Background: an optimization exercise with open tools, aiming at small area and a short achievable clock period. Do not read the settings as production practice. At most, simulation tests tie the RTL to the original design; equivalence was not proved. Not every run is shown, and edits may drop behaviour that the tests do not exercise. For run 7, only the layout was checked, not whether the RTL still works.

==> flow/design.v <==
module mul(
    input         mul_clk,
    input         resetn,
    input         mul_signed,
    input  [31:0] x,
    input  [31:0] y,
    input         de_to_ex_valid,
    input         ex_allowin,
    output [63:0] result
);
    wire en = de_to_ex_valid & ex_allowin;
    wire n0 = mul_signed & x[31];
    wire n1 = mul_signed & y[31];
    wire n2 = y[1] & ~y[0];
    wire n3 = (y[0] & x[0]) ^ y[1];
    wire n4 = ((y[0] & x[1]) | (n2 & x[0])) ^ y[1];
    wire n5 = ((y[0] & x[2]) | (n2 & x[1])) ^ y[1];
    wire n6 = ((y[0] & x[3]) | (n2 & x[2])) ^ y[1];
    wire n7 = ((y[0] & x[4]) | (n2 & x[3])) ^ y[1];
    wire n8 = ((y[0] & x[5]) | (n2 & x[4])) ^ y[1];
    wire n9 = ((y[0] & x[6]) | (n2 & x[5])) ^ y[1];
    wire n10 = ((y[0] & x[7]) | (n2 & x[6])) ^ y[1];
    wire n11 = ((y[0] & x[8]) | (n2 & x[7])) ^ y[1];
    wire n12 = ((y[0] & x[9]) | (n2 & x[8])) ^ y[1];
    wire n13 = ((y[0] & x[10]) | (n2 & x[9])) ^ y[1];
    wire n14 = ((y[0] & x[11]) | (n2 & x[10])) ^ y[1];
    wire n15 = ((y[0] & x[12]) | (n2 & x[11])) ^ y[1];
    wire n16 = ((y[0] & x[13]) | (n2 & x[12])) ^ y[1];
    wire n17 = ((y[0] & x[14]) | (n2 & x[13])) ^ y[1];
    wire n18 = ((y[0] & x[15]) | (n2 & x[14])) ^ y[1];
    wire n19 = ((y[0] & x[16]) | (n2 & x[15])) ^ y[1];
    wire n20 = ((y[0] & x[17]) | (n2 & x[16])) ^ y[1];
    wire n21 = ((y[0] & x[18]) | (n2 & x[17])) ^ y[1];
    wire n22 = ((y[0] & x[19]) | (n2 & x[18])) ^ y[1];
    wire n23 = ((y[0] & x[20]) | (n2 & x[19])) ^ y[1];
    wire n24 = ((y[0] & x[21]) | (n2 & x[20])) ^ y[1];
    wire n25 = ((y[0] & x[22]) | (n2 & x[21])) ^ y[1];
    wire n26 = ((y[0] & x[23]) | (n2 & x[22])) ^ y[1];
    wire n27 = ((y[0] & x[24]) | (n2 & x[23])) ^ y[1];
    wire n28 = ((y[0] & x[25]) | (n2 & x[24])) ^ y[1];
    wire n29 = ((y[0] & x[26]) | (n2 & x[25])) ^ y[1];
    wire n30 = ((y[0] & x[27]) | (n2 & x[26])) ^ y[1];
    wire n31 = ((y[0] & x[28]) | (n2 & x[27])) ^ y[1];
    wire n32 = ((y[0] & x[29]) | (n2 & x[28])) ^ y[1];
    wire n33 = ((y[0] & x[30]) | (n2 & x[29])) ^ y[1];
    wire n34 = ((y[0] & x[31]) | (n2 & x[30])) ^ y[1];
    wire n35 = ((y[0] & n0) | (n2 & x[31])) ^ y[1];
    wire n36 = ~(((y[0] & n0) | (n2 & n0)) ^ y[1]);
    wire n37 = y[2] ^ y[1];
    wire n38 = (y[3] & ~y[2] & ~y[1]) | (~y[3] & y[2] & y[1]);
    wire n39 = (n37 & x[0]) ^ y[3];
    wire n40 = ((n37 & x[1]) | (n38 & x[0])) ^ y[3];
    wire n41 = ((n37 & x[2]) | (n38 & x[1])) ^ y[3];
    wire n42 = ((n37 & x[3]) | (n38 & x[2])) ^ y[3];
    wire n43 = ((n37 & x[4]) | (n38 & x[3])) ^ y[3];
    wire n44 = ((n37 & x[5]) | (n38 & x[4])) ^ y[3];
    wire n45 = ((n37 & x[6]) | (n38 & x[5])) ^ y[3];
    wire n46 = ((n37 & x[7]) | (n38 & x[6])) ^ y[3];
    wire n47 = ((n37 & x[8]) | (n38 & x[7])) ^ y[3];
    wire n48 = ((n37 & x[9]) | (n38 & x[8])) ^ y[3];
    wire n49 = ((n37 & x[10]) | (n38 & x[9])) ^ y[3];
    wire n50 = ((n37 & x[11]) | (n38 & x[10])) ^ y[3];
    wire n51 = ((n37 & x[12]) | (n38 & x[11])) ^ y[3];
    wire n52 = ((n37 & x[13]) | (n38 & x[12])) ^ y[3];
    wire n53 = ((n37 & x[14]) | (n38 & x[13])) ^ y[3];
    wire n54 = ((n37 & x[15]) | (n38 & x[14])) ^ y[3];
    wire n55 = ((n37 & x[16]) | (n38 & x[15])) ^ y[3];
    wire n56 = ((n37 & x[17]) | (n38 & x[16])) ^ y[3];
    wire n57 = ((n37 & x[18]) | (n38 & x[17])) ^ y[3];
    wire n58 = ((n37 & x[19]) | (n38 & x[18])) ^ y[3];
    wire n59 = ((n37 & x[20]) | (n38 & x[19])) ^ y[3];
    wire n60 = ((n37 & x[21]) | (n38 & x[20])) ^ y[3];
    wire n61 = ((n37 & x[22]) | (n38 & x[21])) ^ y[3];
    wire n62 = ((n37 & x[23]) | (n38 & x[22])) ^ y[3];
    wire n63 = ((n37 & x[24]) | (n38 & x[23])) ^ y[3];
    wire n64 = ((n37 & x[25]) | (n38 & x[24])) ^ y[3];
    wire n65 = ((n37 & x[26]) | (n38 & x[25])) ^ y[3];
    wire n66 = ((n37 & x[27]) | (n38 & x[26])) ^ y[3];
    wire n67 = ((n37 & x[28]) | (n38 & x[27])) ^ y[3];
    wire n68 = ((n37 & x[29]) | (n38 & x[28])) ^ y[3];
    wire n69 = ((n37 & x[30]) | (n38 & x[29])) ^ y[3];
    wire n70 = ((n37 & x[31]) | (n38 & x[30])) ^ y[3];
    wire n71 = ((n37 & n0) | (n38 & x[31])) ^ y[3];
    wire n72 = ~(((n37 & n0) | (n38 & n0)) ^ y[3]);
    wire n73 = y[4] ^ y[3];
    wire n74 = (y[5] & ~y[4] & ~y[3]) | (~y[5] & y[4] & y[3]);
    wire n75 = (n73 & x[0]) ^ y[5];
    wire n76 = ((n73 & x[1]) | (n74 & x[0])) ^ y[5];
    wire n77 = ((n73 & x[2]) | (n74 & x[1])) ^ y[5];
    wire n78 = ((n73 & x[3]) | (n74 & x[2])) ^ y[5];
    wire n79 = ((n73 & x[4]) | (n74 & x[3])) ^ y[5];
    wire n80 = ((n73 & x[5]) | (n74 & x[4])) ^ y[5];
    wire n81 = ((n73 & x[6]) | (n74 & x[5])) ^ y[5];
    wire n82 = ((n73 & x[7]) | (n74 & x[6])) ^ y[5];
    wire n83 = ((n73 & x[8]) | (n74 & x[7])) ^ y[5];
    wire n84 = ((n73 & x[9]) | (n74 & x[8])) ^ y[5];
    wire n85 = ((n73 & x[10]) | (n74 & x[9])) ^ y[5];
    wire n86 = ((n73 & x[11]) | (n74 & x[10])) ^ y[5];
    wire n87 = ((n73 & x[12]) | (n74 & x[11])) ^ y[5];
    wire n88 = ((n73 & x[13]) | (n74 & x[12])) ^ y[5];
    wire n89 = ((n73 & x[14]) | (n74 & x[13])) ^ y[5];
    wire n90 = ((n73 & x[15]) | (n74 & x[14])) ^ y[5];
    wire n91 = ((n73 & x[16]) | (n74 & x[15])) ^ y[5];
    wire n92 = ((n73 & x[17]) | (n74 & x[16])) ^ y[5];
    wire n93 = ((n73 & x[18]) | (n74 & x[17])) ^ y[5];
    wire n94 = ((n73 & x[19]) | (n74 & x[18])) ^ y[5];
    wire n95 = ((n73 & x[20]) | (n74 & x[19])) ^ y[5];
    wire n96 = ((n73 & x[21]) | (n74 & x[20])) ^ y[5];
    wire n97 = ((n73 & x[22]) | (n74 & x[21])) ^ y[5];
    wire n98 = ((n73 & x[23]) | (n74 & x[22])) ^ y[5];
    wire n99 = ((n73 & x[24]) | (n74 & x[23])) ^ y[5];
    wire n100 = ((n73 & x[25]) | (n74 & x[24])) ^ y[5];
    wire n101 = ((n73 & x[26]) | (n74 & x[25])) ^ y[5];
    wire n102 = ((n73 & x[27]) | (n74 & x[26])) ^ y[5];
    wire n103 = ((n73 & x[28]) | (n74 & x[27])) ^ y[5];
    wire n104 = ((n73 & x[29]) | (n74 & x[28])) ^ y[5];
    wire n105 = ((n73 & x[30]) | (n74 & x[29])) ^ y[5];
    wire n106 = ((n73 & x[31]) | (n74 & x[30])) ^ y[5];
    wire n107 = ((n73 & n0) | (n74 & x[31])) ^ y[5];
    wire n108 = ~(((n73 & n0) | (n74 & n0)) ^ y[5]);
    wire n109 = y[6] ^ y[5];
    wire n110 = (y[7] & ~y[6] & ~y[5]) | (~y[7] & y[6] & y[5]);
    wire n111 = (n109 & x[0]) ^ y[7];
    wire n112 = ((n109 & x[1]) | (n110 & x[0])) ^ y[7];
    wire n113 = ((n109 & x[2]) | (n110 & x[1])) ^ y[7];
    wire n114 = ((n109 & x[3]) | (n110 & x[2])) ^ y[7];
    wire n115 = ((n109 & x[4]) | (n110 & x[3])) ^ y[7];
    wire n116 = ((n109 & x[5]) | (n110 & x[4])) ^ y[7];
    wire n117 = ((n109 & x[6]) | (n110 & x[5])) ^ y[7];
    wire n118 = ((n109 & x[7]) | (n110 & x[6])) ^ y[7];
    wire n119 = ((n109 & x[8]) | (n110 & x[7])) ^ y[7];
    wire n120 = ((n109 & x[9]) | (n110 & x[8])) ^ y[7];
    wire n121 = ((n109 & x[10]) | (n110 & x[9])) ^ y[7];
    wire n122 = ((n109 & x[11]) | (n110 & x[10])) ^ y[7];
    wire n123 = ((n109 & x[12]) | (n110 & x[11])) ^ y[7];
    wire n124 = ((n109 & x[13]) | (n110 & x[12])) ^ y[7];
    wire n125 = ((n109 & x[14]) | (n110 & x[13])) ^ y[7];
    wire n126 = ((n109 & x[15]) | (n110 & x[14])) ^ y[7];
    wire n127 = ((n109 & x[16]) | (n110 & x[15])) ^ y[7];
    wire n128 = ((n109 & x[17]) | (n110 & x[16])) ^ y[7];
    wire n129 = ((n109 & x[18]) | (n110 & x[17])) ^ y[7];
    wire n130 = ((n109 & x[19]) | (n110 & x[18])) ^ y[7];
    wire n131 = ((n109 & x[20]) | (n110 & x[19])) ^ y[7];
    wire n132 = ((n109 & x[21]) | (n110 & x[20])) ^ y[7];
    wire n133 = ((n109 & x[22]) | (n110 & x[21])) ^ y[7];
    wire n134 = ((n109 & x[23]) | (n110 & x[22])) ^ y[7];
    wire n135 = ((n109 & x[24]) | (n110 & x[23])) ^ y[7];
    wire n136 = ((n109 & x[25]) | (n110 & x[24])) ^ y[7];
    wire n137 = ((n109 & x[26]) | (n110 & x[25])) ^ y[7];
    wire n138 = ((n109 & x[27]) | (n110 & x[26])) ^ y[7];
    wire n139 = ((n109 & x[28]) | (n110 & x[27])) ^ y[7];
    wire n140 = ((n109 & x[29]) | (n110 & x[28])) ^ y[7];
    wire n141 = ((n109 & x[30]) | (n110 & x[29])) ^ y[7];
    wire n142 = ((n109 & x[31]) | (n110 & x[30])) ^ y[7];
    wire n143 = ((n109 & n0) | (n110 & x[31])) ^ y[7];
    wire n144 = ~(((n109 & n0) | (n110 & n0)) ^ y[7]);
    wire n145 = y[8] ^ y[7];
    wire n146 = (y[9] & ~y[8] & ~y[7]) | (~y[9] & y[8] & y[7]);
    wire n147 = (n145 & x[0]) ^ y[9];
    wire n148 = ((n145 & x[1]) | (n146 & x[0])) ^ y[9];
    wire n149 = ((n145 & x[2]) | (n146 & x[1])) ^ y[9];
    wire n150 = ((n145 & x[3]) | (n146 & x[2])) ^ y[9];
    wire n151 = ((n145 & x[4]) | (n146 & x[3])) ^ y[9];
    wire n152 = ((n145 & x[5]) | (n146 & x[4])) ^ y[9];
    wire n153 = ((n145 & x[6]) | (n146 & x[5])) ^ y[9];
    wire n154 = ((n145 & x[7]) | (n146 & x[6])) ^ y[9];
    wire n155 = ((n145 & x[8]) | (n146 & x[7])) ^ y[9];
    wire n156 = ((n145 & x[9]) | (n146 & x[8])) ^ y[9];
    wire n157 = ((n145 & x[10]) | (n146 & x[9])) ^ y[9];
    wire n158 = ((n145 & x[11]) | (n146 & x[10])) ^ y[9];
    wire n159 = ((n145 & x[12]) | (n146 & x[11])) ^ y[9];
    wire n160 = ((n145 & x[13]) | (n146 & x[12])) ^ y[9];
    wire n161 = ((n145 & x[14]) | (n146 & x[13])) ^ y[9];
    wire n162 = ((n145 & x[15]) | (n146 & x[14])) ^ y[9];
    wire n163 = ((n145 & x[16]) | (n146 & x[15])) ^ y[9];
    wire n164 = ((n145 & x[17]) | (n146 & x[16])) ^ y[9];
    wire n165 = ((n145 & x[18]) | (n146 & x[17])) ^ y[9];
    wire n166 = ((n145 & x[19]) | (n146 & x[18])) ^ y[9];
    wire n167 = ((n145 & x[20]) | (n146 & x[19])) ^ y[9];
    wire n168 = ((n145 & x[21]) | (n146 & x[20])) ^ y[9];
    wire n169 = ((n145 & x[22]) | (n146 & x[21])) ^ y[9];
    wire n170 = ((n145 & x[23]) | (n146 & x[22])) ^ y[9];
    wire n171 = ((n145 & x[24]) | (n146 & x[23])) ^ y[9];
    wire n172 = ((n145 & x[25]) | (n146 & x[24])) ^ y[9];
    wire n173 = ((n145 & x[26]) | (n146 & x[25])) ^ y[9];
    wire n174 = ((n145 & x[27]) | (n146 & x[26])) ^ y[9];
    wire n175 = ((n145 & x[28]) | (n146 & x[27])) ^ y[9];
    wire n176 = ((n145 & x[29]) | (n146 & x[28])) ^ y[9];
    wire n177 = ((n145 & x[30]) | (n146 & x[29])) ^ y[9];
    wire n178 = ((n145 & x[31]) | (n146 & x[30])) ^ y[9];
    wire n179 = ((n145 & n0) | (n146 & x[31])) ^ y[9];
    wire n180 = ~(((n145 & n0) | (n146 & n0)) ^ y[9]);
    wire n181 = y[10] ^ y[9];
    wire n182 = (y[11] & ~y[10] & ~y[9]) | (~y[11] & y[10] & y[9]);
    wire n183 = (n181 & x[0]) ^ y[11];
    wire n184 = ((n181 & x[1]) | (n182 & x[0])) ^ y[11];
    wire n185 = ((n181 & x[2]) | (n182 & x[1])) ^ y[11];
    wire n186 = ((n181 & x[3]) | (n182 & x[2])) ^ y[11];
    wire n187 = ((n181 & x[4]) | (n182 & x[3])) ^ y[11];
    wire n188 = ((n181 & x[5]) | (n182 & x[4])) ^ y[11];
    wire n189 = ((n181 & x[6]) | (n182 & x[5])) ^ y[11];
    wire n190 = ((n181 & x[7]) | (n182 & x[6])) ^ y[11];
    wire n191 = ((n181 & x[8]) | (n182 & x[7])) ^ y[11];
    wire n192 = ((n181 & x[9]) | (n182 & x[8])) ^ y[11];
    wire n193 = ((n181 & x[10]) | (n182 & x[9])) ^ y[11];
    wire n194 = ((n181 & x[11]) | (n182 & x[10])) ^ y[11];
    wire n195 = ((n181 & x[12]) | (n182 & x[11])) ^ y[11];
    wire n196 = ((n181 & x[13]) | (n182 & x[12])) ^ y[11];
    wire n197 = ((n181 & x[14]) | (n182 & x[13])) ^ y[11];
    wire n198 = ((n181 & x[15]) | (n182 & x[14])) ^ y[11];
    wire n199 = ((n181 & x[16]) | (n182 & x[15])) ^ y[11];
    wire n200 = ((n181 & x[17]) | (n182 & x[16])) ^ y[11];
    wire n201 = ((n181 & x[18]) | (n182 & x[17])) ^ y[11];
    wire n202 = ((n181 & x[19]) | (n182 & x[18])) ^ y[11];
    wire n203 = ((n181 & x[20]) | (n182 & x[19])) ^ y[11];
    wire n204 = ((n181 & x[21]) | (n182 & x[20])) ^ y[11];
    wire n205 = ((n181 & x[22]) | (n182 & x[21])) ^ y[11];
    wire n206 = ((n181 & x[23]) | (n182 & x[22])) ^ y[11];
    wire n207 = ((n181 & x[24]) | (n182 & x[23])) ^ y[11];
    wire n208 = ((n181 & x[25]) | (n182 & x[24])) ^ y[11];
    wire n209 = ((n181 & x[26]) | (n182 & x[25])) ^ y[11];
    wire n210 = ((n181 & x[27]) | (n182 & x[26])) ^ y[11];
    wire n211 = ((n181 & x[28]) | (n182 & x[27])) ^ y[11];
    wire n212 = ((n181 & x[29]) | (n182 & x[28])) ^ y[11];
    wire n213 = ((n181 & x[30]) | (n182 & x[29])) ^ y[11];
    wire n214 = ((n181 & x[31]) | (n182 & x[30])) ^ y[11];
    wire n215 = ((n181 & n0) | (n182 & x[31])) ^ y[11];
    wire n216 = ~(((n181 & n0) | (n182 & n0)) ^ y[11]);
    wire n217 = y[12] ^ y[11];
    wire n218 = (y[13] & ~y[12] & ~y[11]) | (~y[13] & y[12] & y[11]);
    wire n219 = (n217 & x[0]) ^ y[13];
    wire n220 = ((n217 & x[1]) | (n218 & x[0])) ^ y[13];
    wire n221 = ((n217 & x[2]) | (n218 & x[1])) ^ y[13];
    wire n222 = ((n217 & x[3]) | (n218 & x[2])) ^ y[13];
    wire n223 = ((n217 & x[4]) | (n218 & x[3])) ^ y[13];
    wire n224 = ((n217 & x[5]) | (n218 & x[4])) ^ y[13];
    wire n225 = ((n217 & x[6]) | (n218 & x[5])) ^ y[13];
    wire n226 = ((n217 & x[7]) | (n218 & x[6])) ^ y[13];
    wire n227 = ((n217 & x[8]) | (n218 & x[7])) ^ y[13];
    wire n228 = ((n217 & x[9]) | (n218 & x[8])) ^ y[13];
    wire n229 = ((n217 & x[10]) | (n218 & x[9])) ^ y[13];
    wire n230 = ((n217 & x[11]) | (n218 & x[10])) ^ y[13];
    wire n231 = ((n217 & x[12]) | (n218 & x[11])) ^ y[13];
    wire n232 = ((n217 & x[13]) | (n218 & x[12])) ^ y[13];
    wire n233 = ((n217 & x[14]) | (n218 & x[13])) ^ y[13];
    wire n234 = ((n217 & x[15]) | (n218 & x[14])) ^ y[13];
    wire n235 = ((n217 & x[16]) | (n218 & x[15])) ^ y[13];
    wire n236 = ((n217 & x[17]) | (n218 & x[16])) ^ y[13];
    wire n237 = ((n217 & x[18]) | (n218 & x[17])) ^ y[13];
    wire n238 = ((n217 & x[19]) | (n218 & x[18])) ^ y[13];
    wire n239 = ((n217 & x[20]) | (n218 & x[19])) ^ y[13];
    wire n240 = ((n217 & x[21]) | (n218 & x[20])) ^ y[13];
    wire n241 = ((n217 & x[22]) | (n218 & x[21])) ^ y[13];
    wire n242 = ((n217 & x[23]) | (n218 & x[22])) ^ y[13];
    wire n243 = ((n217 & x[24]) | (n218 & x[23])) ^ y[13];
    wire n244 = ((n217 & x[25]) | (n218 & x[24])) ^ y[13];
    wire n245 = ((n217 & x[26]) | (n218 & x[25])) ^ y[13];
    wire n246 = ((n217 & x[27]) | (n218 & x[26])) ^ y[13];
    wire n247 = ((n217 & x[28]) | (n218 & x[27])) ^ y[13];
    wire n248 = ((n217 & x[29]) | (n218 & x[28])) ^ y[13];
    wire n249 = ((n217 & x[30]) | (n218 & x[29])) ^ y[13];
    wire n250 = ((n217 & x[31]) | (n218 & x[30])) ^ y[13];
    wire n251 = ((n217 & n0) | (n218 & x[31])) ^ y[13];
    wire n252 = ~(((n217 & n0) | (n218 & n0)) ^ y[13]);
    wire n253 = y[14] ^ y[13];
    wire n254 = (y[15] & ~y[14] & ~y[13]) | (~y[15] & y[14] & y[13]);
    wire n255 = (n253 & x[0]) ^ y[15];
    wire n256 = ((n253 & x[1]) | (n254 & x[0])) ^ y[15];
    wire n257 = ((n253 & x[2]) | (n254 & x[1])) ^ y[15];
    wire n258 = ((n253 & x[3]) | (n254 & x[2])) ^ y[15];
    wire n259 = ((n253 & x[4]) | (n254 & x[3])) ^ y[15];
    wire n260 = ((n253 & x[5]) | (n254 & x[4])) ^ y[15];
    wire n261 = ((n253 & x[6]) | (n254 & x[5])) ^ y[15];
    wire n262 = ((n253 & x[7]) | (n254 & x[6])) ^ y[15];
    wire n263 = ((n253 & x[8]) | (n254 & x[7])) ^ y[15];
    wire n264 = ((n253 & x[9]) | (n254 & x[8])) ^ y[15];
    wire n265 = ((n253 & x[10]) | (n254 & x[9])) ^ y[15];
    wire n266 = ((n253 & x[11]) | (n254 & x[10])) ^ y[15];
    wire n267 = ((n253 & x[12]) | (n254 & x[11])) ^ y[15];
    wire n268 = ((n253 & x[13]) | (n254 & x[12])) ^ y[15];
    wire n269 = ((n253 & x[14]) | (n254 & x[13])) ^ y[15];
    wire n270 = ((n253 & x[15]) | (n254 & x[14])) ^ y[15];
    wire n271 = ((n253 & x[16]) | (n254 & x[15])) ^ y[15];
    wire n272 = ((n253 & x[17]) | (n254 & x[16])) ^ y[15];
    wire n273 = ((n253 & x[18]) | (n254 & x[17])) ^ y[15];
    wire n274 = ((n253 & x[19]) | (n254 & x[18])) ^ y[15];
    wire n275 = ((n253 & x[20]) | (n254 & x[19])) ^ y[15];
    wire n276 = ((n253 & x[21]) | (n254 & x[20])) ^ y[15];
    wire n277 = ((n253 & x[22]) | (n254 & x[21])) ^ y[15];
    wire n278 = ((n253 & x[23]) | (n254 & x[22])) ^ y[15];
    wire n279 = ((n253 & x[24]) | (n254 & x[23])) ^ y[15];
    wire n280 = ((n253 & x[25]) | (n254 & x[24])) ^ y[15];
    wire n281 = ((n253 & x[26]) | (n254 & x[25])) ^ y[15];
    wire n282 = ((n253 & x[27]) | (n254 & x[26])) ^ y[15];
    wire n283 = ((n253 & x[28]) | (n254 & x[27])) ^ y[15];
    wire n284 = ((n253 & x[29]) | (n254 & x[28])) ^ y[15];
    wire n285 = ((n253 & x[30]) | (n254 & x[29])) ^ y[15];
    wire n286 = ((n253 & x[31]) | (n254 & x[30])) ^ y[15];
    wire n287 = ((n253 & n0) | (n254 & x[31])) ^ y[15];
    wire n288 = ~(((n253 & n0) | (n254 & n0)) ^ y[15]);
    wire n289 = y[16] ^ y[15];
    wire n290 = (y[17] & ~y[16] & ~y[15]) | (~y[17] & y[16] & y[15]);
    wire n291 = (n289 & x[0]) ^ y[17];
    wire n292 = ((n289 & x[1]) | (n290 & x[0])) ^ y[17];
    wire n293 = ((n289 & x[2]) | (n290 & x[1])) ^ y[17];
    wire n294 = ((n289 & x[3]) | (n290 & x[2])) ^ y[17];
    wire n295 = ((n289 & x[4]) | (n290 & x[3])) ^ y[17];
    wire n296 = ((n289 & x[5]) | (n290 & x[4])) ^ y[17];
    wire n297 = ((n289 & x[6]) | (n290 & x[5])) ^ y[17];
    wire n298 = ((n289 & x[7]) | (n290 & x[6])) ^ y[17];
    wire n299 = ((n289 & x[8]) | (n290 & x[7])) ^ y[17];
    wire n300 = ((n289 & x[9]) | (n290 & x[8])) ^ y[17];
    wire n301 = ((n289 & x[10]) | (n290 & x[9])) ^ y[17];
    wire n302 = ((n289 & x[11]) | (n290 & x[10])) ^ y[17];
    wire n303 = ((n289 & x[12]) | (n290 & x[11])) ^ y[17];
    wire n304 = ((n289 & x[13]) | (n290 & x[12])) ^ y[17];
    wire n305 = ((n289 & x[14]) | (n290 & x[13])) ^ y[17];
    wire n306 = ((n289 & x[15]) | (n290 & x[14])) ^ y[17];
    wire n307 = ((n289 & x[16]) | (n290 & x[15])) ^ y[17];
    wire n308 = ((n289 & x[17]) | (n290 & x[16])) ^ y[17];
    wire n309 = ((n289 & x[18]) | (n290 & x[17])) ^ y[17];
    wire n310 = ((n289 & x[19]) | (n290 & x[18])) ^ y[17];
    wire n311 = ((n289 & x[20]) | (n290 & x[19])) ^ y[17];
    wire n312 = ((n289 & x[21]) | (n290 & x[20])) ^ y[17];
    wire n313 = ((n289 & x[22]) | (n290 & x[21])) ^ y[17];
    wire n314 = ((n289 & x[23]) | (n290 & x[22])) ^ y[17];
    wire n315 = ((n289 & x[24]) | (n290 & x[23])) ^ y[17];
    wire n316 = ((n289 & x[25]) | (n290 & x[24])) ^ y[17];
    wire n317 = ((n289 & x[26]) | (n290 & x[25])) ^ y[17];
    wire n318 = ((n289 & x[27]) | (n290 & x[26])) ^ y[17];
    wire n319 = ((n289 & x[28]) | (n290 & x[27])) ^ y[17];
    wire n320 = ((n289 & x[29]) | (n290 & x[28])) ^ y[17];
    wire n321 = ((n289 & x[30]) | (n290 & x[29])) ^ y[17];
    wire n322 = ((n289 & x[31]) | (n290 & x[30])) ^ y[17];
    wire n323 = ((n289 & n0) | (n290 & x[31])) ^ y[17];
    wire n324 = ~(((n289 & n0) | (n290 & n0)) ^ y[17]);
    wire n325 = y[18] ^ y[17];
    wire n326 = (y[19] & ~y[18] & ~y[17]) | (~y[19] & y[18] & y[17]);
    wire n327 = (n325 & x[0]) ^ y[19];
    wire n328 = ((n325 & x[1]) | (n326 & x[0])) ^ y[19];
    wire n329 = ((n325 & x[2]) | (n326 & x[1])) ^ y[19];
    wire n330 = ((n325 & x[3]) | (n326 & x[2])) ^ y[19];
    wire n331 = ((n325 & x[4]) | (n326 & x[3])) ^ y[19];
    wire n332 = ((n325 & x[5]) | (n326 & x[4])) ^ y[19];
    wire n333 = ((n325 & x[6]) | (n326 & x[5])) ^ y[19];
    wire n334 = ((n325 & x[7]) | (n326 & x[6])) ^ y[19];
    wire n335 = ((n325 & x[8]) | (n326 & x[7])) ^ y[19];
    wire n336 = ((n325 & x[9]) | (n326 & x[8])) ^ y[19];
    wire n337 = ((n325 & x[10]) | (n326 & x[9])) ^ y[19];
    wire n338 = ((n325 & x[11]) | (n326 & x[10])) ^ y[19];
    wire n339 = ((n325 & x[12]) | (n326 & x[11])) ^ y[19];
    wire n340 = ((n325 & x[13]) | (n326 & x[12])) ^ y[19];
    wire n341 = ((n325 & x[14]) | (n326 & x[13])) ^ y[19];
    wire n342 = ((n325 & x[15]) | (n326 & x[14])) ^ y[19];
    wire n343 = ((n325 & x[16]) | (n326 & x[15])) ^ y[19];
    wire n344 = ((n325 & x[17]) | (n326 & x[16])) ^ y[19];
    wire n345 = ((n325 & x[18]) | (n326 & x[17])) ^ y[19];
    wire n346 = ((n325 & x[19]) | (n326 & x[18])) ^ y[19];
    wire n347 = ((n325 & x[20]) | (n326 & x[19])) ^ y[19];
    wire n348 = ((n325 & x[21]) | (n326 & x[20])) ^ y[19];
    wire n349 = ((n325 & x[22]) | (n326 & x[21])) ^ y[19];
    wire n350 = ((n325 & x[23]) | (n326 & x[22])) ^ y[19];
    wire n351 = ((n325 & x[24]) | (n326 & x[23])) ^ y[19];
    wire n352 = ((n325 & x[25]) | (n326 & x[24])) ^ y[19];
    wire n353 = ((n325 & x[26]) | (n326 & x[25])) ^ y[19];
    wire n354 = ((n325 & x[27]) | (n326 & x[26])) ^ y[19];
    wire n355 = ((n325 & x[28]) | (n326 & x[27])) ^ y[19];
    wire n356 = ((n325 & x[29]) | (n326 & x[28])) ^ y[19];
    wire n357 = ((n325 & x[30]) | (n326 & x[29])) ^ y[19];
    wire n358 = ((n325 & x[31]) | (n326 & x[30])) ^ y[19];
    wire n359 = ((n325 & n0) | (n326 & x[31])) ^ y[19];
    wire n360 = ~(((n325 & n0) | (n326 & n0)) ^ y[19]);
    wire n361 = y[20] ^ y[19];
    wire n362 = (y[21] & ~y[20] & ~y[19]) | (~y[21] & y[20] & y[19]);
    wire n363 = (n361 & x[0]) ^ y[21];
    wire n364 = ((n361 & x[1]) | (n362 & x[0])) ^ y[21];
    wire n365 = ((n361 & x[2]) | (n362 & x[1])) ^ y[21];
    wire n366 = ((n361 & x[3]) | (n362 & x[2])) ^ y[21];
    wire n367 = ((n361 & x[4]) | (n362 & x[3])) ^ y[21];
    wire n368 = ((n361 & x[5]) | (n362 & x[4])) ^ y[21];
    wire n369 = ((n361 & x[6]) | (n362 & x[5])) ^ y[21];
    wire n370 = ((n361 & x[7]) | (n362 & x[6])) ^ y[21];
    wire n371 = ((n361 & x[8]) | (n362 & x[7])) ^ y[21];
    wire n372 = ((n361 & x[9]) | (n362 & x[8])) ^ y[21];
    wire n373 = ((n361 & x[10]) | (n362 & x[9])) ^ y[21];
    wire n374 = ((n361 & x[11]) | (n362 & x[10])) ^ y[21];
    wire n375 = ((n361 & x[12]) | (n362 & x[11])) ^ y[21];
    wire n376 = ((n361 & x[13]) | (n362 & x[12])) ^ y[21];
    wire n377 = ((n361 & x[14]) | (n362 & x[13])) ^ y[21];
    wire n378 = ((n361 & x[15]) | (n362 & x[14])) ^ y[21];
    wire n379 = ((n361 & x[16]) | (n362 & x[15])) ^ y[21];
    wire n380 = ((n361 & x[17]) | (n362 & x[16])) ^ y[21];
    wire n381 = ((n361 & x[18]) | (n362 & x[17])) ^ y[21];
    wire n382 = ((n361 & x[19]) | (n362 & x[18])) ^ y[21];
    wire n383 = ((n361 & x[20]) | (n362 & x[19])) ^ y[21];
    wire n384 = ((n361 & x[21]) | (n362 & x[20])) ^ y[21];
    wire n385 = ((n361 & x[22]) | (n362 & x[21])) ^ y[21];
    wire n386 = ((n361 & x[23]) | (n362 & x[22])) ^ y[21];
    wire n387 = ((n361 & x[24]) | (n362 & x[23])) ^ y[21];
    wire n388 = ((n361 & x[25]) | (n362 & x[24])) ^ y[21];
    wire n389 = ((n361 & x[26]) | (n362 & x[25])) ^ y[21];
    wire n390 = ((n361 & x[27]) | (n362 & x[26])) ^ y[21];
    wire n391 = ((n361 & x[28]) | (n362 & x[27])) ^ y[21];
    wire n392 = ((n361 & x[29]) | (n362 & x[28])) ^ y[21];
    wire n393 = ((n361 & x[30]) | (n362 & x[29])) ^ y[21];
    wire n394 = ((n361 & x[31]) | (n362 & x[30])) ^ y[21];
    wire n395 = ((n361 & n0) | (n362 & x[31])) ^ y[21];
    wire n396 = ~(((n361 & n0) | (n362 & n0)) ^ y[21]);
    wire n397 = y[22] ^ y[21];
    wire n398 = (y[23] & ~y[22] & ~y[21]) | (~y[23] & y[22] & y[21]);
    wire n399 = (n397 & x[0]) ^ y[23];
    wire n400 = ((n397 & x[1]) | (n398 & x[0])) ^ y[23];
    wire n401 = ((n397 & x[2]) | (n398 & x[1])) ^ y[23];
    wire n402 = ((n397 & x[3]) | (n398 & x[2])) ^ y[23];
    wire n403 = ((n397 & x[4]) | (n398 & x[3])) ^ y[23];
    wire n404 = ((n397 & x[5]) | (n398 & x[4])) ^ y[23];
    wire n405 = ((n397 & x[6]) | (n398 & x[5])) ^ y[23];
    wire n406 = ((n397 & x[7]) | (n398 & x[6])) ^ y[23];
    wire n407 = ((n397 & x[8]) | (n398 & x[7])) ^ y[23];
    wire n408 = ((n397 & x[9]) | (n398 & x[8])) ^ y[23];
    wire n409 = ((n397 & x[10]) | (n398 & x[9])) ^ y[23];
    wire n410 = ((n397 & x[11]) | (n398 & x[10])) ^ y[23];
    wire n411 = ((n397 & x[12]) | (n398 & x[11])) ^ y[23];
    wire n412 = ((n397 & x[13]) | (n398 & x[12])) ^ y[23];
    wire n413 = ((n397 & x[14]) | (n398 & x[13])) ^ y[23];
    wire n414 = ((n397 & x[15]) | (n398 & x[14])) ^ y[23];
    wire n415 = ((n397 & x[16]) | (n398 & x[15])) ^ y[23];
    wire n416 = ((n397 & x[17]) | (n398 & x[16])) ^ y[23];
    wire n417 = ((n397 & x[18]) | (n398 & x[17])) ^ y[23];
    wire n418 = ((n397 & x[19]) | (n398 & x[18])) ^ y[23];
    wire n419 = ((n397 & x[20]) | (n398 & x[19])) ^ y[23];
    wire n420 = ((n397 & x[21]) | (n398 & x[20])) ^ y[23];
    wire n421 = ((n397 & x[22]) | (n398 & x[21])) ^ y[23];
    wire n422 = ((n397 & x[23]) | (n398 & x[22])) ^ y[23];
    wire n423 = ((n397 & x[24]) | (n398 & x[23])) ^ y[23];
    wire n424 = ((n397 & x[25]) | (n398 & x[24])) ^ y[23];
    wire n425 = ((n397 & x[26]) | (n398 & x[25])) ^ y[23];
    wire n426 = ((n397 & x[27]) | (n398 & x[26])) ^ y[23];
    wire n427 = ((n397 & x[28]) | (n398 & x[27])) ^ y[23];
    wire n428 = ((n397 & x[29]) | (n398 & x[28])) ^ y[23];
    wire n429 = ((n397 & x[30]) | (n398 & x[29])) ^ y[23];
    wire n430 = ((n397 & x[31]) | (n398 & x[30])) ^ y[23];
    wire n431 = ((n397 & n0) | (n398 & x[31])) ^ y[23];
    wire n432 = ~(((n397 & n0) | (n398 & n0)) ^ y[23]);
    wire n433 = y[24] ^ y[23];
    wire n434 = (y[25] & ~y[24] & ~y[23]) | (~y[25] & y[24] & y[23]);
    wire n435 = (n433 & x[0]) ^ y[25];
    wire n436 = ((n433 & x[1]) | (n434 & x[0])) ^ y[25];
    wire n437 = ((n433 & x[2]) | (n434 & x[1])) ^ y[25];
    wire n438 = ((n433 & x[3]) | (n434 & x[2])) ^ y[25];
    wire n439 = ((n433 & x[4]) | (n434 & x[3])) ^ y[25];
    wire n440 = ((n433 & x[5]) | (n434 & x[4])) ^ y[25];
    wire n441 = ((n433 & x[6]) | (n434 & x[5])) ^ y[25];
    wire n442 = ((n433 & x[7]) | (n434 & x[6])) ^ y[25];
    wire n443 = ((n433 & x[8]) | (n434 & x[7])) ^ y[25];
    wire n444 = ((n433 & x[9]) | (n434 & x[8])) ^ y[25];
    wire n445 = ((n433 & x[10]) | (n434 & x[9])) ^ y[25];
    wire n446 = ((n433 & x[11]) | (n434 & x[10])) ^ y[25];
    wire n447 = ((n433 & x[12]) | (n434 & x[11])) ^ y[25];
    wire n448 = ((n433 & x[13]) | (n434 & x[12])) ^ y[25];
    wire n449 = ((n433 & x[14]) | (n434 & x[13])) ^ y[25];
    wire n450 = ((n433 & x[15]) | (n434 & x[14])) ^ y[25];
    wire n451 = ((n433 & x[16]) | (n434 & x[15])) ^ y[25];
    wire n452 = ((n433 & x[17]) | (n434 & x[16])) ^ y[25];
    wire n453 = ((n433 & x[18]) | (n434 & x[17])) ^ y[25];
    wire n454 = ((n433 & x[19]) | (n434 & x[18])) ^ y[25];
    wire n455 = ((n433 & x[20]) | (n434 & x[19])) ^ y[25];
    wire n456 = ((n433 & x[21]) | (n434 & x[20])) ^ y[25];
    wire n457 = ((n433 & x[22]) | (n434 & x[21])) ^ y[25];
    wire n458 = ((n433 & x[23]) | (n434 & x[22])) ^ y[25];
    wire n459 = ((n433 & x[24]) | (n434 & x[23])) ^ y[25];
    wire n460 = ((n433 & x[25]) | (n434 & x[24])) ^ y[25];
    wire n461 = ((n433 & x[26]) | (n434 & x[25])) ^ y[25];
    wire n462 = ((n433 & x[27]) | (n434 & x[26])) ^ y[25];
    wire n463 = ((n433 & x[28]) | (n434 & x[27])) ^ y[25];
    wire n464 = ((n433 & x[29]) | (n434 & x[28])) ^ y[25];
    wire n465 = ((n433 & x[30]) | (n434 & x[29])) ^ y[25];
    wire n466 = ((n433 & x[31]) | (n434 & x[30])) ^ y[25];
    wire n467 = ((n433 & n0) | (n434 & x[31])) ^ y[25];
    wire n468 = ~(((n433 & n0) | (n434 & n0)) ^ y[25]);
    wire n469 = y[26] ^ y[25];
    wire n470 = (y[27] & ~y[26] & ~y[25]) | (~y[27] & y[26] & y[25]);
    wire n471 = (n469 & x[0]) ^ y[27];
    wire n472 = ((n469 & x[1]) | (n470 & x[0])) ^ y[27];
    wire n473 = ((n469 & x[2]) | (n470 & x[1])) ^ y[27];
    wire n474 = ((n469 & x[3]) | (n470 & x[2])) ^ y[27];
    wire n475 = ((n469 & x[4]) | (n470 & x[3])) ^ y[27];
    wire n476 = ((n469 & x[5]) | (n470 & x[4])) ^ y[27];
    wire n477 = ((n469 & x[6]) | (n470 & x[5])) ^ y[27];
    wire n478 = ((n469 & x[7]) | (n470 & x[6])) ^ y[27];
    wire n479 = ((n469 & x[8]) | (n470 & x[7])) ^ y[27];
    wire n480 = ((n469 & x[9]) | (n470 & x[8])) ^ y[27];
    wire n481 = ((n469 & x[10]) | (n470 & x[9])) ^ y[27];
    wire n482 = ((n469 & x[11]) | (n470 & x[10])) ^ y[27];
    wire n483 = ((n469 & x[12]) | (n470 & x[11])) ^ y[27];
    wire n484 = ((n469 & x[13]) | (n470 & x[12])) ^ y[27];
    wire n485 = ((n469 & x[14]) | (n470 & x[13])) ^ y[27];
    wire n486 = ((n469 & x[15]) | (n470 & x[14])) ^ y[27];
    wire n487 = ((n469 & x[16]) | (n470 & x[15])) ^ y[27];
    wire n488 = ((n469 & x[17]) | (n470 & x[16])) ^ y[27];
    wire n489 = ((n469 & x[18]) | (n470 & x[17])) ^ y[27];
    wire n490 = ((n469 & x[19]) | (n470 & x[18])) ^ y[27];
    wire n491 = ((n469 & x[20]) | (n470 & x[19])) ^ y[27];
    wire n492 = ((n469 & x[21]) | (n470 & x[20])) ^ y[27];
    wire n493 = ((n469 & x[22]) | (n470 & x[21])) ^ y[27];
    wire n494 = ((n469 & x[23]) | (n470 & x[22])) ^ y[27];
    wire n495 = ((n469 & x[24]) | (n470 & x[23])) ^ y[27];
    wire n496 = ((n469 & x[25]) | (n470 & x[24])) ^ y[27];
    wire n497 = ((n469 & x[26]) | (n470 & x[25])) ^ y[27];
    wire n498 = ((n469 & x[27]) | (n470 & x[26])) ^ y[27];
    wire n499 = ((n469 & x[28]) | (n470 & x[27])) ^ y[27];
    wire n500 = ((n469 & x[29]) | (n470 & x[28])) ^ y[27];
    wire n501 = ((n469 & x[30]) | (n470 & x[29])) ^ y[27];
    wire n502 = ((n469 & x[31]) | (n470 & x[30])) ^ y[27];
    wire n503 = ((n469 & n0) | (n470 & x[31])) ^ y[27];
    wire n504 = ~(((n469 & n0) | (n470 & n0)) ^ y[27]);
    wire n505 = y[28] ^ y[27];
    wire n506 = (y[29] & ~y[28] & ~y[27]) | (~y[29] & y[28] & y[27]);
    wire n507 = (n505 & x[0]) ^ y[29];
    wire n508 = ((n505 & x[1]) | (n506 & x[0])) ^ y[29];
    wire n509 = ((n505 & x[2]) | (n506 & x[1])) ^ y[29];
    wire n510 = ((n505 & x[3]) | (n506 & x[2])) ^ y[29];
    wire n511 = ((n505 & x[4]) | (n506 & x[3])) ^ y[29];
    wire n512 = ((n505 & x[5]) | (n506 & x[4])) ^ y[29];
    wire n513 = ((n505 & x[6]) | (n506 & x[5])) ^ y[29];
    wire n514 = ((n505 & x[7]) | (n506 & x[6])) ^ y[29];
    wire n515 = ((n505 & x[8]) | (n506 & x[7])) ^ y[29];
    wire n516 = ((n505 & x[9]) | (n506 & x[8])) ^ y[29];
    wire n517 = ((n505 & x[10]) | (n506 & x[9])) ^ y[29];
    wire n518 = ((n505 & x[11]) | (n506 & x[10])) ^ y[29];
    wire n519 = ((n505 & x[12]) | (n506 & x[11])) ^ y[29];
    wire n520 = ((n505 & x[13]) | (n506 & x[12])) ^ y[29];
    wire n521 = ((n505 & x[14]) | (n506 & x[13])) ^ y[29];
    wire n522 = ((n505 & x[15]) | (n506 & x[14])) ^ y[29];
    wire n523 = ((n505 & x[16]) | (n506 & x[15])) ^ y[29];
    wire n524 = ((n505 & x[17]) | (n506 & x[16])) ^ y[29];
    wire n525 = ((n505 & x[18]) | (n506 & x[17])) ^ y[29];
    wire n526 = ((n505 & x[19]) | (n506 & x[18])) ^ y[29];
    wire n527 = ((n505 & x[20]) | (n506 & x[19])) ^ y[29];
    wire n528 = ((n505 & x[21]) | (n506 & x[20])) ^ y[29];
    wire n529 = ((n505 & x[22]) | (n506 & x[21])) ^ y[29];
    wire n530 = ((n505 & x[23]) | (n506 & x[22])) ^ y[29];
    wire n531 = ((n505 & x[24]) | (n506 & x[23])) ^ y[29];
    wire n532 = ((n505 & x[25]) | (n506 & x[24])) ^ y[29];
    wire n533 = ((n505 & x[26]) | (n506 & x[25])) ^ y[29];
    wire n534 = ((n505 & x[27]) | (n506 & x[26])) ^ y[29];
    wire n535 = ((n505 & x[28]) | (n506 & x[27])) ^ y[29];
    wire n536 = ((n505 & x[29]) | (n506 & x[28])) ^ y[29];
    wire n537 = ((n505 & x[30]) | (n506 & x[29])) ^ y[29];
    wire n538 = ((n505 & x[31]) | (n506 & x[30])) ^ y[29];
    wire n539 = ((n505 & n0) | (n506 & x[31])) ^ y[29];
    wire n540 = ~(((n505 & n0) | (n506 & n0)) ^ y[29]);
    wire n541 = y[30] ^ y[29];
    wire n542 = (y[31] & ~y[30] & ~y[29]) | (~y[31] & y[30] & y[29]);
    wire n543 = (n541 & x[0]) ^ y[31];
    wire n544 = ((n541 & x[1]) | (n542 & x[0])) ^ y[31];
    wire n545 = ((n541 & x[2]) | (n542 & x[1])) ^ y[31];
    wire n546 = ((n541 & x[3]) | (n542 & x[2])) ^ y[31];
    wire n547 = ((n541 & x[4]) | (n542 & x[3])) ^ y[31];
    wire n548 = ((n541 & x[5]) | (n542 & x[4])) ^ y[31];
    wire n549 = ((n541 & x[6]) | (n542 & x[5])) ^ y[31];
    wire n550 = ((n541 & x[7]) | (n542 & x[6])) ^ y[31];
    wire n551 = ((n541 & x[8]) | (n542 & x[7])) ^ y[31];
    wire n552 = ((n541 & x[9]) | (n542 & x[8])) ^ y[31];
    wire n553 = ((n541 & x[10]) | (n542 & x[9])) ^ y[31];
    wire n554 = ((n541 & x[11]) | (n542 & x[10])) ^ y[31];
    wire n555 = ((n541 & x[12]) | (n542 & x[11])) ^ y[31];
    wire n556 = ((n541 & x[13]) | (n542 & x[12])) ^ y[31];
    wire n557 = ((n541 & x[14]) | (n542 & x[13])) ^ y[31];
    wire n558 = ((n541 & x[15]) | (n542 & x[14])) ^ y[31];
    wire n559 = ((n541 & x[16]) | (n542 & x[15])) ^ y[31];
    wire n560 = ((n541 & x[17]) | (n542 & x[16])) ^ y[31];
    wire n561 = ((n541 & x[18]) | (n542 & x[17])) ^ y[31];
    wire n562 = ((n541 & x[19]) | (n542 & x[18])) ^ y[31];
    wire n563 = ((n541 & x[20]) | (n542 & x[19])) ^ y[31];
    wire n564 = ((n541 & x[21]) | (n542 & x[20])) ^ y[31];
    wire n565 = ((n541 & x[22]) | (n542 & x[21])) ^ y[31];
    wire n566 = ((n541 & x[23]) | (n542 & x[22])) ^ y[31];
    wire n567 = ((n541 & x[24]) | (n542 & x[23])) ^ y[31];
    wire n568 = ((n541 & x[25]) | (n542 & x[24])) ^ y[31];
    wire n569 = ((n541 & x[26]) | (n542 & x[25])) ^ y[31];
    wire n570 = ((n541 & x[27]) | (n542 & x[26])) ^ y[31];
    wire n571 = ((n541 & x[28]) | (n542 & x[27])) ^ y[31];
    wire n572 = ((n541 & x[29]) | (n542 & x[28])) ^ y[31];
    wire n573 = ((n541 & x[30]) | (n542 & x[29])) ^ y[31];
    wire n574 = ((n541 & x[31]) | (n542 & x[30])) ^ y[31];
    wire n575 = ((n541 & n0) | (n542 & x[31])) ^ y[31];
    wire n576 = ~(((n541 & n0) | (n542 & n0)) ^ y[31]);
    wire n577 = y[31] & ~mul_signed;
    wire n578 = n577 & x[0];
    wire n579 = n577 & x[1];
    wire n580 = n577 & x[2];
    wire n581 = n577 & x[3];
    wire n582 = n577 & x[4];
    wire n583 = n577 & x[5];
    wire n584 = n577 & x[6];
    wire n585 = n577 & x[7];
    wire n586 = n577 & x[8];
    wire n587 = n577 & x[9];
    wire n588 = n577 & x[10];
    wire n589 = n577 & x[11];
    wire n590 = n577 & x[12];
    wire n591 = n577 & x[13];
    wire n592 = n577 & x[14];
    wire n593 = n577 & x[15];
    wire n594 = n577 & x[16];
    wire n595 = n577 & x[17];
    wire n596 = n577 & x[18];
    wire n597 = n577 & x[19];
    wire n598 = n577 & x[20];
    wire n599 = n577 & x[21];
    wire n600 = n577 & x[22];
    wire n601 = n577 & x[23];
    wire n602 = n577 & x[24];
    wire n603 = n577 & x[25];
    wire n604 = n577 & x[26];
    wire n605 = n577 & x[27];
    wire n606 = n577 & x[28];
    wire n607 = n577 & x[29];
    wire n608 = n577 & x[30];
    wire n609 = n577 & x[31];
    wire n610 = y[25] ^ n27;
    wire n611 = y[25] & n27;
    wire n612 = n28 ^ n62;
    wire n613 = n28 & n62;
    wire n614 = y[27] ^ n29 ^ n63;
    wire n615 = (y[27] & n29) | (y[27] & n63) | (n29 & n63);
    wire n616 = n97 ^ n131;
    wire n617 = n97 & n131;
    wire n618 = n30 ^ n64 ^ n98;
    wire n619 = (n30 & n64) | (n30 & n98) | (n64 & n98);
    wire n620 = n132 ^ n166;
    wire n621 = n132 & n166;
    wire n622 = y[29] ^ n31 ^ n65;
    wire n623 = (y[29] & n31) | (y[29] & n65) | (n31 & n65);
    wire n624 = n99 ^ n133 ^ n167;
    wire n625 = (n99 & n133) | (n99 & n167) | (n133 & n167);
    wire n626 = n201 ^ n235;
    wire n627 = n201 & n235;
    wire n628 = n32 ^ n66 ^ n100;
    wire n629 = (n32 & n66) | (n32 & n100) | (n66 & n100);
    wire n630 = n134 ^ n168 ^ n202;
    wire n631 = (n134 & n168) | (n134 & n202) | (n168 & n202);
    wire n632 = n236 ^ n270;
    wire n633 = n236 & n270;
    wire n634 = y[31] ^ n33 ^ n67;
    wire n635 = (y[31] & n33) | (y[31] & n67) | (n33 & n67);
    wire n636 = n101 ^ n135 ^ n169;
    wire n637 = (n101 & n135) | (n101 & n169) | (n135 & n169);
    wire n638 = n203 ^ n237 ^ n271;
    wire n639 = (n203 & n237) | (n203 & n271) | (n237 & n271);
    wire n640 = n305 ^ n339;
    wire n641 = n305 & n339;
    wire n642 = n34 ^ n68 ^ n102;
    wire n643 = (n34 & n68) | (n34 & n102) | (n68 & n102);
    wire n644 = n136 ^ n170 ^ n204;
    wire n645 = (n136 & n170) | (n136 & n204) | (n170 & n204);
    wire n646 = n238 ^ n272 ^ n306;
    wire n647 = (n238 & n272) | (n238 & n306) | (n272 & n306);
    wire n648 = n340 ^ n374;
    wire n649 = n340 & n374;
    wire n650 = n578 ^ n35 ^ n69;
    wire n651 = (n578 & n35) | (n578 & n69) | (n35 & n69);
    wire n652 = n103 ^ n137 ^ n171;
    wire n653 = (n103 & n137) | (n103 & n171) | (n137 & n171);
    wire n654 = n205 ^ n239 ^ n273;
    wire n655 = (n205 & n239) | (n205 & n273) | (n239 & n273);
    wire n656 = n307 ^ n341 ^ n375;
    wire n657 = (n307 & n341) | (n307 & n375) | (n341 & n375);
    wire n658 = ~(n579 ^ n36);
    wire n659 = n579 | n36;
    wire n660 = n70 ^ n104 ^ n138;
    wire n661 = (n70 & n104) | (n70 & n138) | (n104 & n138);
    wire n662 = n172 ^ n206 ^ n240;
    wire n663 = (n172 & n206) | (n172 & n240) | (n206 & n240);
    wire n664 = n274 ^ n308 ^ n342;
    wire n665 = (n274 & n308) | (n274 & n342) | (n308 & n342);
    wire n666 = n376 ^ n410;
    wire n667 = n376 & n410;
    wire n668 = ~(n580 ^ n71);
    wire n669 = n580 | n71;
    wire n670 = n105 ^ n139 ^ n173;
    wire n671 = (n105 & n139) | (n105 & n173) | (n139 & n173);
    wire n672 = n207 ^ n241 ^ n275;
    wire n673 = (n207 & n241) | (n207 & n275) | (n241 & n275);
    wire n674 = n309 ^ n343 ^ n377;
    wire n675 = (n309 & n343) | (n309 & n377) | (n343 & n377);
    wire n676 = n411 ^ n445;
    wire n677 = n411 & n445;
    wire n678 = n581 ^ n72 ^ n106;
    wire n679 = (n581 & n72) | (n581 & n106) | (n72 & n106);
    wire n680 = n140 ^ n174 ^ n208;
    wire n681 = (n140 & n174) | (n140 & n208) | (n174 & n208);
    wire n682 = n242 ^ n276 ^ n310;
    wire n683 = (n242 & n276) | (n242 & n310) | (n276 & n310);
    wire n684 = n344 ^ n378 ^ n412;
    wire n685 = (n344 & n378) | (n344 & n412) | (n378 & n412);
    wire n686 = ~(n582 ^ n107);
    wire n687 = n582 | n107;
    wire n688 = n141 ^ n175 ^ n209;
    wire n689 = (n141 & n175) | (n141 & n209) | (n175 & n209);
    wire n690 = n243 ^ n277 ^ n311;
    wire n691 = (n243 & n277) | (n243 & n311) | (n277 & n311);
    wire n692 = n345 ^ n379;
    wire n693 = n345 & n379;
    wire n694 = n583 ^ n108 ^ n142;
    wire n695 = (n583 & n108) | (n583 & n142) | (n108 & n142);
    wire n696 = n176 ^ n210 ^ n244;
    wire n697 = (n176 & n210) | (n176 & n244) | (n210 & n244);
    wire n698 = n278 ^ n312 ^ n346;
    wire n699 = (n278 & n312) | (n278 & n346) | (n312 & n346);
    wire n700 = ~(n584 ^ n143);
    wire n701 = n584 | n143;
    wire n702 = n177 ^ n211 ^ n245;
    wire n703 = (n177 & n211) | (n177 & n245) | (n211 & n245);
    wire n704 = n279 ^ n313;
    wire n705 = n279 & n313;
    wire n706 = n585 ^ n144 ^ n178;
    wire n707 = (n585 & n144) | (n585 & n178) | (n144 & n178);
    wire n708 = n212 ^ n246 ^ n280;
    wire n709 = (n212 & n246) | (n212 & n280) | (n246 & n280);
    wire n710 = ~(n586 ^ n179);
    wire n711 = n586 | n179;
    wire n712 = n213 ^ n247;
    wire n713 = n213 & n247;
    wire n714 = n587 ^ n180 ^ n214;
    wire n715 = (n587 & n180) | (n587 & n214) | (n180 & n214);
    wire n716 = ~n588;
    wire n717 = y[17] ^ n19;
    wire n718 = y[17] & n19;
    wire n719 = n20 ^ n54;
    wire n720 = n20 & n54;
    wire n721 = y[19] ^ n21 ^ n55;
    wire n722 = (y[19] & n21) | (y[19] & n55) | (n21 & n55);
    wire n723 = n89 ^ n123;
    wire n724 = n89 & n123;
    wire n725 = n22 ^ n56 ^ n90;
    wire n726 = (n22 & n56) | (n22 & n90) | (n56 & n90);
    wire n727 = n124 ^ n158;
    wire n728 = n124 & n158;
    wire n729 = y[21] ^ n23 ^ n57;
    wire n730 = (y[21] & n23) | (y[21] & n57) | (n23 & n57);
    wire n731 = n91 ^ n125 ^ n159;
    wire n732 = (n91 & n125) | (n91 & n159) | (n125 & n159);
    wire n733 = n193 ^ n227;
    wire n734 = n193 & n227;
    wire n735 = n24 ^ n58 ^ n92;
    wire n736 = (n24 & n58) | (n24 & n92) | (n58 & n92);
    wire n737 = n126 ^ n160 ^ n194;
    wire n738 = (n126 & n160) | (n126 & n194) | (n160 & n194);
    wire n739 = n228 ^ n262;
    wire n740 = n228 & n262;
    wire n741 = y[23] ^ n25 ^ n59;
    wire n742 = (y[23] & n25) | (y[23] & n59) | (n25 & n59);
    wire n743 = n93 ^ n127 ^ n161;
    wire n744 = (n93 & n127) | (n93 & n161) | (n127 & n161);
    wire n745 = n195 ^ n229 ^ n263;
    wire n746 = (n195 & n229) | (n195 & n263) | (n229 & n263);
    wire n747 = n297 ^ n331;
    wire n748 = n297 & n331;
    wire n749 = n26 ^ n60 ^ n94;
    wire n750 = (n26 & n60) | (n26 & n94) | (n60 & n94);
    wire n751 = n128 ^ n162 ^ n196;
    wire n752 = (n128 & n162) | (n128 & n196) | (n162 & n196);
    wire n753 = n230 ^ n264 ^ n298;
    wire n754 = (n230 & n264) | (n230 & n298) | (n264 & n298);
    wire n755 = n332 ^ n366;
    wire n756 = n332 & n366;
    wire n757 = n61 ^ n95 ^ n129;
    wire n758 = (n61 & n95) | (n61 & n129) | (n95 & n129);
    wire n759 = n163 ^ n197 ^ n231;
    wire n760 = (n163 & n197) | (n163 & n231) | (n197 & n231);
    wire n761 = n265 ^ n299 ^ n333;
    wire n762 = (n265 & n299) | (n265 & n333) | (n299 & n333);
    wire n763 = n367 ^ n401 ^ n435;
    wire n764 = (n367 & n401) | (n367 & n435) | (n401 & n435);
    wire n765 = n96 ^ n130 ^ n164;
    wire n766 = (n96 & n130) | (n96 & n164) | (n130 & n164);
    wire n767 = n198 ^ n232 ^ n266;
    wire n768 = (n198 & n232) | (n198 & n266) | (n232 & n266);
    wire n769 = n300 ^ n334 ^ n368;
    wire n770 = (n300 & n334) | (n300 & n368) | (n334 & n368);
    wire n771 = n402 ^ n436 ^ n611;
    wire n772 = (n402 & n436) | (n402 & n611) | (n436 & n611);
    wire n773 = n165 ^ n199 ^ n233;
    wire n774 = (n165 & n199) | (n165 & n233) | (n199 & n233);
    wire n775 = n267 ^ n301 ^ n335;
    wire n776 = (n267 & n301) | (n267 & n335) | (n301 & n335);
    wire n777 = n369 ^ n403 ^ n437;
    wire n778 = (n369 & n403) | (n369 & n437) | (n403 & n437);
    wire n779 = n471 ^ n613 ^ n616;
    wire n780 = (n471 & n613) | (n471 & n616) | (n613 & n616);
    wire n781 = n200 ^ n234 ^ n268;
    wire n782 = (n200 & n234) | (n200 & n268) | (n234 & n268);
    wire n783 = n302 ^ n336 ^ n370;
    wire n784 = (n302 & n336) | (n302 & n370) | (n336 & n370);
    wire n785 = n404 ^ n438 ^ n472;
    wire n786 = (n404 & n438) | (n404 & n472) | (n438 & n472);
    wire n787 = n617 ^ n620 ^ n615;
    wire n788 = (n617 & n620) | (n617 & n615) | (n620 & n615);
    wire n789 = n269 ^ n303 ^ n337;
    wire n790 = (n269 & n303) | (n269 & n337) | (n303 & n337);
    wire n791 = n371 ^ n405 ^ n439;
    wire n792 = (n371 & n405) | (n371 & n439) | (n405 & n439);
    wire n793 = n473 ^ n507 ^ n621;
    wire n794 = (n473 & n507) | (n473 & n621) | (n507 & n621);
    wire n795 = n626 ^ n619 ^ n622;
    wire n796 = (n626 & n619) | (n626 & n622) | (n619 & n622);
    wire n797 = n304 ^ n338 ^ n372;
    wire n798 = (n304 & n338) | (n304 & n372) | (n338 & n372);
    wire n799 = n406 ^ n440 ^ n474;
    wire n800 = (n406 & n440) | (n406 & n474) | (n440 & n474);
    wire n801 = n508 ^ n627 ^ n632;
    wire n802 = (n508 & n627) | (n508 & n632) | (n627 & n632);
    wire n803 = n623 ^ n625 ^ n628;
    wire n804 = (n623 & n625) | (n623 & n628) | (n625 & n628);
    wire n805 = n373 ^ n407 ^ n441;
    wire n806 = (n373 & n407) | (n373 & n441) | (n407 & n441);
    wire n807 = n475 ^ n509 ^ n543;
    wire n808 = (n475 & n509) | (n475 & n543) | (n509 & n543);
    wire n809 = n633 ^ n640 ^ n629;
    wire n810 = (n633 & n640) | (n633 & n629) | (n640 & n629);
    wire n811 = n631 ^ n634 ^ n636;
    wire n812 = (n631 & n634) | (n631 & n636) | (n634 & n636);
    wire n813 = n408 ^ n442 ^ n476;
    wire n814 = (n408 & n442) | (n408 & n476) | (n442 & n476);
    wire n815 = n510 ^ n544 ^ n641;
    wire n816 = (n510 & n544) | (n510 & n641) | (n544 & n641);
    wire n817 = n648 ^ n635 ^ n637;
    wire n818 = (n648 & n635) | (n648 & n637) | (n635 & n637);
    wire n819 = n639 ^ n642 ^ n644;
    wire n820 = (n639 & n642) | (n639 & n644) | (n642 & n644);
    wire n821 = n409 ^ n443 ^ n477;
    wire n822 = (n409 & n443) | (n409 & n477) | (n443 & n477);
    wire n823 = n511 ^ n545 ^ n649;
    wire n824 = (n511 & n545) | (n511 & n649) | (n545 & n649);
    wire n825 = n643 ^ n645 ^ n647;
    wire n826 = (n643 & n645) | (n643 & n647) | (n645 & n647);
    wire n827 = n650 ^ n652 ^ n654;
    wire n828 = (n650 & n652) | (n650 & n654) | (n652 & n654);
    wire n829 = n444 ^ n478 ^ n512;
    wire n830 = (n444 & n478) | (n444 & n512) | (n478 & n512);
    wire n831 = n546 ^ n658 ^ n666;
    wire n832 = (n546 & n658) | (n546 & n666) | (n658 & n666);
    wire n833 = n651 ^ n653 ^ n655;
    wire n834 = (n651 & n653) | (n651 & n655) | (n653 & n655);
    wire n835 = n657 ^ n660 ^ n662;
    wire n836 = (n657 & n660) | (n657 & n662) | (n660 & n662);
    wire n837 = n479 ^ n513 ^ n547;
    wire n838 = (n479 & n513) | (n479 & n547) | (n513 & n547);
    wire n839 = n667 ^ n659 ^ n668;
    wire n840 = (n667 & n659) | (n667 & n668) | (n659 & n668);
    wire n841 = n676 ^ n661 ^ n663;
    wire n842 = (n676 & n661) | (n676 & n663) | (n661 & n663);
    wire n843 = n665 ^ n670 ^ n672;
    wire n844 = (n665 & n670) | (n665 & n672) | (n670 & n672);
    wire n845 = n446 ^ n480 ^ n514;
    wire n846 = (n446 & n480) | (n446 & n514) | (n480 & n514);
    wire n847 = n548 ^ n677 ^ n669;
    wire n848 = (n548 & n677) | (n548 & n669) | (n677 & n669);
    wire n849 = n671 ^ n673 ^ n675;
    wire n850 = (n671 & n673) | (n671 & n675) | (n673 & n675);
    wire n851 = n678 ^ n680 ^ n682;
    wire n852 = (n678 & n680) | (n678 & n682) | (n680 & n682);
    wire n853 = n413 ^ n447 ^ n481;
    wire n854 = (n413 & n447) | (n413 & n481) | (n447 & n481);
    wire n855 = n515 ^ n549 ^ n686;
    wire n856 = (n515 & n549) | (n515 & n686) | (n549 & n686);
    wire n857 = n692 ^ n679 ^ n681;
    wire n858 = (n692 & n679) | (n692 & n681) | (n679 & n681);
    wire n859 = n683 ^ n685 ^ n688;
    wire n860 = (n683 & n685) | (n683 & n688) | (n685 & n688);
    wire n861 = n380 ^ n414 ^ n448;
    wire n862 = (n380 & n414) | (n380 & n448) | (n414 & n448);
    wire n863 = n482 ^ n516 ^ n550;
    wire n864 = (n482 & n516) | (n482 & n550) | (n516 & n550);
    wire n865 = n693 ^ n687 ^ n689;
    wire n866 = (n693 & n687) | (n693 & n689) | (n687 & n689);
    wire n867 = n691 ^ n694 ^ n696;
    wire n868 = (n691 & n694) | (n691 & n696) | (n694 & n696);
    wire n869 = n347 ^ n381 ^ n415;
    wire n870 = (n347 & n381) | (n347 & n415) | (n381 & n415);
    wire n871 = n449 ^ n483 ^ n517;
    wire n872 = (n449 & n483) | (n449 & n517) | (n483 & n517);
    wire n873 = n551 ^ n700 ^ n704;
    wire n874 = (n551 & n700) | (n551 & n704) | (n700 & n704);
    wire n875 = n695 ^ n697 ^ n699;
    wire n876 = (n695 & n697) | (n695 & n699) | (n697 & n699);
    wire n877 = n314 ^ n348 ^ n382;
    wire n878 = (n314 & n348) | (n314 & n382) | (n348 & n382);
    wire n879 = n416 ^ n450 ^ n484;
    wire n880 = (n416 & n450) | (n416 & n484) | (n450 & n484);
    wire n881 = n518 ^ n552 ^ n705;
    wire n882 = (n518 & n552) | (n518 & n705) | (n552 & n705);
    wire n883 = n701 ^ n703 ^ n706;
    wire n884 = (n701 & n703) | (n701 & n706) | (n703 & n706);
    wire n885 = n281 ^ n315 ^ n349;
    wire n886 = (n281 & n315) | (n281 & n349) | (n315 & n349);
    wire n887 = n383 ^ n417 ^ n451;
    wire n888 = (n383 & n417) | (n383 & n451) | (n417 & n451);
    wire n889 = n485 ^ n519 ^ n553;
    wire n890 = (n485 & n519) | (n485 & n553) | (n519 & n553);
    wire n891 = n710 ^ n712 ^ n707;
    wire n892 = (n710 & n712) | (n710 & n707) | (n712 & n707);
    wire n893 = n248 ^ n282 ^ n316;
    wire n894 = (n248 & n282) | (n248 & n316) | (n282 & n316);
    wire n895 = n350 ^ n384 ^ n418;
    wire n896 = (n350 & n384) | (n350 & n418) | (n384 & n418);
    wire n897 = n452 ^ n486 ^ n520;
    wire n898 = (n452 & n486) | (n452 & n520) | (n486 & n520);
    wire n899 = n554 ^ n713 ^ n711;
    wire n900 = (n554 & n713) | (n554 & n711) | (n713 & n711);
    wire n901 = n716 ^ n215 ^ n249;
    wire n902 = (n716 & n215) | (n716 & n249) | (n215 & n249);
    wire n903 = n283 ^ n317 ^ n351;
    wire n904 = (n283 & n317) | (n283 & n351) | (n317 & n351);
    wire n905 = n385 ^ n419 ^ n453;
    wire n906 = (n385 & n419) | (n385 & n453) | (n419 & n453);
    wire n907 = n487 ^ n521 ^ n555;
    wire n908 = (n487 & n521) | (n487 & n555) | (n521 & n555);
    wire n909 = n588 ^ n589 ^ n216;
    wire n910 = (n588 & n589) | (n588 & n216) | (n589 & n216);
    wire n911 = n250 ^ n284 ^ n318;
    wire n912 = (n250 & n284) | (n250 & n318) | (n284 & n318);
    wire n913 = n352 ^ n386 ^ n420;
    wire n914 = (n352 & n386) | (n352 & n420) | (n386 & n420);
    wire n915 = n454 ^ n488 ^ n522;
    wire n916 = (n454 & n488) | (n454 & n522) | (n488 & n522);
    wire n917 = ~(n590 ^ n251);
    wire n918 = n590 | n251;
    wire n919 = n285 ^ n319 ^ n353;
    wire n920 = (n285 & n319) | (n285 & n353) | (n319 & n353);
    wire n921 = n387 ^ n421 ^ n455;
    wire n922 = (n387 & n421) | (n387 & n455) | (n421 & n455);
    wire n923 = n489 ^ n523;
    wire n924 = n489 & n523;
    wire n925 = n591 ^ n252 ^ n286;
    wire n926 = (n591 & n252) | (n591 & n286) | (n252 & n286);
    wire n927 = n320 ^ n354 ^ n388;
    wire n928 = (n320 & n354) | (n320 & n388) | (n354 & n388);
    wire n929 = n422 ^ n456 ^ n490;
    wire n930 = (n422 & n456) | (n422 & n490) | (n456 & n490);
    wire n931 = ~(n592 ^ n287);
    wire n932 = n592 | n287;
    wire n933 = n321 ^ n355 ^ n389;
    wire n934 = (n321 & n355) | (n321 & n389) | (n355 & n389);
    wire n935 = n423 ^ n457;
    wire n936 = n423 & n457;
    wire n937 = n593 ^ n288 ^ n322;
    wire n938 = (n593 & n288) | (n593 & n322) | (n288 & n322);
    wire n939 = n356 ^ n390 ^ n424;
    wire n940 = (n356 & n390) | (n356 & n424) | (n390 & n424);
    wire n941 = ~(n594 ^ n323);
    wire n942 = n594 | n323;
    wire n943 = n357 ^ n391;
    wire n944 = n357 & n391;
    wire n945 = n595 ^ n324 ^ n358;
    wire n946 = (n595 & n324) | (n595 & n358) | (n324 & n358);
    wire n947 = ~n596;
    wire n948 = y[11] ^ n13;
    wire n949 = y[11] & n13;
    wire n950 = n14 ^ n48;
    wire n951 = n14 & n48;
    wire n952 = y[13] ^ n15 ^ n49;
    wire n953 = (y[13] & n15) | (y[13] & n49) | (n15 & n49);
    wire n954 = n83 ^ n117;
    wire n955 = n83 & n117;
    wire n956 = n16 ^ n50 ^ n84;
    wire n957 = (n16 & n50) | (n16 & n84) | (n50 & n84);
    wire n958 = n118 ^ n152;
    wire n959 = n118 & n152;
    wire n960 = y[15] ^ n17 ^ n51;
    wire n961 = (y[15] & n17) | (y[15] & n51) | (n17 & n51);
    wire n962 = n85 ^ n119 ^ n153;
    wire n963 = (n85 & n119) | (n85 & n153) | (n119 & n153);
    wire n964 = n187 ^ n221;
    wire n965 = n187 & n221;
    wire n966 = n18 ^ n52 ^ n86;
    wire n967 = (n18 & n52) | (n18 & n86) | (n52 & n86);
    wire n968 = n120 ^ n154 ^ n188;
    wire n969 = (n120 & n154) | (n120 & n188) | (n154 & n188);
    wire n970 = n222 ^ n256;
    wire n971 = n222 & n256;
    wire n972 = n53 ^ n87 ^ n121;
    wire n973 = (n53 & n87) | (n53 & n121) | (n87 & n121);
    wire n974 = n155 ^ n189 ^ n223;
    wire n975 = (n155 & n189) | (n155 & n223) | (n189 & n223);
    wire n976 = n257 ^ n291 ^ n717;
    wire n977 = (n257 & n291) | (n257 & n717) | (n291 & n717);
    wire n978 = n88 ^ n122 ^ n156;
    wire n979 = (n88 & n122) | (n88 & n156) | (n122 & n156);
    wire n980 = n190 ^ n224 ^ n258;
    wire n981 = (n190 & n224) | (n190 & n258) | (n224 & n258);
    wire n982 = n292 ^ n718 ^ n719;
    wire n983 = (n292 & n718) | (n292 & n719) | (n718 & n719);
    wire n984 = n157 ^ n191 ^ n225;
    wire n985 = (n157 & n191) | (n157 & n225) | (n191 & n225);
    wire n986 = n259 ^ n293 ^ n327;
    wire n987 = (n259 & n293) | (n259 & n327) | (n293 & n327);
    wire n988 = n720 ^ n723 ^ n721;
    wire n989 = (n720 & n723) | (n720 & n721) | (n723 & n721);
    wire n990 = n192 ^ n226 ^ n260;
    wire n991 = (n192 & n226) | (n192 & n260) | (n226 & n260);
    wire n992 = n294 ^ n328 ^ n724;
    wire n993 = (n294 & n328) | (n294 & n724) | (n328 & n724);
    wire n994 = n727 ^ n722 ^ n725;
    wire n995 = (n727 & n722) | (n727 & n725) | (n722 & n725);
    wire n996 = n261 ^ n295 ^ n329;
    wire n997 = (n261 & n295) | (n261 & n329) | (n295 & n329);
    wire n998 = n363 ^ n728 ^ n733;
    wire n999 = (n363 & n728) | (n363 & n733) | (n728 & n733);
    wire n1000 = n726 ^ n729 ^ n731;
    wire n1001 = (n726 & n729) | (n726 & n731) | (n729 & n731);
    wire n1002 = n296 ^ n330 ^ n364;
    wire n1003 = (n296 & n330) | (n296 & n364) | (n330 & n364);
    wire n1004 = n734 ^ n739 ^ n730;
    wire n1005 = (n734 & n739) | (n734 & n730) | (n739 & n730);
    wire n1006 = n732 ^ n735 ^ n737;
    wire n1007 = (n732 & n735) | (n732 & n737) | (n735 & n737);
    wire n1008 = n365 ^ n399 ^ n740;
    wire n1009 = (n365 & n399) | (n365 & n740) | (n399 & n740);
    wire n1010 = n747 ^ n736 ^ n738;
    wire n1011 = (n747 & n736) | (n747 & n738) | (n736 & n738);
    wire n1012 = n741 ^ n743 ^ n745;
    wire n1013 = (n741 & n743) | (n741 & n745) | (n743 & n745);
    wire n1014 = n400 ^ n748 ^ n755;
    wire n1015 = (n400 & n748) | (n400 & n755) | (n748 & n755);
    wire n1016 = n742 ^ n744 ^ n746;
    wire n1017 = (n742 & n744) | (n742 & n746) | (n744 & n746);
    wire n1018 = n749 ^ n751 ^ n753;
    wire n1019 = (n749 & n751) | (n749 & n753) | (n751 & n753);
    wire n1020 = n756 ^ n610 ^ n750;
    wire n1021 = (n756 & n610) | (n756 & n750) | (n610 & n750);
    wire n1022 = n752 ^ n754 ^ n757;
    wire n1023 = (n752 & n754) | (n752 & n757) | (n754 & n757);
    wire n1024 = n759 ^ n761 ^ n763;
    wire n1025 = (n759 & n761) | (n759 & n763) | (n761 & n763);
    wire n1026 = n612 ^ n758 ^ n760;
    wire n1027 = (n612 & n758) | (n612 & n760) | (n758 & n760);
    wire n1028 = n762 ^ n764 ^ n765;
    wire n1029 = (n762 & n764) | (n762 & n765) | (n764 & n765);
    wire n1030 = n767 ^ n769 ^ n771;
    wire n1031 = (n767 & n769) | (n767 & n771) | (n769 & n771);
    wire n1032 = n766 ^ n768 ^ n770;
    wire n1033 = (n766 & n768) | (n766 & n770) | (n768 & n770);
    wire n1034 = n773 ^ n775 ^ n777;
    wire n1035 = (n773 & n775) | (n773 & n777) | (n775 & n777);
    wire n1036 = n614 ^ n772 ^ n779;
    wire n1037 = (n614 & n772) | (n614 & n779) | (n772 & n779);
    wire n1038 = n774 ^ n776 ^ n778;
    wire n1039 = (n774 & n776) | (n774 & n778) | (n776 & n778);
    wire n1040 = n781 ^ n783 ^ n785;
    wire n1041 = (n781 & n783) | (n781 & n785) | (n783 & n785);
    wire n1042 = n618 ^ n780 ^ n787;
    wire n1043 = (n618 & n780) | (n618 & n787) | (n780 & n787);
    wire n1044 = n782 ^ n784 ^ n786;
    wire n1045 = (n782 & n784) | (n782 & n786) | (n784 & n786);
    wire n1046 = n789 ^ n791 ^ n624;
    wire n1047 = (n789 & n791) | (n789 & n624) | (n791 & n624);
    wire n1048 = n793 ^ n788 ^ n795;
    wire n1049 = (n793 & n788) | (n793 & n795) | (n788 & n795);
    wire n1050 = n790 ^ n792 ^ n797;
    wire n1051 = (n790 & n792) | (n790 & n797) | (n792 & n797);
    wire n1052 = n799 ^ n630 ^ n794;
    wire n1053 = (n799 & n630) | (n799 & n794) | (n630 & n794);
    wire n1054 = n801 ^ n796 ^ n803;
    wire n1055 = (n801 & n796) | (n801 & n803) | (n796 & n803);
    wire n1056 = n798 ^ n800 ^ n805;
    wire n1057 = (n798 & n800) | (n798 & n805) | (n800 & n805);
    wire n1058 = n807 ^ n638 ^ n802;
    wire n1059 = (n807 & n638) | (n807 & n802) | (n638 & n802);
    wire n1060 = n804 ^ n809 ^ n811;
    wire n1061 = (n804 & n809) | (n804 & n811) | (n809 & n811);
    wire n1062 = n806 ^ n808 ^ n813;
    wire n1063 = (n806 & n808) | (n806 & n813) | (n808 & n813);
    wire n1064 = n646 ^ n815 ^ n810;
    wire n1065 = (n646 & n815) | (n646 & n810) | (n815 & n810);
    wire n1066 = n812 ^ n817 ^ n819;
    wire n1067 = (n812 & n817) | (n812 & n819) | (n817 & n819);
    wire n1068 = n814 ^ n821 ^ n656;
    wire n1069 = (n814 & n821) | (n814 & n656) | (n821 & n656);
    wire n1070 = n816 ^ n823 ^ n818;
    wire n1071 = (n816 & n823) | (n816 & n818) | (n823 & n818);
    wire n1072 = n820 ^ n825 ^ n827;
    wire n1073 = (n820 & n825) | (n820 & n827) | (n825 & n827);
    wire n1074 = n822 ^ n829 ^ n664;
    wire n1075 = (n822 & n829) | (n822 & n664) | (n829 & n664);
    wire n1076 = n824 ^ n826 ^ n831;
    wire n1077 = (n824 & n826) | (n824 & n831) | (n826 & n831);
    wire n1078 = n828 ^ n833 ^ n835;
    wire n1079 = (n828 & n833) | (n828 & n835) | (n833 & n835);
    wire n1080 = n830 ^ n837 ^ n674;
    wire n1081 = (n830 & n837) | (n830 & n674) | (n837 & n674);
    wire n1082 = n832 ^ n834 ^ n839;
    wire n1083 = (n832 & n834) | (n832 & n839) | (n834 & n839);
    wire n1084 = n836 ^ n841 ^ n843;
    wire n1085 = (n836 & n841) | (n836 & n843) | (n841 & n843);
    wire n1086 = n838 ^ n845 ^ n684;
    wire n1087 = (n838 & n845) | (n838 & n684) | (n845 & n684);
    wire n1088 = n840 ^ n847 ^ n842;
    wire n1089 = (n840 & n847) | (n840 & n842) | (n847 & n842);
    wire n1090 = n844 ^ n849 ^ n851;
    wire n1091 = (n844 & n849) | (n844 & n851) | (n849 & n851);
    wire n1092 = n846 ^ n853 ^ n690;
    wire n1093 = (n846 & n853) | (n846 & n690) | (n853 & n690);
    wire n1094 = n848 ^ n850 ^ n855;
    wire n1095 = (n848 & n850) | (n848 & n855) | (n850 & n855);
    wire n1096 = n852 ^ n857 ^ n859;
    wire n1097 = (n852 & n857) | (n852 & n859) | (n857 & n859);
    wire n1098 = n854 ^ n861 ^ n863;
    wire n1099 = (n854 & n861) | (n854 & n863) | (n861 & n863);
    wire n1100 = n698 ^ n856 ^ n858;
    wire n1101 = (n698 & n856) | (n698 & n858) | (n856 & n858);
    wire n1102 = n860 ^ n865 ^ n867;
    wire n1103 = (n860 & n865) | (n860 & n867) | (n865 & n867);
    wire n1104 = n862 ^ n864 ^ n869;
    wire n1105 = (n862 & n864) | (n862 & n869) | (n864 & n869);
    wire n1106 = n871 ^ n702 ^ n866;
    wire n1107 = (n871 & n702) | (n871 & n866) | (n702 & n866);
    wire n1108 = n873 ^ n868 ^ n875;
    wire n1109 = (n873 & n868) | (n873 & n875) | (n868 & n875);
    wire n1110 = n870 ^ n872 ^ n877;
    wire n1111 = (n870 & n872) | (n870 & n877) | (n872 & n877);
    wire n1112 = n879 ^ n708 ^ n881;
    wire n1113 = (n879 & n708) | (n879 & n881) | (n708 & n881);
    wire n1114 = n874 ^ n876 ^ n883;
    wire n1115 = (n874 & n876) | (n874 & n883) | (n876 & n883);
    wire n1116 = n878 ^ n880 ^ n709;
    wire n1117 = (n878 & n880) | (n878 & n709) | (n880 & n709);
    wire n1118 = n885 ^ n887 ^ n889;
    wire n1119 = (n885 & n887) | (n885 & n889) | (n887 & n889);
    wire n1120 = n882 ^ n884 ^ n891;
    wire n1121 = (n882 & n884) | (n882 & n891) | (n884 & n891);
    wire n1122 = n886 ^ n888 ^ n890;
    wire n1123 = (n886 & n888) | (n886 & n890) | (n888 & n890);
    wire n1124 = n893 ^ n895 ^ n897;
    wire n1125 = (n893 & n895) | (n893 & n897) | (n895 & n897);
    wire n1126 = n714 ^ n899 ^ n892;
    wire n1127 = (n714 & n899) | (n714 & n892) | (n899 & n892);
    wire n1128 = n894 ^ n896 ^ n898;
    wire n1129 = (n894 & n896) | (n894 & n898) | (n896 & n898);
    wire n1130 = n715 ^ n901 ^ n903;
    wire n1131 = (n715 & n901) | (n715 & n903) | (n901 & n903);
    wire n1132 = n905 ^ n907 ^ n900;
    wire n1133 = (n905 & n907) | (n905 & n900) | (n907 & n900);
    wire n1134 = n556 ^ n902 ^ n904;
    wire n1135 = (n556 & n902) | (n556 & n904) | (n902 & n904);
    wire n1136 = n906 ^ n908 ^ n909;
    wire n1137 = (n906 & n908) | (n906 & n909) | (n908 & n909);
    wire n1138 = n911 ^ n913 ^ n915;
    wire n1139 = (n911 & n913) | (n911 & n915) | (n913 & n915);
    wire n1140 = n557 ^ n917 ^ n923;
    wire n1141 = (n557 & n917) | (n557 & n923) | (n917 & n923);
    wire n1142 = n910 ^ n912 ^ n914;
    wire n1143 = (n910 & n912) | (n910 & n914) | (n912 & n914);
    wire n1144 = n916 ^ n919 ^ n921;
    wire n1145 = (n916 & n919) | (n916 & n921) | (n919 & n921);
    wire n1146 = n524 ^ n558 ^ n924;
    wire n1147 = (n524 & n558) | (n524 & n924) | (n558 & n924);
    wire n1148 = n918 ^ n920 ^ n922;
    wire n1149 = (n918 & n920) | (n918 & n922) | (n920 & n922);
    wire n1150 = n925 ^ n927 ^ n929;
    wire n1151 = (n925 & n927) | (n925 & n929) | (n927 & n929);
    wire n1152 = n491 ^ n525 ^ n559;
    wire n1153 = (n491 & n525) | (n491 & n559) | (n525 & n559);
    wire n1154 = n931 ^ n935 ^ n926;
    wire n1155 = (n931 & n935) | (n931 & n926) | (n935 & n926);
    wire n1156 = n928 ^ n930 ^ n933;
    wire n1157 = (n928 & n930) | (n928 & n933) | (n930 & n933);
    wire n1158 = n458 ^ n492 ^ n526;
    wire n1159 = (n458 & n492) | (n458 & n526) | (n492 & n526);
    wire n1160 = n560 ^ n936 ^ n932;
    wire n1161 = (n560 & n936) | (n560 & n932) | (n936 & n932);
    wire n1162 = n934 ^ n937 ^ n939;
    wire n1163 = (n934 & n937) | (n934 & n939) | (n937 & n939);
    wire n1164 = n425 ^ n459 ^ n493;
    wire n1165 = (n425 & n459) | (n425 & n493) | (n459 & n493);
    wire n1166 = n527 ^ n561 ^ n941;
    wire n1167 = (n527 & n561) | (n527 & n941) | (n561 & n941);
    wire n1168 = n943 ^ n938 ^ n940;
    wire n1169 = (n943 & n938) | (n943 & n940) | (n938 & n940);
    wire n1170 = n392 ^ n426 ^ n460;
    wire n1171 = (n392 & n426) | (n392 & n460) | (n426 & n460);
    wire n1172 = n494 ^ n528 ^ n562;
    wire n1173 = (n494 & n528) | (n494 & n562) | (n528 & n562);
    wire n1174 = n944 ^ n942 ^ n945;
    wire n1175 = (n944 & n942) | (n944 & n945) | (n942 & n945);
    wire n1176 = n947 ^ n359 ^ n393;
    wire n1177 = (n947 & n359) | (n947 & n393) | (n359 & n393);
    wire n1178 = n427 ^ n461 ^ n495;
    wire n1179 = (n427 & n461) | (n427 & n495) | (n461 & n495);
    wire n1180 = n529 ^ n563 ^ n946;
    wire n1181 = (n529 & n563) | (n529 & n946) | (n563 & n946);
    wire n1182 = n596 ^ n597 ^ n360;
    wire n1183 = (n596 & n597) | (n596 & n360) | (n597 & n360);
    wire n1184 = n394 ^ n428 ^ n462;
    wire n1185 = (n394 & n428) | (n394 & n462) | (n428 & n462);
    wire n1186 = n496 ^ n530 ^ n564;
    wire n1187 = (n496 & n530) | (n496 & n564) | (n530 & n564);
    wire n1188 = ~(n598 ^ n395);
    wire n1189 = n598 | n395;
    wire n1190 = n429 ^ n463 ^ n497;
    wire n1191 = (n429 & n463) | (n429 & n497) | (n463 & n497);
    wire n1192 = n531 ^ n565;
    wire n1193 = n531 & n565;
    wire n1194 = n599 ^ n396 ^ n430;
    wire n1195 = (n599 & n396) | (n599 & n430) | (n396 & n430);
    wire n1196 = n464 ^ n498 ^ n532;
    wire n1197 = (n464 & n498) | (n464 & n532) | (n498 & n532);
    wire n1198 = ~(n600 ^ n431);
    wire n1199 = n600 | n431;
    wire n1200 = n465 ^ n499;
    wire n1201 = n465 & n499;
    wire n1202 = n601 ^ n432 ^ n466;
    wire n1203 = (n601 & n432) | (n601 & n466) | (n432 & n466);
    wire n1204 = ~n602;
    wire n1205 = y[7] ^ n9;
    wire n1206 = y[7] & n9;
    wire n1207 = n10 ^ n44;
    wire n1208 = n10 & n44;
    wire n1209 = y[9] ^ n11 ^ n45;
    wire n1210 = (y[9] & n11) | (y[9] & n45) | (n11 & n45);
    wire n1211 = n79 ^ n113;
    wire n1212 = n79 & n113;
    wire n1213 = n12 ^ n46 ^ n80;
    wire n1214 = (n12 & n46) | (n12 & n80) | (n46 & n80);
    wire n1215 = n114 ^ n148;
    wire n1216 = n114 & n148;
    wire n1217 = n47 ^ n81 ^ n115;
    wire n1218 = (n47 & n81) | (n47 & n115) | (n81 & n115);
    wire n1219 = n149 ^ n183 ^ n948;
    wire n1220 = (n149 & n183) | (n149 & n948) | (n183 & n948);
    wire n1221 = n82 ^ n116 ^ n150;
    wire n1222 = (n82 & n116) | (n82 & n150) | (n116 & n150);
    wire n1223 = n184 ^ n949 ^ n950;
    wire n1224 = (n184 & n949) | (n184 & n950) | (n949 & n950);
    wire n1225 = n151 ^ n185 ^ n219;
    wire n1226 = (n151 & n185) | (n151 & n219) | (n185 & n219);
    wire n1227 = n951 ^ n954 ^ n952;
    wire n1228 = (n951 & n954) | (n951 & n952) | (n954 & n952);
    wire n1229 = n186 ^ n220 ^ n955;
    wire n1230 = (n186 & n220) | (n186 & n955) | (n220 & n955);
    wire n1231 = n958 ^ n953 ^ n956;
    wire n1232 = (n958 & n953) | (n958 & n956) | (n953 & n956);
    wire n1233 = n255 ^ n959 ^ n964;
    wire n1234 = (n255 & n959) | (n255 & n964) | (n959 & n964);
    wire n1235 = n957 ^ n960 ^ n962;
    wire n1236 = (n957 & n960) | (n957 & n962) | (n960 & n962);
    wire n1237 = n965 ^ n970 ^ n961;
    wire n1238 = (n965 & n970) | (n965 & n961) | (n970 & n961);
    wire n1239 = n963 ^ n966 ^ n968;
    wire n1240 = (n963 & n966) | (n963 & n968) | (n966 & n968);
    wire n1241 = n971 ^ n967 ^ n969;
    wire n1242 = (n971 & n967) | (n971 & n969) | (n967 & n969);
    wire n1243 = n972 ^ n974 ^ n976;
    wire n1244 = (n972 & n974) | (n972 & n976) | (n974 & n976);
    wire n1245 = n973 ^ n975 ^ n978;
    wire n1246 = (n973 & n975) | (n973 & n978) | (n975 & n978);
    wire n1247 = n980 ^ n977 ^ n982;
    wire n1248 = (n980 & n977) | (n980 & n982) | (n977 & n982);
    wire n1249 = n979 ^ n981 ^ n984;
    wire n1250 = (n979 & n981) | (n979 & n984) | (n981 & n984);
    wire n1251 = n986 ^ n983 ^ n988;
    wire n1252 = (n986 & n983) | (n986 & n988) | (n983 & n988);
    wire n1253 = n985 ^ n987 ^ n990;
    wire n1254 = (n985 & n987) | (n985 & n990) | (n987 & n990);
    wire n1255 = n992 ^ n989 ^ n994;
    wire n1256 = (n992 & n989) | (n992 & n994) | (n989 & n994);
    wire n1257 = n991 ^ n996 ^ n993;
    wire n1258 = (n991 & n996) | (n991 & n993) | (n996 & n993);
    wire n1259 = n998 ^ n995 ^ n1000;
    wire n1260 = (n998 & n995) | (n998 & n1000) | (n995 & n1000);
    wire n1261 = n997 ^ n1002 ^ n999;
    wire n1262 = (n997 & n1002) | (n997 & n999) | (n1002 & n999);
    wire n1263 = n1001 ^ n1004 ^ n1006;
    wire n1264 = (n1001 & n1004) | (n1001 & n1006) | (n1004 & n1006);
    wire n1265 = n1003 ^ n1008 ^ n1005;
    wire n1266 = (n1003 & n1008) | (n1003 & n1005) | (n1008 & n1005);
    wire n1267 = n1007 ^ n1010 ^ n1012;
    wire n1268 = (n1007 & n1010) | (n1007 & n1012) | (n1010 & n1012);
    wire n1269 = n1009 ^ n1011 ^ n1014;
    wire n1270 = (n1009 & n1011) | (n1009 & n1014) | (n1011 & n1014);
    wire n1271 = n1013 ^ n1016 ^ n1018;
    wire n1272 = (n1013 & n1016) | (n1013 & n1018) | (n1016 & n1018);
    wire n1273 = n1015 ^ n1017 ^ n1019;
    wire n1274 = (n1015 & n1017) | (n1015 & n1019) | (n1017 & n1019);
    wire n1275 = n1020 ^ n1022 ^ n1024;
    wire n1276 = (n1020 & n1022) | (n1020 & n1024) | (n1022 & n1024);
    wire n1277 = n1021 ^ n1023 ^ n1025;
    wire n1278 = (n1021 & n1023) | (n1021 & n1025) | (n1023 & n1025);
    wire n1279 = n1026 ^ n1028 ^ n1030;
    wire n1280 = (n1026 & n1028) | (n1026 & n1030) | (n1028 & n1030);
    wire n1281 = n1027 ^ n1029 ^ n1032;
    wire n1282 = (n1027 & n1029) | (n1027 & n1032) | (n1029 & n1032);
    wire n1283 = n1034 ^ n1031 ^ n1036;
    wire n1284 = (n1034 & n1031) | (n1034 & n1036) | (n1031 & n1036);
    wire n1285 = n1033 ^ n1035 ^ n1038;
    wire n1286 = (n1033 & n1035) | (n1033 & n1038) | (n1035 & n1038);
    wire n1287 = n1040 ^ n1037 ^ n1042;
    wire n1288 = (n1040 & n1037) | (n1040 & n1042) | (n1037 & n1042);
    wire n1289 = n1039 ^ n1041 ^ n1044;
    wire n1290 = (n1039 & n1041) | (n1039 & n1044) | (n1041 & n1044);
    wire n1291 = n1046 ^ n1043 ^ n1048;
    wire n1292 = (n1046 & n1043) | (n1046 & n1048) | (n1043 & n1048);
    wire n1293 = n1045 ^ n1047 ^ n1050;
    wire n1294 = (n1045 & n1047) | (n1045 & n1050) | (n1047 & n1050);
    wire n1295 = n1052 ^ n1049 ^ n1054;
    wire n1296 = (n1052 & n1049) | (n1052 & n1054) | (n1049 & n1054);
    wire n1297 = n1051 ^ n1053 ^ n1056;
    wire n1298 = (n1051 & n1053) | (n1051 & n1056) | (n1053 & n1056);
    wire n1299 = n1058 ^ n1055 ^ n1060;
    wire n1300 = (n1058 & n1055) | (n1058 & n1060) | (n1055 & n1060);
    wire n1301 = n1057 ^ n1062 ^ n1059;
    wire n1302 = (n1057 & n1062) | (n1057 & n1059) | (n1062 & n1059);
    wire n1303 = n1064 ^ n1061 ^ n1066;
    wire n1304 = (n1064 & n1061) | (n1064 & n1066) | (n1061 & n1066);
    wire n1305 = n1063 ^ n1068 ^ n1065;
    wire n1306 = (n1063 & n1068) | (n1063 & n1065) | (n1068 & n1065);
    wire n1307 = n1070 ^ n1067 ^ n1072;
    wire n1308 = (n1070 & n1067) | (n1070 & n1072) | (n1067 & n1072);
    wire n1309 = n1069 ^ n1074 ^ n1071;
    wire n1310 = (n1069 & n1074) | (n1069 & n1071) | (n1074 & n1071);
    wire n1311 = n1076 ^ n1073 ^ n1078;
    wire n1312 = (n1076 & n1073) | (n1076 & n1078) | (n1073 & n1078);
    wire n1313 = n1075 ^ n1080 ^ n1077;
    wire n1314 = (n1075 & n1080) | (n1075 & n1077) | (n1080 & n1077);
    wire n1315 = n1082 ^ n1079 ^ n1084;
    wire n1316 = (n1082 & n1079) | (n1082 & n1084) | (n1079 & n1084);
    wire n1317 = n1081 ^ n1086 ^ n1083;
    wire n1318 = (n1081 & n1086) | (n1081 & n1083) | (n1086 & n1083);
    wire n1319 = n1088 ^ n1085 ^ n1090;
    wire n1320 = (n1088 & n1085) | (n1088 & n1090) | (n1085 & n1090);
    wire n1321 = n1087 ^ n1092 ^ n1089;
    wire n1322 = (n1087 & n1092) | (n1087 & n1089) | (n1092 & n1089);
    wire n1323 = n1094 ^ n1091 ^ n1096;
    wire n1324 = (n1094 & n1091) | (n1094 & n1096) | (n1091 & n1096);
    wire n1325 = n1093 ^ n1098 ^ n1095;
    wire n1326 = (n1093 & n1098) | (n1093 & n1095) | (n1098 & n1095);
    wire n1327 = n1100 ^ n1097 ^ n1102;
    wire n1328 = (n1100 & n1097) | (n1100 & n1102) | (n1097 & n1102);
    wire n1329 = n1099 ^ n1104 ^ n1101;
    wire n1330 = (n1099 & n1104) | (n1099 & n1101) | (n1104 & n1101);
    wire n1331 = n1106 ^ n1103 ^ n1108;
    wire n1332 = (n1106 & n1103) | (n1106 & n1108) | (n1103 & n1108);
    wire n1333 = n1105 ^ n1110 ^ n1107;
    wire n1334 = (n1105 & n1110) | (n1105 & n1107) | (n1110 & n1107);
    wire n1335 = n1112 ^ n1109 ^ n1114;
    wire n1336 = (n1112 & n1109) | (n1112 & n1114) | (n1109 & n1114);
    wire n1337 = n1111 ^ n1116 ^ n1118;
    wire n1338 = (n1111 & n1116) | (n1111 & n1118) | (n1116 & n1118);
    wire n1339 = n1113 ^ n1115 ^ n1120;
    wire n1340 = (n1113 & n1115) | (n1113 & n1120) | (n1115 & n1120);
    wire n1341 = n1117 ^ n1119 ^ n1122;
    wire n1342 = (n1117 & n1119) | (n1117 & n1122) | (n1119 & n1122);
    wire n1343 = n1124 ^ n1121 ^ n1126;
    wire n1344 = (n1124 & n1121) | (n1124 & n1126) | (n1121 & n1126);
    wire n1345 = n1123 ^ n1125 ^ n1128;
    wire n1346 = (n1123 & n1125) | (n1123 & n1128) | (n1125 & n1128);
    wire n1347 = n1130 ^ n1132 ^ n1127;
    wire n1348 = (n1130 & n1132) | (n1130 & n1127) | (n1132 & n1127);
    wire n1349 = n1129 ^ n1131 ^ n1134;
    wire n1350 = (n1129 & n1131) | (n1129 & n1134) | (n1131 & n1134);
    wire n1351 = n1133 ^ n1136 ^ n1138;
    wire n1352 = (n1133 & n1136) | (n1133 & n1138) | (n1136 & n1138);
    wire n1353 = n1135 ^ n1140 ^ n1137;
    wire n1354 = (n1135 & n1140) | (n1135 & n1137) | (n1140 & n1137);
    wire n1355 = n1139 ^ n1142 ^ n1144;
    wire n1356 = (n1139 & n1142) | (n1139 & n1144) | (n1142 & n1144);
    wire n1357 = n1146 ^ n1141 ^ n1143;
    wire n1358 = (n1146 & n1141) | (n1146 & n1143) | (n1141 & n1143);
    wire n1359 = n1145 ^ n1148 ^ n1150;
    wire n1360 = (n1145 & n1148) | (n1145 & n1150) | (n1148 & n1150);
    wire n1361 = n1152 ^ n1147 ^ n1149;
    wire n1362 = (n1152 & n1147) | (n1152 & n1149) | (n1147 & n1149);
    wire n1363 = n1151 ^ n1154 ^ n1156;
    wire n1364 = (n1151 & n1154) | (n1151 & n1156) | (n1154 & n1156);
    wire n1365 = n1153 ^ n1158 ^ n1160;
    wire n1366 = (n1153 & n1158) | (n1153 & n1160) | (n1158 & n1160);
    wire n1367 = n1155 ^ n1157 ^ n1162;
    wire n1368 = (n1155 & n1157) | (n1155 & n1162) | (n1157 & n1162);
    wire n1369 = n1159 ^ n1164 ^ n1161;
    wire n1370 = (n1159 & n1164) | (n1159 & n1161) | (n1164 & n1161);
    wire n1371 = n1166 ^ n1163 ^ n1168;
    wire n1372 = (n1166 & n1163) | (n1166 & n1168) | (n1163 & n1168);
    wire n1373 = n1165 ^ n1170 ^ n1172;
    wire n1374 = (n1165 & n1170) | (n1165 & n1172) | (n1170 & n1172);
    wire n1375 = n1167 ^ n1169 ^ n1174;
    wire n1376 = (n1167 & n1169) | (n1167 & n1174) | (n1169 & n1174);
    wire n1377 = n1171 ^ n1173 ^ n1176;
    wire n1378 = (n1171 & n1173) | (n1171 & n1176) | (n1173 & n1176);
    wire n1379 = n1178 ^ n1175 ^ n1180;
    wire n1380 = (n1178 & n1175) | (n1178 & n1180) | (n1175 & n1180);
    wire n1381 = n1177 ^ n1179 ^ n1182;
    wire n1382 = (n1177 & n1179) | (n1177 & n1182) | (n1179 & n1182);
    wire n1383 = n1184 ^ n1186 ^ n1181;
    wire n1384 = (n1184 & n1186) | (n1184 & n1181) | (n1186 & n1181);
    wire n1385 = n1188 ^ n1192 ^ n1183;
    wire n1386 = (n1188 & n1192) | (n1188 & n1183) | (n1192 & n1183);
    wire n1387 = n1185 ^ n1187 ^ n1190;
    wire n1388 = (n1185 & n1187) | (n1185 & n1190) | (n1187 & n1190);
    wire n1389 = n566 ^ n1193 ^ n1189;
    wire n1390 = (n566 & n1193) | (n566 & n1189) | (n1193 & n1189);
    wire n1391 = n1191 ^ n1194 ^ n1196;
    wire n1392 = (n1191 & n1194) | (n1191 & n1196) | (n1194 & n1196);
    wire n1393 = n533 ^ n567 ^ n1198;
    wire n1394 = (n533 & n567) | (n533 & n1198) | (n567 & n1198);
    wire n1395 = n1200 ^ n1195 ^ n1197;
    wire n1396 = (n1200 & n1195) | (n1200 & n1197) | (n1195 & n1197);
    wire n1397 = n500 ^ n534 ^ n568;
    wire n1398 = (n500 & n534) | (n500 & n568) | (n534 & n568);
    wire n1399 = n1201 ^ n1199 ^ n1202;
    wire n1400 = (n1201 & n1199) | (n1201 & n1202) | (n1199 & n1202);
    wire n1401 = n1204 ^ n467 ^ n501;
    wire n1402 = (n1204 & n467) | (n1204 & n501) | (n467 & n501);
    wire n1403 = n535 ^ n569 ^ n1203;
    wire n1404 = (n535 & n569) | (n535 & n1203) | (n569 & n1203);
    wire n1405 = n602 ^ n603 ^ n468;
    wire n1406 = (n602 & n603) | (n602 & n468) | (n603 & n468);
    wire n1407 = n502 ^ n536 ^ n570;
    wire n1408 = (n502 & n536) | (n502 & n570) | (n536 & n570);
    wire n1409 = ~(n604 ^ n503);
    wire n1410 = n604 | n503;
    wire n1411 = n537 ^ n571;
    wire n1412 = n537 & n571;
    wire n1413 = n605 ^ n504 ^ n538;
    wire n1414 = (n605 & n504) | (n605 & n538) | (n504 & n538);
    wire n1415 = ~n606;
    wire n1416 = y[5] ^ n7;
    wire n1417 = y[5] & n7;
    wire n1418 = n8 ^ n42;
    wire n1419 = n8 & n42;
    wire n1420 = n43 ^ n77 ^ n111;
    wire n1421 = (n43 & n77) | (n43 & n111) | (n77 & n111);
    wire n1422 = n78 ^ n112 ^ n1206;
    wire n1423 = (n78 & n112) | (n78 & n1206) | (n112 & n1206);
    wire n1424 = n147 ^ n1208 ^ n1211;
    wire n1425 = (n147 & n1208) | (n147 & n1211) | (n1208 & n1211);
    wire n1426 = n1212 ^ n1215 ^ n1210;
    wire n1427 = (n1212 & n1215) | (n1212 & n1210) | (n1215 & n1210);
    wire n1428 = n1216 ^ n1214 ^ n1217;
    wire n1429 = (n1216 & n1214) | (n1216 & n1217) | (n1214 & n1217);
    wire n1430 = n1218 ^ n1221 ^ n1220;
    wire n1431 = (n1218 & n1221) | (n1218 & n1220) | (n1221 & n1220);
    wire n1432 = n1222 ^ n1225 ^ n1224;
    wire n1433 = (n1222 & n1225) | (n1222 & n1224) | (n1225 & n1224);
    wire n1434 = n1226 ^ n1229 ^ n1228;
    wire n1435 = (n1226 & n1229) | (n1226 & n1228) | (n1229 & n1228);
    wire n1436 = n1230 ^ n1233 ^ n1232;
    wire n1437 = (n1230 & n1233) | (n1230 & n1232) | (n1233 & n1232);
    wire n1438 = n1234 ^ n1236 ^ n1237;
    wire n1439 = (n1234 & n1236) | (n1234 & n1237) | (n1236 & n1237);
    wire n1440 = n1238 ^ n1240 ^ n1241;
    wire n1441 = (n1238 & n1240) | (n1238 & n1241) | (n1240 & n1241);
    wire n1442 = n1242 ^ n1245 ^ n1244;
    wire n1443 = (n1242 & n1245) | (n1242 & n1244) | (n1245 & n1244);
    wire n1444 = n1246 ^ n1249 ^ n1248;
    wire n1445 = (n1246 & n1249) | (n1246 & n1248) | (n1249 & n1248);
    wire n1446 = n1250 ^ n1253 ^ n1252;
    wire n1447 = (n1250 & n1253) | (n1250 & n1252) | (n1253 & n1252);
    wire n1448 = n1254 ^ n1257 ^ n1256;
    wire n1449 = (n1254 & n1257) | (n1254 & n1256) | (n1257 & n1256);
    wire n1450 = n1258 ^ n1261 ^ n1260;
    wire n1451 = (n1258 & n1261) | (n1258 & n1260) | (n1261 & n1260);
    wire n1452 = n1262 ^ n1265 ^ n1264;
    wire n1453 = (n1262 & n1265) | (n1262 & n1264) | (n1265 & n1264);
    wire n1454 = n1266 ^ n1269 ^ n1268;
    wire n1455 = (n1266 & n1269) | (n1266 & n1268) | (n1269 & n1268);
    wire n1456 = n1270 ^ n1272 ^ n1273;
    wire n1457 = (n1270 & n1272) | (n1270 & n1273) | (n1272 & n1273);
    wire n1458 = n1274 ^ n1276 ^ n1277;
    wire n1459 = (n1274 & n1276) | (n1274 & n1277) | (n1276 & n1277);
    wire n1460 = n1278 ^ n1281 ^ n1280;
    wire n1461 = (n1278 & n1281) | (n1278 & n1280) | (n1281 & n1280);
    wire n1462 = n1282 ^ n1285 ^ n1284;
    wire n1463 = (n1282 & n1285) | (n1282 & n1284) | (n1285 & n1284);
    wire n1464 = n1286 ^ n1289 ^ n1288;
    wire n1465 = (n1286 & n1289) | (n1286 & n1288) | (n1289 & n1288);
    wire n1466 = n1290 ^ n1293 ^ n1292;
    wire n1467 = (n1290 & n1293) | (n1290 & n1292) | (n1293 & n1292);
    wire n1468 = n1294 ^ n1297 ^ n1296;
    wire n1469 = (n1294 & n1297) | (n1294 & n1296) | (n1297 & n1296);
    wire n1470 = n1298 ^ n1301 ^ n1300;
    wire n1471 = (n1298 & n1301) | (n1298 & n1300) | (n1301 & n1300);
    wire n1472 = n1302 ^ n1305 ^ n1304;
    wire n1473 = (n1302 & n1305) | (n1302 & n1304) | (n1305 & n1304);
    wire n1474 = n1306 ^ n1309 ^ n1308;
    wire n1475 = (n1306 & n1309) | (n1306 & n1308) | (n1309 & n1308);
    wire n1476 = n1310 ^ n1313 ^ n1312;
    wire n1477 = (n1310 & n1313) | (n1310 & n1312) | (n1313 & n1312);
    wire n1478 = n1314 ^ n1317 ^ n1316;
    wire n1479 = (n1314 & n1317) | (n1314 & n1316) | (n1317 & n1316);
    wire n1480 = n1318 ^ n1321 ^ n1320;
    wire n1481 = (n1318 & n1321) | (n1318 & n1320) | (n1321 & n1320);
    wire n1482 = n1322 ^ n1325 ^ n1324;
    wire n1483 = (n1322 & n1325) | (n1322 & n1324) | (n1325 & n1324);
    wire n1484 = n1326 ^ n1329 ^ n1328;
    wire n1485 = (n1326 & n1329) | (n1326 & n1328) | (n1329 & n1328);
    wire n1486 = n1330 ^ n1333 ^ n1332;
    wire n1487 = (n1330 & n1333) | (n1330 & n1332) | (n1333 & n1332);
    wire n1488 = n1337 ^ n1334 ^ n1336;
    wire n1489 = (n1337 & n1334) | (n1337 & n1336) | (n1334 & n1336);
    wire n1490 = n1338 ^ n1341 ^ n1340;
    wire n1491 = (n1338 & n1341) | (n1338 & n1340) | (n1341 & n1340);
    wire n1492 = n1342 ^ n1345 ^ n1344;
    wire n1493 = (n1342 & n1345) | (n1342 & n1344) | (n1345 & n1344);
    wire n1494 = n1346 ^ n1349 ^ n1351;
    wire n1495 = (n1346 & n1349) | (n1346 & n1351) | (n1349 & n1351);
    wire n1496 = n1350 ^ n1352 ^ n1353;
    wire n1497 = (n1350 & n1352) | (n1350 & n1353) | (n1352 & n1353);
    wire n1498 = n1354 ^ n1357 ^ n1356;
    wire n1499 = (n1354 & n1357) | (n1354 & n1356) | (n1357 & n1356);
    wire n1500 = n1358 ^ n1361 ^ n1360;
    wire n1501 = (n1358 & n1361) | (n1358 & n1360) | (n1361 & n1360);
    wire n1502 = n1362 ^ n1365 ^ n1364;
    wire n1503 = (n1362 & n1365) | (n1362 & n1364) | (n1365 & n1364);
    wire n1504 = n1369 ^ n1366 ^ n1368;
    wire n1505 = (n1369 & n1366) | (n1369 & n1368) | (n1366 & n1368);
    wire n1506 = n1370 ^ n1373 ^ n1372;
    wire n1507 = (n1370 & n1373) | (n1370 & n1372) | (n1373 & n1372);
    wire n1508 = n1374 ^ n1377 ^ n1376;
    wire n1509 = (n1374 & n1377) | (n1374 & n1376) | (n1377 & n1376);
    wire n1510 = n1378 ^ n1381 ^ n1380;
    wire n1511 = (n1378 & n1381) | (n1378 & n1380) | (n1381 & n1380);
    wire n1512 = n1382 ^ n1385 ^ n1387;
    wire n1513 = (n1382 & n1385) | (n1382 & n1387) | (n1385 & n1387);
    wire n1514 = n1389 ^ n1386 ^ n1388;
    wire n1515 = (n1389 & n1386) | (n1389 & n1388) | (n1386 & n1388);
    wire n1516 = n1390 ^ n1393 ^ n1392;
    wire n1517 = (n1390 & n1393) | (n1390 & n1392) | (n1393 & n1392);
    wire n1518 = n1397 ^ n1394 ^ n1396;
    wire n1519 = (n1397 & n1394) | (n1397 & n1396) | (n1394 & n1396);
    wire n1520 = n1398 ^ n1401 ^ n1400;
    wire n1521 = (n1398 & n1401) | (n1398 & n1400) | (n1401 & n1400);
    wire n1522 = n1402 ^ n1405 ^ n1407;
    wire n1523 = (n1402 & n1405) | (n1402 & n1407) | (n1405 & n1407);
    wire n1524 = n1409 ^ n1411 ^ n1406;
    wire n1525 = (n1409 & n1411) | (n1409 & n1406) | (n1411 & n1406);
    wire n1526 = n572 ^ n1412 ^ n1410;
    wire n1527 = (n572 & n1412) | (n572 & n1410) | (n1412 & n1410);
    wire n1528 = n1415 ^ n539 ^ n573;
    wire n1529 = (n1415 & n539) | (n1415 & n573) | (n539 & n573);
    wire n1530 = n606 ^ n607 ^ n540;
    wire n1531 = (n606 & n607) | (n606 & n540) | (n607 & n540);
    wire n1532 = ~n608;
    wire n1533 = y[3] ^ n5;
    wire n1534 = y[3] & n5;
    wire n1535 = n6 ^ n40;
    wire n1536 = n6 & n40;
    wire n1537 = n41 ^ n75 ^ n1416;
    wire n1538 = (n41 & n75) | (n41 & n1416) | (n75 & n1416);
    wire n1539 = n76 ^ n1417 ^ n1418;
    wire n1540 = (n76 & n1417) | (n76 & n1418) | (n1417 & n1418);
    wire n1541 = n1419 ^ n1205 ^ n1420;
    wire n1542 = (n1419 & n1205) | (n1419 & n1420) | (n1205 & n1420);
    wire n1543 = n1207 ^ n1421 ^ n1422;
    wire n1544 = (n1207 & n1421) | (n1207 & n1422) | (n1421 & n1422);
    wire n1545 = n1209 ^ n1423 ^ n1424;
    wire n1546 = (n1209 & n1423) | (n1209 & n1424) | (n1423 & n1424);
    wire n1547 = n1213 ^ n1425 ^ n1426;
    wire n1548 = (n1213 & n1425) | (n1213 & n1426) | (n1425 & n1426);
    wire n1549 = n1427 ^ n1219 ^ n1428;
    wire n1550 = (n1427 & n1219) | (n1427 & n1428) | (n1219 & n1428);
    wire n1551 = n1223 ^ n1429 ^ n1430;
    wire n1552 = (n1223 & n1429) | (n1223 & n1430) | (n1429 & n1430);
    wire n1553 = n1227 ^ n1431 ^ n1432;
    wire n1554 = (n1227 & n1431) | (n1227 & n1432) | (n1431 & n1432);
    wire n1555 = n1231 ^ n1433 ^ n1434;
    wire n1556 = (n1231 & n1433) | (n1231 & n1434) | (n1433 & n1434);
    wire n1557 = n1235 ^ n1435 ^ n1436;
    wire n1558 = (n1235 & n1435) | (n1235 & n1436) | (n1435 & n1436);
    wire n1559 = n1239 ^ n1437 ^ n1438;
    wire n1560 = (n1239 & n1437) | (n1239 & n1438) | (n1437 & n1438);
    wire n1561 = n1439 ^ n1243 ^ n1440;
    wire n1562 = (n1439 & n1243) | (n1439 & n1440) | (n1243 & n1440);
    wire n1563 = n1441 ^ n1247 ^ n1442;
    wire n1564 = (n1441 & n1247) | (n1441 & n1442) | (n1247 & n1442);
    wire n1565 = n1251 ^ n1443 ^ n1444;
    wire n1566 = (n1251 & n1443) | (n1251 & n1444) | (n1443 & n1444);
    wire n1567 = n1255 ^ n1445 ^ n1446;
    wire n1568 = (n1255 & n1445) | (n1255 & n1446) | (n1445 & n1446);
    wire n1569 = n1259 ^ n1447 ^ n1448;
    wire n1570 = (n1259 & n1447) | (n1259 & n1448) | (n1447 & n1448);
    wire n1571 = n1263 ^ n1449 ^ n1450;
    wire n1572 = (n1263 & n1449) | (n1263 & n1450) | (n1449 & n1450);
    wire n1573 = n1267 ^ n1451 ^ n1452;
    wire n1574 = (n1267 & n1451) | (n1267 & n1452) | (n1451 & n1452);
    wire n1575 = n1271 ^ n1453 ^ n1454;
    wire n1576 = (n1271 & n1453) | (n1271 & n1454) | (n1453 & n1454);
    wire n1577 = n1275 ^ n1455 ^ n1456;
    wire n1578 = (n1275 & n1455) | (n1275 & n1456) | (n1455 & n1456);
    wire n1579 = n1279 ^ n1457 ^ n1458;
    wire n1580 = (n1279 & n1457) | (n1279 & n1458) | (n1457 & n1458);
    wire n1617 = n1355 ^ n1495 ^ n1496;
    wire n1618 = (n1355 & n1495) | (n1355 & n1496) | (n1495 & n1496);
    wire n1619 = n1359 ^ n1497 ^ n1498;
    wire n1620 = (n1359 & n1497) | (n1359 & n1498) | (n1497 & n1498);
    wire n1621 = n1363 ^ n1499 ^ n1500;
    wire n1622 = (n1363 & n1499) | (n1363 & n1500) | (n1499 & n1500);
    wire n1623 = n1367 ^ n1501 ^ n1502;
    wire n1624 = (n1367 & n1501) | (n1367 & n1502) | (n1501 & n1502);
    wire n1625 = n1371 ^ n1503 ^ n1504;
    wire n1626 = (n1371 & n1503) | (n1371 & n1504) | (n1503 & n1504);
    wire n1627 = n1375 ^ n1505 ^ n1506;
    wire n1628 = (n1375 & n1505) | (n1375 & n1506) | (n1505 & n1506);
    wire n1629 = n1379 ^ n1507 ^ n1508;
    wire n1630 = (n1379 & n1507) | (n1379 & n1508) | (n1507 & n1508);
    wire n1631 = n1383 ^ n1509 ^ n1510;
    wire n1632 = (n1383 & n1509) | (n1383 & n1510) | (n1509 & n1510);
    wire n1633 = n1384 ^ n1512 ^ n1511;
    wire n1634 = (n1384 & n1512) | (n1384 & n1511) | (n1512 & n1511);
    wire n1635 = n1391 ^ n1513 ^ n1514;
    wire n1636 = (n1391 & n1513) | (n1391 & n1514) | (n1513 & n1514);
    wire n1637 = n1395 ^ n1515 ^ n1516;
    wire n1638 = (n1395 & n1515) | (n1395 & n1516) | (n1515 & n1516);
    wire n1639 = n1399 ^ n1517 ^ n1518;
    wire n1640 = (n1399 & n1517) | (n1399 & n1518) | (n1517 & n1518);
    wire n1641 = n1403 ^ n1519 ^ n1520;
    wire n1642 = (n1403 & n1519) | (n1403 & n1520) | (n1519 & n1520);
    wire n1643 = n1404 ^ n1522 ^ n1521;
    wire n1644 = (n1404 & n1522) | (n1404 & n1521) | (n1522 & n1521);
    wire n1645 = n1408 ^ n1523 ^ n1524;
    wire n1646 = (n1408 & n1523) | (n1408 & n1524) | (n1523 & n1524);
    wire n1647 = n1413 ^ n1526 ^ n1525;
    wire n1648 = (n1413 & n1526) | (n1413 & n1525) | (n1526 & n1525);
    wire n1649 = n1414 ^ n1528 ^ n1527;
    wire n1650 = (n1414 & n1528) | (n1414 & n1527) | (n1528 & n1527);
    wire n1651 = n574 ^ n1529 ^ n1530;
    wire n1652 = (n574 & n1529) | (n574 & n1530) | (n1529 & n1530);
    wire n1653 = n1532 ^ n575 ^ n1531;
    wire n1654 = (n1532 & n575) | (n1532 & n1531) | (n575 & n1531);
    wire n1655 = n608 ^ n609 ^ n576;
    wire n1656 = (n608 & n609) | (n608 & n576) | (n609 & n576);
    wire n1657 = y[1] & n3;
    wire n1658 = y[1] ^ n3;
    wire n1659 = n39 & n1533;
    wire n1660 = n39 ^ n1533;
    wire n1661 = n1534 & n1535;
    wire n1662 = n1534 ^ n1535;
    wire n1663 = n1536 & n1537;
    wire n1664 = n1536 ^ n1537;
    wire n1665 = n1538 & n1539;
    wire n1666 = n1538 ^ n1539;
    wire n1667 = n1540 & n1541;
    wire n1668 = n1540 ^ n1541;
    wire n1669 = n1542 & n1543;
    wire n1670 = n1542 ^ n1543;
    wire n1671 = n1544 & n1545;
    wire n1672 = n1544 ^ n1545;
    wire n1673 = n1546 & n1547;
    wire n1674 = n1546 ^ n1547;
    wire n1675 = n1548 & n1549;
    wire n1676 = n1548 ^ n1549;
    wire n1677 = n1550 & n1551;
    wire n1678 = n1550 ^ n1551;
    wire n1679 = n1552 & n1553;
    wire n1680 = n1552 ^ n1553;
    wire n1681 = n1554 & n1555;
    wire n1682 = n1554 ^ n1555;
    wire n1683 = n1556 & n1557;
    wire n1684 = n1556 ^ n1557;
    wire n1685 = n1558 & n1559;
    wire n1686 = n1558 ^ n1559;
    wire n1687 = n1560 & n1561;
    wire n1688 = n1560 ^ n1561;
    wire n1689 = n1562 & n1563;
    wire n1690 = n1562 ^ n1563;
    wire n1691 = n1564 & n1565;
    wire n1692 = n1564 ^ n1565;
    wire n1759 = n1632 & n1633;
    wire n1760 = n1632 ^ n1633;
    wire n1761 = n1635 & n1634;
    wire n1762 = n1635 ^ n1634;
    wire n1763 = n1636 & n1637;
    wire n1764 = n1636 ^ n1637;
    wire n1765 = n1638 & n1639;
    wire n1766 = n1638 ^ n1639;
    wire n1767 = n1640 & n1641;
    wire n1768 = n1640 ^ n1641;
    wire n1769 = n1642 & n1643;
    wire n1770 = n1642 ^ n1643;
    wire n1771 = n1645 & n1644;
    wire n1772 = n1645 ^ n1644;
    wire n1773 = n1646 & n1647;
    wire n1774 = n1646 ^ n1647;
    wire n1775 = n1649 & n1648;
    wire n1776 = n1649 ^ n1648;
    wire n1777 = n1650 & n1651;
    wire n1778 = n1650 ^ n1651;
    wire n1779 = n1652 & n1653;
    wire n1780 = n1652 ^ n1653;
    wire n1781 = n1655 & n1654;
    wire n1782 = n1655 ^ n1654;
    wire n1783 = n4 & n1657;
    wire n1784 = n4 & n1658;
    wire n1785 = n1661 | (n1662 & n1659);
    wire n1786 = n1662 & n1660;
    wire n1787 = n1665 | (n1666 & n1663);
    wire n1788 = n1666 & n1664;
    wire n1789 = n1669 | (n1670 & n1667);
    wire n1790 = n1670 & n1668;
    wire n1791 = n1673 | (n1674 & n1671);
    wire n1792 = n1674 & n1672;
    wire n1793 = n1677 | (n1678 & n1675);
    wire n1794 = n1678 & n1676;
    wire n1795 = n1681 | (n1682 & n1679);
    wire n1796 = n1682 & n1680;
    wire n1797 = n1685 | (n1686 & n1683);
    wire n1798 = n1686 & n1684;
    wire n1837 = n1765 | (n1766 & n1763);
    wire n1838 = n1766 & n1764;
    wire n1839 = n1769 | (n1770 & n1767);
    wire n1840 = n1770 & n1768;
    wire n1841 = n1773 | (n1774 & n1771);
    wire n1842 = n1774 & n1772;
    wire n1843 = n1777 | (n1778 & n1775);
    wire n1844 = n1778 & n1776;
    wire n1845 = n1781 | (n1782 & n1779);
    wire n1846 = n1782 & n1780;
    wire n1847 = n1659 | (n1660 & n1783);
    wire n1848 = n1660 & n1784;
    wire n1849 = n1785 | (n1786 & n1783);
    wire n1850 = n1786 & n1784;
    wire n1851 = n1667 | (n1668 & n1787);
    wire n1852 = n1668 & n1788;
    wire n1853 = n1789 | (n1790 & n1787);
    wire n1854 = n1790 & n1788;
    wire n1855 = n1675 | (n1676 & n1791);
    wire n1856 = n1676 & n1792;
    wire n1857 = n1793 | (n1794 & n1791);
    wire n1858 = n1794 & n1792;
    wire n1907 = n1779 | (n1780 & n1843);
    wire n1908 = n1780 & n1844;
    wire n1909 = n1845 | (n1846 & n1843);
    wire n1910 = n1846 & n1844;
    wire n1911 = n1663 | (n1664 & n1849);
    wire n1912 = n1664 & n1850;
    wire n1913 = n1787 | (n1788 & n1849);
    wire n1914 = n1788 & n1850;
    wire n1915 = n1851 | (n1852 & n1849);
    wire n1916 = n1852 & n1850;
    wire n1917 = n1853 | (n1854 & n1849);
    wire n1918 = n1854 & n1850;
    wire n1975 = n1671 | (n1672 & n1917);
    wire n1976 = n1672 & n1918;
    wire n1977 = n1791 | (n1792 & n1917);
    wire n1978 = n1792 & n1918;
    wire n1979 = n1855 | (n1856 & n1917);
    wire n1980 = n1856 & n1918;
    wire n2167 = n4 ^ n1657;
    wire n2168 = n1660 ^ n1783;
    wire n2169 = n1662 ^ n1847;
    wire n2170 = n1664 ^ n1849;
    wire n2171 = n1666 ^ n1911;
    wire n2172 = n1668 ^ n1913;
    wire n2173 = n1670 ^ n1915;
    wire n2174 = n1672 ^ n1917;
    reg r0;
    reg r1;
    reg r2;
    reg r3;
    reg r4;
    reg r5;
    reg r6;
    reg r7;
    reg r8;
    reg r9;
    reg r10;
    reg r11;
    reg r12;
    reg r13;
    reg r14;
    reg r15;
    reg r16;
    reg r17;
    reg r18;
    reg r19;
    reg r20;
    reg r21;
    reg r22;
    reg r23;
    reg r24;
    reg r25;
    reg r26;
    reg r27;
    reg r28;
    reg r29;
    reg r30;
    reg r31;
    reg r32;
    reg r33;
    reg r34;
    reg r35;
    reg r36;
    reg r37;
    reg r38;
    reg r39;
    reg r40;
    reg r41;
    reg r42;
    reg r43;
    reg r44;
    reg r45;
    reg r46;
    reg r47;
    reg r48;
    reg r49;
    reg r50;
    reg r51;
    reg r52;
    reg r53;
    reg r54;
    reg r55;
    reg r56;
    reg r57;
    reg r58;
    reg r59;
    reg r60;
    reg r61;
    reg r62;
    reg r63;
    reg r64;
    reg r65;
    reg r66;
    reg r67;
    reg r68;
    reg r69;
    reg r70;
    reg r71;
    reg r72;
    reg r73;
    reg r74;
    reg r75;
    reg r76;
    reg r77;
    reg r78;
    reg r79;
    reg r80;
    reg r81;
    reg r82;
    reg r83;
    reg r84;
    reg r85;
    reg r86;
    reg r87;
    reg r88;
    reg r89;
    reg r90;
    reg r91;
    reg r92;
    reg r93;
    reg r94;
    reg r95;
    reg r96;
    reg r97;
    reg r98;
    reg r99;
    reg r100;
    reg r101;
    reg r102;
    reg r103;
    reg r104;
    reg r105;
    reg r106;
    reg r107;
    reg r108;
    reg r109;
    reg r110;
    reg r111;
    reg r112;
    reg r113;
    reg r114;
    reg r115;
    reg r116;
    reg r117;
    reg r118;
    reg r119;
    reg r120;
    reg r121;
    reg r122;
    reg r123;
    reg r124;
    reg r125;
    reg r126;
    reg r127;
    reg r128;
    reg r129;
    reg r130;
    reg r131;
    reg r132;
    reg r133;
    reg r134;
    reg r135;
    reg r136;
    reg r137;
    reg r138;
    reg r139;
    reg r140;
    reg r141;
    reg r142;
    reg r143;
    reg r144;
    reg r145;
    reg r146;
    reg r147;
    reg r148;
    always @(posedge mul_clk) begin
        if (en) begin
            r0 <= n1459;
            r1 <= n1283;
            r2 <= n1460;
            r3 <= n1287;
            r4 <= n1461;
            r5 <= n1462;
            r6 <= n1291;
            r7 <= n1463;
            r8 <= n1464;
            r9 <= n1295;
            r10 <= n1465;
            r11 <= n1466;
            r12 <= n1299;
            r13 <= n1467;
            r14 <= n1468;
            r15 <= n1303;
            r16 <= n1469;
            r17 <= n1470;
            r18 <= n1307;
            r19 <= n1471;
            r20 <= n1472;
            r21 <= n1311;
            r22 <= n1473;
            r23 <= n1474;
            r24 <= n1315;
            r25 <= n1475;
            r26 <= n1476;
            r27 <= n1319;
            r28 <= n1477;
            r29 <= n1478;
            r30 <= n1323;
            r31 <= n1479;
            r32 <= n1480;
            r33 <= n1327;
            r34 <= n1481;
            r35 <= n1482;
            r36 <= n1331;
            r37 <= n1483;
            r38 <= n1484;
            r39 <= n1335;
            r40 <= n1485;
            r41 <= n1486;
            r42 <= n1339;
            r43 <= n1487;
            r44 <= n1488;
            r45 <= n1343;
            r46 <= n1489;
            r47 <= n1490;
            r48 <= n1347;
            r49 <= n1491;
            r50 <= n1492;
            r51 <= n1348;
            r52 <= n1494;
            r53 <= n1493;
            r54 <= n1566;
            r55 <= n1567;
            r56 <= n1568;
            r57 <= n1569;
            r58 <= n1570;
            r59 <= n1571;
            r60 <= n1572;
            r61 <= n1573;
            r62 <= n1574;
            r63 <= n1575;
            r64 <= n1576;
            r65 <= n1577;
            r66 <= n1578;
            r67 <= n1579;
            r68 <= n1580;
            r69 <= n1617;
            r70 <= n1618;
            r71 <= n1619;
            r72 <= n1620;
            r73 <= n1621;
            r74 <= n1622;
            r75 <= n1623;
            r76 <= n1624;
            r77 <= n1625;
            r78 <= n1626;
            r79 <= n1627;
            r80 <= n1628;
            r81 <= n1629;
            r82 <= n1630;
            r83 <= n1631;
            r84 <= n1689;
            r85 <= n1690;
            r86 <= n1687;
            r87 <= n1688;
            r88 <= n1691;
            r89 <= n1692;
            r90 <= n1761;
            r91 <= n1762;
            r92 <= n1759;
            r93 <= n1760;
            r94 <= n1683;
            r95 <= n1684;
            r96 <= n1795;
            r97 <= n1796;
            r98 <= n1797;
            r99 <= n1798;
            r100 <= n1763;
            r101 <= n1764;
            r102 <= n1837;
            r103 <= n1838;
            r104 <= n1771;
            r105 <= n1772;
            r106 <= n1839;
            r107 <= n1840;
            r108 <= n1841;
            r109 <= n1842;
            r110 <= n1679;
            r111 <= n1680;
            r112 <= n1857;
            r113 <= n1858;
            r114 <= n1775;
            r115 <= n1776;
            r116 <= n1843;
            r117 <= n1844;
            r118 <= n1907;
            r119 <= n1908;
            r120 <= n1909;
            r121 <= n1910;
            r122 <= n1917;
            r123 <= n1918;
            r124 <= n1767;
            r125 <= n1768;
            r126 <= n1674;
            r127 <= n1975;
            r128 <= n1676;
            r129 <= n1977;
            r130 <= n1678;
            r131 <= n1979;
            r132 <= n1682;
            r133 <= n1686;
            r134 <= n1766;
            r135 <= n1770;
            r136 <= n1774;
            r137 <= n1778;
            r138 <= n1780;
            r139 <= n1782;
            r140 <= n1658;
            r141 <= n2167;
            r142 <= n2168;
            r143 <= n2169;
            r144 <= n2170;
            r145 <= n2171;
            r146 <= n2172;
            r147 <= n2173;
            r148 <= n2174;
        end
    end
    wire n1581 = r0 ^ r1 ^ r2;
    wire n1582 = (r0 & r1) | (r0 & r2) | (r1 & r2);
    wire n1583 = r3 ^ r4 ^ r5;
    wire n1584 = (r3 & r4) | (r3 & r5) | (r4 & r5);
    wire n1585 = r6 ^ r7 ^ r8;
    wire n1586 = (r6 & r7) | (r6 & r8) | (r7 & r8);
    wire n1587 = r9 ^ r10 ^ r11;
    wire n1588 = (r9 & r10) | (r9 & r11) | (r10 & r11);
    wire n1589 = r12 ^ r13 ^ r14;
    wire n1590 = (r12 & r13) | (r12 & r14) | (r13 & r14);
    wire n1591 = r15 ^ r16 ^ r17;
    wire n1592 = (r15 & r16) | (r15 & r17) | (r16 & r17);
    wire n1593 = r18 ^ r19 ^ r20;
    wire n1594 = (r18 & r19) | (r18 & r20) | (r19 & r20);
    wire n1595 = r21 ^ r22 ^ r23;
    wire n1596 = (r21 & r22) | (r21 & r23) | (r22 & r23);
    wire n1597 = r24 ^ r25 ^ r26;
    wire n1598 = (r24 & r25) | (r24 & r26) | (r25 & r26);
    wire n1599 = r27 ^ r28 ^ r29;
    wire n1600 = (r27 & r28) | (r27 & r29) | (r28 & r29);
    wire n1601 = r30 ^ r31 ^ r32;
    wire n1602 = (r30 & r31) | (r30 & r32) | (r31 & r32);
    wire n1603 = r33 ^ r34 ^ r35;
    wire n1604 = (r33 & r34) | (r33 & r35) | (r34 & r35);
    wire n1605 = r36 ^ r37 ^ r38;
    wire n1606 = (r36 & r37) | (r36 & r38) | (r37 & r38);
    wire n1607 = r39 ^ r40 ^ r41;
    wire n1608 = (r39 & r40) | (r39 & r41) | (r40 & r41);
    wire n1609 = r42 ^ r43 ^ r44;
    wire n1610 = (r42 & r43) | (r42 & r44) | (r43 & r44);
    wire n1611 = r45 ^ r46 ^ r47;
    wire n1612 = (r45 & r46) | (r45 & r47) | (r46 & r47);
    wire n1613 = r48 ^ r49 ^ r50;
    wire n1614 = (r48 & r49) | (r48 & r50) | (r49 & r50);
    wire n1615 = r51 ^ r52 ^ r53;
    wire n1616 = (r51 & r52) | (r51 & r53) | (r52 & r53);
    wire n1693 = r54 & r55;
    wire n1694 = r54 ^ r55;
    wire n1695 = r56 & r57;
    wire n1696 = r56 ^ r57;
    wire n1697 = r58 & r59;
    wire n1698 = r58 ^ r59;
    wire n1699 = r60 & r61;
    wire n1700 = r60 ^ r61;
    wire n1701 = r62 & r63;
    wire n1702 = r62 ^ r63;
    wire n1703 = r64 & r65;
    wire n1704 = r64 ^ r65;
    wire n1705 = r66 & r67;
    wire n1706 = r66 ^ r67;
    wire n1707 = r68 & n1581;
    wire n1708 = r68 ^ n1581;
    wire n1709 = n1582 & n1583;
    wire n1710 = n1582 ^ n1583;
    wire n1711 = n1584 & n1585;
    wire n1712 = n1584 ^ n1585;
    wire n1713 = n1586 & n1587;
    wire n1714 = n1586 ^ n1587;
    wire n1715 = n1588 & n1589;
    wire n1716 = n1588 ^ n1589;
    wire n1717 = n1590 & n1591;
    wire n1718 = n1590 ^ n1591;
    wire n1719 = n1592 & n1593;
    wire n1720 = n1592 ^ n1593;
    wire n1721 = n1594 & n1595;
    wire n1722 = n1594 ^ n1595;
    wire n1723 = n1596 & n1597;
    wire n1724 = n1596 ^ n1597;
    wire n1725 = n1598 & n1599;
    wire n1726 = n1598 ^ n1599;
    wire n1727 = n1600 & n1601;
    wire n1728 = n1600 ^ n1601;
    wire n1729 = n1602 & n1603;
    wire n1730 = n1602 ^ n1603;
    wire n1731 = n1604 & n1605;
    wire n1732 = n1604 ^ n1605;
    wire n1733 = n1606 & n1607;
    wire n1734 = n1606 ^ n1607;
    wire n1735 = n1608 & n1609;
    wire n1736 = n1608 ^ n1609;
    wire n1737 = n1610 & n1611;
    wire n1738 = n1610 ^ n1611;
    wire n1739 = n1612 & n1613;
    wire n1740 = n1612 ^ n1613;
    wire n1741 = n1614 & n1615;
    wire n1742 = n1614 ^ n1615;
    wire n1743 = r69 & n1616;
    wire n1744 = r69 ^ n1616;
    wire n1745 = r70 & r71;
    wire n1746 = r70 ^ r71;
    wire n1747 = r72 & r73;
    wire n1748 = r72 ^ r73;
    wire n1749 = r74 & r75;
    wire n1750 = r74 ^ r75;
    wire n1751 = r76 & r77;
    wire n1752 = r76 ^ r77;
    wire n1753 = r78 & r79;
    wire n1754 = r78 ^ r79;
    wire n1755 = r80 & r81;
    wire n1756 = r80 ^ r81;
    wire n1757 = r82 & r83;
    wire n1758 = r82 ^ r83;
    wire n1799 = r84 | (r85 & r86);
    wire n1800 = r85 & r87;
    wire n1801 = n1693 | (n1694 & r88);
    wire n1802 = n1694 & r89;
    wire n1803 = n1697 | (n1698 & n1695);
    wire n1804 = n1698 & n1696;
    wire n1805 = n1701 | (n1702 & n1699);
    wire n1806 = n1702 & n1700;
    wire n1807 = n1705 | (n1706 & n1703);
    wire n1808 = n1706 & n1704;
    wire n1809 = n1709 | (n1710 & n1707);
    wire n1810 = n1710 & n1708;
    wire n1811 = n1713 | (n1714 & n1711);
    wire n1812 = n1714 & n1712;
    wire n1813 = n1717 | (n1718 & n1715);
    wire n1814 = n1718 & n1716;
    wire n1815 = n1721 | (n1722 & n1719);
    wire n1816 = n1722 & n1720;
    wire n1817 = n1725 | (n1726 & n1723);
    wire n1818 = n1726 & n1724;
    wire n1819 = n1729 | (n1730 & n1727);
    wire n1820 = n1730 & n1728;
    wire n1821 = n1733 | (n1734 & n1731);
    wire n1822 = n1734 & n1732;
    wire n1823 = n1737 | (n1738 & n1735);
    wire n1824 = n1738 & n1736;
    wire n1825 = n1741 | (n1742 & n1739);
    wire n1826 = n1742 & n1740;
    wire n1827 = n1745 | (n1746 & n1743);
    wire n1828 = n1746 & n1744;
    wire n1829 = n1749 | (n1750 & n1747);
    wire n1830 = n1750 & n1748;
    wire n1831 = n1753 | (n1754 & n1751);
    wire n1832 = n1754 & n1752;
    wire n1833 = n1757 | (n1758 & n1755);
    wire n1834 = n1758 & n1756;
    wire n1835 = r90 | (r91 & r92);
    wire n1836 = r91 & r93;
    wire n1859 = r94 | (r95 & r96);
    wire n1860 = r95 & r97;
    wire n1861 = r98 | (r99 & r96);
    wire n1862 = r99 & r97;
    wire n1863 = r88 | (r89 & n1799);
    wire n1864 = r89 & n1800;
    wire n1865 = n1801 | (n1802 & n1799);
    wire n1866 = n1802 & n1800;
    wire n1867 = n1699 | (n1700 & n1803);
    wire n1868 = n1700 & n1804;
    wire n1869 = n1805 | (n1806 & n1803);
    wire n1870 = n1806 & n1804;
    wire n1871 = n1707 | (n1708 & n1807);
    wire n1872 = n1708 & n1808;
    wire n1873 = n1809 | (n1810 & n1807);
    wire n1874 = n1810 & n1808;
    wire n1875 = n1715 | (n1716 & n1811);
    wire n1876 = n1716 & n1812;
    wire n1877 = n1813 | (n1814 & n1811);
    wire n1878 = n1814 & n1812;
    wire n1879 = n1723 | (n1724 & n1815);
    wire n1880 = n1724 & n1816;
    wire n1881 = n1817 | (n1818 & n1815);
    wire n1882 = n1818 & n1816;
    wire n1883 = n1731 | (n1732 & n1819);
    wire n1884 = n1732 & n1820;
    wire n1885 = n1821 | (n1822 & n1819);
    wire n1886 = n1822 & n1820;
    wire n1887 = n1739 | (n1740 & n1823);
    wire n1888 = n1740 & n1824;
    wire n1889 = n1825 | (n1826 & n1823);
    wire n1890 = n1826 & n1824;
    wire n1891 = n1747 | (n1748 & n1827);
    wire n1892 = n1748 & n1828;
    wire n1893 = n1829 | (n1830 & n1827);
    wire n1894 = n1830 & n1828;
    wire n1895 = n1755 | (n1756 & n1831);
    wire n1896 = n1756 & n1832;
    wire n1897 = n1833 | (n1834 & n1831);
    wire n1898 = n1834 & n1832;
    wire n1899 = r100 | (r101 & n1835);
    wire n1900 = r101 & n1836;
    wire n1901 = r102 | (r103 & n1835);
    wire n1902 = r103 & n1836;
    wire n1903 = r104 | (r105 & r106);
    wire n1904 = r105 & r107;
    wire n1905 = r108 | (r109 & r106);
    wire n1906 = r109 & r107;
    wire n1919 = r110 | (r111 & r112);
    wire n1920 = r111 & r113;
    wire n1921 = r96 | (r97 & r112);
    wire n1922 = r97 & r113;
    wire n1923 = n1859 | (n1860 & r112);
    wire n1924 = n1860 & r113;
    wire n1925 = n1861 | (n1862 & r112);
    wire n1926 = n1862 & r113;
    wire n1927 = n1695 | (n1696 & n1865);
    wire n1928 = n1696 & n1866;
    wire n1929 = n1803 | (n1804 & n1865);
    wire n1930 = n1804 & n1866;
    wire n1931 = n1867 | (n1868 & n1865);
    wire n1932 = n1868 & n1866;
    wire n1933 = n1869 | (n1870 & n1865);
    wire n1934 = n1870 & n1866;
    wire n1935 = n1711 | (n1712 & n1873);
    wire n1936 = n1712 & n1874;
    wire n1937 = n1811 | (n1812 & n1873);
    wire n1938 = n1812 & n1874;
    wire n1939 = n1875 | (n1876 & n1873);
    wire n1940 = n1876 & n1874;
    wire n1941 = n1877 | (n1878 & n1873);
    wire n1942 = n1878 & n1874;
    wire n1943 = n1727 | (n1728 & n1881);
    wire n1944 = n1728 & n1882;
    wire n1945 = n1819 | (n1820 & n1881);
    wire n1946 = n1820 & n1882;
    wire n1947 = n1883 | (n1884 & n1881);
    wire n1948 = n1884 & n1882;
    wire n1949 = n1885 | (n1886 & n1881);
    wire n1950 = n1886 & n1882;
    wire n1951 = n1743 | (n1744 & n1889);
    wire n1952 = n1744 & n1890;
    wire n1953 = n1827 | (n1828 & n1889);
    wire n1954 = n1828 & n1890;
    wire n1955 = n1891 | (n1892 & n1889);
    wire n1956 = n1892 & n1890;
    wire n1957 = n1893 | (n1894 & n1889);
    wire n1958 = n1894 & n1890;
    wire n1959 = r92 | (r93 & n1897);
    wire n1960 = r93 & n1898;
    wire n1961 = n1835 | (n1836 & n1897);
    wire n1962 = n1836 & n1898;
    wire n1963 = n1899 | (n1900 & n1897);
    wire n1964 = n1900 & n1898;
    wire n1965 = n1901 | (n1902 & n1897);
    wire n1966 = n1902 & n1898;
    wire n1967 = r114 | (r115 & n1905);
    wire n1968 = r115 & n1906;
    wire n1969 = r116 | (r117 & n1905);
    wire n1970 = r117 & n1906;
    wire n1971 = r118 | (r119 & n1905);
    wire n1972 = r119 & n1906;
    wire n1973 = r120 | (r121 & n1905);
    wire n1974 = r121 & n1906;
    wire n1981 = r112 | (r113 & r122);
    wire n1982 = r113 & r123;
    wire n1983 = n1919 | (n1920 & r122);
    wire n1984 = n1920 & r123;
    wire n1985 = n1921 | (n1922 & r122);
    wire n1986 = n1922 & r123;
    wire n1987 = n1923 | (n1924 & r122);
    wire n1988 = n1924 & r123;
    wire n1989 = n1925 | (n1926 & r122);
    wire n1990 = n1926 & r123;
    wire n1991 = n1703 | (n1704 & n1933);
    wire n1992 = n1704 & n1934;
    wire n1993 = n1807 | (n1808 & n1933);
    wire n1994 = n1808 & n1934;
    wire n1995 = n1871 | (n1872 & n1933);
    wire n1996 = n1872 & n1934;
    wire n1997 = n1873 | (n1874 & n1933);
    wire n1998 = n1874 & n1934;
    wire n1999 = n1935 | (n1936 & n1933);
    wire n2000 = n1936 & n1934;
    wire n2001 = n1937 | (n1938 & n1933);
    wire n2002 = n1938 & n1934;
    wire n2003 = n1939 | (n1940 & n1933);
    wire n2004 = n1940 & n1934;
    wire n2005 = n1941 | (n1942 & n1933);
    wire n2006 = n1942 & n1934;
    wire n2007 = n1735 | (n1736 & n1949);
    wire n2008 = n1736 & n1950;
    wire n2009 = n1823 | (n1824 & n1949);
    wire n2010 = n1824 & n1950;
    wire n2011 = n1887 | (n1888 & n1949);
    wire n2012 = n1888 & n1950;
    wire n2013 = n1889 | (n1890 & n1949);
    wire n2014 = n1890 & n1950;
    wire n2015 = n1951 | (n1952 & n1949);
    wire n2016 = n1952 & n1950;
    wire n2017 = n1953 | (n1954 & n1949);
    wire n2018 = n1954 & n1950;
    wire n2019 = n1955 | (n1956 & n1949);
    wire n2020 = n1956 & n1950;
    wire n2021 = n1957 | (n1958 & n1949);
    wire n2022 = n1958 & n1950;
    wire n2023 = r124 | (r125 & n1965);
    wire n2024 = r125 & n1966;
    wire n2025 = r106 | (r107 & n1965);
    wire n2026 = r107 & n1966;
    wire n2027 = n1903 | (n1904 & n1965);
    wire n2028 = n1904 & n1966;
    wire n2029 = n1905 | (n1906 & n1965);
    wire n2030 = n1906 & n1966;
    wire n2031 = n1967 | (n1968 & n1965);
    wire n2032 = n1968 & n1966;
    wire n2033 = n1969 | (n1970 & n1965);
    wire n2034 = n1970 & n1966;
    wire n2035 = n1971 | (n1972 & n1965);
    wire n2036 = n1972 & n1966;
    wire n2037 = n1973 | (n1974 & n1965);
    wire n2038 = n1974 & n1966;
    wire n2039 = r86 | (r87 & n1989);
    wire n2040 = r87 & n1990;
    wire n2041 = n1799 | (n1800 & n1989);
    wire n2042 = n1800 & n1990;
    wire n2043 = n1863 | (n1864 & n1989);
    wire n2044 = n1864 & n1990;
    wire n2045 = n1865 | (n1866 & n1989);
    wire n2046 = n1866 & n1990;
    wire n2047 = n1927 | (n1928 & n1989);
    wire n2048 = n1928 & n1990;
    wire n2049 = n1929 | (n1930 & n1989);
    wire n2050 = n1930 & n1990;
    wire n2051 = n1931 | (n1932 & n1989);
    wire n2052 = n1932 & n1990;
    wire n2053 = n1933 | (n1934 & n1989);
    wire n2054 = n1934 & n1990;
    wire n2055 = n1991 | (n1992 & n1989);
    wire n2056 = n1992 & n1990;
    wire n2057 = n1993 | (n1994 & n1989);
    wire n2058 = n1994 & n1990;
    wire n2059 = n1995 | (n1996 & n1989);
    wire n2060 = n1996 & n1990;
    wire n2061 = n1997 | (n1998 & n1989);
    wire n2062 = n1998 & n1990;
    wire n2063 = n1999 | (n2000 & n1989);
    wire n2064 = n2000 & n1990;
    wire n2065 = n2001 | (n2002 & n1989);
    wire n2066 = n2002 & n1990;
    wire n2067 = n2003 | (n2004 & n1989);
    wire n2068 = n2004 & n1990;
    wire n2069 = n2005 | (n2006 & n1989);
    wire n2070 = n2006 & n1990;
    wire n2071 = n1751 | (n1752 & n2021);
    wire n2072 = n1752 & n2022;
    wire n2073 = n1831 | (n1832 & n2021);
    wire n2074 = n1832 & n2022;
    wire n2075 = n1895 | (n1896 & n2021);
    wire n2076 = n1896 & n2022;
    wire n2077 = n1897 | (n1898 & n2021);
    wire n2078 = n1898 & n2022;
    wire n2079 = n1959 | (n1960 & n2021);
    wire n2080 = n1960 & n2022;
    wire n2081 = n1961 | (n1962 & n2021);
    wire n2082 = n1962 & n2022;
    wire n2083 = n1963 | (n1964 & n2021);
    wire n2084 = n1964 & n2022;
    wire n2085 = n1965 | (n1966 & n2021);
    wire n2086 = n1966 & n2022;
    wire n2087 = n2023 | (n2024 & n2021);
    wire n2088 = n2024 & n2022;
    wire n2089 = n2025 | (n2026 & n2021);
    wire n2090 = n2026 & n2022;
    wire n2091 = n2027 | (n2028 & n2021);
    wire n2092 = n2028 & n2022;
    wire n2093 = n2029 | (n2030 & n2021);
    wire n2094 = n2030 & n2022;
    wire n2095 = n2031 | (n2032 & n2021);
    wire n2096 = n2032 & n2022;
    wire n2097 = n2033 | (n2034 & n2021);
    wire n2098 = n2034 & n2022;
    wire n2099 = n2035 | (n2036 & n2021);
    wire n2100 = n2036 & n2022;
    wire n2101 = n2037 | (n2038 & n2021);
    wire n2102 = n2038 & n2022;
    wire n2103 = n1719 | (n1720 & n2069);
    wire n2104 = n1720 & n2070;
    wire n2105 = n1815 | (n1816 & n2069);
    wire n2106 = n1816 & n2070;
    wire n2107 = n1879 | (n1880 & n2069);
    wire n2108 = n1880 & n2070;
    wire n2109 = n1881 | (n1882 & n2069);
    wire n2110 = n1882 & n2070;
    wire n2111 = n1943 | (n1944 & n2069);
    wire n2112 = n1944 & n2070;
    wire n2113 = n1945 | (n1946 & n2069);
    wire n2114 = n1946 & n2070;
    wire n2115 = n1947 | (n1948 & n2069);
    wire n2116 = n1948 & n2070;
    wire n2117 = n1949 | (n1950 & n2069);
    wire n2118 = n1950 & n2070;
    wire n2119 = n2007 | (n2008 & n2069);
    wire n2120 = n2008 & n2070;
    wire n2121 = n2009 | (n2010 & n2069);
    wire n2122 = n2010 & n2070;
    wire n2123 = n2011 | (n2012 & n2069);
    wire n2124 = n2012 & n2070;
    wire n2125 = n2013 | (n2014 & n2069);
    wire n2126 = n2014 & n2070;
    wire n2127 = n2015 | (n2016 & n2069);
    wire n2128 = n2016 & n2070;
    wire n2129 = n2017 | (n2018 & n2069);
    wire n2130 = n2018 & n2070;
    wire n2131 = n2019 | (n2020 & n2069);
    wire n2132 = n2020 & n2070;
    wire n2133 = n2021 | (n2022 & n2069);
    wire n2134 = n2022 & n2070;
    wire n2135 = n2071 | (n2072 & n2069);
    wire n2136 = n2072 & n2070;
    wire n2137 = n2073 | (n2074 & n2069);
    wire n2138 = n2074 & n2070;
    wire n2139 = n2075 | (n2076 & n2069);
    wire n2140 = n2076 & n2070;
    wire n2141 = n2077 | (n2078 & n2069);
    wire n2142 = n2078 & n2070;
    wire n2143 = n2079 | (n2080 & n2069);
    wire n2144 = n2080 & n2070;
    wire n2145 = n2081 | (n2082 & n2069);
    wire n2146 = n2082 & n2070;
    wire n2147 = n2083 | (n2084 & n2069);
    wire n2148 = n2084 & n2070;
    wire n2149 = n2085 | (n2086 & n2069);
    wire n2150 = n2086 & n2070;
    wire n2151 = n2087 | (n2088 & n2069);
    wire n2152 = n2088 & n2070;
    wire n2153 = n2089 | (n2090 & n2069);
    wire n2154 = n2090 & n2070;
    wire n2155 = n2091 | (n2092 & n2069);
    wire n2156 = n2092 & n2070;
    wire n2157 = n2093 | (n2094 & n2069);
    wire n2158 = n2094 & n2070;
    wire n2159 = n2095 | (n2096 & n2069);
    wire n2160 = n2096 & n2070;
    wire n2161 = n2097 | (n2098 & n2069);
    wire n2162 = n2098 & n2070;
    wire n2163 = n2099 | (n2100 & n2069);
    wire n2164 = n2100 & n2070;
    wire n2165 = n2101 | (n2102 & n2069);
    wire n2166 = n2102 & n2070;
    wire n2175 = r126 ^ r127;
    wire n2176 = r128 ^ r129;
    wire n2177 = r130 ^ r131;
    wire n2178 = r111 ^ n1981;
    wire n2179 = r132 ^ n1983;
    wire n2180 = r95 ^ n1985;
    wire n2181 = r133 ^ n1987;
    wire n2182 = r87 ^ n1989;
    wire n2183 = r85 ^ n2039;
    wire n2184 = r89 ^ n2041;
    wire n2185 = n1694 ^ n2043;
    wire n2186 = n1696 ^ n2045;
    wire n2187 = n1698 ^ n2047;
    wire n2188 = n1700 ^ n2049;
    wire n2189 = n1702 ^ n2051;
    wire n2190 = n1704 ^ n2053;
    wire n2191 = n1706 ^ n2055;
    wire n2192 = n1708 ^ n2057;
    wire n2193 = n1710 ^ n2059;
    wire n2194 = n1712 ^ n2061;
    wire n2195 = n1714 ^ n2063;
    wire n2196 = n1716 ^ n2065;
    wire n2197 = n1718 ^ n2067;
    wire n2198 = n1720 ^ n2069;
    wire n2199 = n1722 ^ n2103;
    wire n2200 = n1724 ^ n2105;
    wire n2201 = n1726 ^ n2107;
    wire n2202 = n1728 ^ n2109;
    wire n2203 = n1730 ^ n2111;
    wire n2204 = n1732 ^ n2113;
    wire n2205 = n1734 ^ n2115;
    wire n2206 = n1736 ^ n2117;
    wire n2207 = n1738 ^ n2119;
    wire n2208 = n1740 ^ n2121;
    wire n2209 = n1742 ^ n2123;
    wire n2210 = n1744 ^ n2125;
    wire n2211 = n1746 ^ n2127;
    wire n2212 = n1748 ^ n2129;
    wire n2213 = n1750 ^ n2131;
    wire n2214 = n1752 ^ n2133;
    wire n2215 = n1754 ^ n2135;
    wire n2216 = n1756 ^ n2137;
    wire n2217 = n1758 ^ n2139;
    wire n2218 = r93 ^ n2141;
    wire n2219 = r91 ^ n2143;
    wire n2220 = r101 ^ n2145;
    wire n2221 = r134 ^ n2147;
    wire n2222 = r125 ^ n2149;
    wire n2223 = r135 ^ n2151;
    wire n2224 = r105 ^ n2153;
    wire n2225 = r136 ^ n2155;
    wire n2226 = r115 ^ n2157;
    wire n2227 = r137 ^ n2159;
    wire n2228 = r138 ^ n2161;
    wire n2229 = r139 ^ n2163;
    assign result = {n2229, n2228, n2227, n2226, n2225, n2224, n2223, n2222, n2221, n2220, n2219, n2218, n2217, n2216, n2215, n2214, n2213, n2212, n2211, n2210, n2209, n2208, n2207, n2206, n2205, n2204, n2203, n2202, n2201, n2200, n2199, n2198, n2197, n2196, n2195, n2194, n2193, n2192, n2191, n2190, n2189, n2188, n2187, n2186, n2185, n2184, n2183, n2182, n2181, n2180, n2179, n2178, n2177, n2176, n2175, r148, r147, r146, r145, r144, r143, r142, r141, r140};
endmodule
==> flow/run.sh <==
#!/bin/bash
# synth_recipe.tcl (not shown) runs the flow's synth.tcl, then flattens the netlist and writes it again
# the make line also repeats each setting of config.mk as NAME=value (left out here)
make -C /OpenROAD-flow-scripts/flow DESIGN_CONFIG=/design/flow/config.mk WORK_HOME=/design/flow/orfs CLKGATE_MAP_FILE= SYNTH_SCRIPT=/design/flow/synth_recipe.tcl finish
==> flow/config.mk <==
export PLATFORM = sky130hd
export DESIGN_NAME = mul
export DESIGN_NICKNAME = mul
export VERILOG_FILES = /design/flow/design.v
export SDC_FILE = /design/flow/constraint.sdc
export NUM_CORES = 4
export LEC_CHECK = 0
export CAP_MARGIN = 20
export CORE_MARGIN = 2
export CORE_UTILIZATION = 40
export SLEW_MARGIN = 20
==> flow/constraint.sdc <==
create_clock -name core_clock -period 12.0 [get_ports {mul_clk}]
set_input_delay 2.4000 -clock core_clock [delete_from_list [all_inputs] [get_ports {mul_clk}]]
set_output_delay 2.4000 -clock core_clock [all_outputs]
set_load 0.01 [all_outputs]
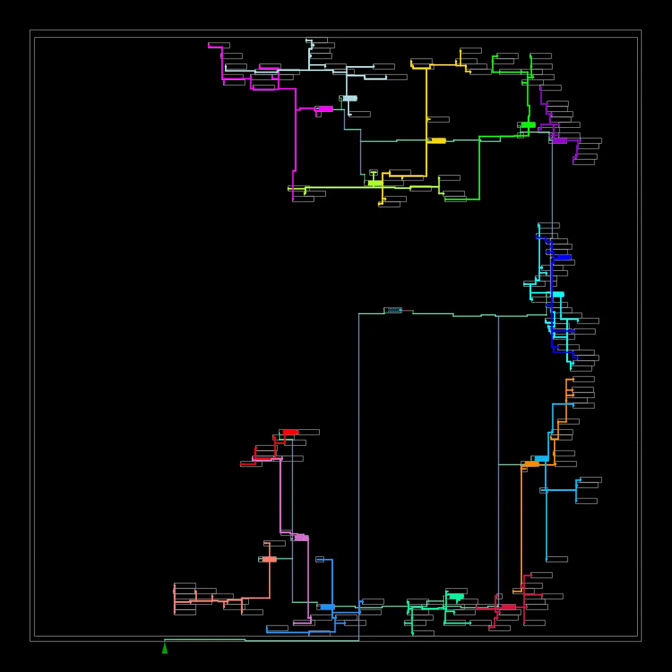
*Clock tree branches, run 1*
H-tree levels: 4
TritonCTS buffer count: 17
clock tree sinks: 146
num sequential: 146

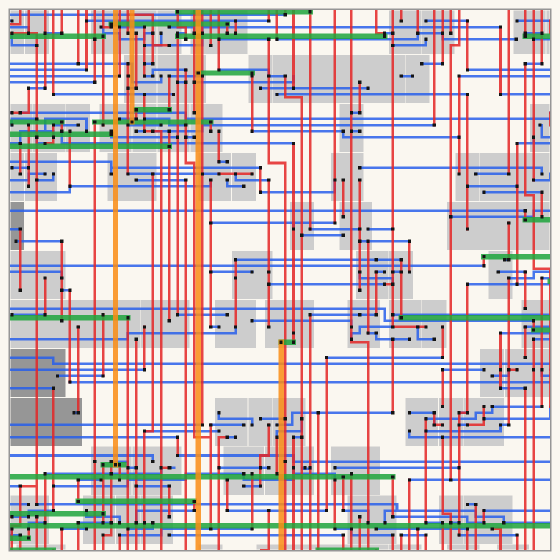
*Layout detail, run 1*
Region (220, 220) to (250, 250) um. Cells in grey, sequential cells in the stronger grey; small squares are vias.
- orange: M4
- red: M2
- green: M3
- blue: M1
- cells with their middle in the window: 64
- sequential cells in the window: 0
- most frequent: a21oi_1 (12), nor2_1 (11)

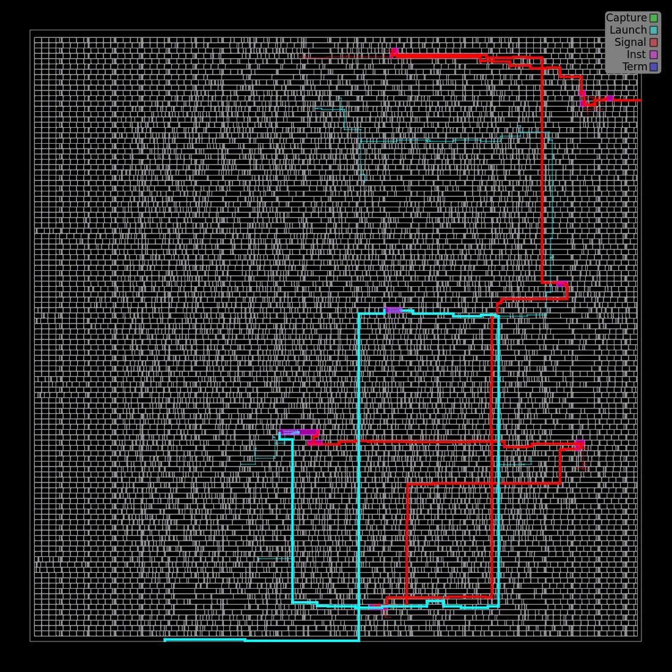
*Critical path on the layout, run 1*
fin cells: 5944
min Tclk post-route: 8.108 ns
final core utilization: 0.4185

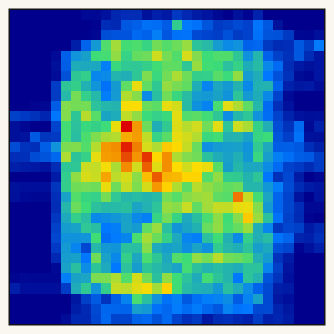
*Signal metal coverage by tile, run 1*
Drawn at 1 px/um. 31 x 31 tiles, from dark blue (low) to red (high), scaled to the fullest tile. Values are wire area over tile area, all layers added.
- densest ninth of the die: centre
- tiles over half the peak: 24%
- mean over tiles: 0.26
- nearly empty tiles: 18%
- fullest tile: 0.87

[run 1: final cells by class]
type,instances,area (sq um)
fill,9608,55330
multi-input combinational,3731,29260
sequential,146,4384
timing repair buffer,256,2009
inverter,514,1929
tap,1265,1583
clock buffer,17,425.4
clock inverter,15,226.5
[run 1: placed cells by master (no fill, tap or decap), types with 12 or more instances in the layout]
master / netlist / routed
a211oi_1: 119 / 119
o221ai_1: 71 / 71
a221oi_1: 138 / 138
nor3_1: 12 / 12
ha_1: 116 / 116
nand2_1: 506 / 505
buf_2: 0 / 47
maj3_1: 124 / 124
clkbuf_16: 0 / 17
xnor2_1: 51 / 51
o21ai_0: 351 / 351
fa_1: 472 / 472
a22oi_1: 223 / 223
a21o_1: 26 / 26
and2_1: 57 / 52
edfxtp_1: 146 / 146
o311a_1: 22 / 22
clkdlybuf4s50_1: 0 / 77
o31ai_1: 33 / 33
inv_1: 511 / 511
nor2_1: 441 / 431
a21oi_1: 500 / 500
o22ai_1: 198 / 198
buf_4: 65 / 131
xor2_1: 59 / 59
nor2b_1: 94 / 92
==> reports/metrics.cfg, run 1 <==
[routing]
postRouteWirelength_mm = 148.9
firstDrtPassIters = 9
drt-met1-wl_mm = 60.95
routed-via-count = 37760
wl_met3_mm = 19.54
top_layer_used = met5
met2WireLength_mm = 62.28
final_antenna_net_count = 0
route.detailed.drc = 0
drt_iter0_drc = 5047
wl_per_cell_um = 25.05
viasPerCell = 6.352

[yosys]
syn-cell-area_sq_um = 38420
synth_edf_count = 146
async_flop_share = 0
synth.cells.most_frequent = clkbuf_1, inv_1, nand2_1, a21oi_1, fa_1
synthFlopType = edfxtp_1
synth.largest_area_cell = fa_1
ys_seq_area_frac = 0.1141
synth_top_family_by_area = adder cells
ys_ff_latch = 146
synth_xor_area_frac = 0.02508
yosys.cell_count.top_type = clkbuf_1
synthCells = 5106
synthTopCellsByArea = fa_1, edfxtp_1, a21oi_1
yosys.area.top_type_share = 0.2459
yosysUniqueCellTypes = 73
synth-compound-area-share = 0.2907
muxShareOfSynthArea = 0.0002605
syn_avg_cell_area_sq_um = 7.524
synthSimpleGateAreaFrac = 0.1274

[timing]
rsz0062_at_grt = false
hold_slack_ns = 2.546
hold_viol_final = 0
tightest_slew_ns = 1.230
max_freq_ghz = 0.1233
fin_ws_ns = 3.892
finalSetupViolations = 0
slew_violations = 0

[cells_and_area]
final_cell_area_sq_um = 39820
syn2layout_area_growth_pct = 3.644
finalNetCount = 5323
layout-drive-gt1-share = 0.05343

[critical_path]
worst_path_largest_cell_delay_ns = 0.69
crit_path_end = result[63]
crit_chain = fa_1 > ha_1 > nand3_1 > nor3b_4 > nand4_1 > o2bb2ai_2 > nor2_1 > o21ai_2 > a21oi_2 > o311ai_1 > clkdlybuf4s50_1
cp.required_ns = 9.60
critPathTopFamily = compound AO/OA/AOI/OAI gates
cp.buffers_inverters = 1
cp.arrival_ns = 5.71
crit_fanout = 11

[clock_network]
ctsHoldBuffers = 0
cts_tree = done
clk_pin_slew_ns = 0.07

[global_route]
busiest_layer = met2
grt_pass1_vias = 34300
use_met3 = 0.07626
track_usage = 0.2969
antenna_found_initial = 5
met2_usage = 0.4310
overflow = 0
grt_pass1_wl_mm = 223.0
gr-usage-met1 = 0.4211
grt_max_degree = 128

[floorplanning]
fp.coreArea_sq_um = 95150
rows = 113
die_width_um = 313.9
ios = 133

[worst_hold_path]
min_to = r140
hold_depth = 2
min_path_type = in2reg
min_from = y[1]

[place]
dp_cells = 5912
gp_congestion = 0.9111
dpl-instance-area_sq_um = 39160
place_ws_ns = 3.991
numPortBuffers = 131

[status]
status = no timing/DRC/antenna violations

### Power grid, run 1

Drawn at 1.5 px/um. Pins as bars on the die edge. Tap cells in grey.
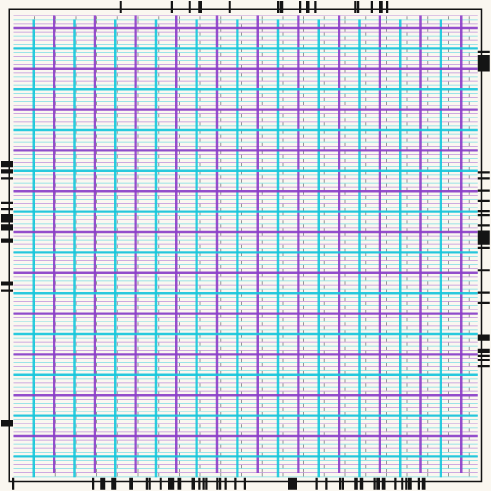

==> run 2, diff against run 1 <==
--- a/flow/config.mk
+++ b/flow/config.mk
@@ -5,6 +5,7 @@
 export SDC_FILE = /design/flow/constraint.sdc
 export NUM_CORES = 4
 export LEC_CHECK = 0
+export ABC_AREA = 1
 export CAP_MARGIN = 20
 export CORE_MARGIN = 2
 export CORE_UTILIZATION = 40
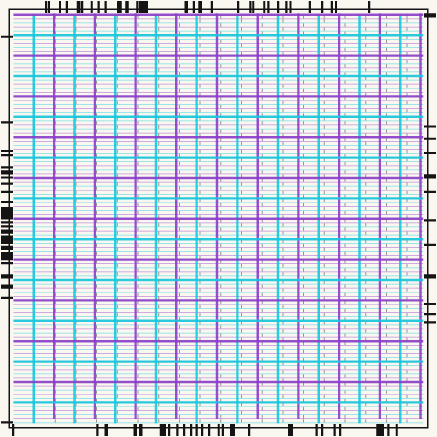
*Power grid, run 2*
Drawn at 1.5 px/um. Pins as bars on the die edge. Tap cells in grey.
- purple: VDD
- cyan: VSS
- tap cells: 969
- rows: 100
- met5 straps: 20
- signal pins: 133

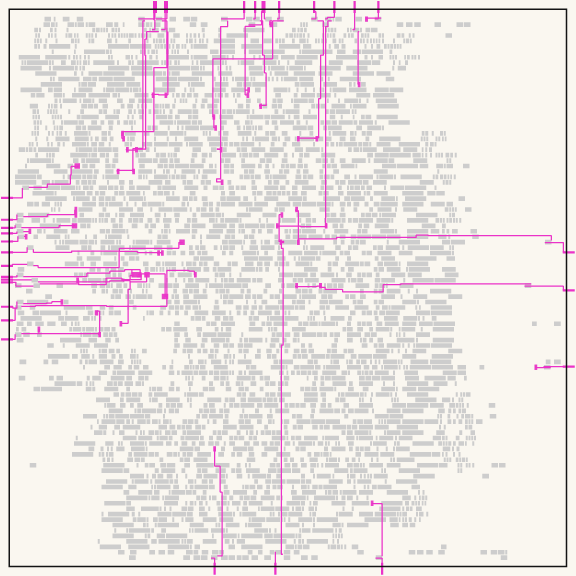
*Nets reached from selected ports, run 2*
Drawn at 2 px/um.
- magenta: `x` (bits 32; direction input; end cells 57; buffers 32; wire 2320 um)

==> run 2 against run 1 <==
Still clean on timing, DRC and antenna. Die area shrank 22%. Synthesized area shrank 22%. Worst setup slack improved by 0.34 ns. Critical endpoint is now r69. Critical path depth is 4 higher. Sequential share of layout area is 2.6 points higher.
==> reports/metrics.cfg, run 2 <==
[status]
status = no timing/DRC/antenna violations

[cells_and_area]
layout-drive-gt1-share = 0.05052  ; -0.002913
final_cell_area_sq_um = 32300  ; -19%
nFillCells = 7335  ; -24%
antennaDiodeCount = 0
syn2layout_area_growth_pct = 7.633
layout_common_cells = inv_1, xor2_1, o22ai_1
utilization = 0.4347  ; +0.01618
final_cell_count_no_fill = 4255  ; -28%
finalNetCount = 3930  ; -26%
final_common_cell = inv_1

[critical_path]
path_class = in2reg
cp.arrival_ns = 8.00  ; +2.29 ns
crit_fanout = 20  ; +9
worstSetupEndpointType = register
critPathTopFamily = buffers and inverters
worst_path_largest_cell_delay_ns = 0.72  ; +0.03 ns
cp.buffers_inverters = 8  ; +7
crit_path_end = r69
cp.required_ns = 12.23  ; +2.63 ns
crit_chain = clkdlybuf4s50_1 > buf_4 > clkinv_1 > buf_4 > nor2_2 > buf_4 > inv_1 > nor2_1 > fa_1 > inv_1 > fa_1 > fa_1 > fa_1 > inv_1 > fa_1

[yosys]
synth.largest_area_cell = fa_1
synth-compound-area-share = 0.1290  ; -0.1617
synth.cells.most_frequent = inv_1, xor2_1, o22ai_1, fa_1, nand2_1
yosys.cell_count.top_type = inv_1
synthTopCellsByArea = fa_1, xor2_1, edfxtp_1
synth_xor_area_frac = 0.1622  ; +0.1372
async_flop_share = 0  ; unchanged
ys_seq_area_frac = 0.1461  ; +0.03196
syn-cell-area_sq_um = 30010  ; -22%
synthFlopType = edfxtp_1
syn_avg_cell_area_sq_um = 8.911  ; +18%
synth_edf_count = 146  ; unchanged
yosys.area.top_type_share = 0.3148  ; +0.06888
synthSimpleGateAreaFrac = 0.06491  ; -0.06246
synth_top_family_by_area = adder cells
yosysUniqueCellTypes = 34  ; -53%
muxShareOfSynthArea = 0  ; -0.0002605
ys_ff_latch = 146  ; unchanged
synthCells = 3368  ; -34%
synthAdderAreaFrac = 0.3632

[worst_hold_path]
min_from = y[1]
min_path_type = in2reg
min_to = r140
hold_depth = 3  ; +1

[clock_network]
clk_pin_slew_ns = 0.07  ; about the same
cts_root_buffer = clkbuf_16
cts_tree = done
h-tree-depth = 4  ; unchanged
ctsHoldBuffers = 0  ; unchanged
cts_made_buffers = 17  ; unchanged
cts_resized = 0
cts_sinks = 146  ; unchanged

[global_route]
gr-usage-met1 = 0.3392  ; -0.08191
met2_usage = 0.3917  ; -0.03923
antenna_found_initial = 0  ; -5
grt_pass1_wl_mm = 149.5  ; -33%
use_met3 = 0.05837  ; -0.01790
track_usage = 0.2542  ; -0.04271
grt_max_degree = 81  ; -37%
grt_pass1_vias = 24850  ; -28%
busiest_layer = met2
overflow = 0  ; unchanged

[routing]
drt_iter0_drc = 2519  ; -50%
drt-met1-wl_mm = 38.87  ; -36%
route.detailed.drc = 0  ; unchanged
final_antenna_net_count = 0  ; unchanged
wl_per_cell_um = 22.68  ; -9.5%
viasPerCell = 5.663  ; -11%
postRouteWirelength_mm = 96.50  ; -35%
firstDrtPassIters = 6  ; -3
wl_met3_mm = 10.21  ; -48%
top_layer_used = met4
met2WireLength_mm = 42.81  ; -31%
routed-via-count = 24100  ; -36%

[place]
gp_congestion = 0.9382  ; +3.0%
numPortBuffers = 131  ; unchanged
dpl-instance-area_sq_um = 31700  ; -19%
dp_hpwl_mm = 66.66
place_ws_ns = 3.815  ; -0.1768 ns
dp_cells = 4222  ; -29%

[timing]
max_freq_ghz = 0.1288  ; +4.4%
hold_viol_final = 0  ; unchanged
period_needed_ns = 7.766  ; -0.3420 ns
hold_slack_ns = 2.607  ; +0.06044 ns
finalSetupViolations = 0  ; unchanged
slew_violations = 0  ; unchanged
fin_ws_ns = 4.234  ; +0.3420 ns
rsz0062_at_grt = false
tightest_slew_ns = 1.096  ; -0.1348 ns

[job]
maxCapViolations = 0

[floorplanning]
fp.coreArea_sq_um = 74320  ; -22%
rows = 100  ; -12%
die_width_um = 277.9  ; -11%
initial_utilization = 0.4038
ios = 133  ; unchanged

-- run 2: cell types whose count changed in the layout (fill, tap and decap cells not counted), sizes merged, moves of 129 or more --
cell / before / now
o22ai: 198 / 512
o21ai: 355 / 19
a22oi: 223 / 0
nand2: 506 / 287
a221oi: 140 / 0
a21oi: 503 / 68
inv: 516 / 645
nor2: 441 / 96
xor2: 59 / 547
-- run 2: area by class of cell --
| type | instances | area (sq um) | share of cell area |
|---|---|---|---|
| timing repair buffer | 217 | 1959 | 0.06065 |
| tap | 969 | 1212 | 0.03753 |
| clock buffer | 19 | 432.9 | 0.01340 |
| clock inverter | 13 | 160.2 | 0.004958 |
| multi-input combinational | 2242 | 21710 | 0.6722 |
| inverter | 649 | 2441 | 0.07556 |
| sequential | 146 | 4384 | 0.1357 |
### Clock tree branches, run 2

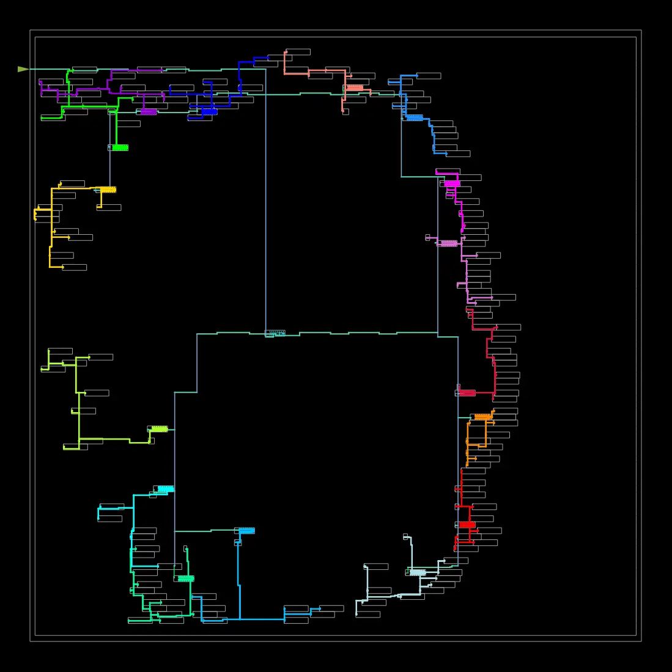

==> run 3, diff against run 2 <==
==> flow/flow/run.sh (new file) <==
#!/bin/bash
# The standard ORFS layout, with extra make settings:
#  - SYNTH_ARGS=-noabc: no abc -fast before full-adder extraction, so the
#    carry-save tree maps onto full-adder cells without polarity inverters
#  - ABC_AREA=1: area-oriented technology mapping
#  - SETUP_SLACK_MARGIN: repair timing towards a shorter period than the clock
#  - port buffers of a fixed, stronger type
set -euo pipefail
MARGIN=${MARGIN:-6}
bash standard.sh finish \
  SYNTH_ARGS=-noabc \
  ABC_AREA=1 \
  SETUP_SLACK_MARGIN=$MARGIN \
  "BUFFER_PORTS_ARGS=-buffer_cell sky130_fd_sc_hd__buf_4" > make_finish.log 2>&1
==> flow/standard.sh (new file) <==
#!/bin/bash
# synth_recipe.tcl (not shown) runs the flow's synth.tcl, then flattens the netlist and writes it again
# the make line also repeats each setting of config.mk as NAME=value (left out here)
make -C /OpenROAD-flow-scripts/flow DESIGN_CONFIG=/design/flow/config.mk WORK_HOME=/design/flow/orfs CLKGATE_MAP_FILE= SYNTH_SCRIPT=/design/flow/synth_recipe.tcl "${@:-finish}"
--- a/flow/config.mk
+++ b/flow/config.mk
@@ -5,7 +5,6 @@
 export SDC_FILE = /design/flow/constraint.sdc
 export NUM_CORES = 4
 export LEC_CHECK = 0
-export ABC_AREA = 1
 export CAP_MARGIN = 20
 export CORE_MARGIN = 2
 export CORE_UTILIZATION = 40
removed: flow/run.sh
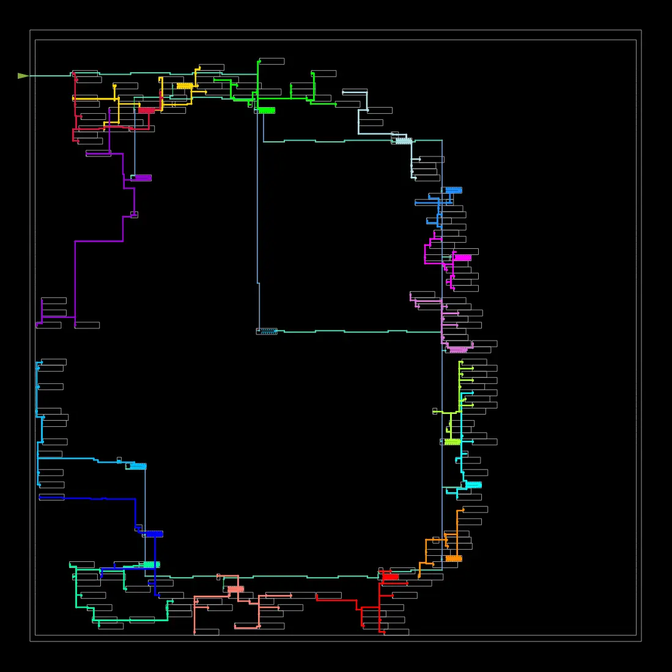
*Clock tree branches, run 3*
CTS root buf: clkbuf_16

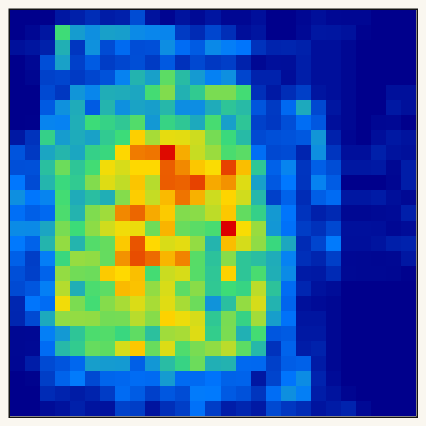
*Signal metal coverage by tile, run 3*
Drawn at 1.5 px/um. 27 x 27 tiles, from dark blue (low) to red (high), scaled to the fullest tile. Values are wire area over tile area, all layers added.
- tiles over half the peak: 24%
- nearly empty tiles: 19%
- mean over tiles: 0.24
- densest ninth of the die: centre
- fullest tile: 0.88

==> run 3 against run 2 <==
Still clean. Sequential share of layout area up 0.24 points. Synthesized area fell by 5.0%. Global-route usage rose by 1.6 points. Clock-buffer cell count shrank 1. Critical endpoint is now r41. Highest routed layer is now met5.
==> reports/metrics.cfg, run 3 <==
[worst_hold_path]
min_to = r140
min_from = y[1]
hold_depth = 2  ; -1

[yosys]
syn_avg_cell_area_sq_um = 9.596  ; +7.7%
synthFlopType = edfxtp_1
yosys.cell_count.top_type = xor2_1
yosys.area.top_type_share = 0.3315  ; +0.01672
synth_edf_count = 146  ; unchanged
async_flop_share = 0  ; unchanged
synth.largest_area_cell = fa_1
ys_ff_latch = 146  ; unchanged
syn-cell-area_sq_um = 28500  ; -5.0%
synthTopCellsByArea = fa_1, xor2_1, edfxtp_1
synthCells = 2970  ; -12%
yosysUniqueCellTypes = 34  ; unchanged

[global_route]
grt_max_degree = 82  ; +1.2%
antenna_found_initial = 2  ; +2
gr-usage-met1 = 0.3372  ; -0.001971
overflow = 0  ; unchanged
use_met3 = 0.1039  ; +0.04556
grt_pass1_vias = 25190  ; +1.4%
busiest_layer = met2
track_usage = 0.2701  ; +0.01589
grt_pass1_wl_mm = 151.0  ; +1.1%
met2_usage = 0.4064  ; +0.01465

[routing]
viasPerCell = 6.207  ; +9.6%
drt_iter0_drc = 2810  ; +12%
routed-via-count = 24040  ; -0.23%
wl_per_cell_um = 25.91  ; +14%
postRouteWirelength_mm = 100.3  ; +4.0%
firstDrtPassIters = 7  ; +1

[floorplanning]
fp.coreArea_sq_um = 70270  ; -5.4%
rows = 97  ; -3.0%
die_width_um = 270.9  ; -2.5%
initial_utilization = 0.4056  ; +0.001731
ios = 133  ; unchanged

[cells_and_area]
multi_input_cells = 2259  ; +0.76%
layout_common_cells = xor2_1, o22ai_1, fa_1
syn2layout_area_growth_pct = 11.38
buffer_area_frac = 0.08052  ; +0.01987
seq_share = 0.1381  ; +0.002396
final_common_cell = xor2_1
final_cell_area_sq_um = 31740  ; -1.7%
antennaDiodeCount = 1  ; +1
multi_input_area_share = 0.6960  ; +0.02381
dominant-cell-class = multi-input gates
finalNetCount = 3578  ; -9.0%
multi_input_area_sq_um = 22090  ; +1.7%
layout-drive-gt1-share = 0.1299  ; +0.07943

[place]
gp_congestion = 0.9124  ; -2.7%
dpl-instance-area_sq_um = 29740  ; -6.2%
dp_hpwl_mm = 63.91  ; -4.1%
place_ws_ns = 4.379  ; +0.5648 ns

[critical_path]
critPathTopFamily = adder cells
crit_fanout = 16  ; -20%
worstSetupEndpointType = register
cp.buffers_inverters = 3  ; -5
crit_chain = buf_4 > clkinvlp_4 > buf_4 > o21ai_4 > o22ai_1 > xor2_1 > fa_1 > fa_1 > fa_1 > fa_1
cp.arrival_ns = 6.21  ; -1.79 ns
crit_path_end = r41
cp.required_ns = 12.20  ; -0.03 ns

[job]
maxCapViolations = 0  ; unchanged

[timing]
rsz0062_at_grt = true
finalSetupViolations = 0  ; unchanged
tightest_slew_ns = 0.8849  ; -0.2108 ns
slew_violations = 0  ; unchanged

[clock_network]
cts_tree = done
cts_made_buffers = 17  ; unchanged
cts_sinks = 146  ; unchanged
clk_pin_slew_ns = 0.08  ; about the same
h-tree-depth = 4  ; unchanged
ctsHoldBuffers = 0  ; unchanged

[status]
status = no timing/DRC/antenna violations

-- run 3: cell count changes after synthesis, sizes merged, moves of 4 or more --
cell    delta
o21ai     +13
a21oi      -8
clkbuf    +22
buf       -23
inv      -411
clkinv     +4
nor2       +8
nor3       +6
-- run 3: per-layer routing --
metal,vias up,wire [um]
met2,1799,43700
met5,-,44
li1,9885,-
met3,405,13800
met1,11950,37280
met4,4,5518
-- run 3: cells by family after synthesis --
| group | after synthesis | share of synthesized area |
|---|---|---|
| compound gates | 629 | 0.1352 |
| buf+inv | 572 | 0.08741 |
| simple gates | 484 | 0.07160 |
| xor+xnor | 550 | 0.1690 |
| fa+ha+maj | 589 | 0.3829 |
| flops | 146 | 0.1538 |
-- run 3: metrics by stage --
stage | utilization | hold WS (ns) | cells
after floorplan | - | 2.606 | 2970
after global placement | 0.4231 | 2.821 | 3776
after detailed placement | 0.4232 | 2.814 | 3776
after CTS | 0.4443 | 2.408 | 3854
after global routing | 0.4517 | 2.440 | 3872
final | 0.4517 | 2.432 | 3873
### Layout detail, run 3

Region (188, 188) to (218, 218) um. Cells in grey, sequential cells in the stronger grey; small squares are vias.
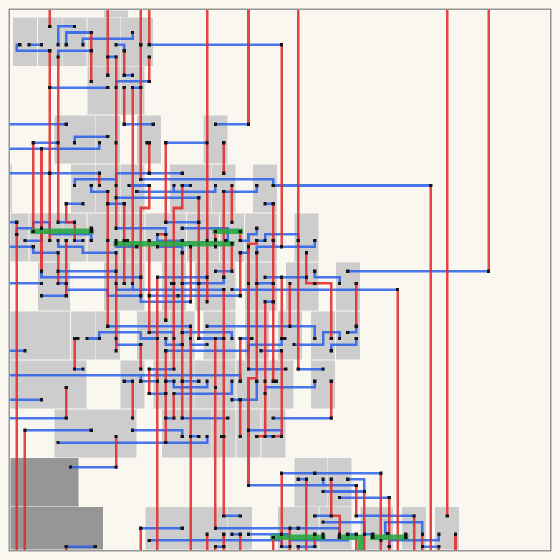

## Run 4: large edit since run 3, in outline
flow/design.v: 2545 -> 2523 lines; modules unchanged: 0
  mul: edited, 2545 -> 2523 lines
--- a/flow/flow/run.sh
+++ b/flow/flow/run.sh
@@ -7,8 +7,9 @@
 #  - port buffers of a fixed, stronger type
 set -euo pipefail
-MARGIN=${MARGIN:-6}
+MARGIN=${MARGIN:-6.2}
 bash standard.sh finish \
   SYNTH_ARGS=-noabc \
   ABC_AREA=1 \
   SETUP_SLACK_MARGIN=$MARGIN \
+  CORE_UTILIZATION=55 \
   "BUFFER_PORTS_ARGS=-buffer_cell sky130_fd_sc_hd__buf_4" > make_finish.log 2>&1
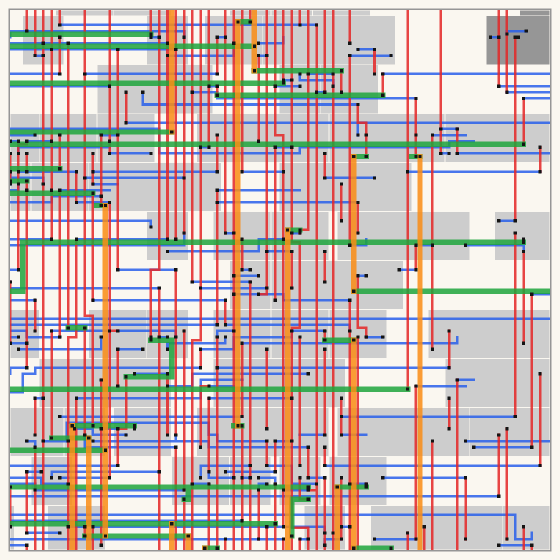
*Layout detail, run 4*
Region (158, 158) to (188, 188) um. Cells in grey, sequential cells in the stronger grey; small squares are vias.
- blue: M1
- green: M3
- red: M2
- orange: M4
- cells with their middle in the window: 46
- sequential cells in the window: 0
- most frequent: xor2_1 (15), fa_1 (15), o22ai_1 (14)

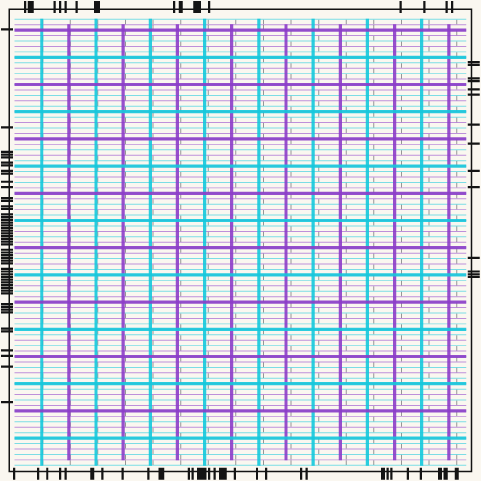
*Power grid, run 4*
Drawn at 2 px/um. Pins as bars on the die edge. Tap cells in grey.
- cyan: VSS
- purple: VDD
- signal pins: 133
- tap cells: 672
- met5 straps: 16

==> run 4 against run 3 <==
Via count is 0.60% higher. Cell area is 0.52% higher. First-iteration DRC count is 18% higher. Utilization is 18 points higher. Non-clock buffer count is 2 higher. Wire length is 1.5% higher. Flip-flop and latch count is 11 lower. Critical path depth is 2 higher. Maximum frequency is 3.8% higher. Global-route usage is 10 points higher. Worst setup slack better by 0.22 ns.
==> reports/metrics.cfg, run 4 <==
[yosys]
synth.cells.most_frequent = xor2_1, o22ai_1, fa_1, nand2_1, inv_1
synthSimpleGateAreaFrac = 0.07755  ; +0.005944
syn_avg_cell_area_sq_um = 9.443  ; -1.6%
ys_seq_area_frac = 0.1438
synthFlopType = edfxtp_1
synth_xor_area_frac = 0.1693  ; +0.0003221
yosys.area.top_type_share = 0.3352  ; +0.003679
synthCells = 2985  ; +0.51%
syn-cell-area_sq_um = 28190  ; -1.1%
yosys.cell_count.top_type = xor2_1
yosys_warnings = 1
async_flop_share = 0  ; unchanged
synthTopCellsByArea = fa_1, xor2_1, edfxtp_1
yosysUniqueCellTypes = 37  ; +8.8%
synth_edf_count = 135  ; -7.5%
synthAdderAreaFrac = 0.3867  ; +0.003805
synth.largest_area_cell = fa_1
synth_top_family_by_area = adder cells
synth-compound-area-share = 0.1336  ; -0.001607
ys_ff_latch = 135  ; -7.5%
muxShareOfSynthArea = 0  ; unchanged

[global_route]
track_usage = 0.3715  ; +0.1014
grt_pass1_vias = 24890  ; -1.2%
grt_pass1_wl_mm = 148.1  ; -1.9%
grt_max_degree = 68  ; -17%
overflow = 0  ; unchanged
antenna_found_initial = 0  ; -2

[critical_path]
crit_chain = buf_16 > inv_4 > o21ai_4 > buf_12 > o22ai_1 > xor2_1 > ha_1 > fa_2 > fa_2 > fa_1 > fa_2 > fa_1
worst_path_largest_cell_delay_ns = 0.60
cp.arrival_ns = 6.01  ; -0.20 ns
cp.buffers_inverters = 3  ; unchanged
critPathTopFamily = adder cells
cpMostUsedCell = fa_2
cp_slowest_cell = fa_2
cp.required_ns = 12.23  ; +0.03 ns
startpoint_type = input pin
path_class = in2reg
crit_fanout = 18  ; +2
worstSetupEndpointType = register

[clock_network]
cts_max_path_buffers = 2
post_cts_buffers = 25
ctsHoldBuffers = 0  ; unchanged
clk_pin_slew_ns = 0.06  ; -0.02 ns
h-tree-depth = 4  ; unchanged
cts_sinks = 135  ; -7.5%
cts_tree = done
cts_made_buffers = 17  ; unchanged
cts_root_buffer = clkbuf_16
cts_resized = 120

[cells_and_area]
antennaDiodeCount = 0  ; -1
finalNetCount = 3595  ; +0.48%
layout-drive-gt1-share = 0.1705  ; +0.04056
syn2layout_area_growth_pct = 13.21
multi_input_cells = 2281  ; +0.97%
clkbuf_count = 17
nFillCells = 4149
buffer_area_frac = 0.08740  ; +0.006873
utilization = 0.6335  ; +0.1817
final_cell_area_sq_um = 31910  ; +0.52%
multi_input_area_sq_um = 22610  ; +2.3%
seq_share = 0.1270  ; -0.01107
n_all_buffers = 256
seq_area_sq_um = 4054
final-clk-cell-share = 0.01757
dominant-cell-class = multi-input gates
inverters = 247
layout_common_cells = xor2_1, o22ai_1, fa_1
final_common_cell = xor2_1
final_cell_count_no_fill = 3622  ; -6.5%
multi_input_area_share = 0.7085  ; +0.01253
seq_cells = 135

[routing]
route.detailed.drc = 0
viasPerCell = 6.677  ; +7.6%
final_antenna_net_count = 0
drt_iter0_drc = 3303  ; +18%
postRouteWirelength_mm = 101.8  ; +1.5%
firstDrtPassIters = 6  ; -1
routed-via-count = 24180  ; +0.60%
wl_per_cell_um = 28.11  ; +8.5%

[timing]
tightest_slew_ns = 0.8737  ; -0.01121 ns
fin_ws_ns = 6.212
period_share = 0.4824
tns_ns = 0
hold_slack_ns = 2.305  ; -0.1266 ns
slew_violations = 0  ; unchanged
max_freq_ghz = 0.1728
rsz0062_at_grt = true
period_needed_ns = 5.788
slew_headroom = 0.4176
hold_viol_final = 0
finalSetupViolations = 0  ; unchanged

[floorplanning]
fp.coreArea_sq_um = 50380  ; -28%
dieArea_sq_um = 53070
rows = 82  ; -15%
initial_utilization = 0.5595  ; +0.1540
tap_cells = 672
ios = 133  ; unchanged
die_width_um = 230.4  ; -15%
die_h_um = 230.4

[place]
dpl-instance-area_sq_um = 29430  ; -1.0%
dp_hpwl_mm = 63.51  ; -0.62%
numPortBuffers = 131
dp_cells = 3518  ; -6.8%
gp_congestion = 0.8954  ; -1.9%
place_ws_ns = 4.673  ; +0.2940 ns

[job]
maxCapViolations = 0  ; unchanged

[worst_hold_path]
min_path_type = in2reg

[status]
status = no timing/DRC/antenna violations

[run 4: cell types whose count changed in the layout (fill, tap and decap cells not counted), moves of 16 or more]
cell     before  now
fa_1        470  426
nand2_1     264  290
inv_1       219  194
inv_2         3   19
fa_2          2   46
[run 4: routing by layer]
layer	vias up	global-route usage	routed length, um
li1	9907	-	-
met1	12090	0.4989	38120
met2	1781	0.5468	43680
met3	402	0.1059	13520
met4	0	0.1986	6506
met5	-	0	0
[run 4: path summary, 6_finish.rpt]
path / from / endpoint / slack (ns) / cells after the start
hold / removal: de_to_ex_valid / r12 / 2.31 / 3
setup / recovery: y[13] / r81 / 6.21 / 12
[run 4: tightest hold or removal path: cells and delay by family]
family	cells	cell delay, ns
buffers and inverters	2	0.18
AND/OR/NAND/NOR	1	0.09
### Critical path on the layout, run 4

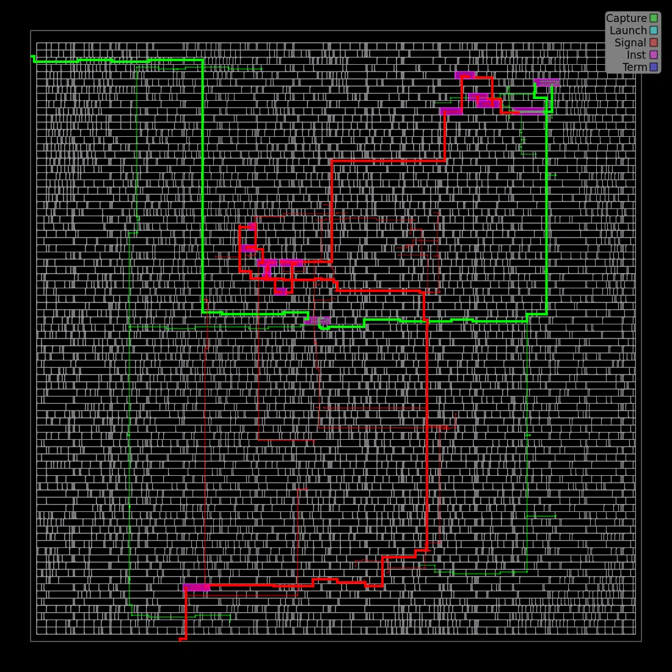

==> run 5, diff against run 4 <==
--- a/flow/flow/run.sh
+++ b/flow/flow/run.sh
@@ -4,7 +4,7 @@
 #    carry-save tree maps onto full-adder cells without polarity inverters
 #  - ABC_AREA=1: area-oriented technology mapping
 #  - SETUP_SLACK_MARGIN: repair timing towards a shorter period than the clock
-#  - port buffers of a fixed, stronger type
+#  - port buffers of a fixed, stronger type; clock tree from clkbuf_8
 set -euo pipefail
 MARGIN=${MARGIN:-6.2}
 bash standard.sh finish \
@@ -12,4 +12,5 @@
   ABC_AREA=1 \
   SETUP_SLACK_MARGIN=$MARGIN \
   CORE_UTILIZATION=55 \
+  CTS_BUF_LIST=sky130_fd_sc_hd__clkbuf_8 \
   "BUFFER_PORTS_ARGS=-buffer_cell sky130_fd_sc_hd__buf_4" > make_finish.log 2>&1
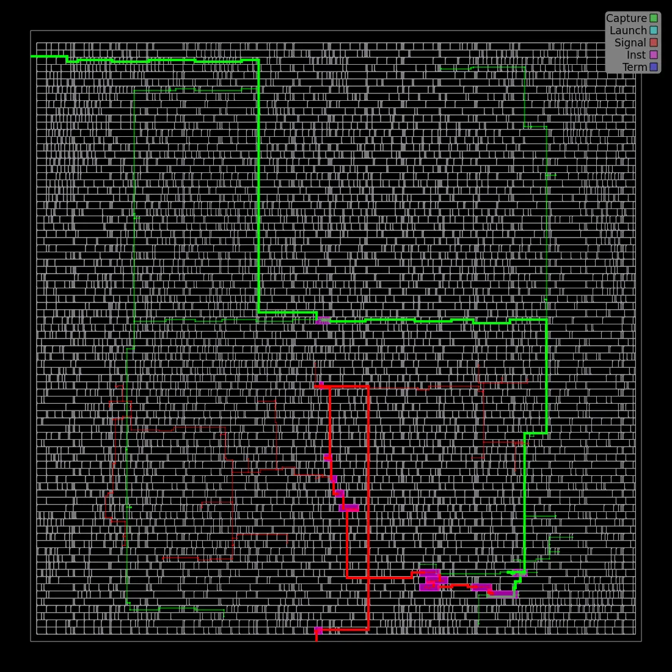
*Critical path on the layout, run 5*
setup ws final: 6.215 ns
min Tclk post-route: 5.785 ns

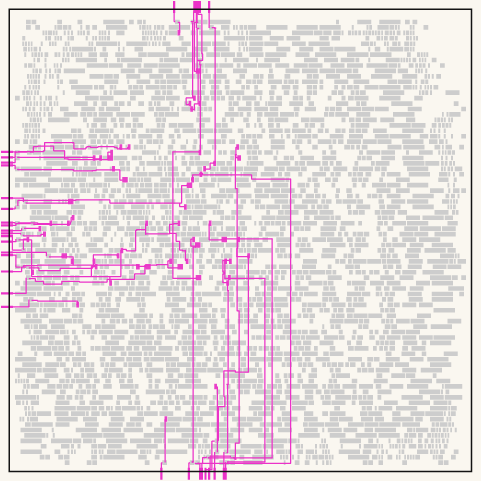
*Nets reached from selected ports, run 5*
Drawn at 2 px/um.
- magenta: `x` (bits 32; direction input; end cells 62; buffers 32; wire 2600 um)

==> run 5 against run 4 <==
Largest cell class unchanged. Cell area decreased by 1.6%. First-iteration DRC count down 14%. Maximum frequency barely moved. Via count is 1.3% lower. Still clean on timing, DRC and antenna. Critical path depth shrank 2. Critical path type unchanged. Die area unchanged.
==> reports/metrics.cfg, run 5 <==
[floorplanning]
tap_cells = 672  ; unchanged
fp.coreArea_sq_um = 50380  ; unchanged
initial_utilization = 0.5595  ; unchanged
die_h_um = 230.4  ; unchanged

[cells_and_area]
multi_input_area_share = 0.7213  ; +0.01282
seq_share = 0.1291  ; +0.002055
final-clk-cell-share = 0.01175  ; -0.005812
nFillCells = 4215  ; +1.6%
seq_cells = 135  ; unchanged
inverters = 246  ; -0.40%
n_all_buffers = 240  ; -6.3%
multi_input_area_sq_um = 22650  ; +0.19%
antennaDiodeCount = 0  ; unchanged

[place]
gp_congestion = 0.8954  ; unchanged
dp_hpwl_mm = 63.51  ; unchanged
dp_cells = 3518  ; unchanged
numPortBuffers = 131  ; unchanged

[routing]
top_layer_used = met4
wl_met3_mm = 12.53  ; -7.3%
wl_per_cell_um = 27.49  ; -2.2%
drt-met1-wl_mm = 37.79  ; -0.87%
viasPerCell = 6.618  ; -0.89%
route.detailed.drc = 0  ; unchanged
final_antenna_net_count = 0  ; unchanged

[timing]
tightest_slew_ns = 0.9650  ; +0.09133 ns
max_freq_ghz = 0.1729  ; about the same
slew_violations = 0  ; unchanged
slew_headroom = 0.3567  ; -0.06089
hold_viol_final = 0  ; unchanged
rsz0062_at_grt = true

[clock_network]
cts_made_buffers = 17  ; unchanged
clk_pin_slew_ns = 0.08  ; +0.02 ns
h-tree-depth = 4  ; unchanged
ctsHoldBuffers = 0  ; unchanged
cts_tree = done
post_cts_buffers = 14  ; -44%
cts_max_path_buffers = 2  ; unchanged
cts_resized = 90  ; -25%
cts_root_buffer = clkbuf_8

[yosys]
synth_edf_count = 135  ; unchanged
yosys.area.top_type_share = 0.3352  ; unchanged
synth.cells.most_frequent = xor2_1, o22ai_1, fa_1, nand2_1, inv_1
ys_seq_area_frac = 0.1438  ; unchanged
ys_ff_latch = 135  ; unchanged
yosysUniqueCellTypes = 37  ; unchanged
syn-cell-area_sq_um = 28190  ; unchanged
synthCells = 2985  ; unchanged
async_flop_share = 0  ; unchanged
syn_avg_cell_area_sq_um = 9.443  ; unchanged

[status]
status = no timing/DRC/antenna violations

[critical_path]
startpoint_type = input pin
cp_slowest_cell = fa_1
path_class = in2reg
crit_chain = buf_4 > inv_1 > buf_4 > o22ai_1 > xor2_1 > fa_1 > fa_1 > fa_2 > fa_1 > fa_1
cp.required_ns = 12.31  ; +0.08 ns

[global_route]
busiest_layer = met2
overflow = 0  ; unchanged
gr-usage-met1 = 0.4943  ; -0.004681
grt_pass1_vias = 24820  ; -0.29%

[worst_hold_path]
min_path_type = in2reg

[job]
maxCapViolations = 0  ; unchanged

run 5: logic make-up (layout without fill, tap and decap cells):
kind of cell / count (synthesis) / in the layout / share of synthesized area
AO/OA/AOI/OAI: 616 / 618 / 0.1336
adder cells (fa/ha/maj): 588 / 588 / 0.3867
buffers and inverters: 575 / 517 / 0.08896
XOR/XNOR: 545 / 545 / 0.1693
AND/OR/NAND/NOR: 526 / 531 / 0.07755
flip-flops: 135 / 135 / 0.1438
run 5: through the flow:
step | hold slack (ns) | utilization
detailed placement | 2.810 | 0.5842
global route | 2.235 | 0.6234
CTS | 2.202 | 0.6035
finish | 2.229 | 0.6234
global placement | 2.807 | 0.5842
floorplan | 2.606 | -
run 5: final timing paths:
path / from / end / cells past startpoint
worst max-delay path: x[1] / r77 / 10
worst min-delay path: de_to_ex_valid / r12 / 3
### Layout detail, run 5

Region (158, 158) to (188, 188) um. Cells in grey, sequential cells in the stronger grey; small squares are vias.
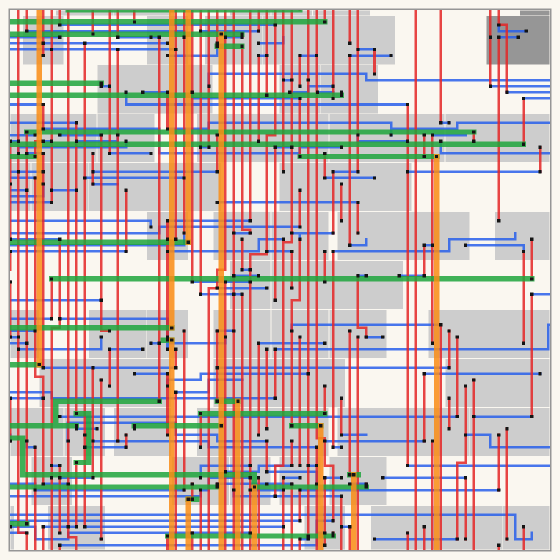

==> run 6, diff against run 5 <==
==> flow/run.sh (new file) <==
#!/bin/bash
# synth_recipe.tcl (not shown) runs the flow's synth.tcl, then flattens the netlist and writes it again
# the make line also repeats each setting of config.mk as NAME=value (left out here)
make -C /OpenROAD-flow-scripts/flow DESIGN_CONFIG=/design/flow/config.mk WORK_HOME=/design/flow/orfs CLKGATE_MAP_FILE= SYNTH_SCRIPT=/design/flow/synth_recipe.tcl finish
--- a/flow/config.mk
+++ b/flow/config.mk
@@ -5,7 +5,10 @@
 export SDC_FILE = /design/flow/constraint.sdc
 export NUM_CORES = 4
 export LEC_CHECK = 0
+export ABC_AREA = 1
 export CAP_MARGIN = 20
 export CORE_MARGIN = 2
-export CORE_UTILIZATION = 40
+export CORE_UTILIZATION = 55
+export CTS_BUF_LIST = sky130_fd_sc_hd__clkbuf_8
+export SETUP_SLACK_MARGIN = 5
 export SLEW_MARGIN = 20
removed: flow/flow/run.sh
removed: flow/standard.sh
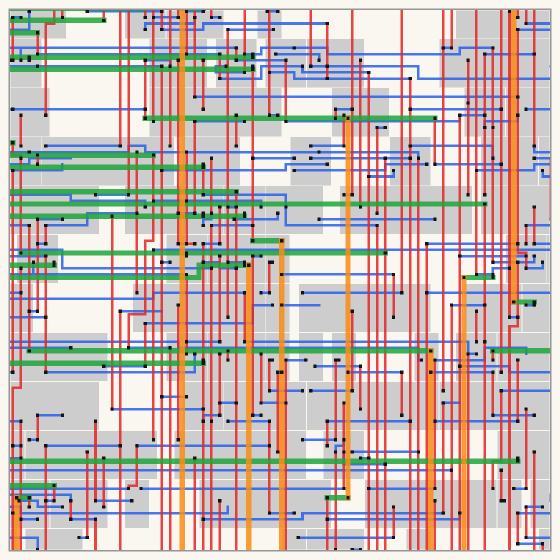
*Layout detail, run 6*
Region (162, 162) to (192, 192) um. Cells in grey, sequential cells in the stronger grey; small squares are vias.
- red: M2
- blue: M1
- orange: M4
- green: M3
- sequential cells in the window: 0
- cells with their middle in the window: 60
- most frequent: o22ai_1 (18), fa_1 (17), xor2_1 (15)

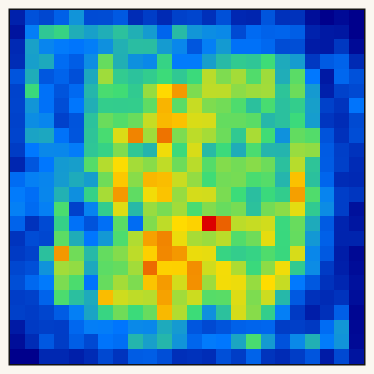
*Signal metal coverage by tile, run 6*
Drawn at 1.5 px/um. 24 x 24 tiles, from dark blue (low) to red (high), scaled to the fullest tile. Values are wire area over tile area, all layers added.
- nearly empty tiles: 1.4%
- densest ninth of the die: centre
- mean over tiles: 0.30

==> run 6 against run 5 <==
Synthesized area grew 5.1%. Clock-buffer cell count is the same. Hold slack better by 0.34 ns. Utilization decreased by 3.0 points. Cell count grew 11%. Worst setup slack got worse by 1.2 ns. Cell area rose by 1.0%.
==> reports/metrics.cfg, run 6 <==
[place]
dpl-instance-area_sq_um = 31020
dp_hpwl_mm = 66.57  ; +4.8%
place_ws_ns = 3.548
dp_cells = 3948  ; +12%
numPortBuffers = 131  ; unchanged
gp_congestion = 0.9167  ; +2.4%

[yosys]
ys_seq_area_frac = 0.1368  ; -0.006974
synth-compound-area-share = 0.1277  ; -0.005887
synth_edf_count = 135  ; unchanged
synth_xor_area_frac = 0.1614  ; -0.007916
yosysUniqueCellTypes = 37  ; unchanged
yosys_warnings = 1
synthTopCellsByArea = fa_1, xor2_1, edfxtp_1
synth.cells.most_frequent = inv_1, xor2_1, o22ai_1, fa_1, nand2_1
synth_top_family_by_area = adder cells
syn-cell-area_sq_um = 29620  ; +5.1%
synthCells = 3361  ; +13%
syn_avg_cell_area_sq_um = 8.814  ; -6.7%
ys_ff_latch = 135  ; unchanged
synth.largest_area_cell = fa_1
synthAdderAreaFrac = 0.3675  ; -0.01917
yosys.area.top_type_share = 0.3190  ; -0.01625
async_flop_share = 0  ; unchanged
muxShareOfSynthArea = 0  ; unchanged
synthSimpleGateAreaFrac = 0.07248  ; -0.005069

[global_route]
overflow = 0  ; unchanged
use_met3 = 0.08063
gr-usage-met1 = 0.4621  ; -0.03218
grt_pass1_vias = 25770  ; +3.8%
grt_pass1_wl_mm = 148.4
busiest_layer = met2
track_usage = 0.3513

[floorplanning]
fp.coreArea_sq_um = 53500  ; +6.2%
initial_utilization = 0.5538  ; -0.005775
die_h_um = 236.1  ; +2.5%
ios = 133

[timing]
slew_violations = 0  ; unchanged
period_share = 0.5843
tns_ns = 0
max_freq_ghz = 0.1426  ; -17%
rsz0062_at_grt = true
finalSetupViolations = 0
slew_headroom = 0.3621  ; +0.005378
tightest_slew_ns = 0.9535  ; -0.01144 ns
hold_slack_ns = 2.566  ; +0.3366 ns
fin_ws_ns = 4.988  ; -1.227 ns
hold_viol_final = 0  ; unchanged
period_needed_ns = 7.012  ; +1.227 ns

[clock_network]
clk_pin_slew_ns = 0.09  ; about the same
ctsHoldBuffers = 0  ; unchanged
cts_sinks = 135
cts_max_path_buffers = 2  ; unchanged
cts_resized = 11  ; -88%
cts_root_buffer = clkbuf_8
post_cts_buffers = 9  ; -5
cts_tree = done
cts_made_buffers = 17  ; unchanged
h-tree-depth = 4  ; unchanged

[critical_path]
cp.arrival_ns = 7.34
cp_slowest_cell = nand2_2
startpoint_type = input pin
path_class = in2reg
crit_fanout = 33
cpMostUsedCell = fa_1
critPathTopFamily = adder cells
cp.required_ns = 12.33  ; +0.02 ns
worst_path_largest_cell_delay_ns = 0.52
crit_chain = clkdlybuf4s50_1 > buf_4 > nor2_1 > inv_1 > nand2_2 > o22ai_1 > xor2_1 > fa_1 > fa_1 > inv_1 > fa_1 > inv_1 > fa_1 > inv_1 > fa_1

[routing]
drt-met1-wl_mm = 37.49  ; -0.79%
final_antenna_net_count = 0  ; unchanged
route.detailed.drc = 0  ; unchanged
viasPerCell = 6.138  ; -7.2%
firstDrtPassIters = 5
routed-via-count = 24530
met2WireLength_mm = 42.69
wl_met3_mm = 10.14  ; -19%
wl_per_cell_um = 24.05  ; -13%
top_layer_used = met4
drt_iter0_drc = 2582

[cells_and_area]
utilization = 0.5930  ; -0.03034
final_cell_area_sq_um = 31720
final_cell_count_no_fill = 3997
finalNetCount = 3943

[worst_hold_path]
min_to = r127
min_path_type = in2reg
hold_depth = 3  ; unchanged
min_from = y[1]

[status]
status = no timing/DRC/antenna violations

[job]
maxCapViolations = 0  ; unchanged

run 6: changes by cell type after synthesis, sizes merged, moves of 3 or more:
cell	before	now
buf	191	167
o211ai	0	7
inv	241	626
nand2	328	322
xnor2	4	7
nor3	5	8
a21oi	60	51
clkbuf	138	164
a211oi	5	1
nor2	103	94
run 6: layout make-up:
type                    instances  area, sq um
well taps                     696        870.8
multi-input cells            2263        21770
fillers                      4700        21770
flip-flops and latches        135         4054
repair buffers                238         2161
diodes                          1        2.502
clock buffers                  17        234.0
inverters                     632         2397
clock inverters                15        237.7
run 6: how the worst max path moves through the flow:
stage / end / slack (ns) / start / cells past startpoint
final: r81 / 4.99 / y[25] / 15
after global routing: r81 / 4.90 / y[25] / 15
after CTS: r81 / 5.02 / y[27] / 16
after detailed placement: r37 / 3.55 / x[31] / 11
after global placement: r37 / 3.58 / x[31] / 11
after floorplan: r81 / 5.70 / y[11] / 15
### Power grid, run 6

Drawn at 2 px/um. Pins as bars on the die edge. Tap cells in grey.
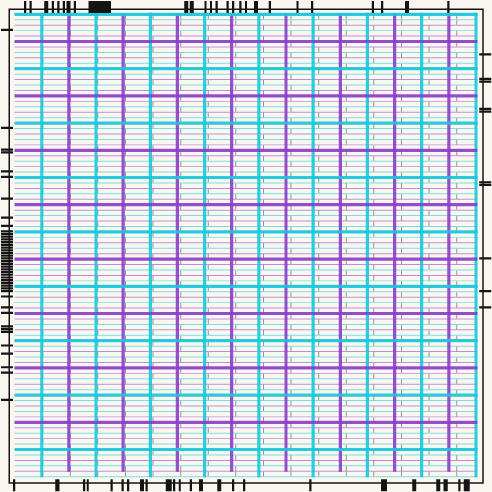

==> run 7: a larger rewrite; changed files in full <==
==> flow/design.v <==
module mul(
    input         mul_clk,
    input         resetn,
    input         mul_signed,
    input  [31:0] x,
    input  [31:0] y,
    input         de_to_ex_valid,
    input         ex_allowin,
    output [63:0] result
);
    wire [16:0] booth_c;                              
    wire [63:0] booth_part_prod [16:0];               
    wire [16:0] part_prod [63:0];                     
    wire [63:0] x_mul = {{32{x[31]&mul_signed}}, x}; 
    wire [33:0] y_mul = {{ 2{y[31]&mul_signed}}, y};
    genvar j;
    generate
    for(j = 0; j < 17; j = j + 1) begin : booth
        if(j == 0) begin
          booth_2b booth_0(
                            .Y({y_mul[1:0], 1'b0}), 
                            .X(x_mul             ),
                            .P(booth_part_prod[0]), 
                            .C(booth_c[0]        )
                          );
        end else begin
          booth_2b booth(
                            .Y(y_mul[2*j+1:2*j-1]), 
                            .X(x_mul<<(2*j)      ), 
                            .P(booth_part_prod[j]), 
                            .C(booth_c[j]        )
                        );
        end
    end
    endgenerate
    genvar k;
    generate
    for(k = 0; k < 64; k = k + 1)
        begin: switch
            assign part_prod[k] = {
                                        booth_part_prod[16][k],
                                        booth_part_prod[15][k], 
                                        booth_part_prod[14][k], 
                                        booth_part_prod[13][k], 
                                        booth_part_prod[12][k], 
                                        booth_part_prod[11][k], 
                                        booth_part_prod[10][k], 
                                        booth_part_prod[ 9][k], 
                                        booth_part_prod[ 8][k], 
                                        booth_part_prod[ 7][k], 
                                        booth_part_prod[ 6][k], 
                                        booth_part_prod[ 5][k], 
                                        booth_part_prod[ 4][k], 
                                        booth_part_prod[ 3][k], 
                                        booth_part_prod[ 2][k], 
                                        booth_part_prod[ 1][k], 
                                        booth_part_prod[ 0][k]
                                  };
        end
    endgenerate
    reg  [16:0] booth_c_r;               
    reg  [16:0] part_prod_r[63:0];       
    wire [13:0] c[63:0];                 
    wire [63:0] add_src1, add_src2;      
    always @(posedge mul_clk)
    begin
        if(de_to_ex_valid & ex_allowin) begin
                booth_c_r <= booth_c;
        end
    end
    genvar m;
    generate
        for(m = 0; m < 64; m = m + 1) begin : part_prod_trans
            always @(posedge mul_clk)
            begin
                if(de_to_ex_valid & ex_allowin) begin
                    part_prod_r[m] <= part_prod[m];
                end
            end
        end
    endgenerate
    assign c[0] = booth_c_r[13:0];
    assign add_src2[0] = booth_c_r[14];
    genvar i;
    generate
    for(i = 0; i < 64; i = i + 1) 
    begin: wallace
        if(i < 63) begin
            wallace_16 wallace(
                                    .cin    (c[i]          ), 
                                    .data_in(part_prod_r[i]), 
                                    .cout   (c[i+1]        ), 
                                    .C      (add_src2[i+1] ), 
                                    .S      (add_src1[i]   )
                               );
        end else begin
            wallace_16 wallace_63(
                                    .cin    (c[63]          ),
                                    .data_in(part_prod_r[63]), 
                                    .S      (add_src1[63]   )
                                 );
        end
    end
    endgenerate
    assign result = add_src1 + add_src2 + booth_c_r[15] + booth_c_r[16];
endmodule
module booth_2b(
    input [2:0] Y,
    input [63:0] X,
    output [63:0] P,
    output C
);
    assign P = Y==3'b001 ? X      :
               Y==3'b010 ? X      :
               Y==3'b011 ? X<<1   :
               Y==3'b100 ? ~(X<<1):
               Y==3'b101 ? ~X     :
               Y==3'b110 ? ~X     :
                           68'd0;
    assign C = Y==3'b100 || Y==3'b101 || Y==3'b110;
endmodule
module wallace_16(
    input  [13:0] cin,
    input  [16:0] data_in,
    output [13:0] cout,
    output        C,
    output        S
);
    wire B1_2, A1_2, C1_3, B1_3, A1_3, A2_0, C2_1, B2_1, A2_1, B3_1, A3_1, A4_0, B4_0, A5_0;
    function [1:0] Add_1;
        input A, B, CIN;
        begin
          Add_1 = A + B + CIN;
        end
    endfunction
    assign {cout[ 0], B1_2} = Add_1(data_in[ 4], data_in[ 3], data_in[ 2]),
           {cout[ 1], A1_2} = Add_1(data_in[ 7], data_in[ 6], data_in[ 5]),
           {cout[ 2], C1_3} = Add_1(data_in[10], data_in[ 9], data_in[ 8]),
           {cout[ 3], B1_3} = Add_1(data_in[13], data_in[12], data_in[11]),
           {cout[ 4], A1_3} = Add_1(data_in[16], data_in[15], data_in[14]),
           {cout[ 5], A2_0} = Add_1(    cin[ 2],     cin[ 1],     cin[ 0]),
           {cout[ 6], C2_1} = Add_1(data_in[ 0],     cin[ 4],     cin[ 3]),
           {cout[ 7], B2_1} = Add_1(       A1_2,        B1_2, data_in[ 1]),
           {cout[ 8], A2_1} = Add_1(       A1_3,        B1_3,        C1_3),
           {cout[ 9], B3_1} = Add_1(       A2_0,     cin[ 6],     cin[ 5]),
           {cout[10], A3_1} = Add_1(       A2_1,        B2_1,        C2_1),
           {cout[11], B4_0} = Add_1(    cin[ 9],     cin[ 8],     cin[ 7]),
           {cout[12], A4_0} = Add_1(       A3_1,        B3_1,     cin[10]),
           {cout[13], A5_0} = Add_1(       A4_0,        B4_0,     cin[11]),
           {C       , S   } = Add_1(       A5_0,     cin[13],     cin[12]);
endmodule
==> flow/config.mk <==
export PLATFORM = sky130hd
export DESIGN_NAME = mul
export DESIGN_NICKNAME = mul
export VERILOG_FILES = /design/flow/design.v
export SDC_FILE = /design/flow/constraint.sdc
export NUM_CORES = 4
export LEC_CHECK = 0
export CAP_MARGIN = 20
export CORE_MARGIN = 2
export CORE_UTILIZATION = 40
export SLEW_MARGIN = 20
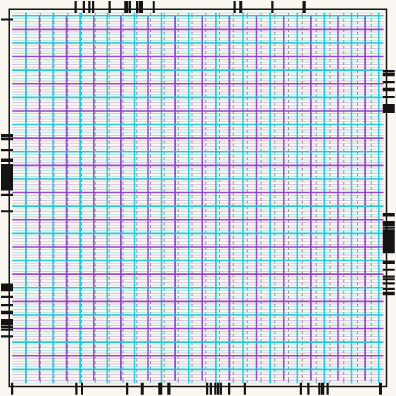
*Power grid, run 7*
Drawn at 1 px/um. Pins as bars on the die edge. Tap cells in grey.
- purple: VDD
- cyan: VSS
- tap cells: 1794
- met4 straps: 27
- met1 rails: 137
- rows: 136

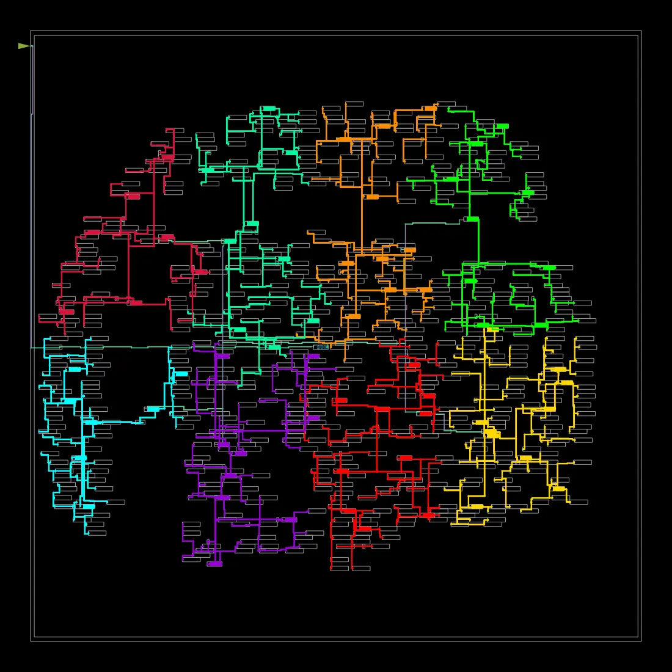
*Clock tree branches, run 7*
H-tree levels: 3
num sequential: 609
TritonCTS buffer count: 72
clock tree sinks: 609

==> run 7 against run 6 <==
Hold slack got worse by 0.24 ns. Flip-flop and latch count increased by 474. Still clean. Largest cell class unchanged. First-iteration DRC count increased by 72%.
==> reports/metrics.cfg, run 7 <==
[routing]
met2WireLength_mm = 80.98  ; +90%
top_layer_used = met5
drt_iter0_drc = 4448  ; +72%
firstDrtPassIters = 6  ; +1
route.detailed.drc = 0  ; unchanged
drt-met1-wl_mm = 72.74  ; +94%

[worst_hold_path]
min_path_type = in2reg
hold_depth = 2  ; -1
min_to = part_prod_r[6][3]

[status]
status = no timing/DRC/antenna violations

[yosys]
synth.largest_area_cell = edfxtp_1
synth_top_family_by_area = adder cells
ys_seq_area_frac = 0.3309  ; +0.1941
syn_avg_cell_area_sq_um = 11.15  ; +26%
synthAdderAreaFrac = 0.3104  ; -0.05712
synth.cells.most_frequent = fa_1, inv_1, edfxtp_1, o21ai_0, xor2_1
synthCells = 4958  ; +48%
synth_xor_area_frac = 0.09193  ; -0.06950
yosys.area.top_type_share = 0.3309  ; +0.01197
ys_ff_latch = 609  ; +350%
yosysUniqueCellTypes = 78  ; +110%
synthTopCellsByArea = edfxtp_1, fa_1, xor2_1

[global_route]
overflow = 0  ; unchanged
grt_pass1_vias = 39420  ; +53%
track_usage = 0.2532  ; -0.09816
gr-usage-met1 = 0.3490  ; -0.1131
grt_pass1_wl_mm = 263.9  ; +78%

[clock_network]
cts_root_buffer = clkbuf_16
cts_tree = done
cts_max_path_buffers = 3  ; +1
ctsHoldBuffers = 0  ; unchanged

[place]
dpl-instance-area_sq_um = 58110  ; +87%
numPortBuffers = 131  ; unchanged
dp_cells = 6568  ; +66%
gp_congestion = 1.016  ; +11%

[cells_and_area]
nFillCells = 12730  ; +170%
utilization = 0.4393  ; -0.1537
finalNetCount = 5827  ; +48%
final_cell_count_no_fill = 6693  ; +67%
final_cell_area_sq_um = 60330  ; +90%

[critical_path]
crit_path_end = result[58]
cp.required_ns = 9.60  ; -2.73 ns
crit_chain = fa_1 > buf_4 > inv_1 > buf_4 > fa_1 > fa_1 > fa_1 > fa_1 > inv_1 > fa_1 > ha_1 > ha_1 > and3_1 > nand3_1 > a2111oi_2 > o31ai_2 > buf_4 > a21o_1 > or3_4 > a21oi_4 > o22ai_1 > xnor2_1 > clkdlybuf4s50_1
path_class = reg2out
cp.arrival_ns = 9.19  ; +1.85 ns
cp-startpoint = part_prod_r[0][16]
crit_fanout = 8  ; -76%
cp_slowest_cell = fa_1

[timing]
period_share = 0.9658  ; +0.3814
hold_slack_ns = 2.329  ; -0.2367 ns
finalSetupViolations = 0  ; unchanged
rsz0062_at_grt = false
max_freq_ghz = 0.08629  ; -39%
tightest_slew_ns = 1.230  ; +0.2768 ns
fin_ws_ns = 0.4105  ; -4.577 ns
slew_headroom = 0.1789  ; -0.1832

[floorplanning]
die_h_um = 375.7  ; +59%

run 7: critical path: cells and delay by family, from the launching register on:
| family | cells | cell delay, ns |
|---|---|---|
| AND/OR/NAND/NOR | 3 | 1.12 |
| adder cells (fa/ha/maj) | 8 | 4.02 |
| XOR/XNOR | 1 | 0.29 |
| AO/OA/AOI/OAI | 5 | 1.15 |
| flip-flops | 1 | 0.55 |
| buffers and inverters | 6 | 1.41 |
run 7: repair_timing:
action | 4_1_cts | 5_1_grt
gates resized for setup | 0 | 4
buffers inserted | 0 | 0
setup endpoints to repair | 0 | 2
hold endpoints to repair | 0 | 0
run 7: cell type report:
type | count | area share
clock buffers | 88 | 0.03192
diodes | 7 | 0.0002904
clock inverters | 29 | 0.003588
flip-flops and latches | 609 | 0.3031
inverters | 723 | 0.04503
repair buffers | 245 | 0.03335
well taps | 1794 | 0.03721
multi-input cells | 3198 | 0.5455
run 7: cells by family after synthesis:
| family | after synthesis |
|---|---|
| flip-flops | 609 |
| other | 1 |
| buffers and inverters | 1152 |
| XOR/XNOR | 580 |
| multiplexers | 14 |
| AO/OA/AOI/OAI | 1284 |
| AND/OR/NAND/NOR | 409 |
| adder cells (fa/ha/maj) | 909 |

## Gallery

Clock tree branches.
Plate I
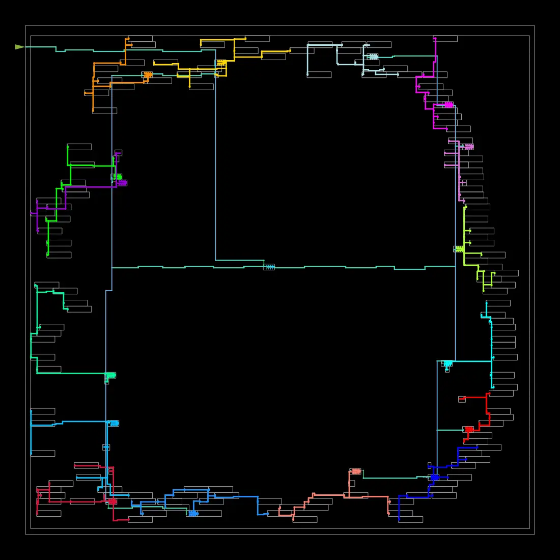
Plate II
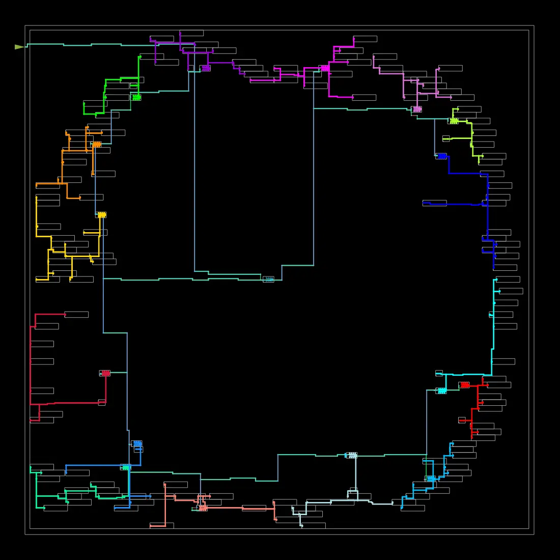
Plate I is run 5.
Plate II is run 6.


==> gallery <==
Nets reached from selected ports.
picture 1
Drawn at 2 px/um.
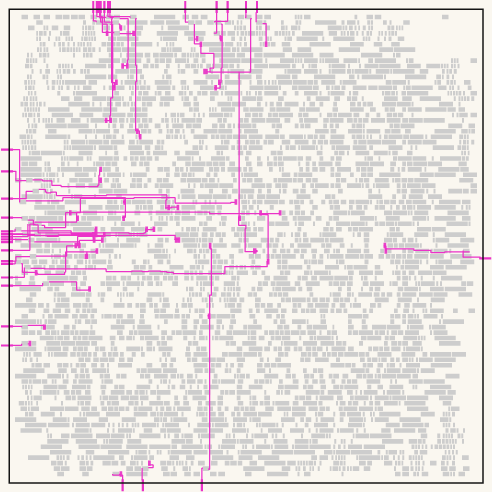
picture 2
Drawn at 2 px/um.
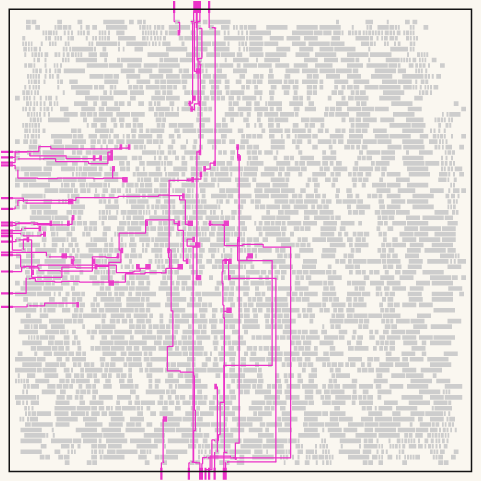
picture 3
Drawn at 1.5 px/um.
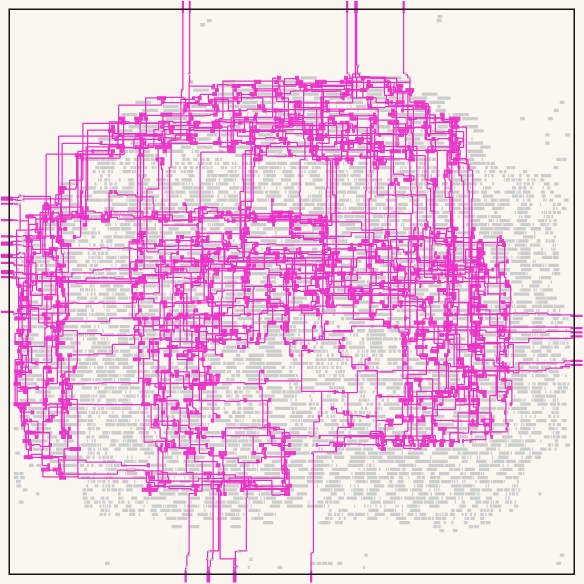
picture 4
Drawn at 2 px/um.
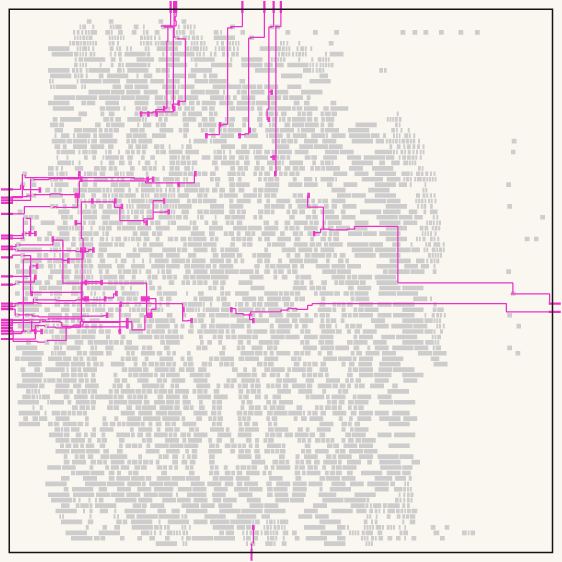
picture 5
Drawn at 2 px/um.
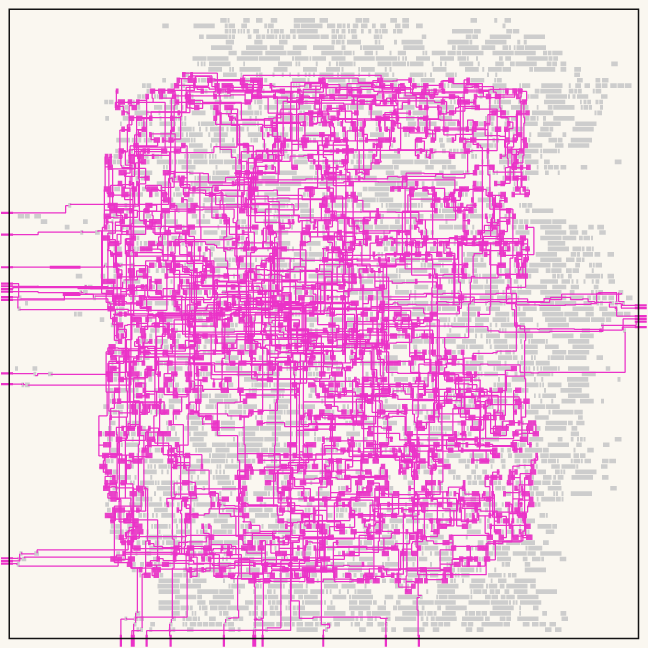
The one with the largest die is picture 3.
run 3 -> picture 4
run 4 -> picture 2
run 6 -> picture 1
run 7 -> picture 3
run 1 -> picture 5

-- re-timing with driven ports --
The flow's constraints put no driver on any port. The routed layouts listed below were extracted and timed again, unchanged, in two steps.
Step 1, drivers: a clkbuf_16 drives mul_clk and a buf_2 each remaining input, both assumed.
Step 2 also shifts input and output timing later by t, the mid clock arrival at the registers, as if the neighbouring blocks saw the same clock.
Slacks: ideal / step 1 / step 2; pairs: ideal / step 1.
run	t, ns	setup WS [ns]	cell pins on the clock port's net
run 1	0.568	3.892 / 3.825 / 3.723	1
run 2	0.557	4.234 / 4.275 / 3.718	1
run 3	0.542	5.993 / 5.918 / 5.376	1
run 4	0.550	6.212 / 6.062 / 5.512	1
run 5	0.625	6.215 / 6.132 / 5.508	1
run 6	0.637	4.988 / 5.020 / 4.384	1
run 7	0.699	0.410 / 0.336 / 1.035	1
After both steps every run listed still meets setup and hold. For run 5, which loses most, drivers alone change the setup slack by -0.083 ns; drivers and shift together by -0.707 ns.
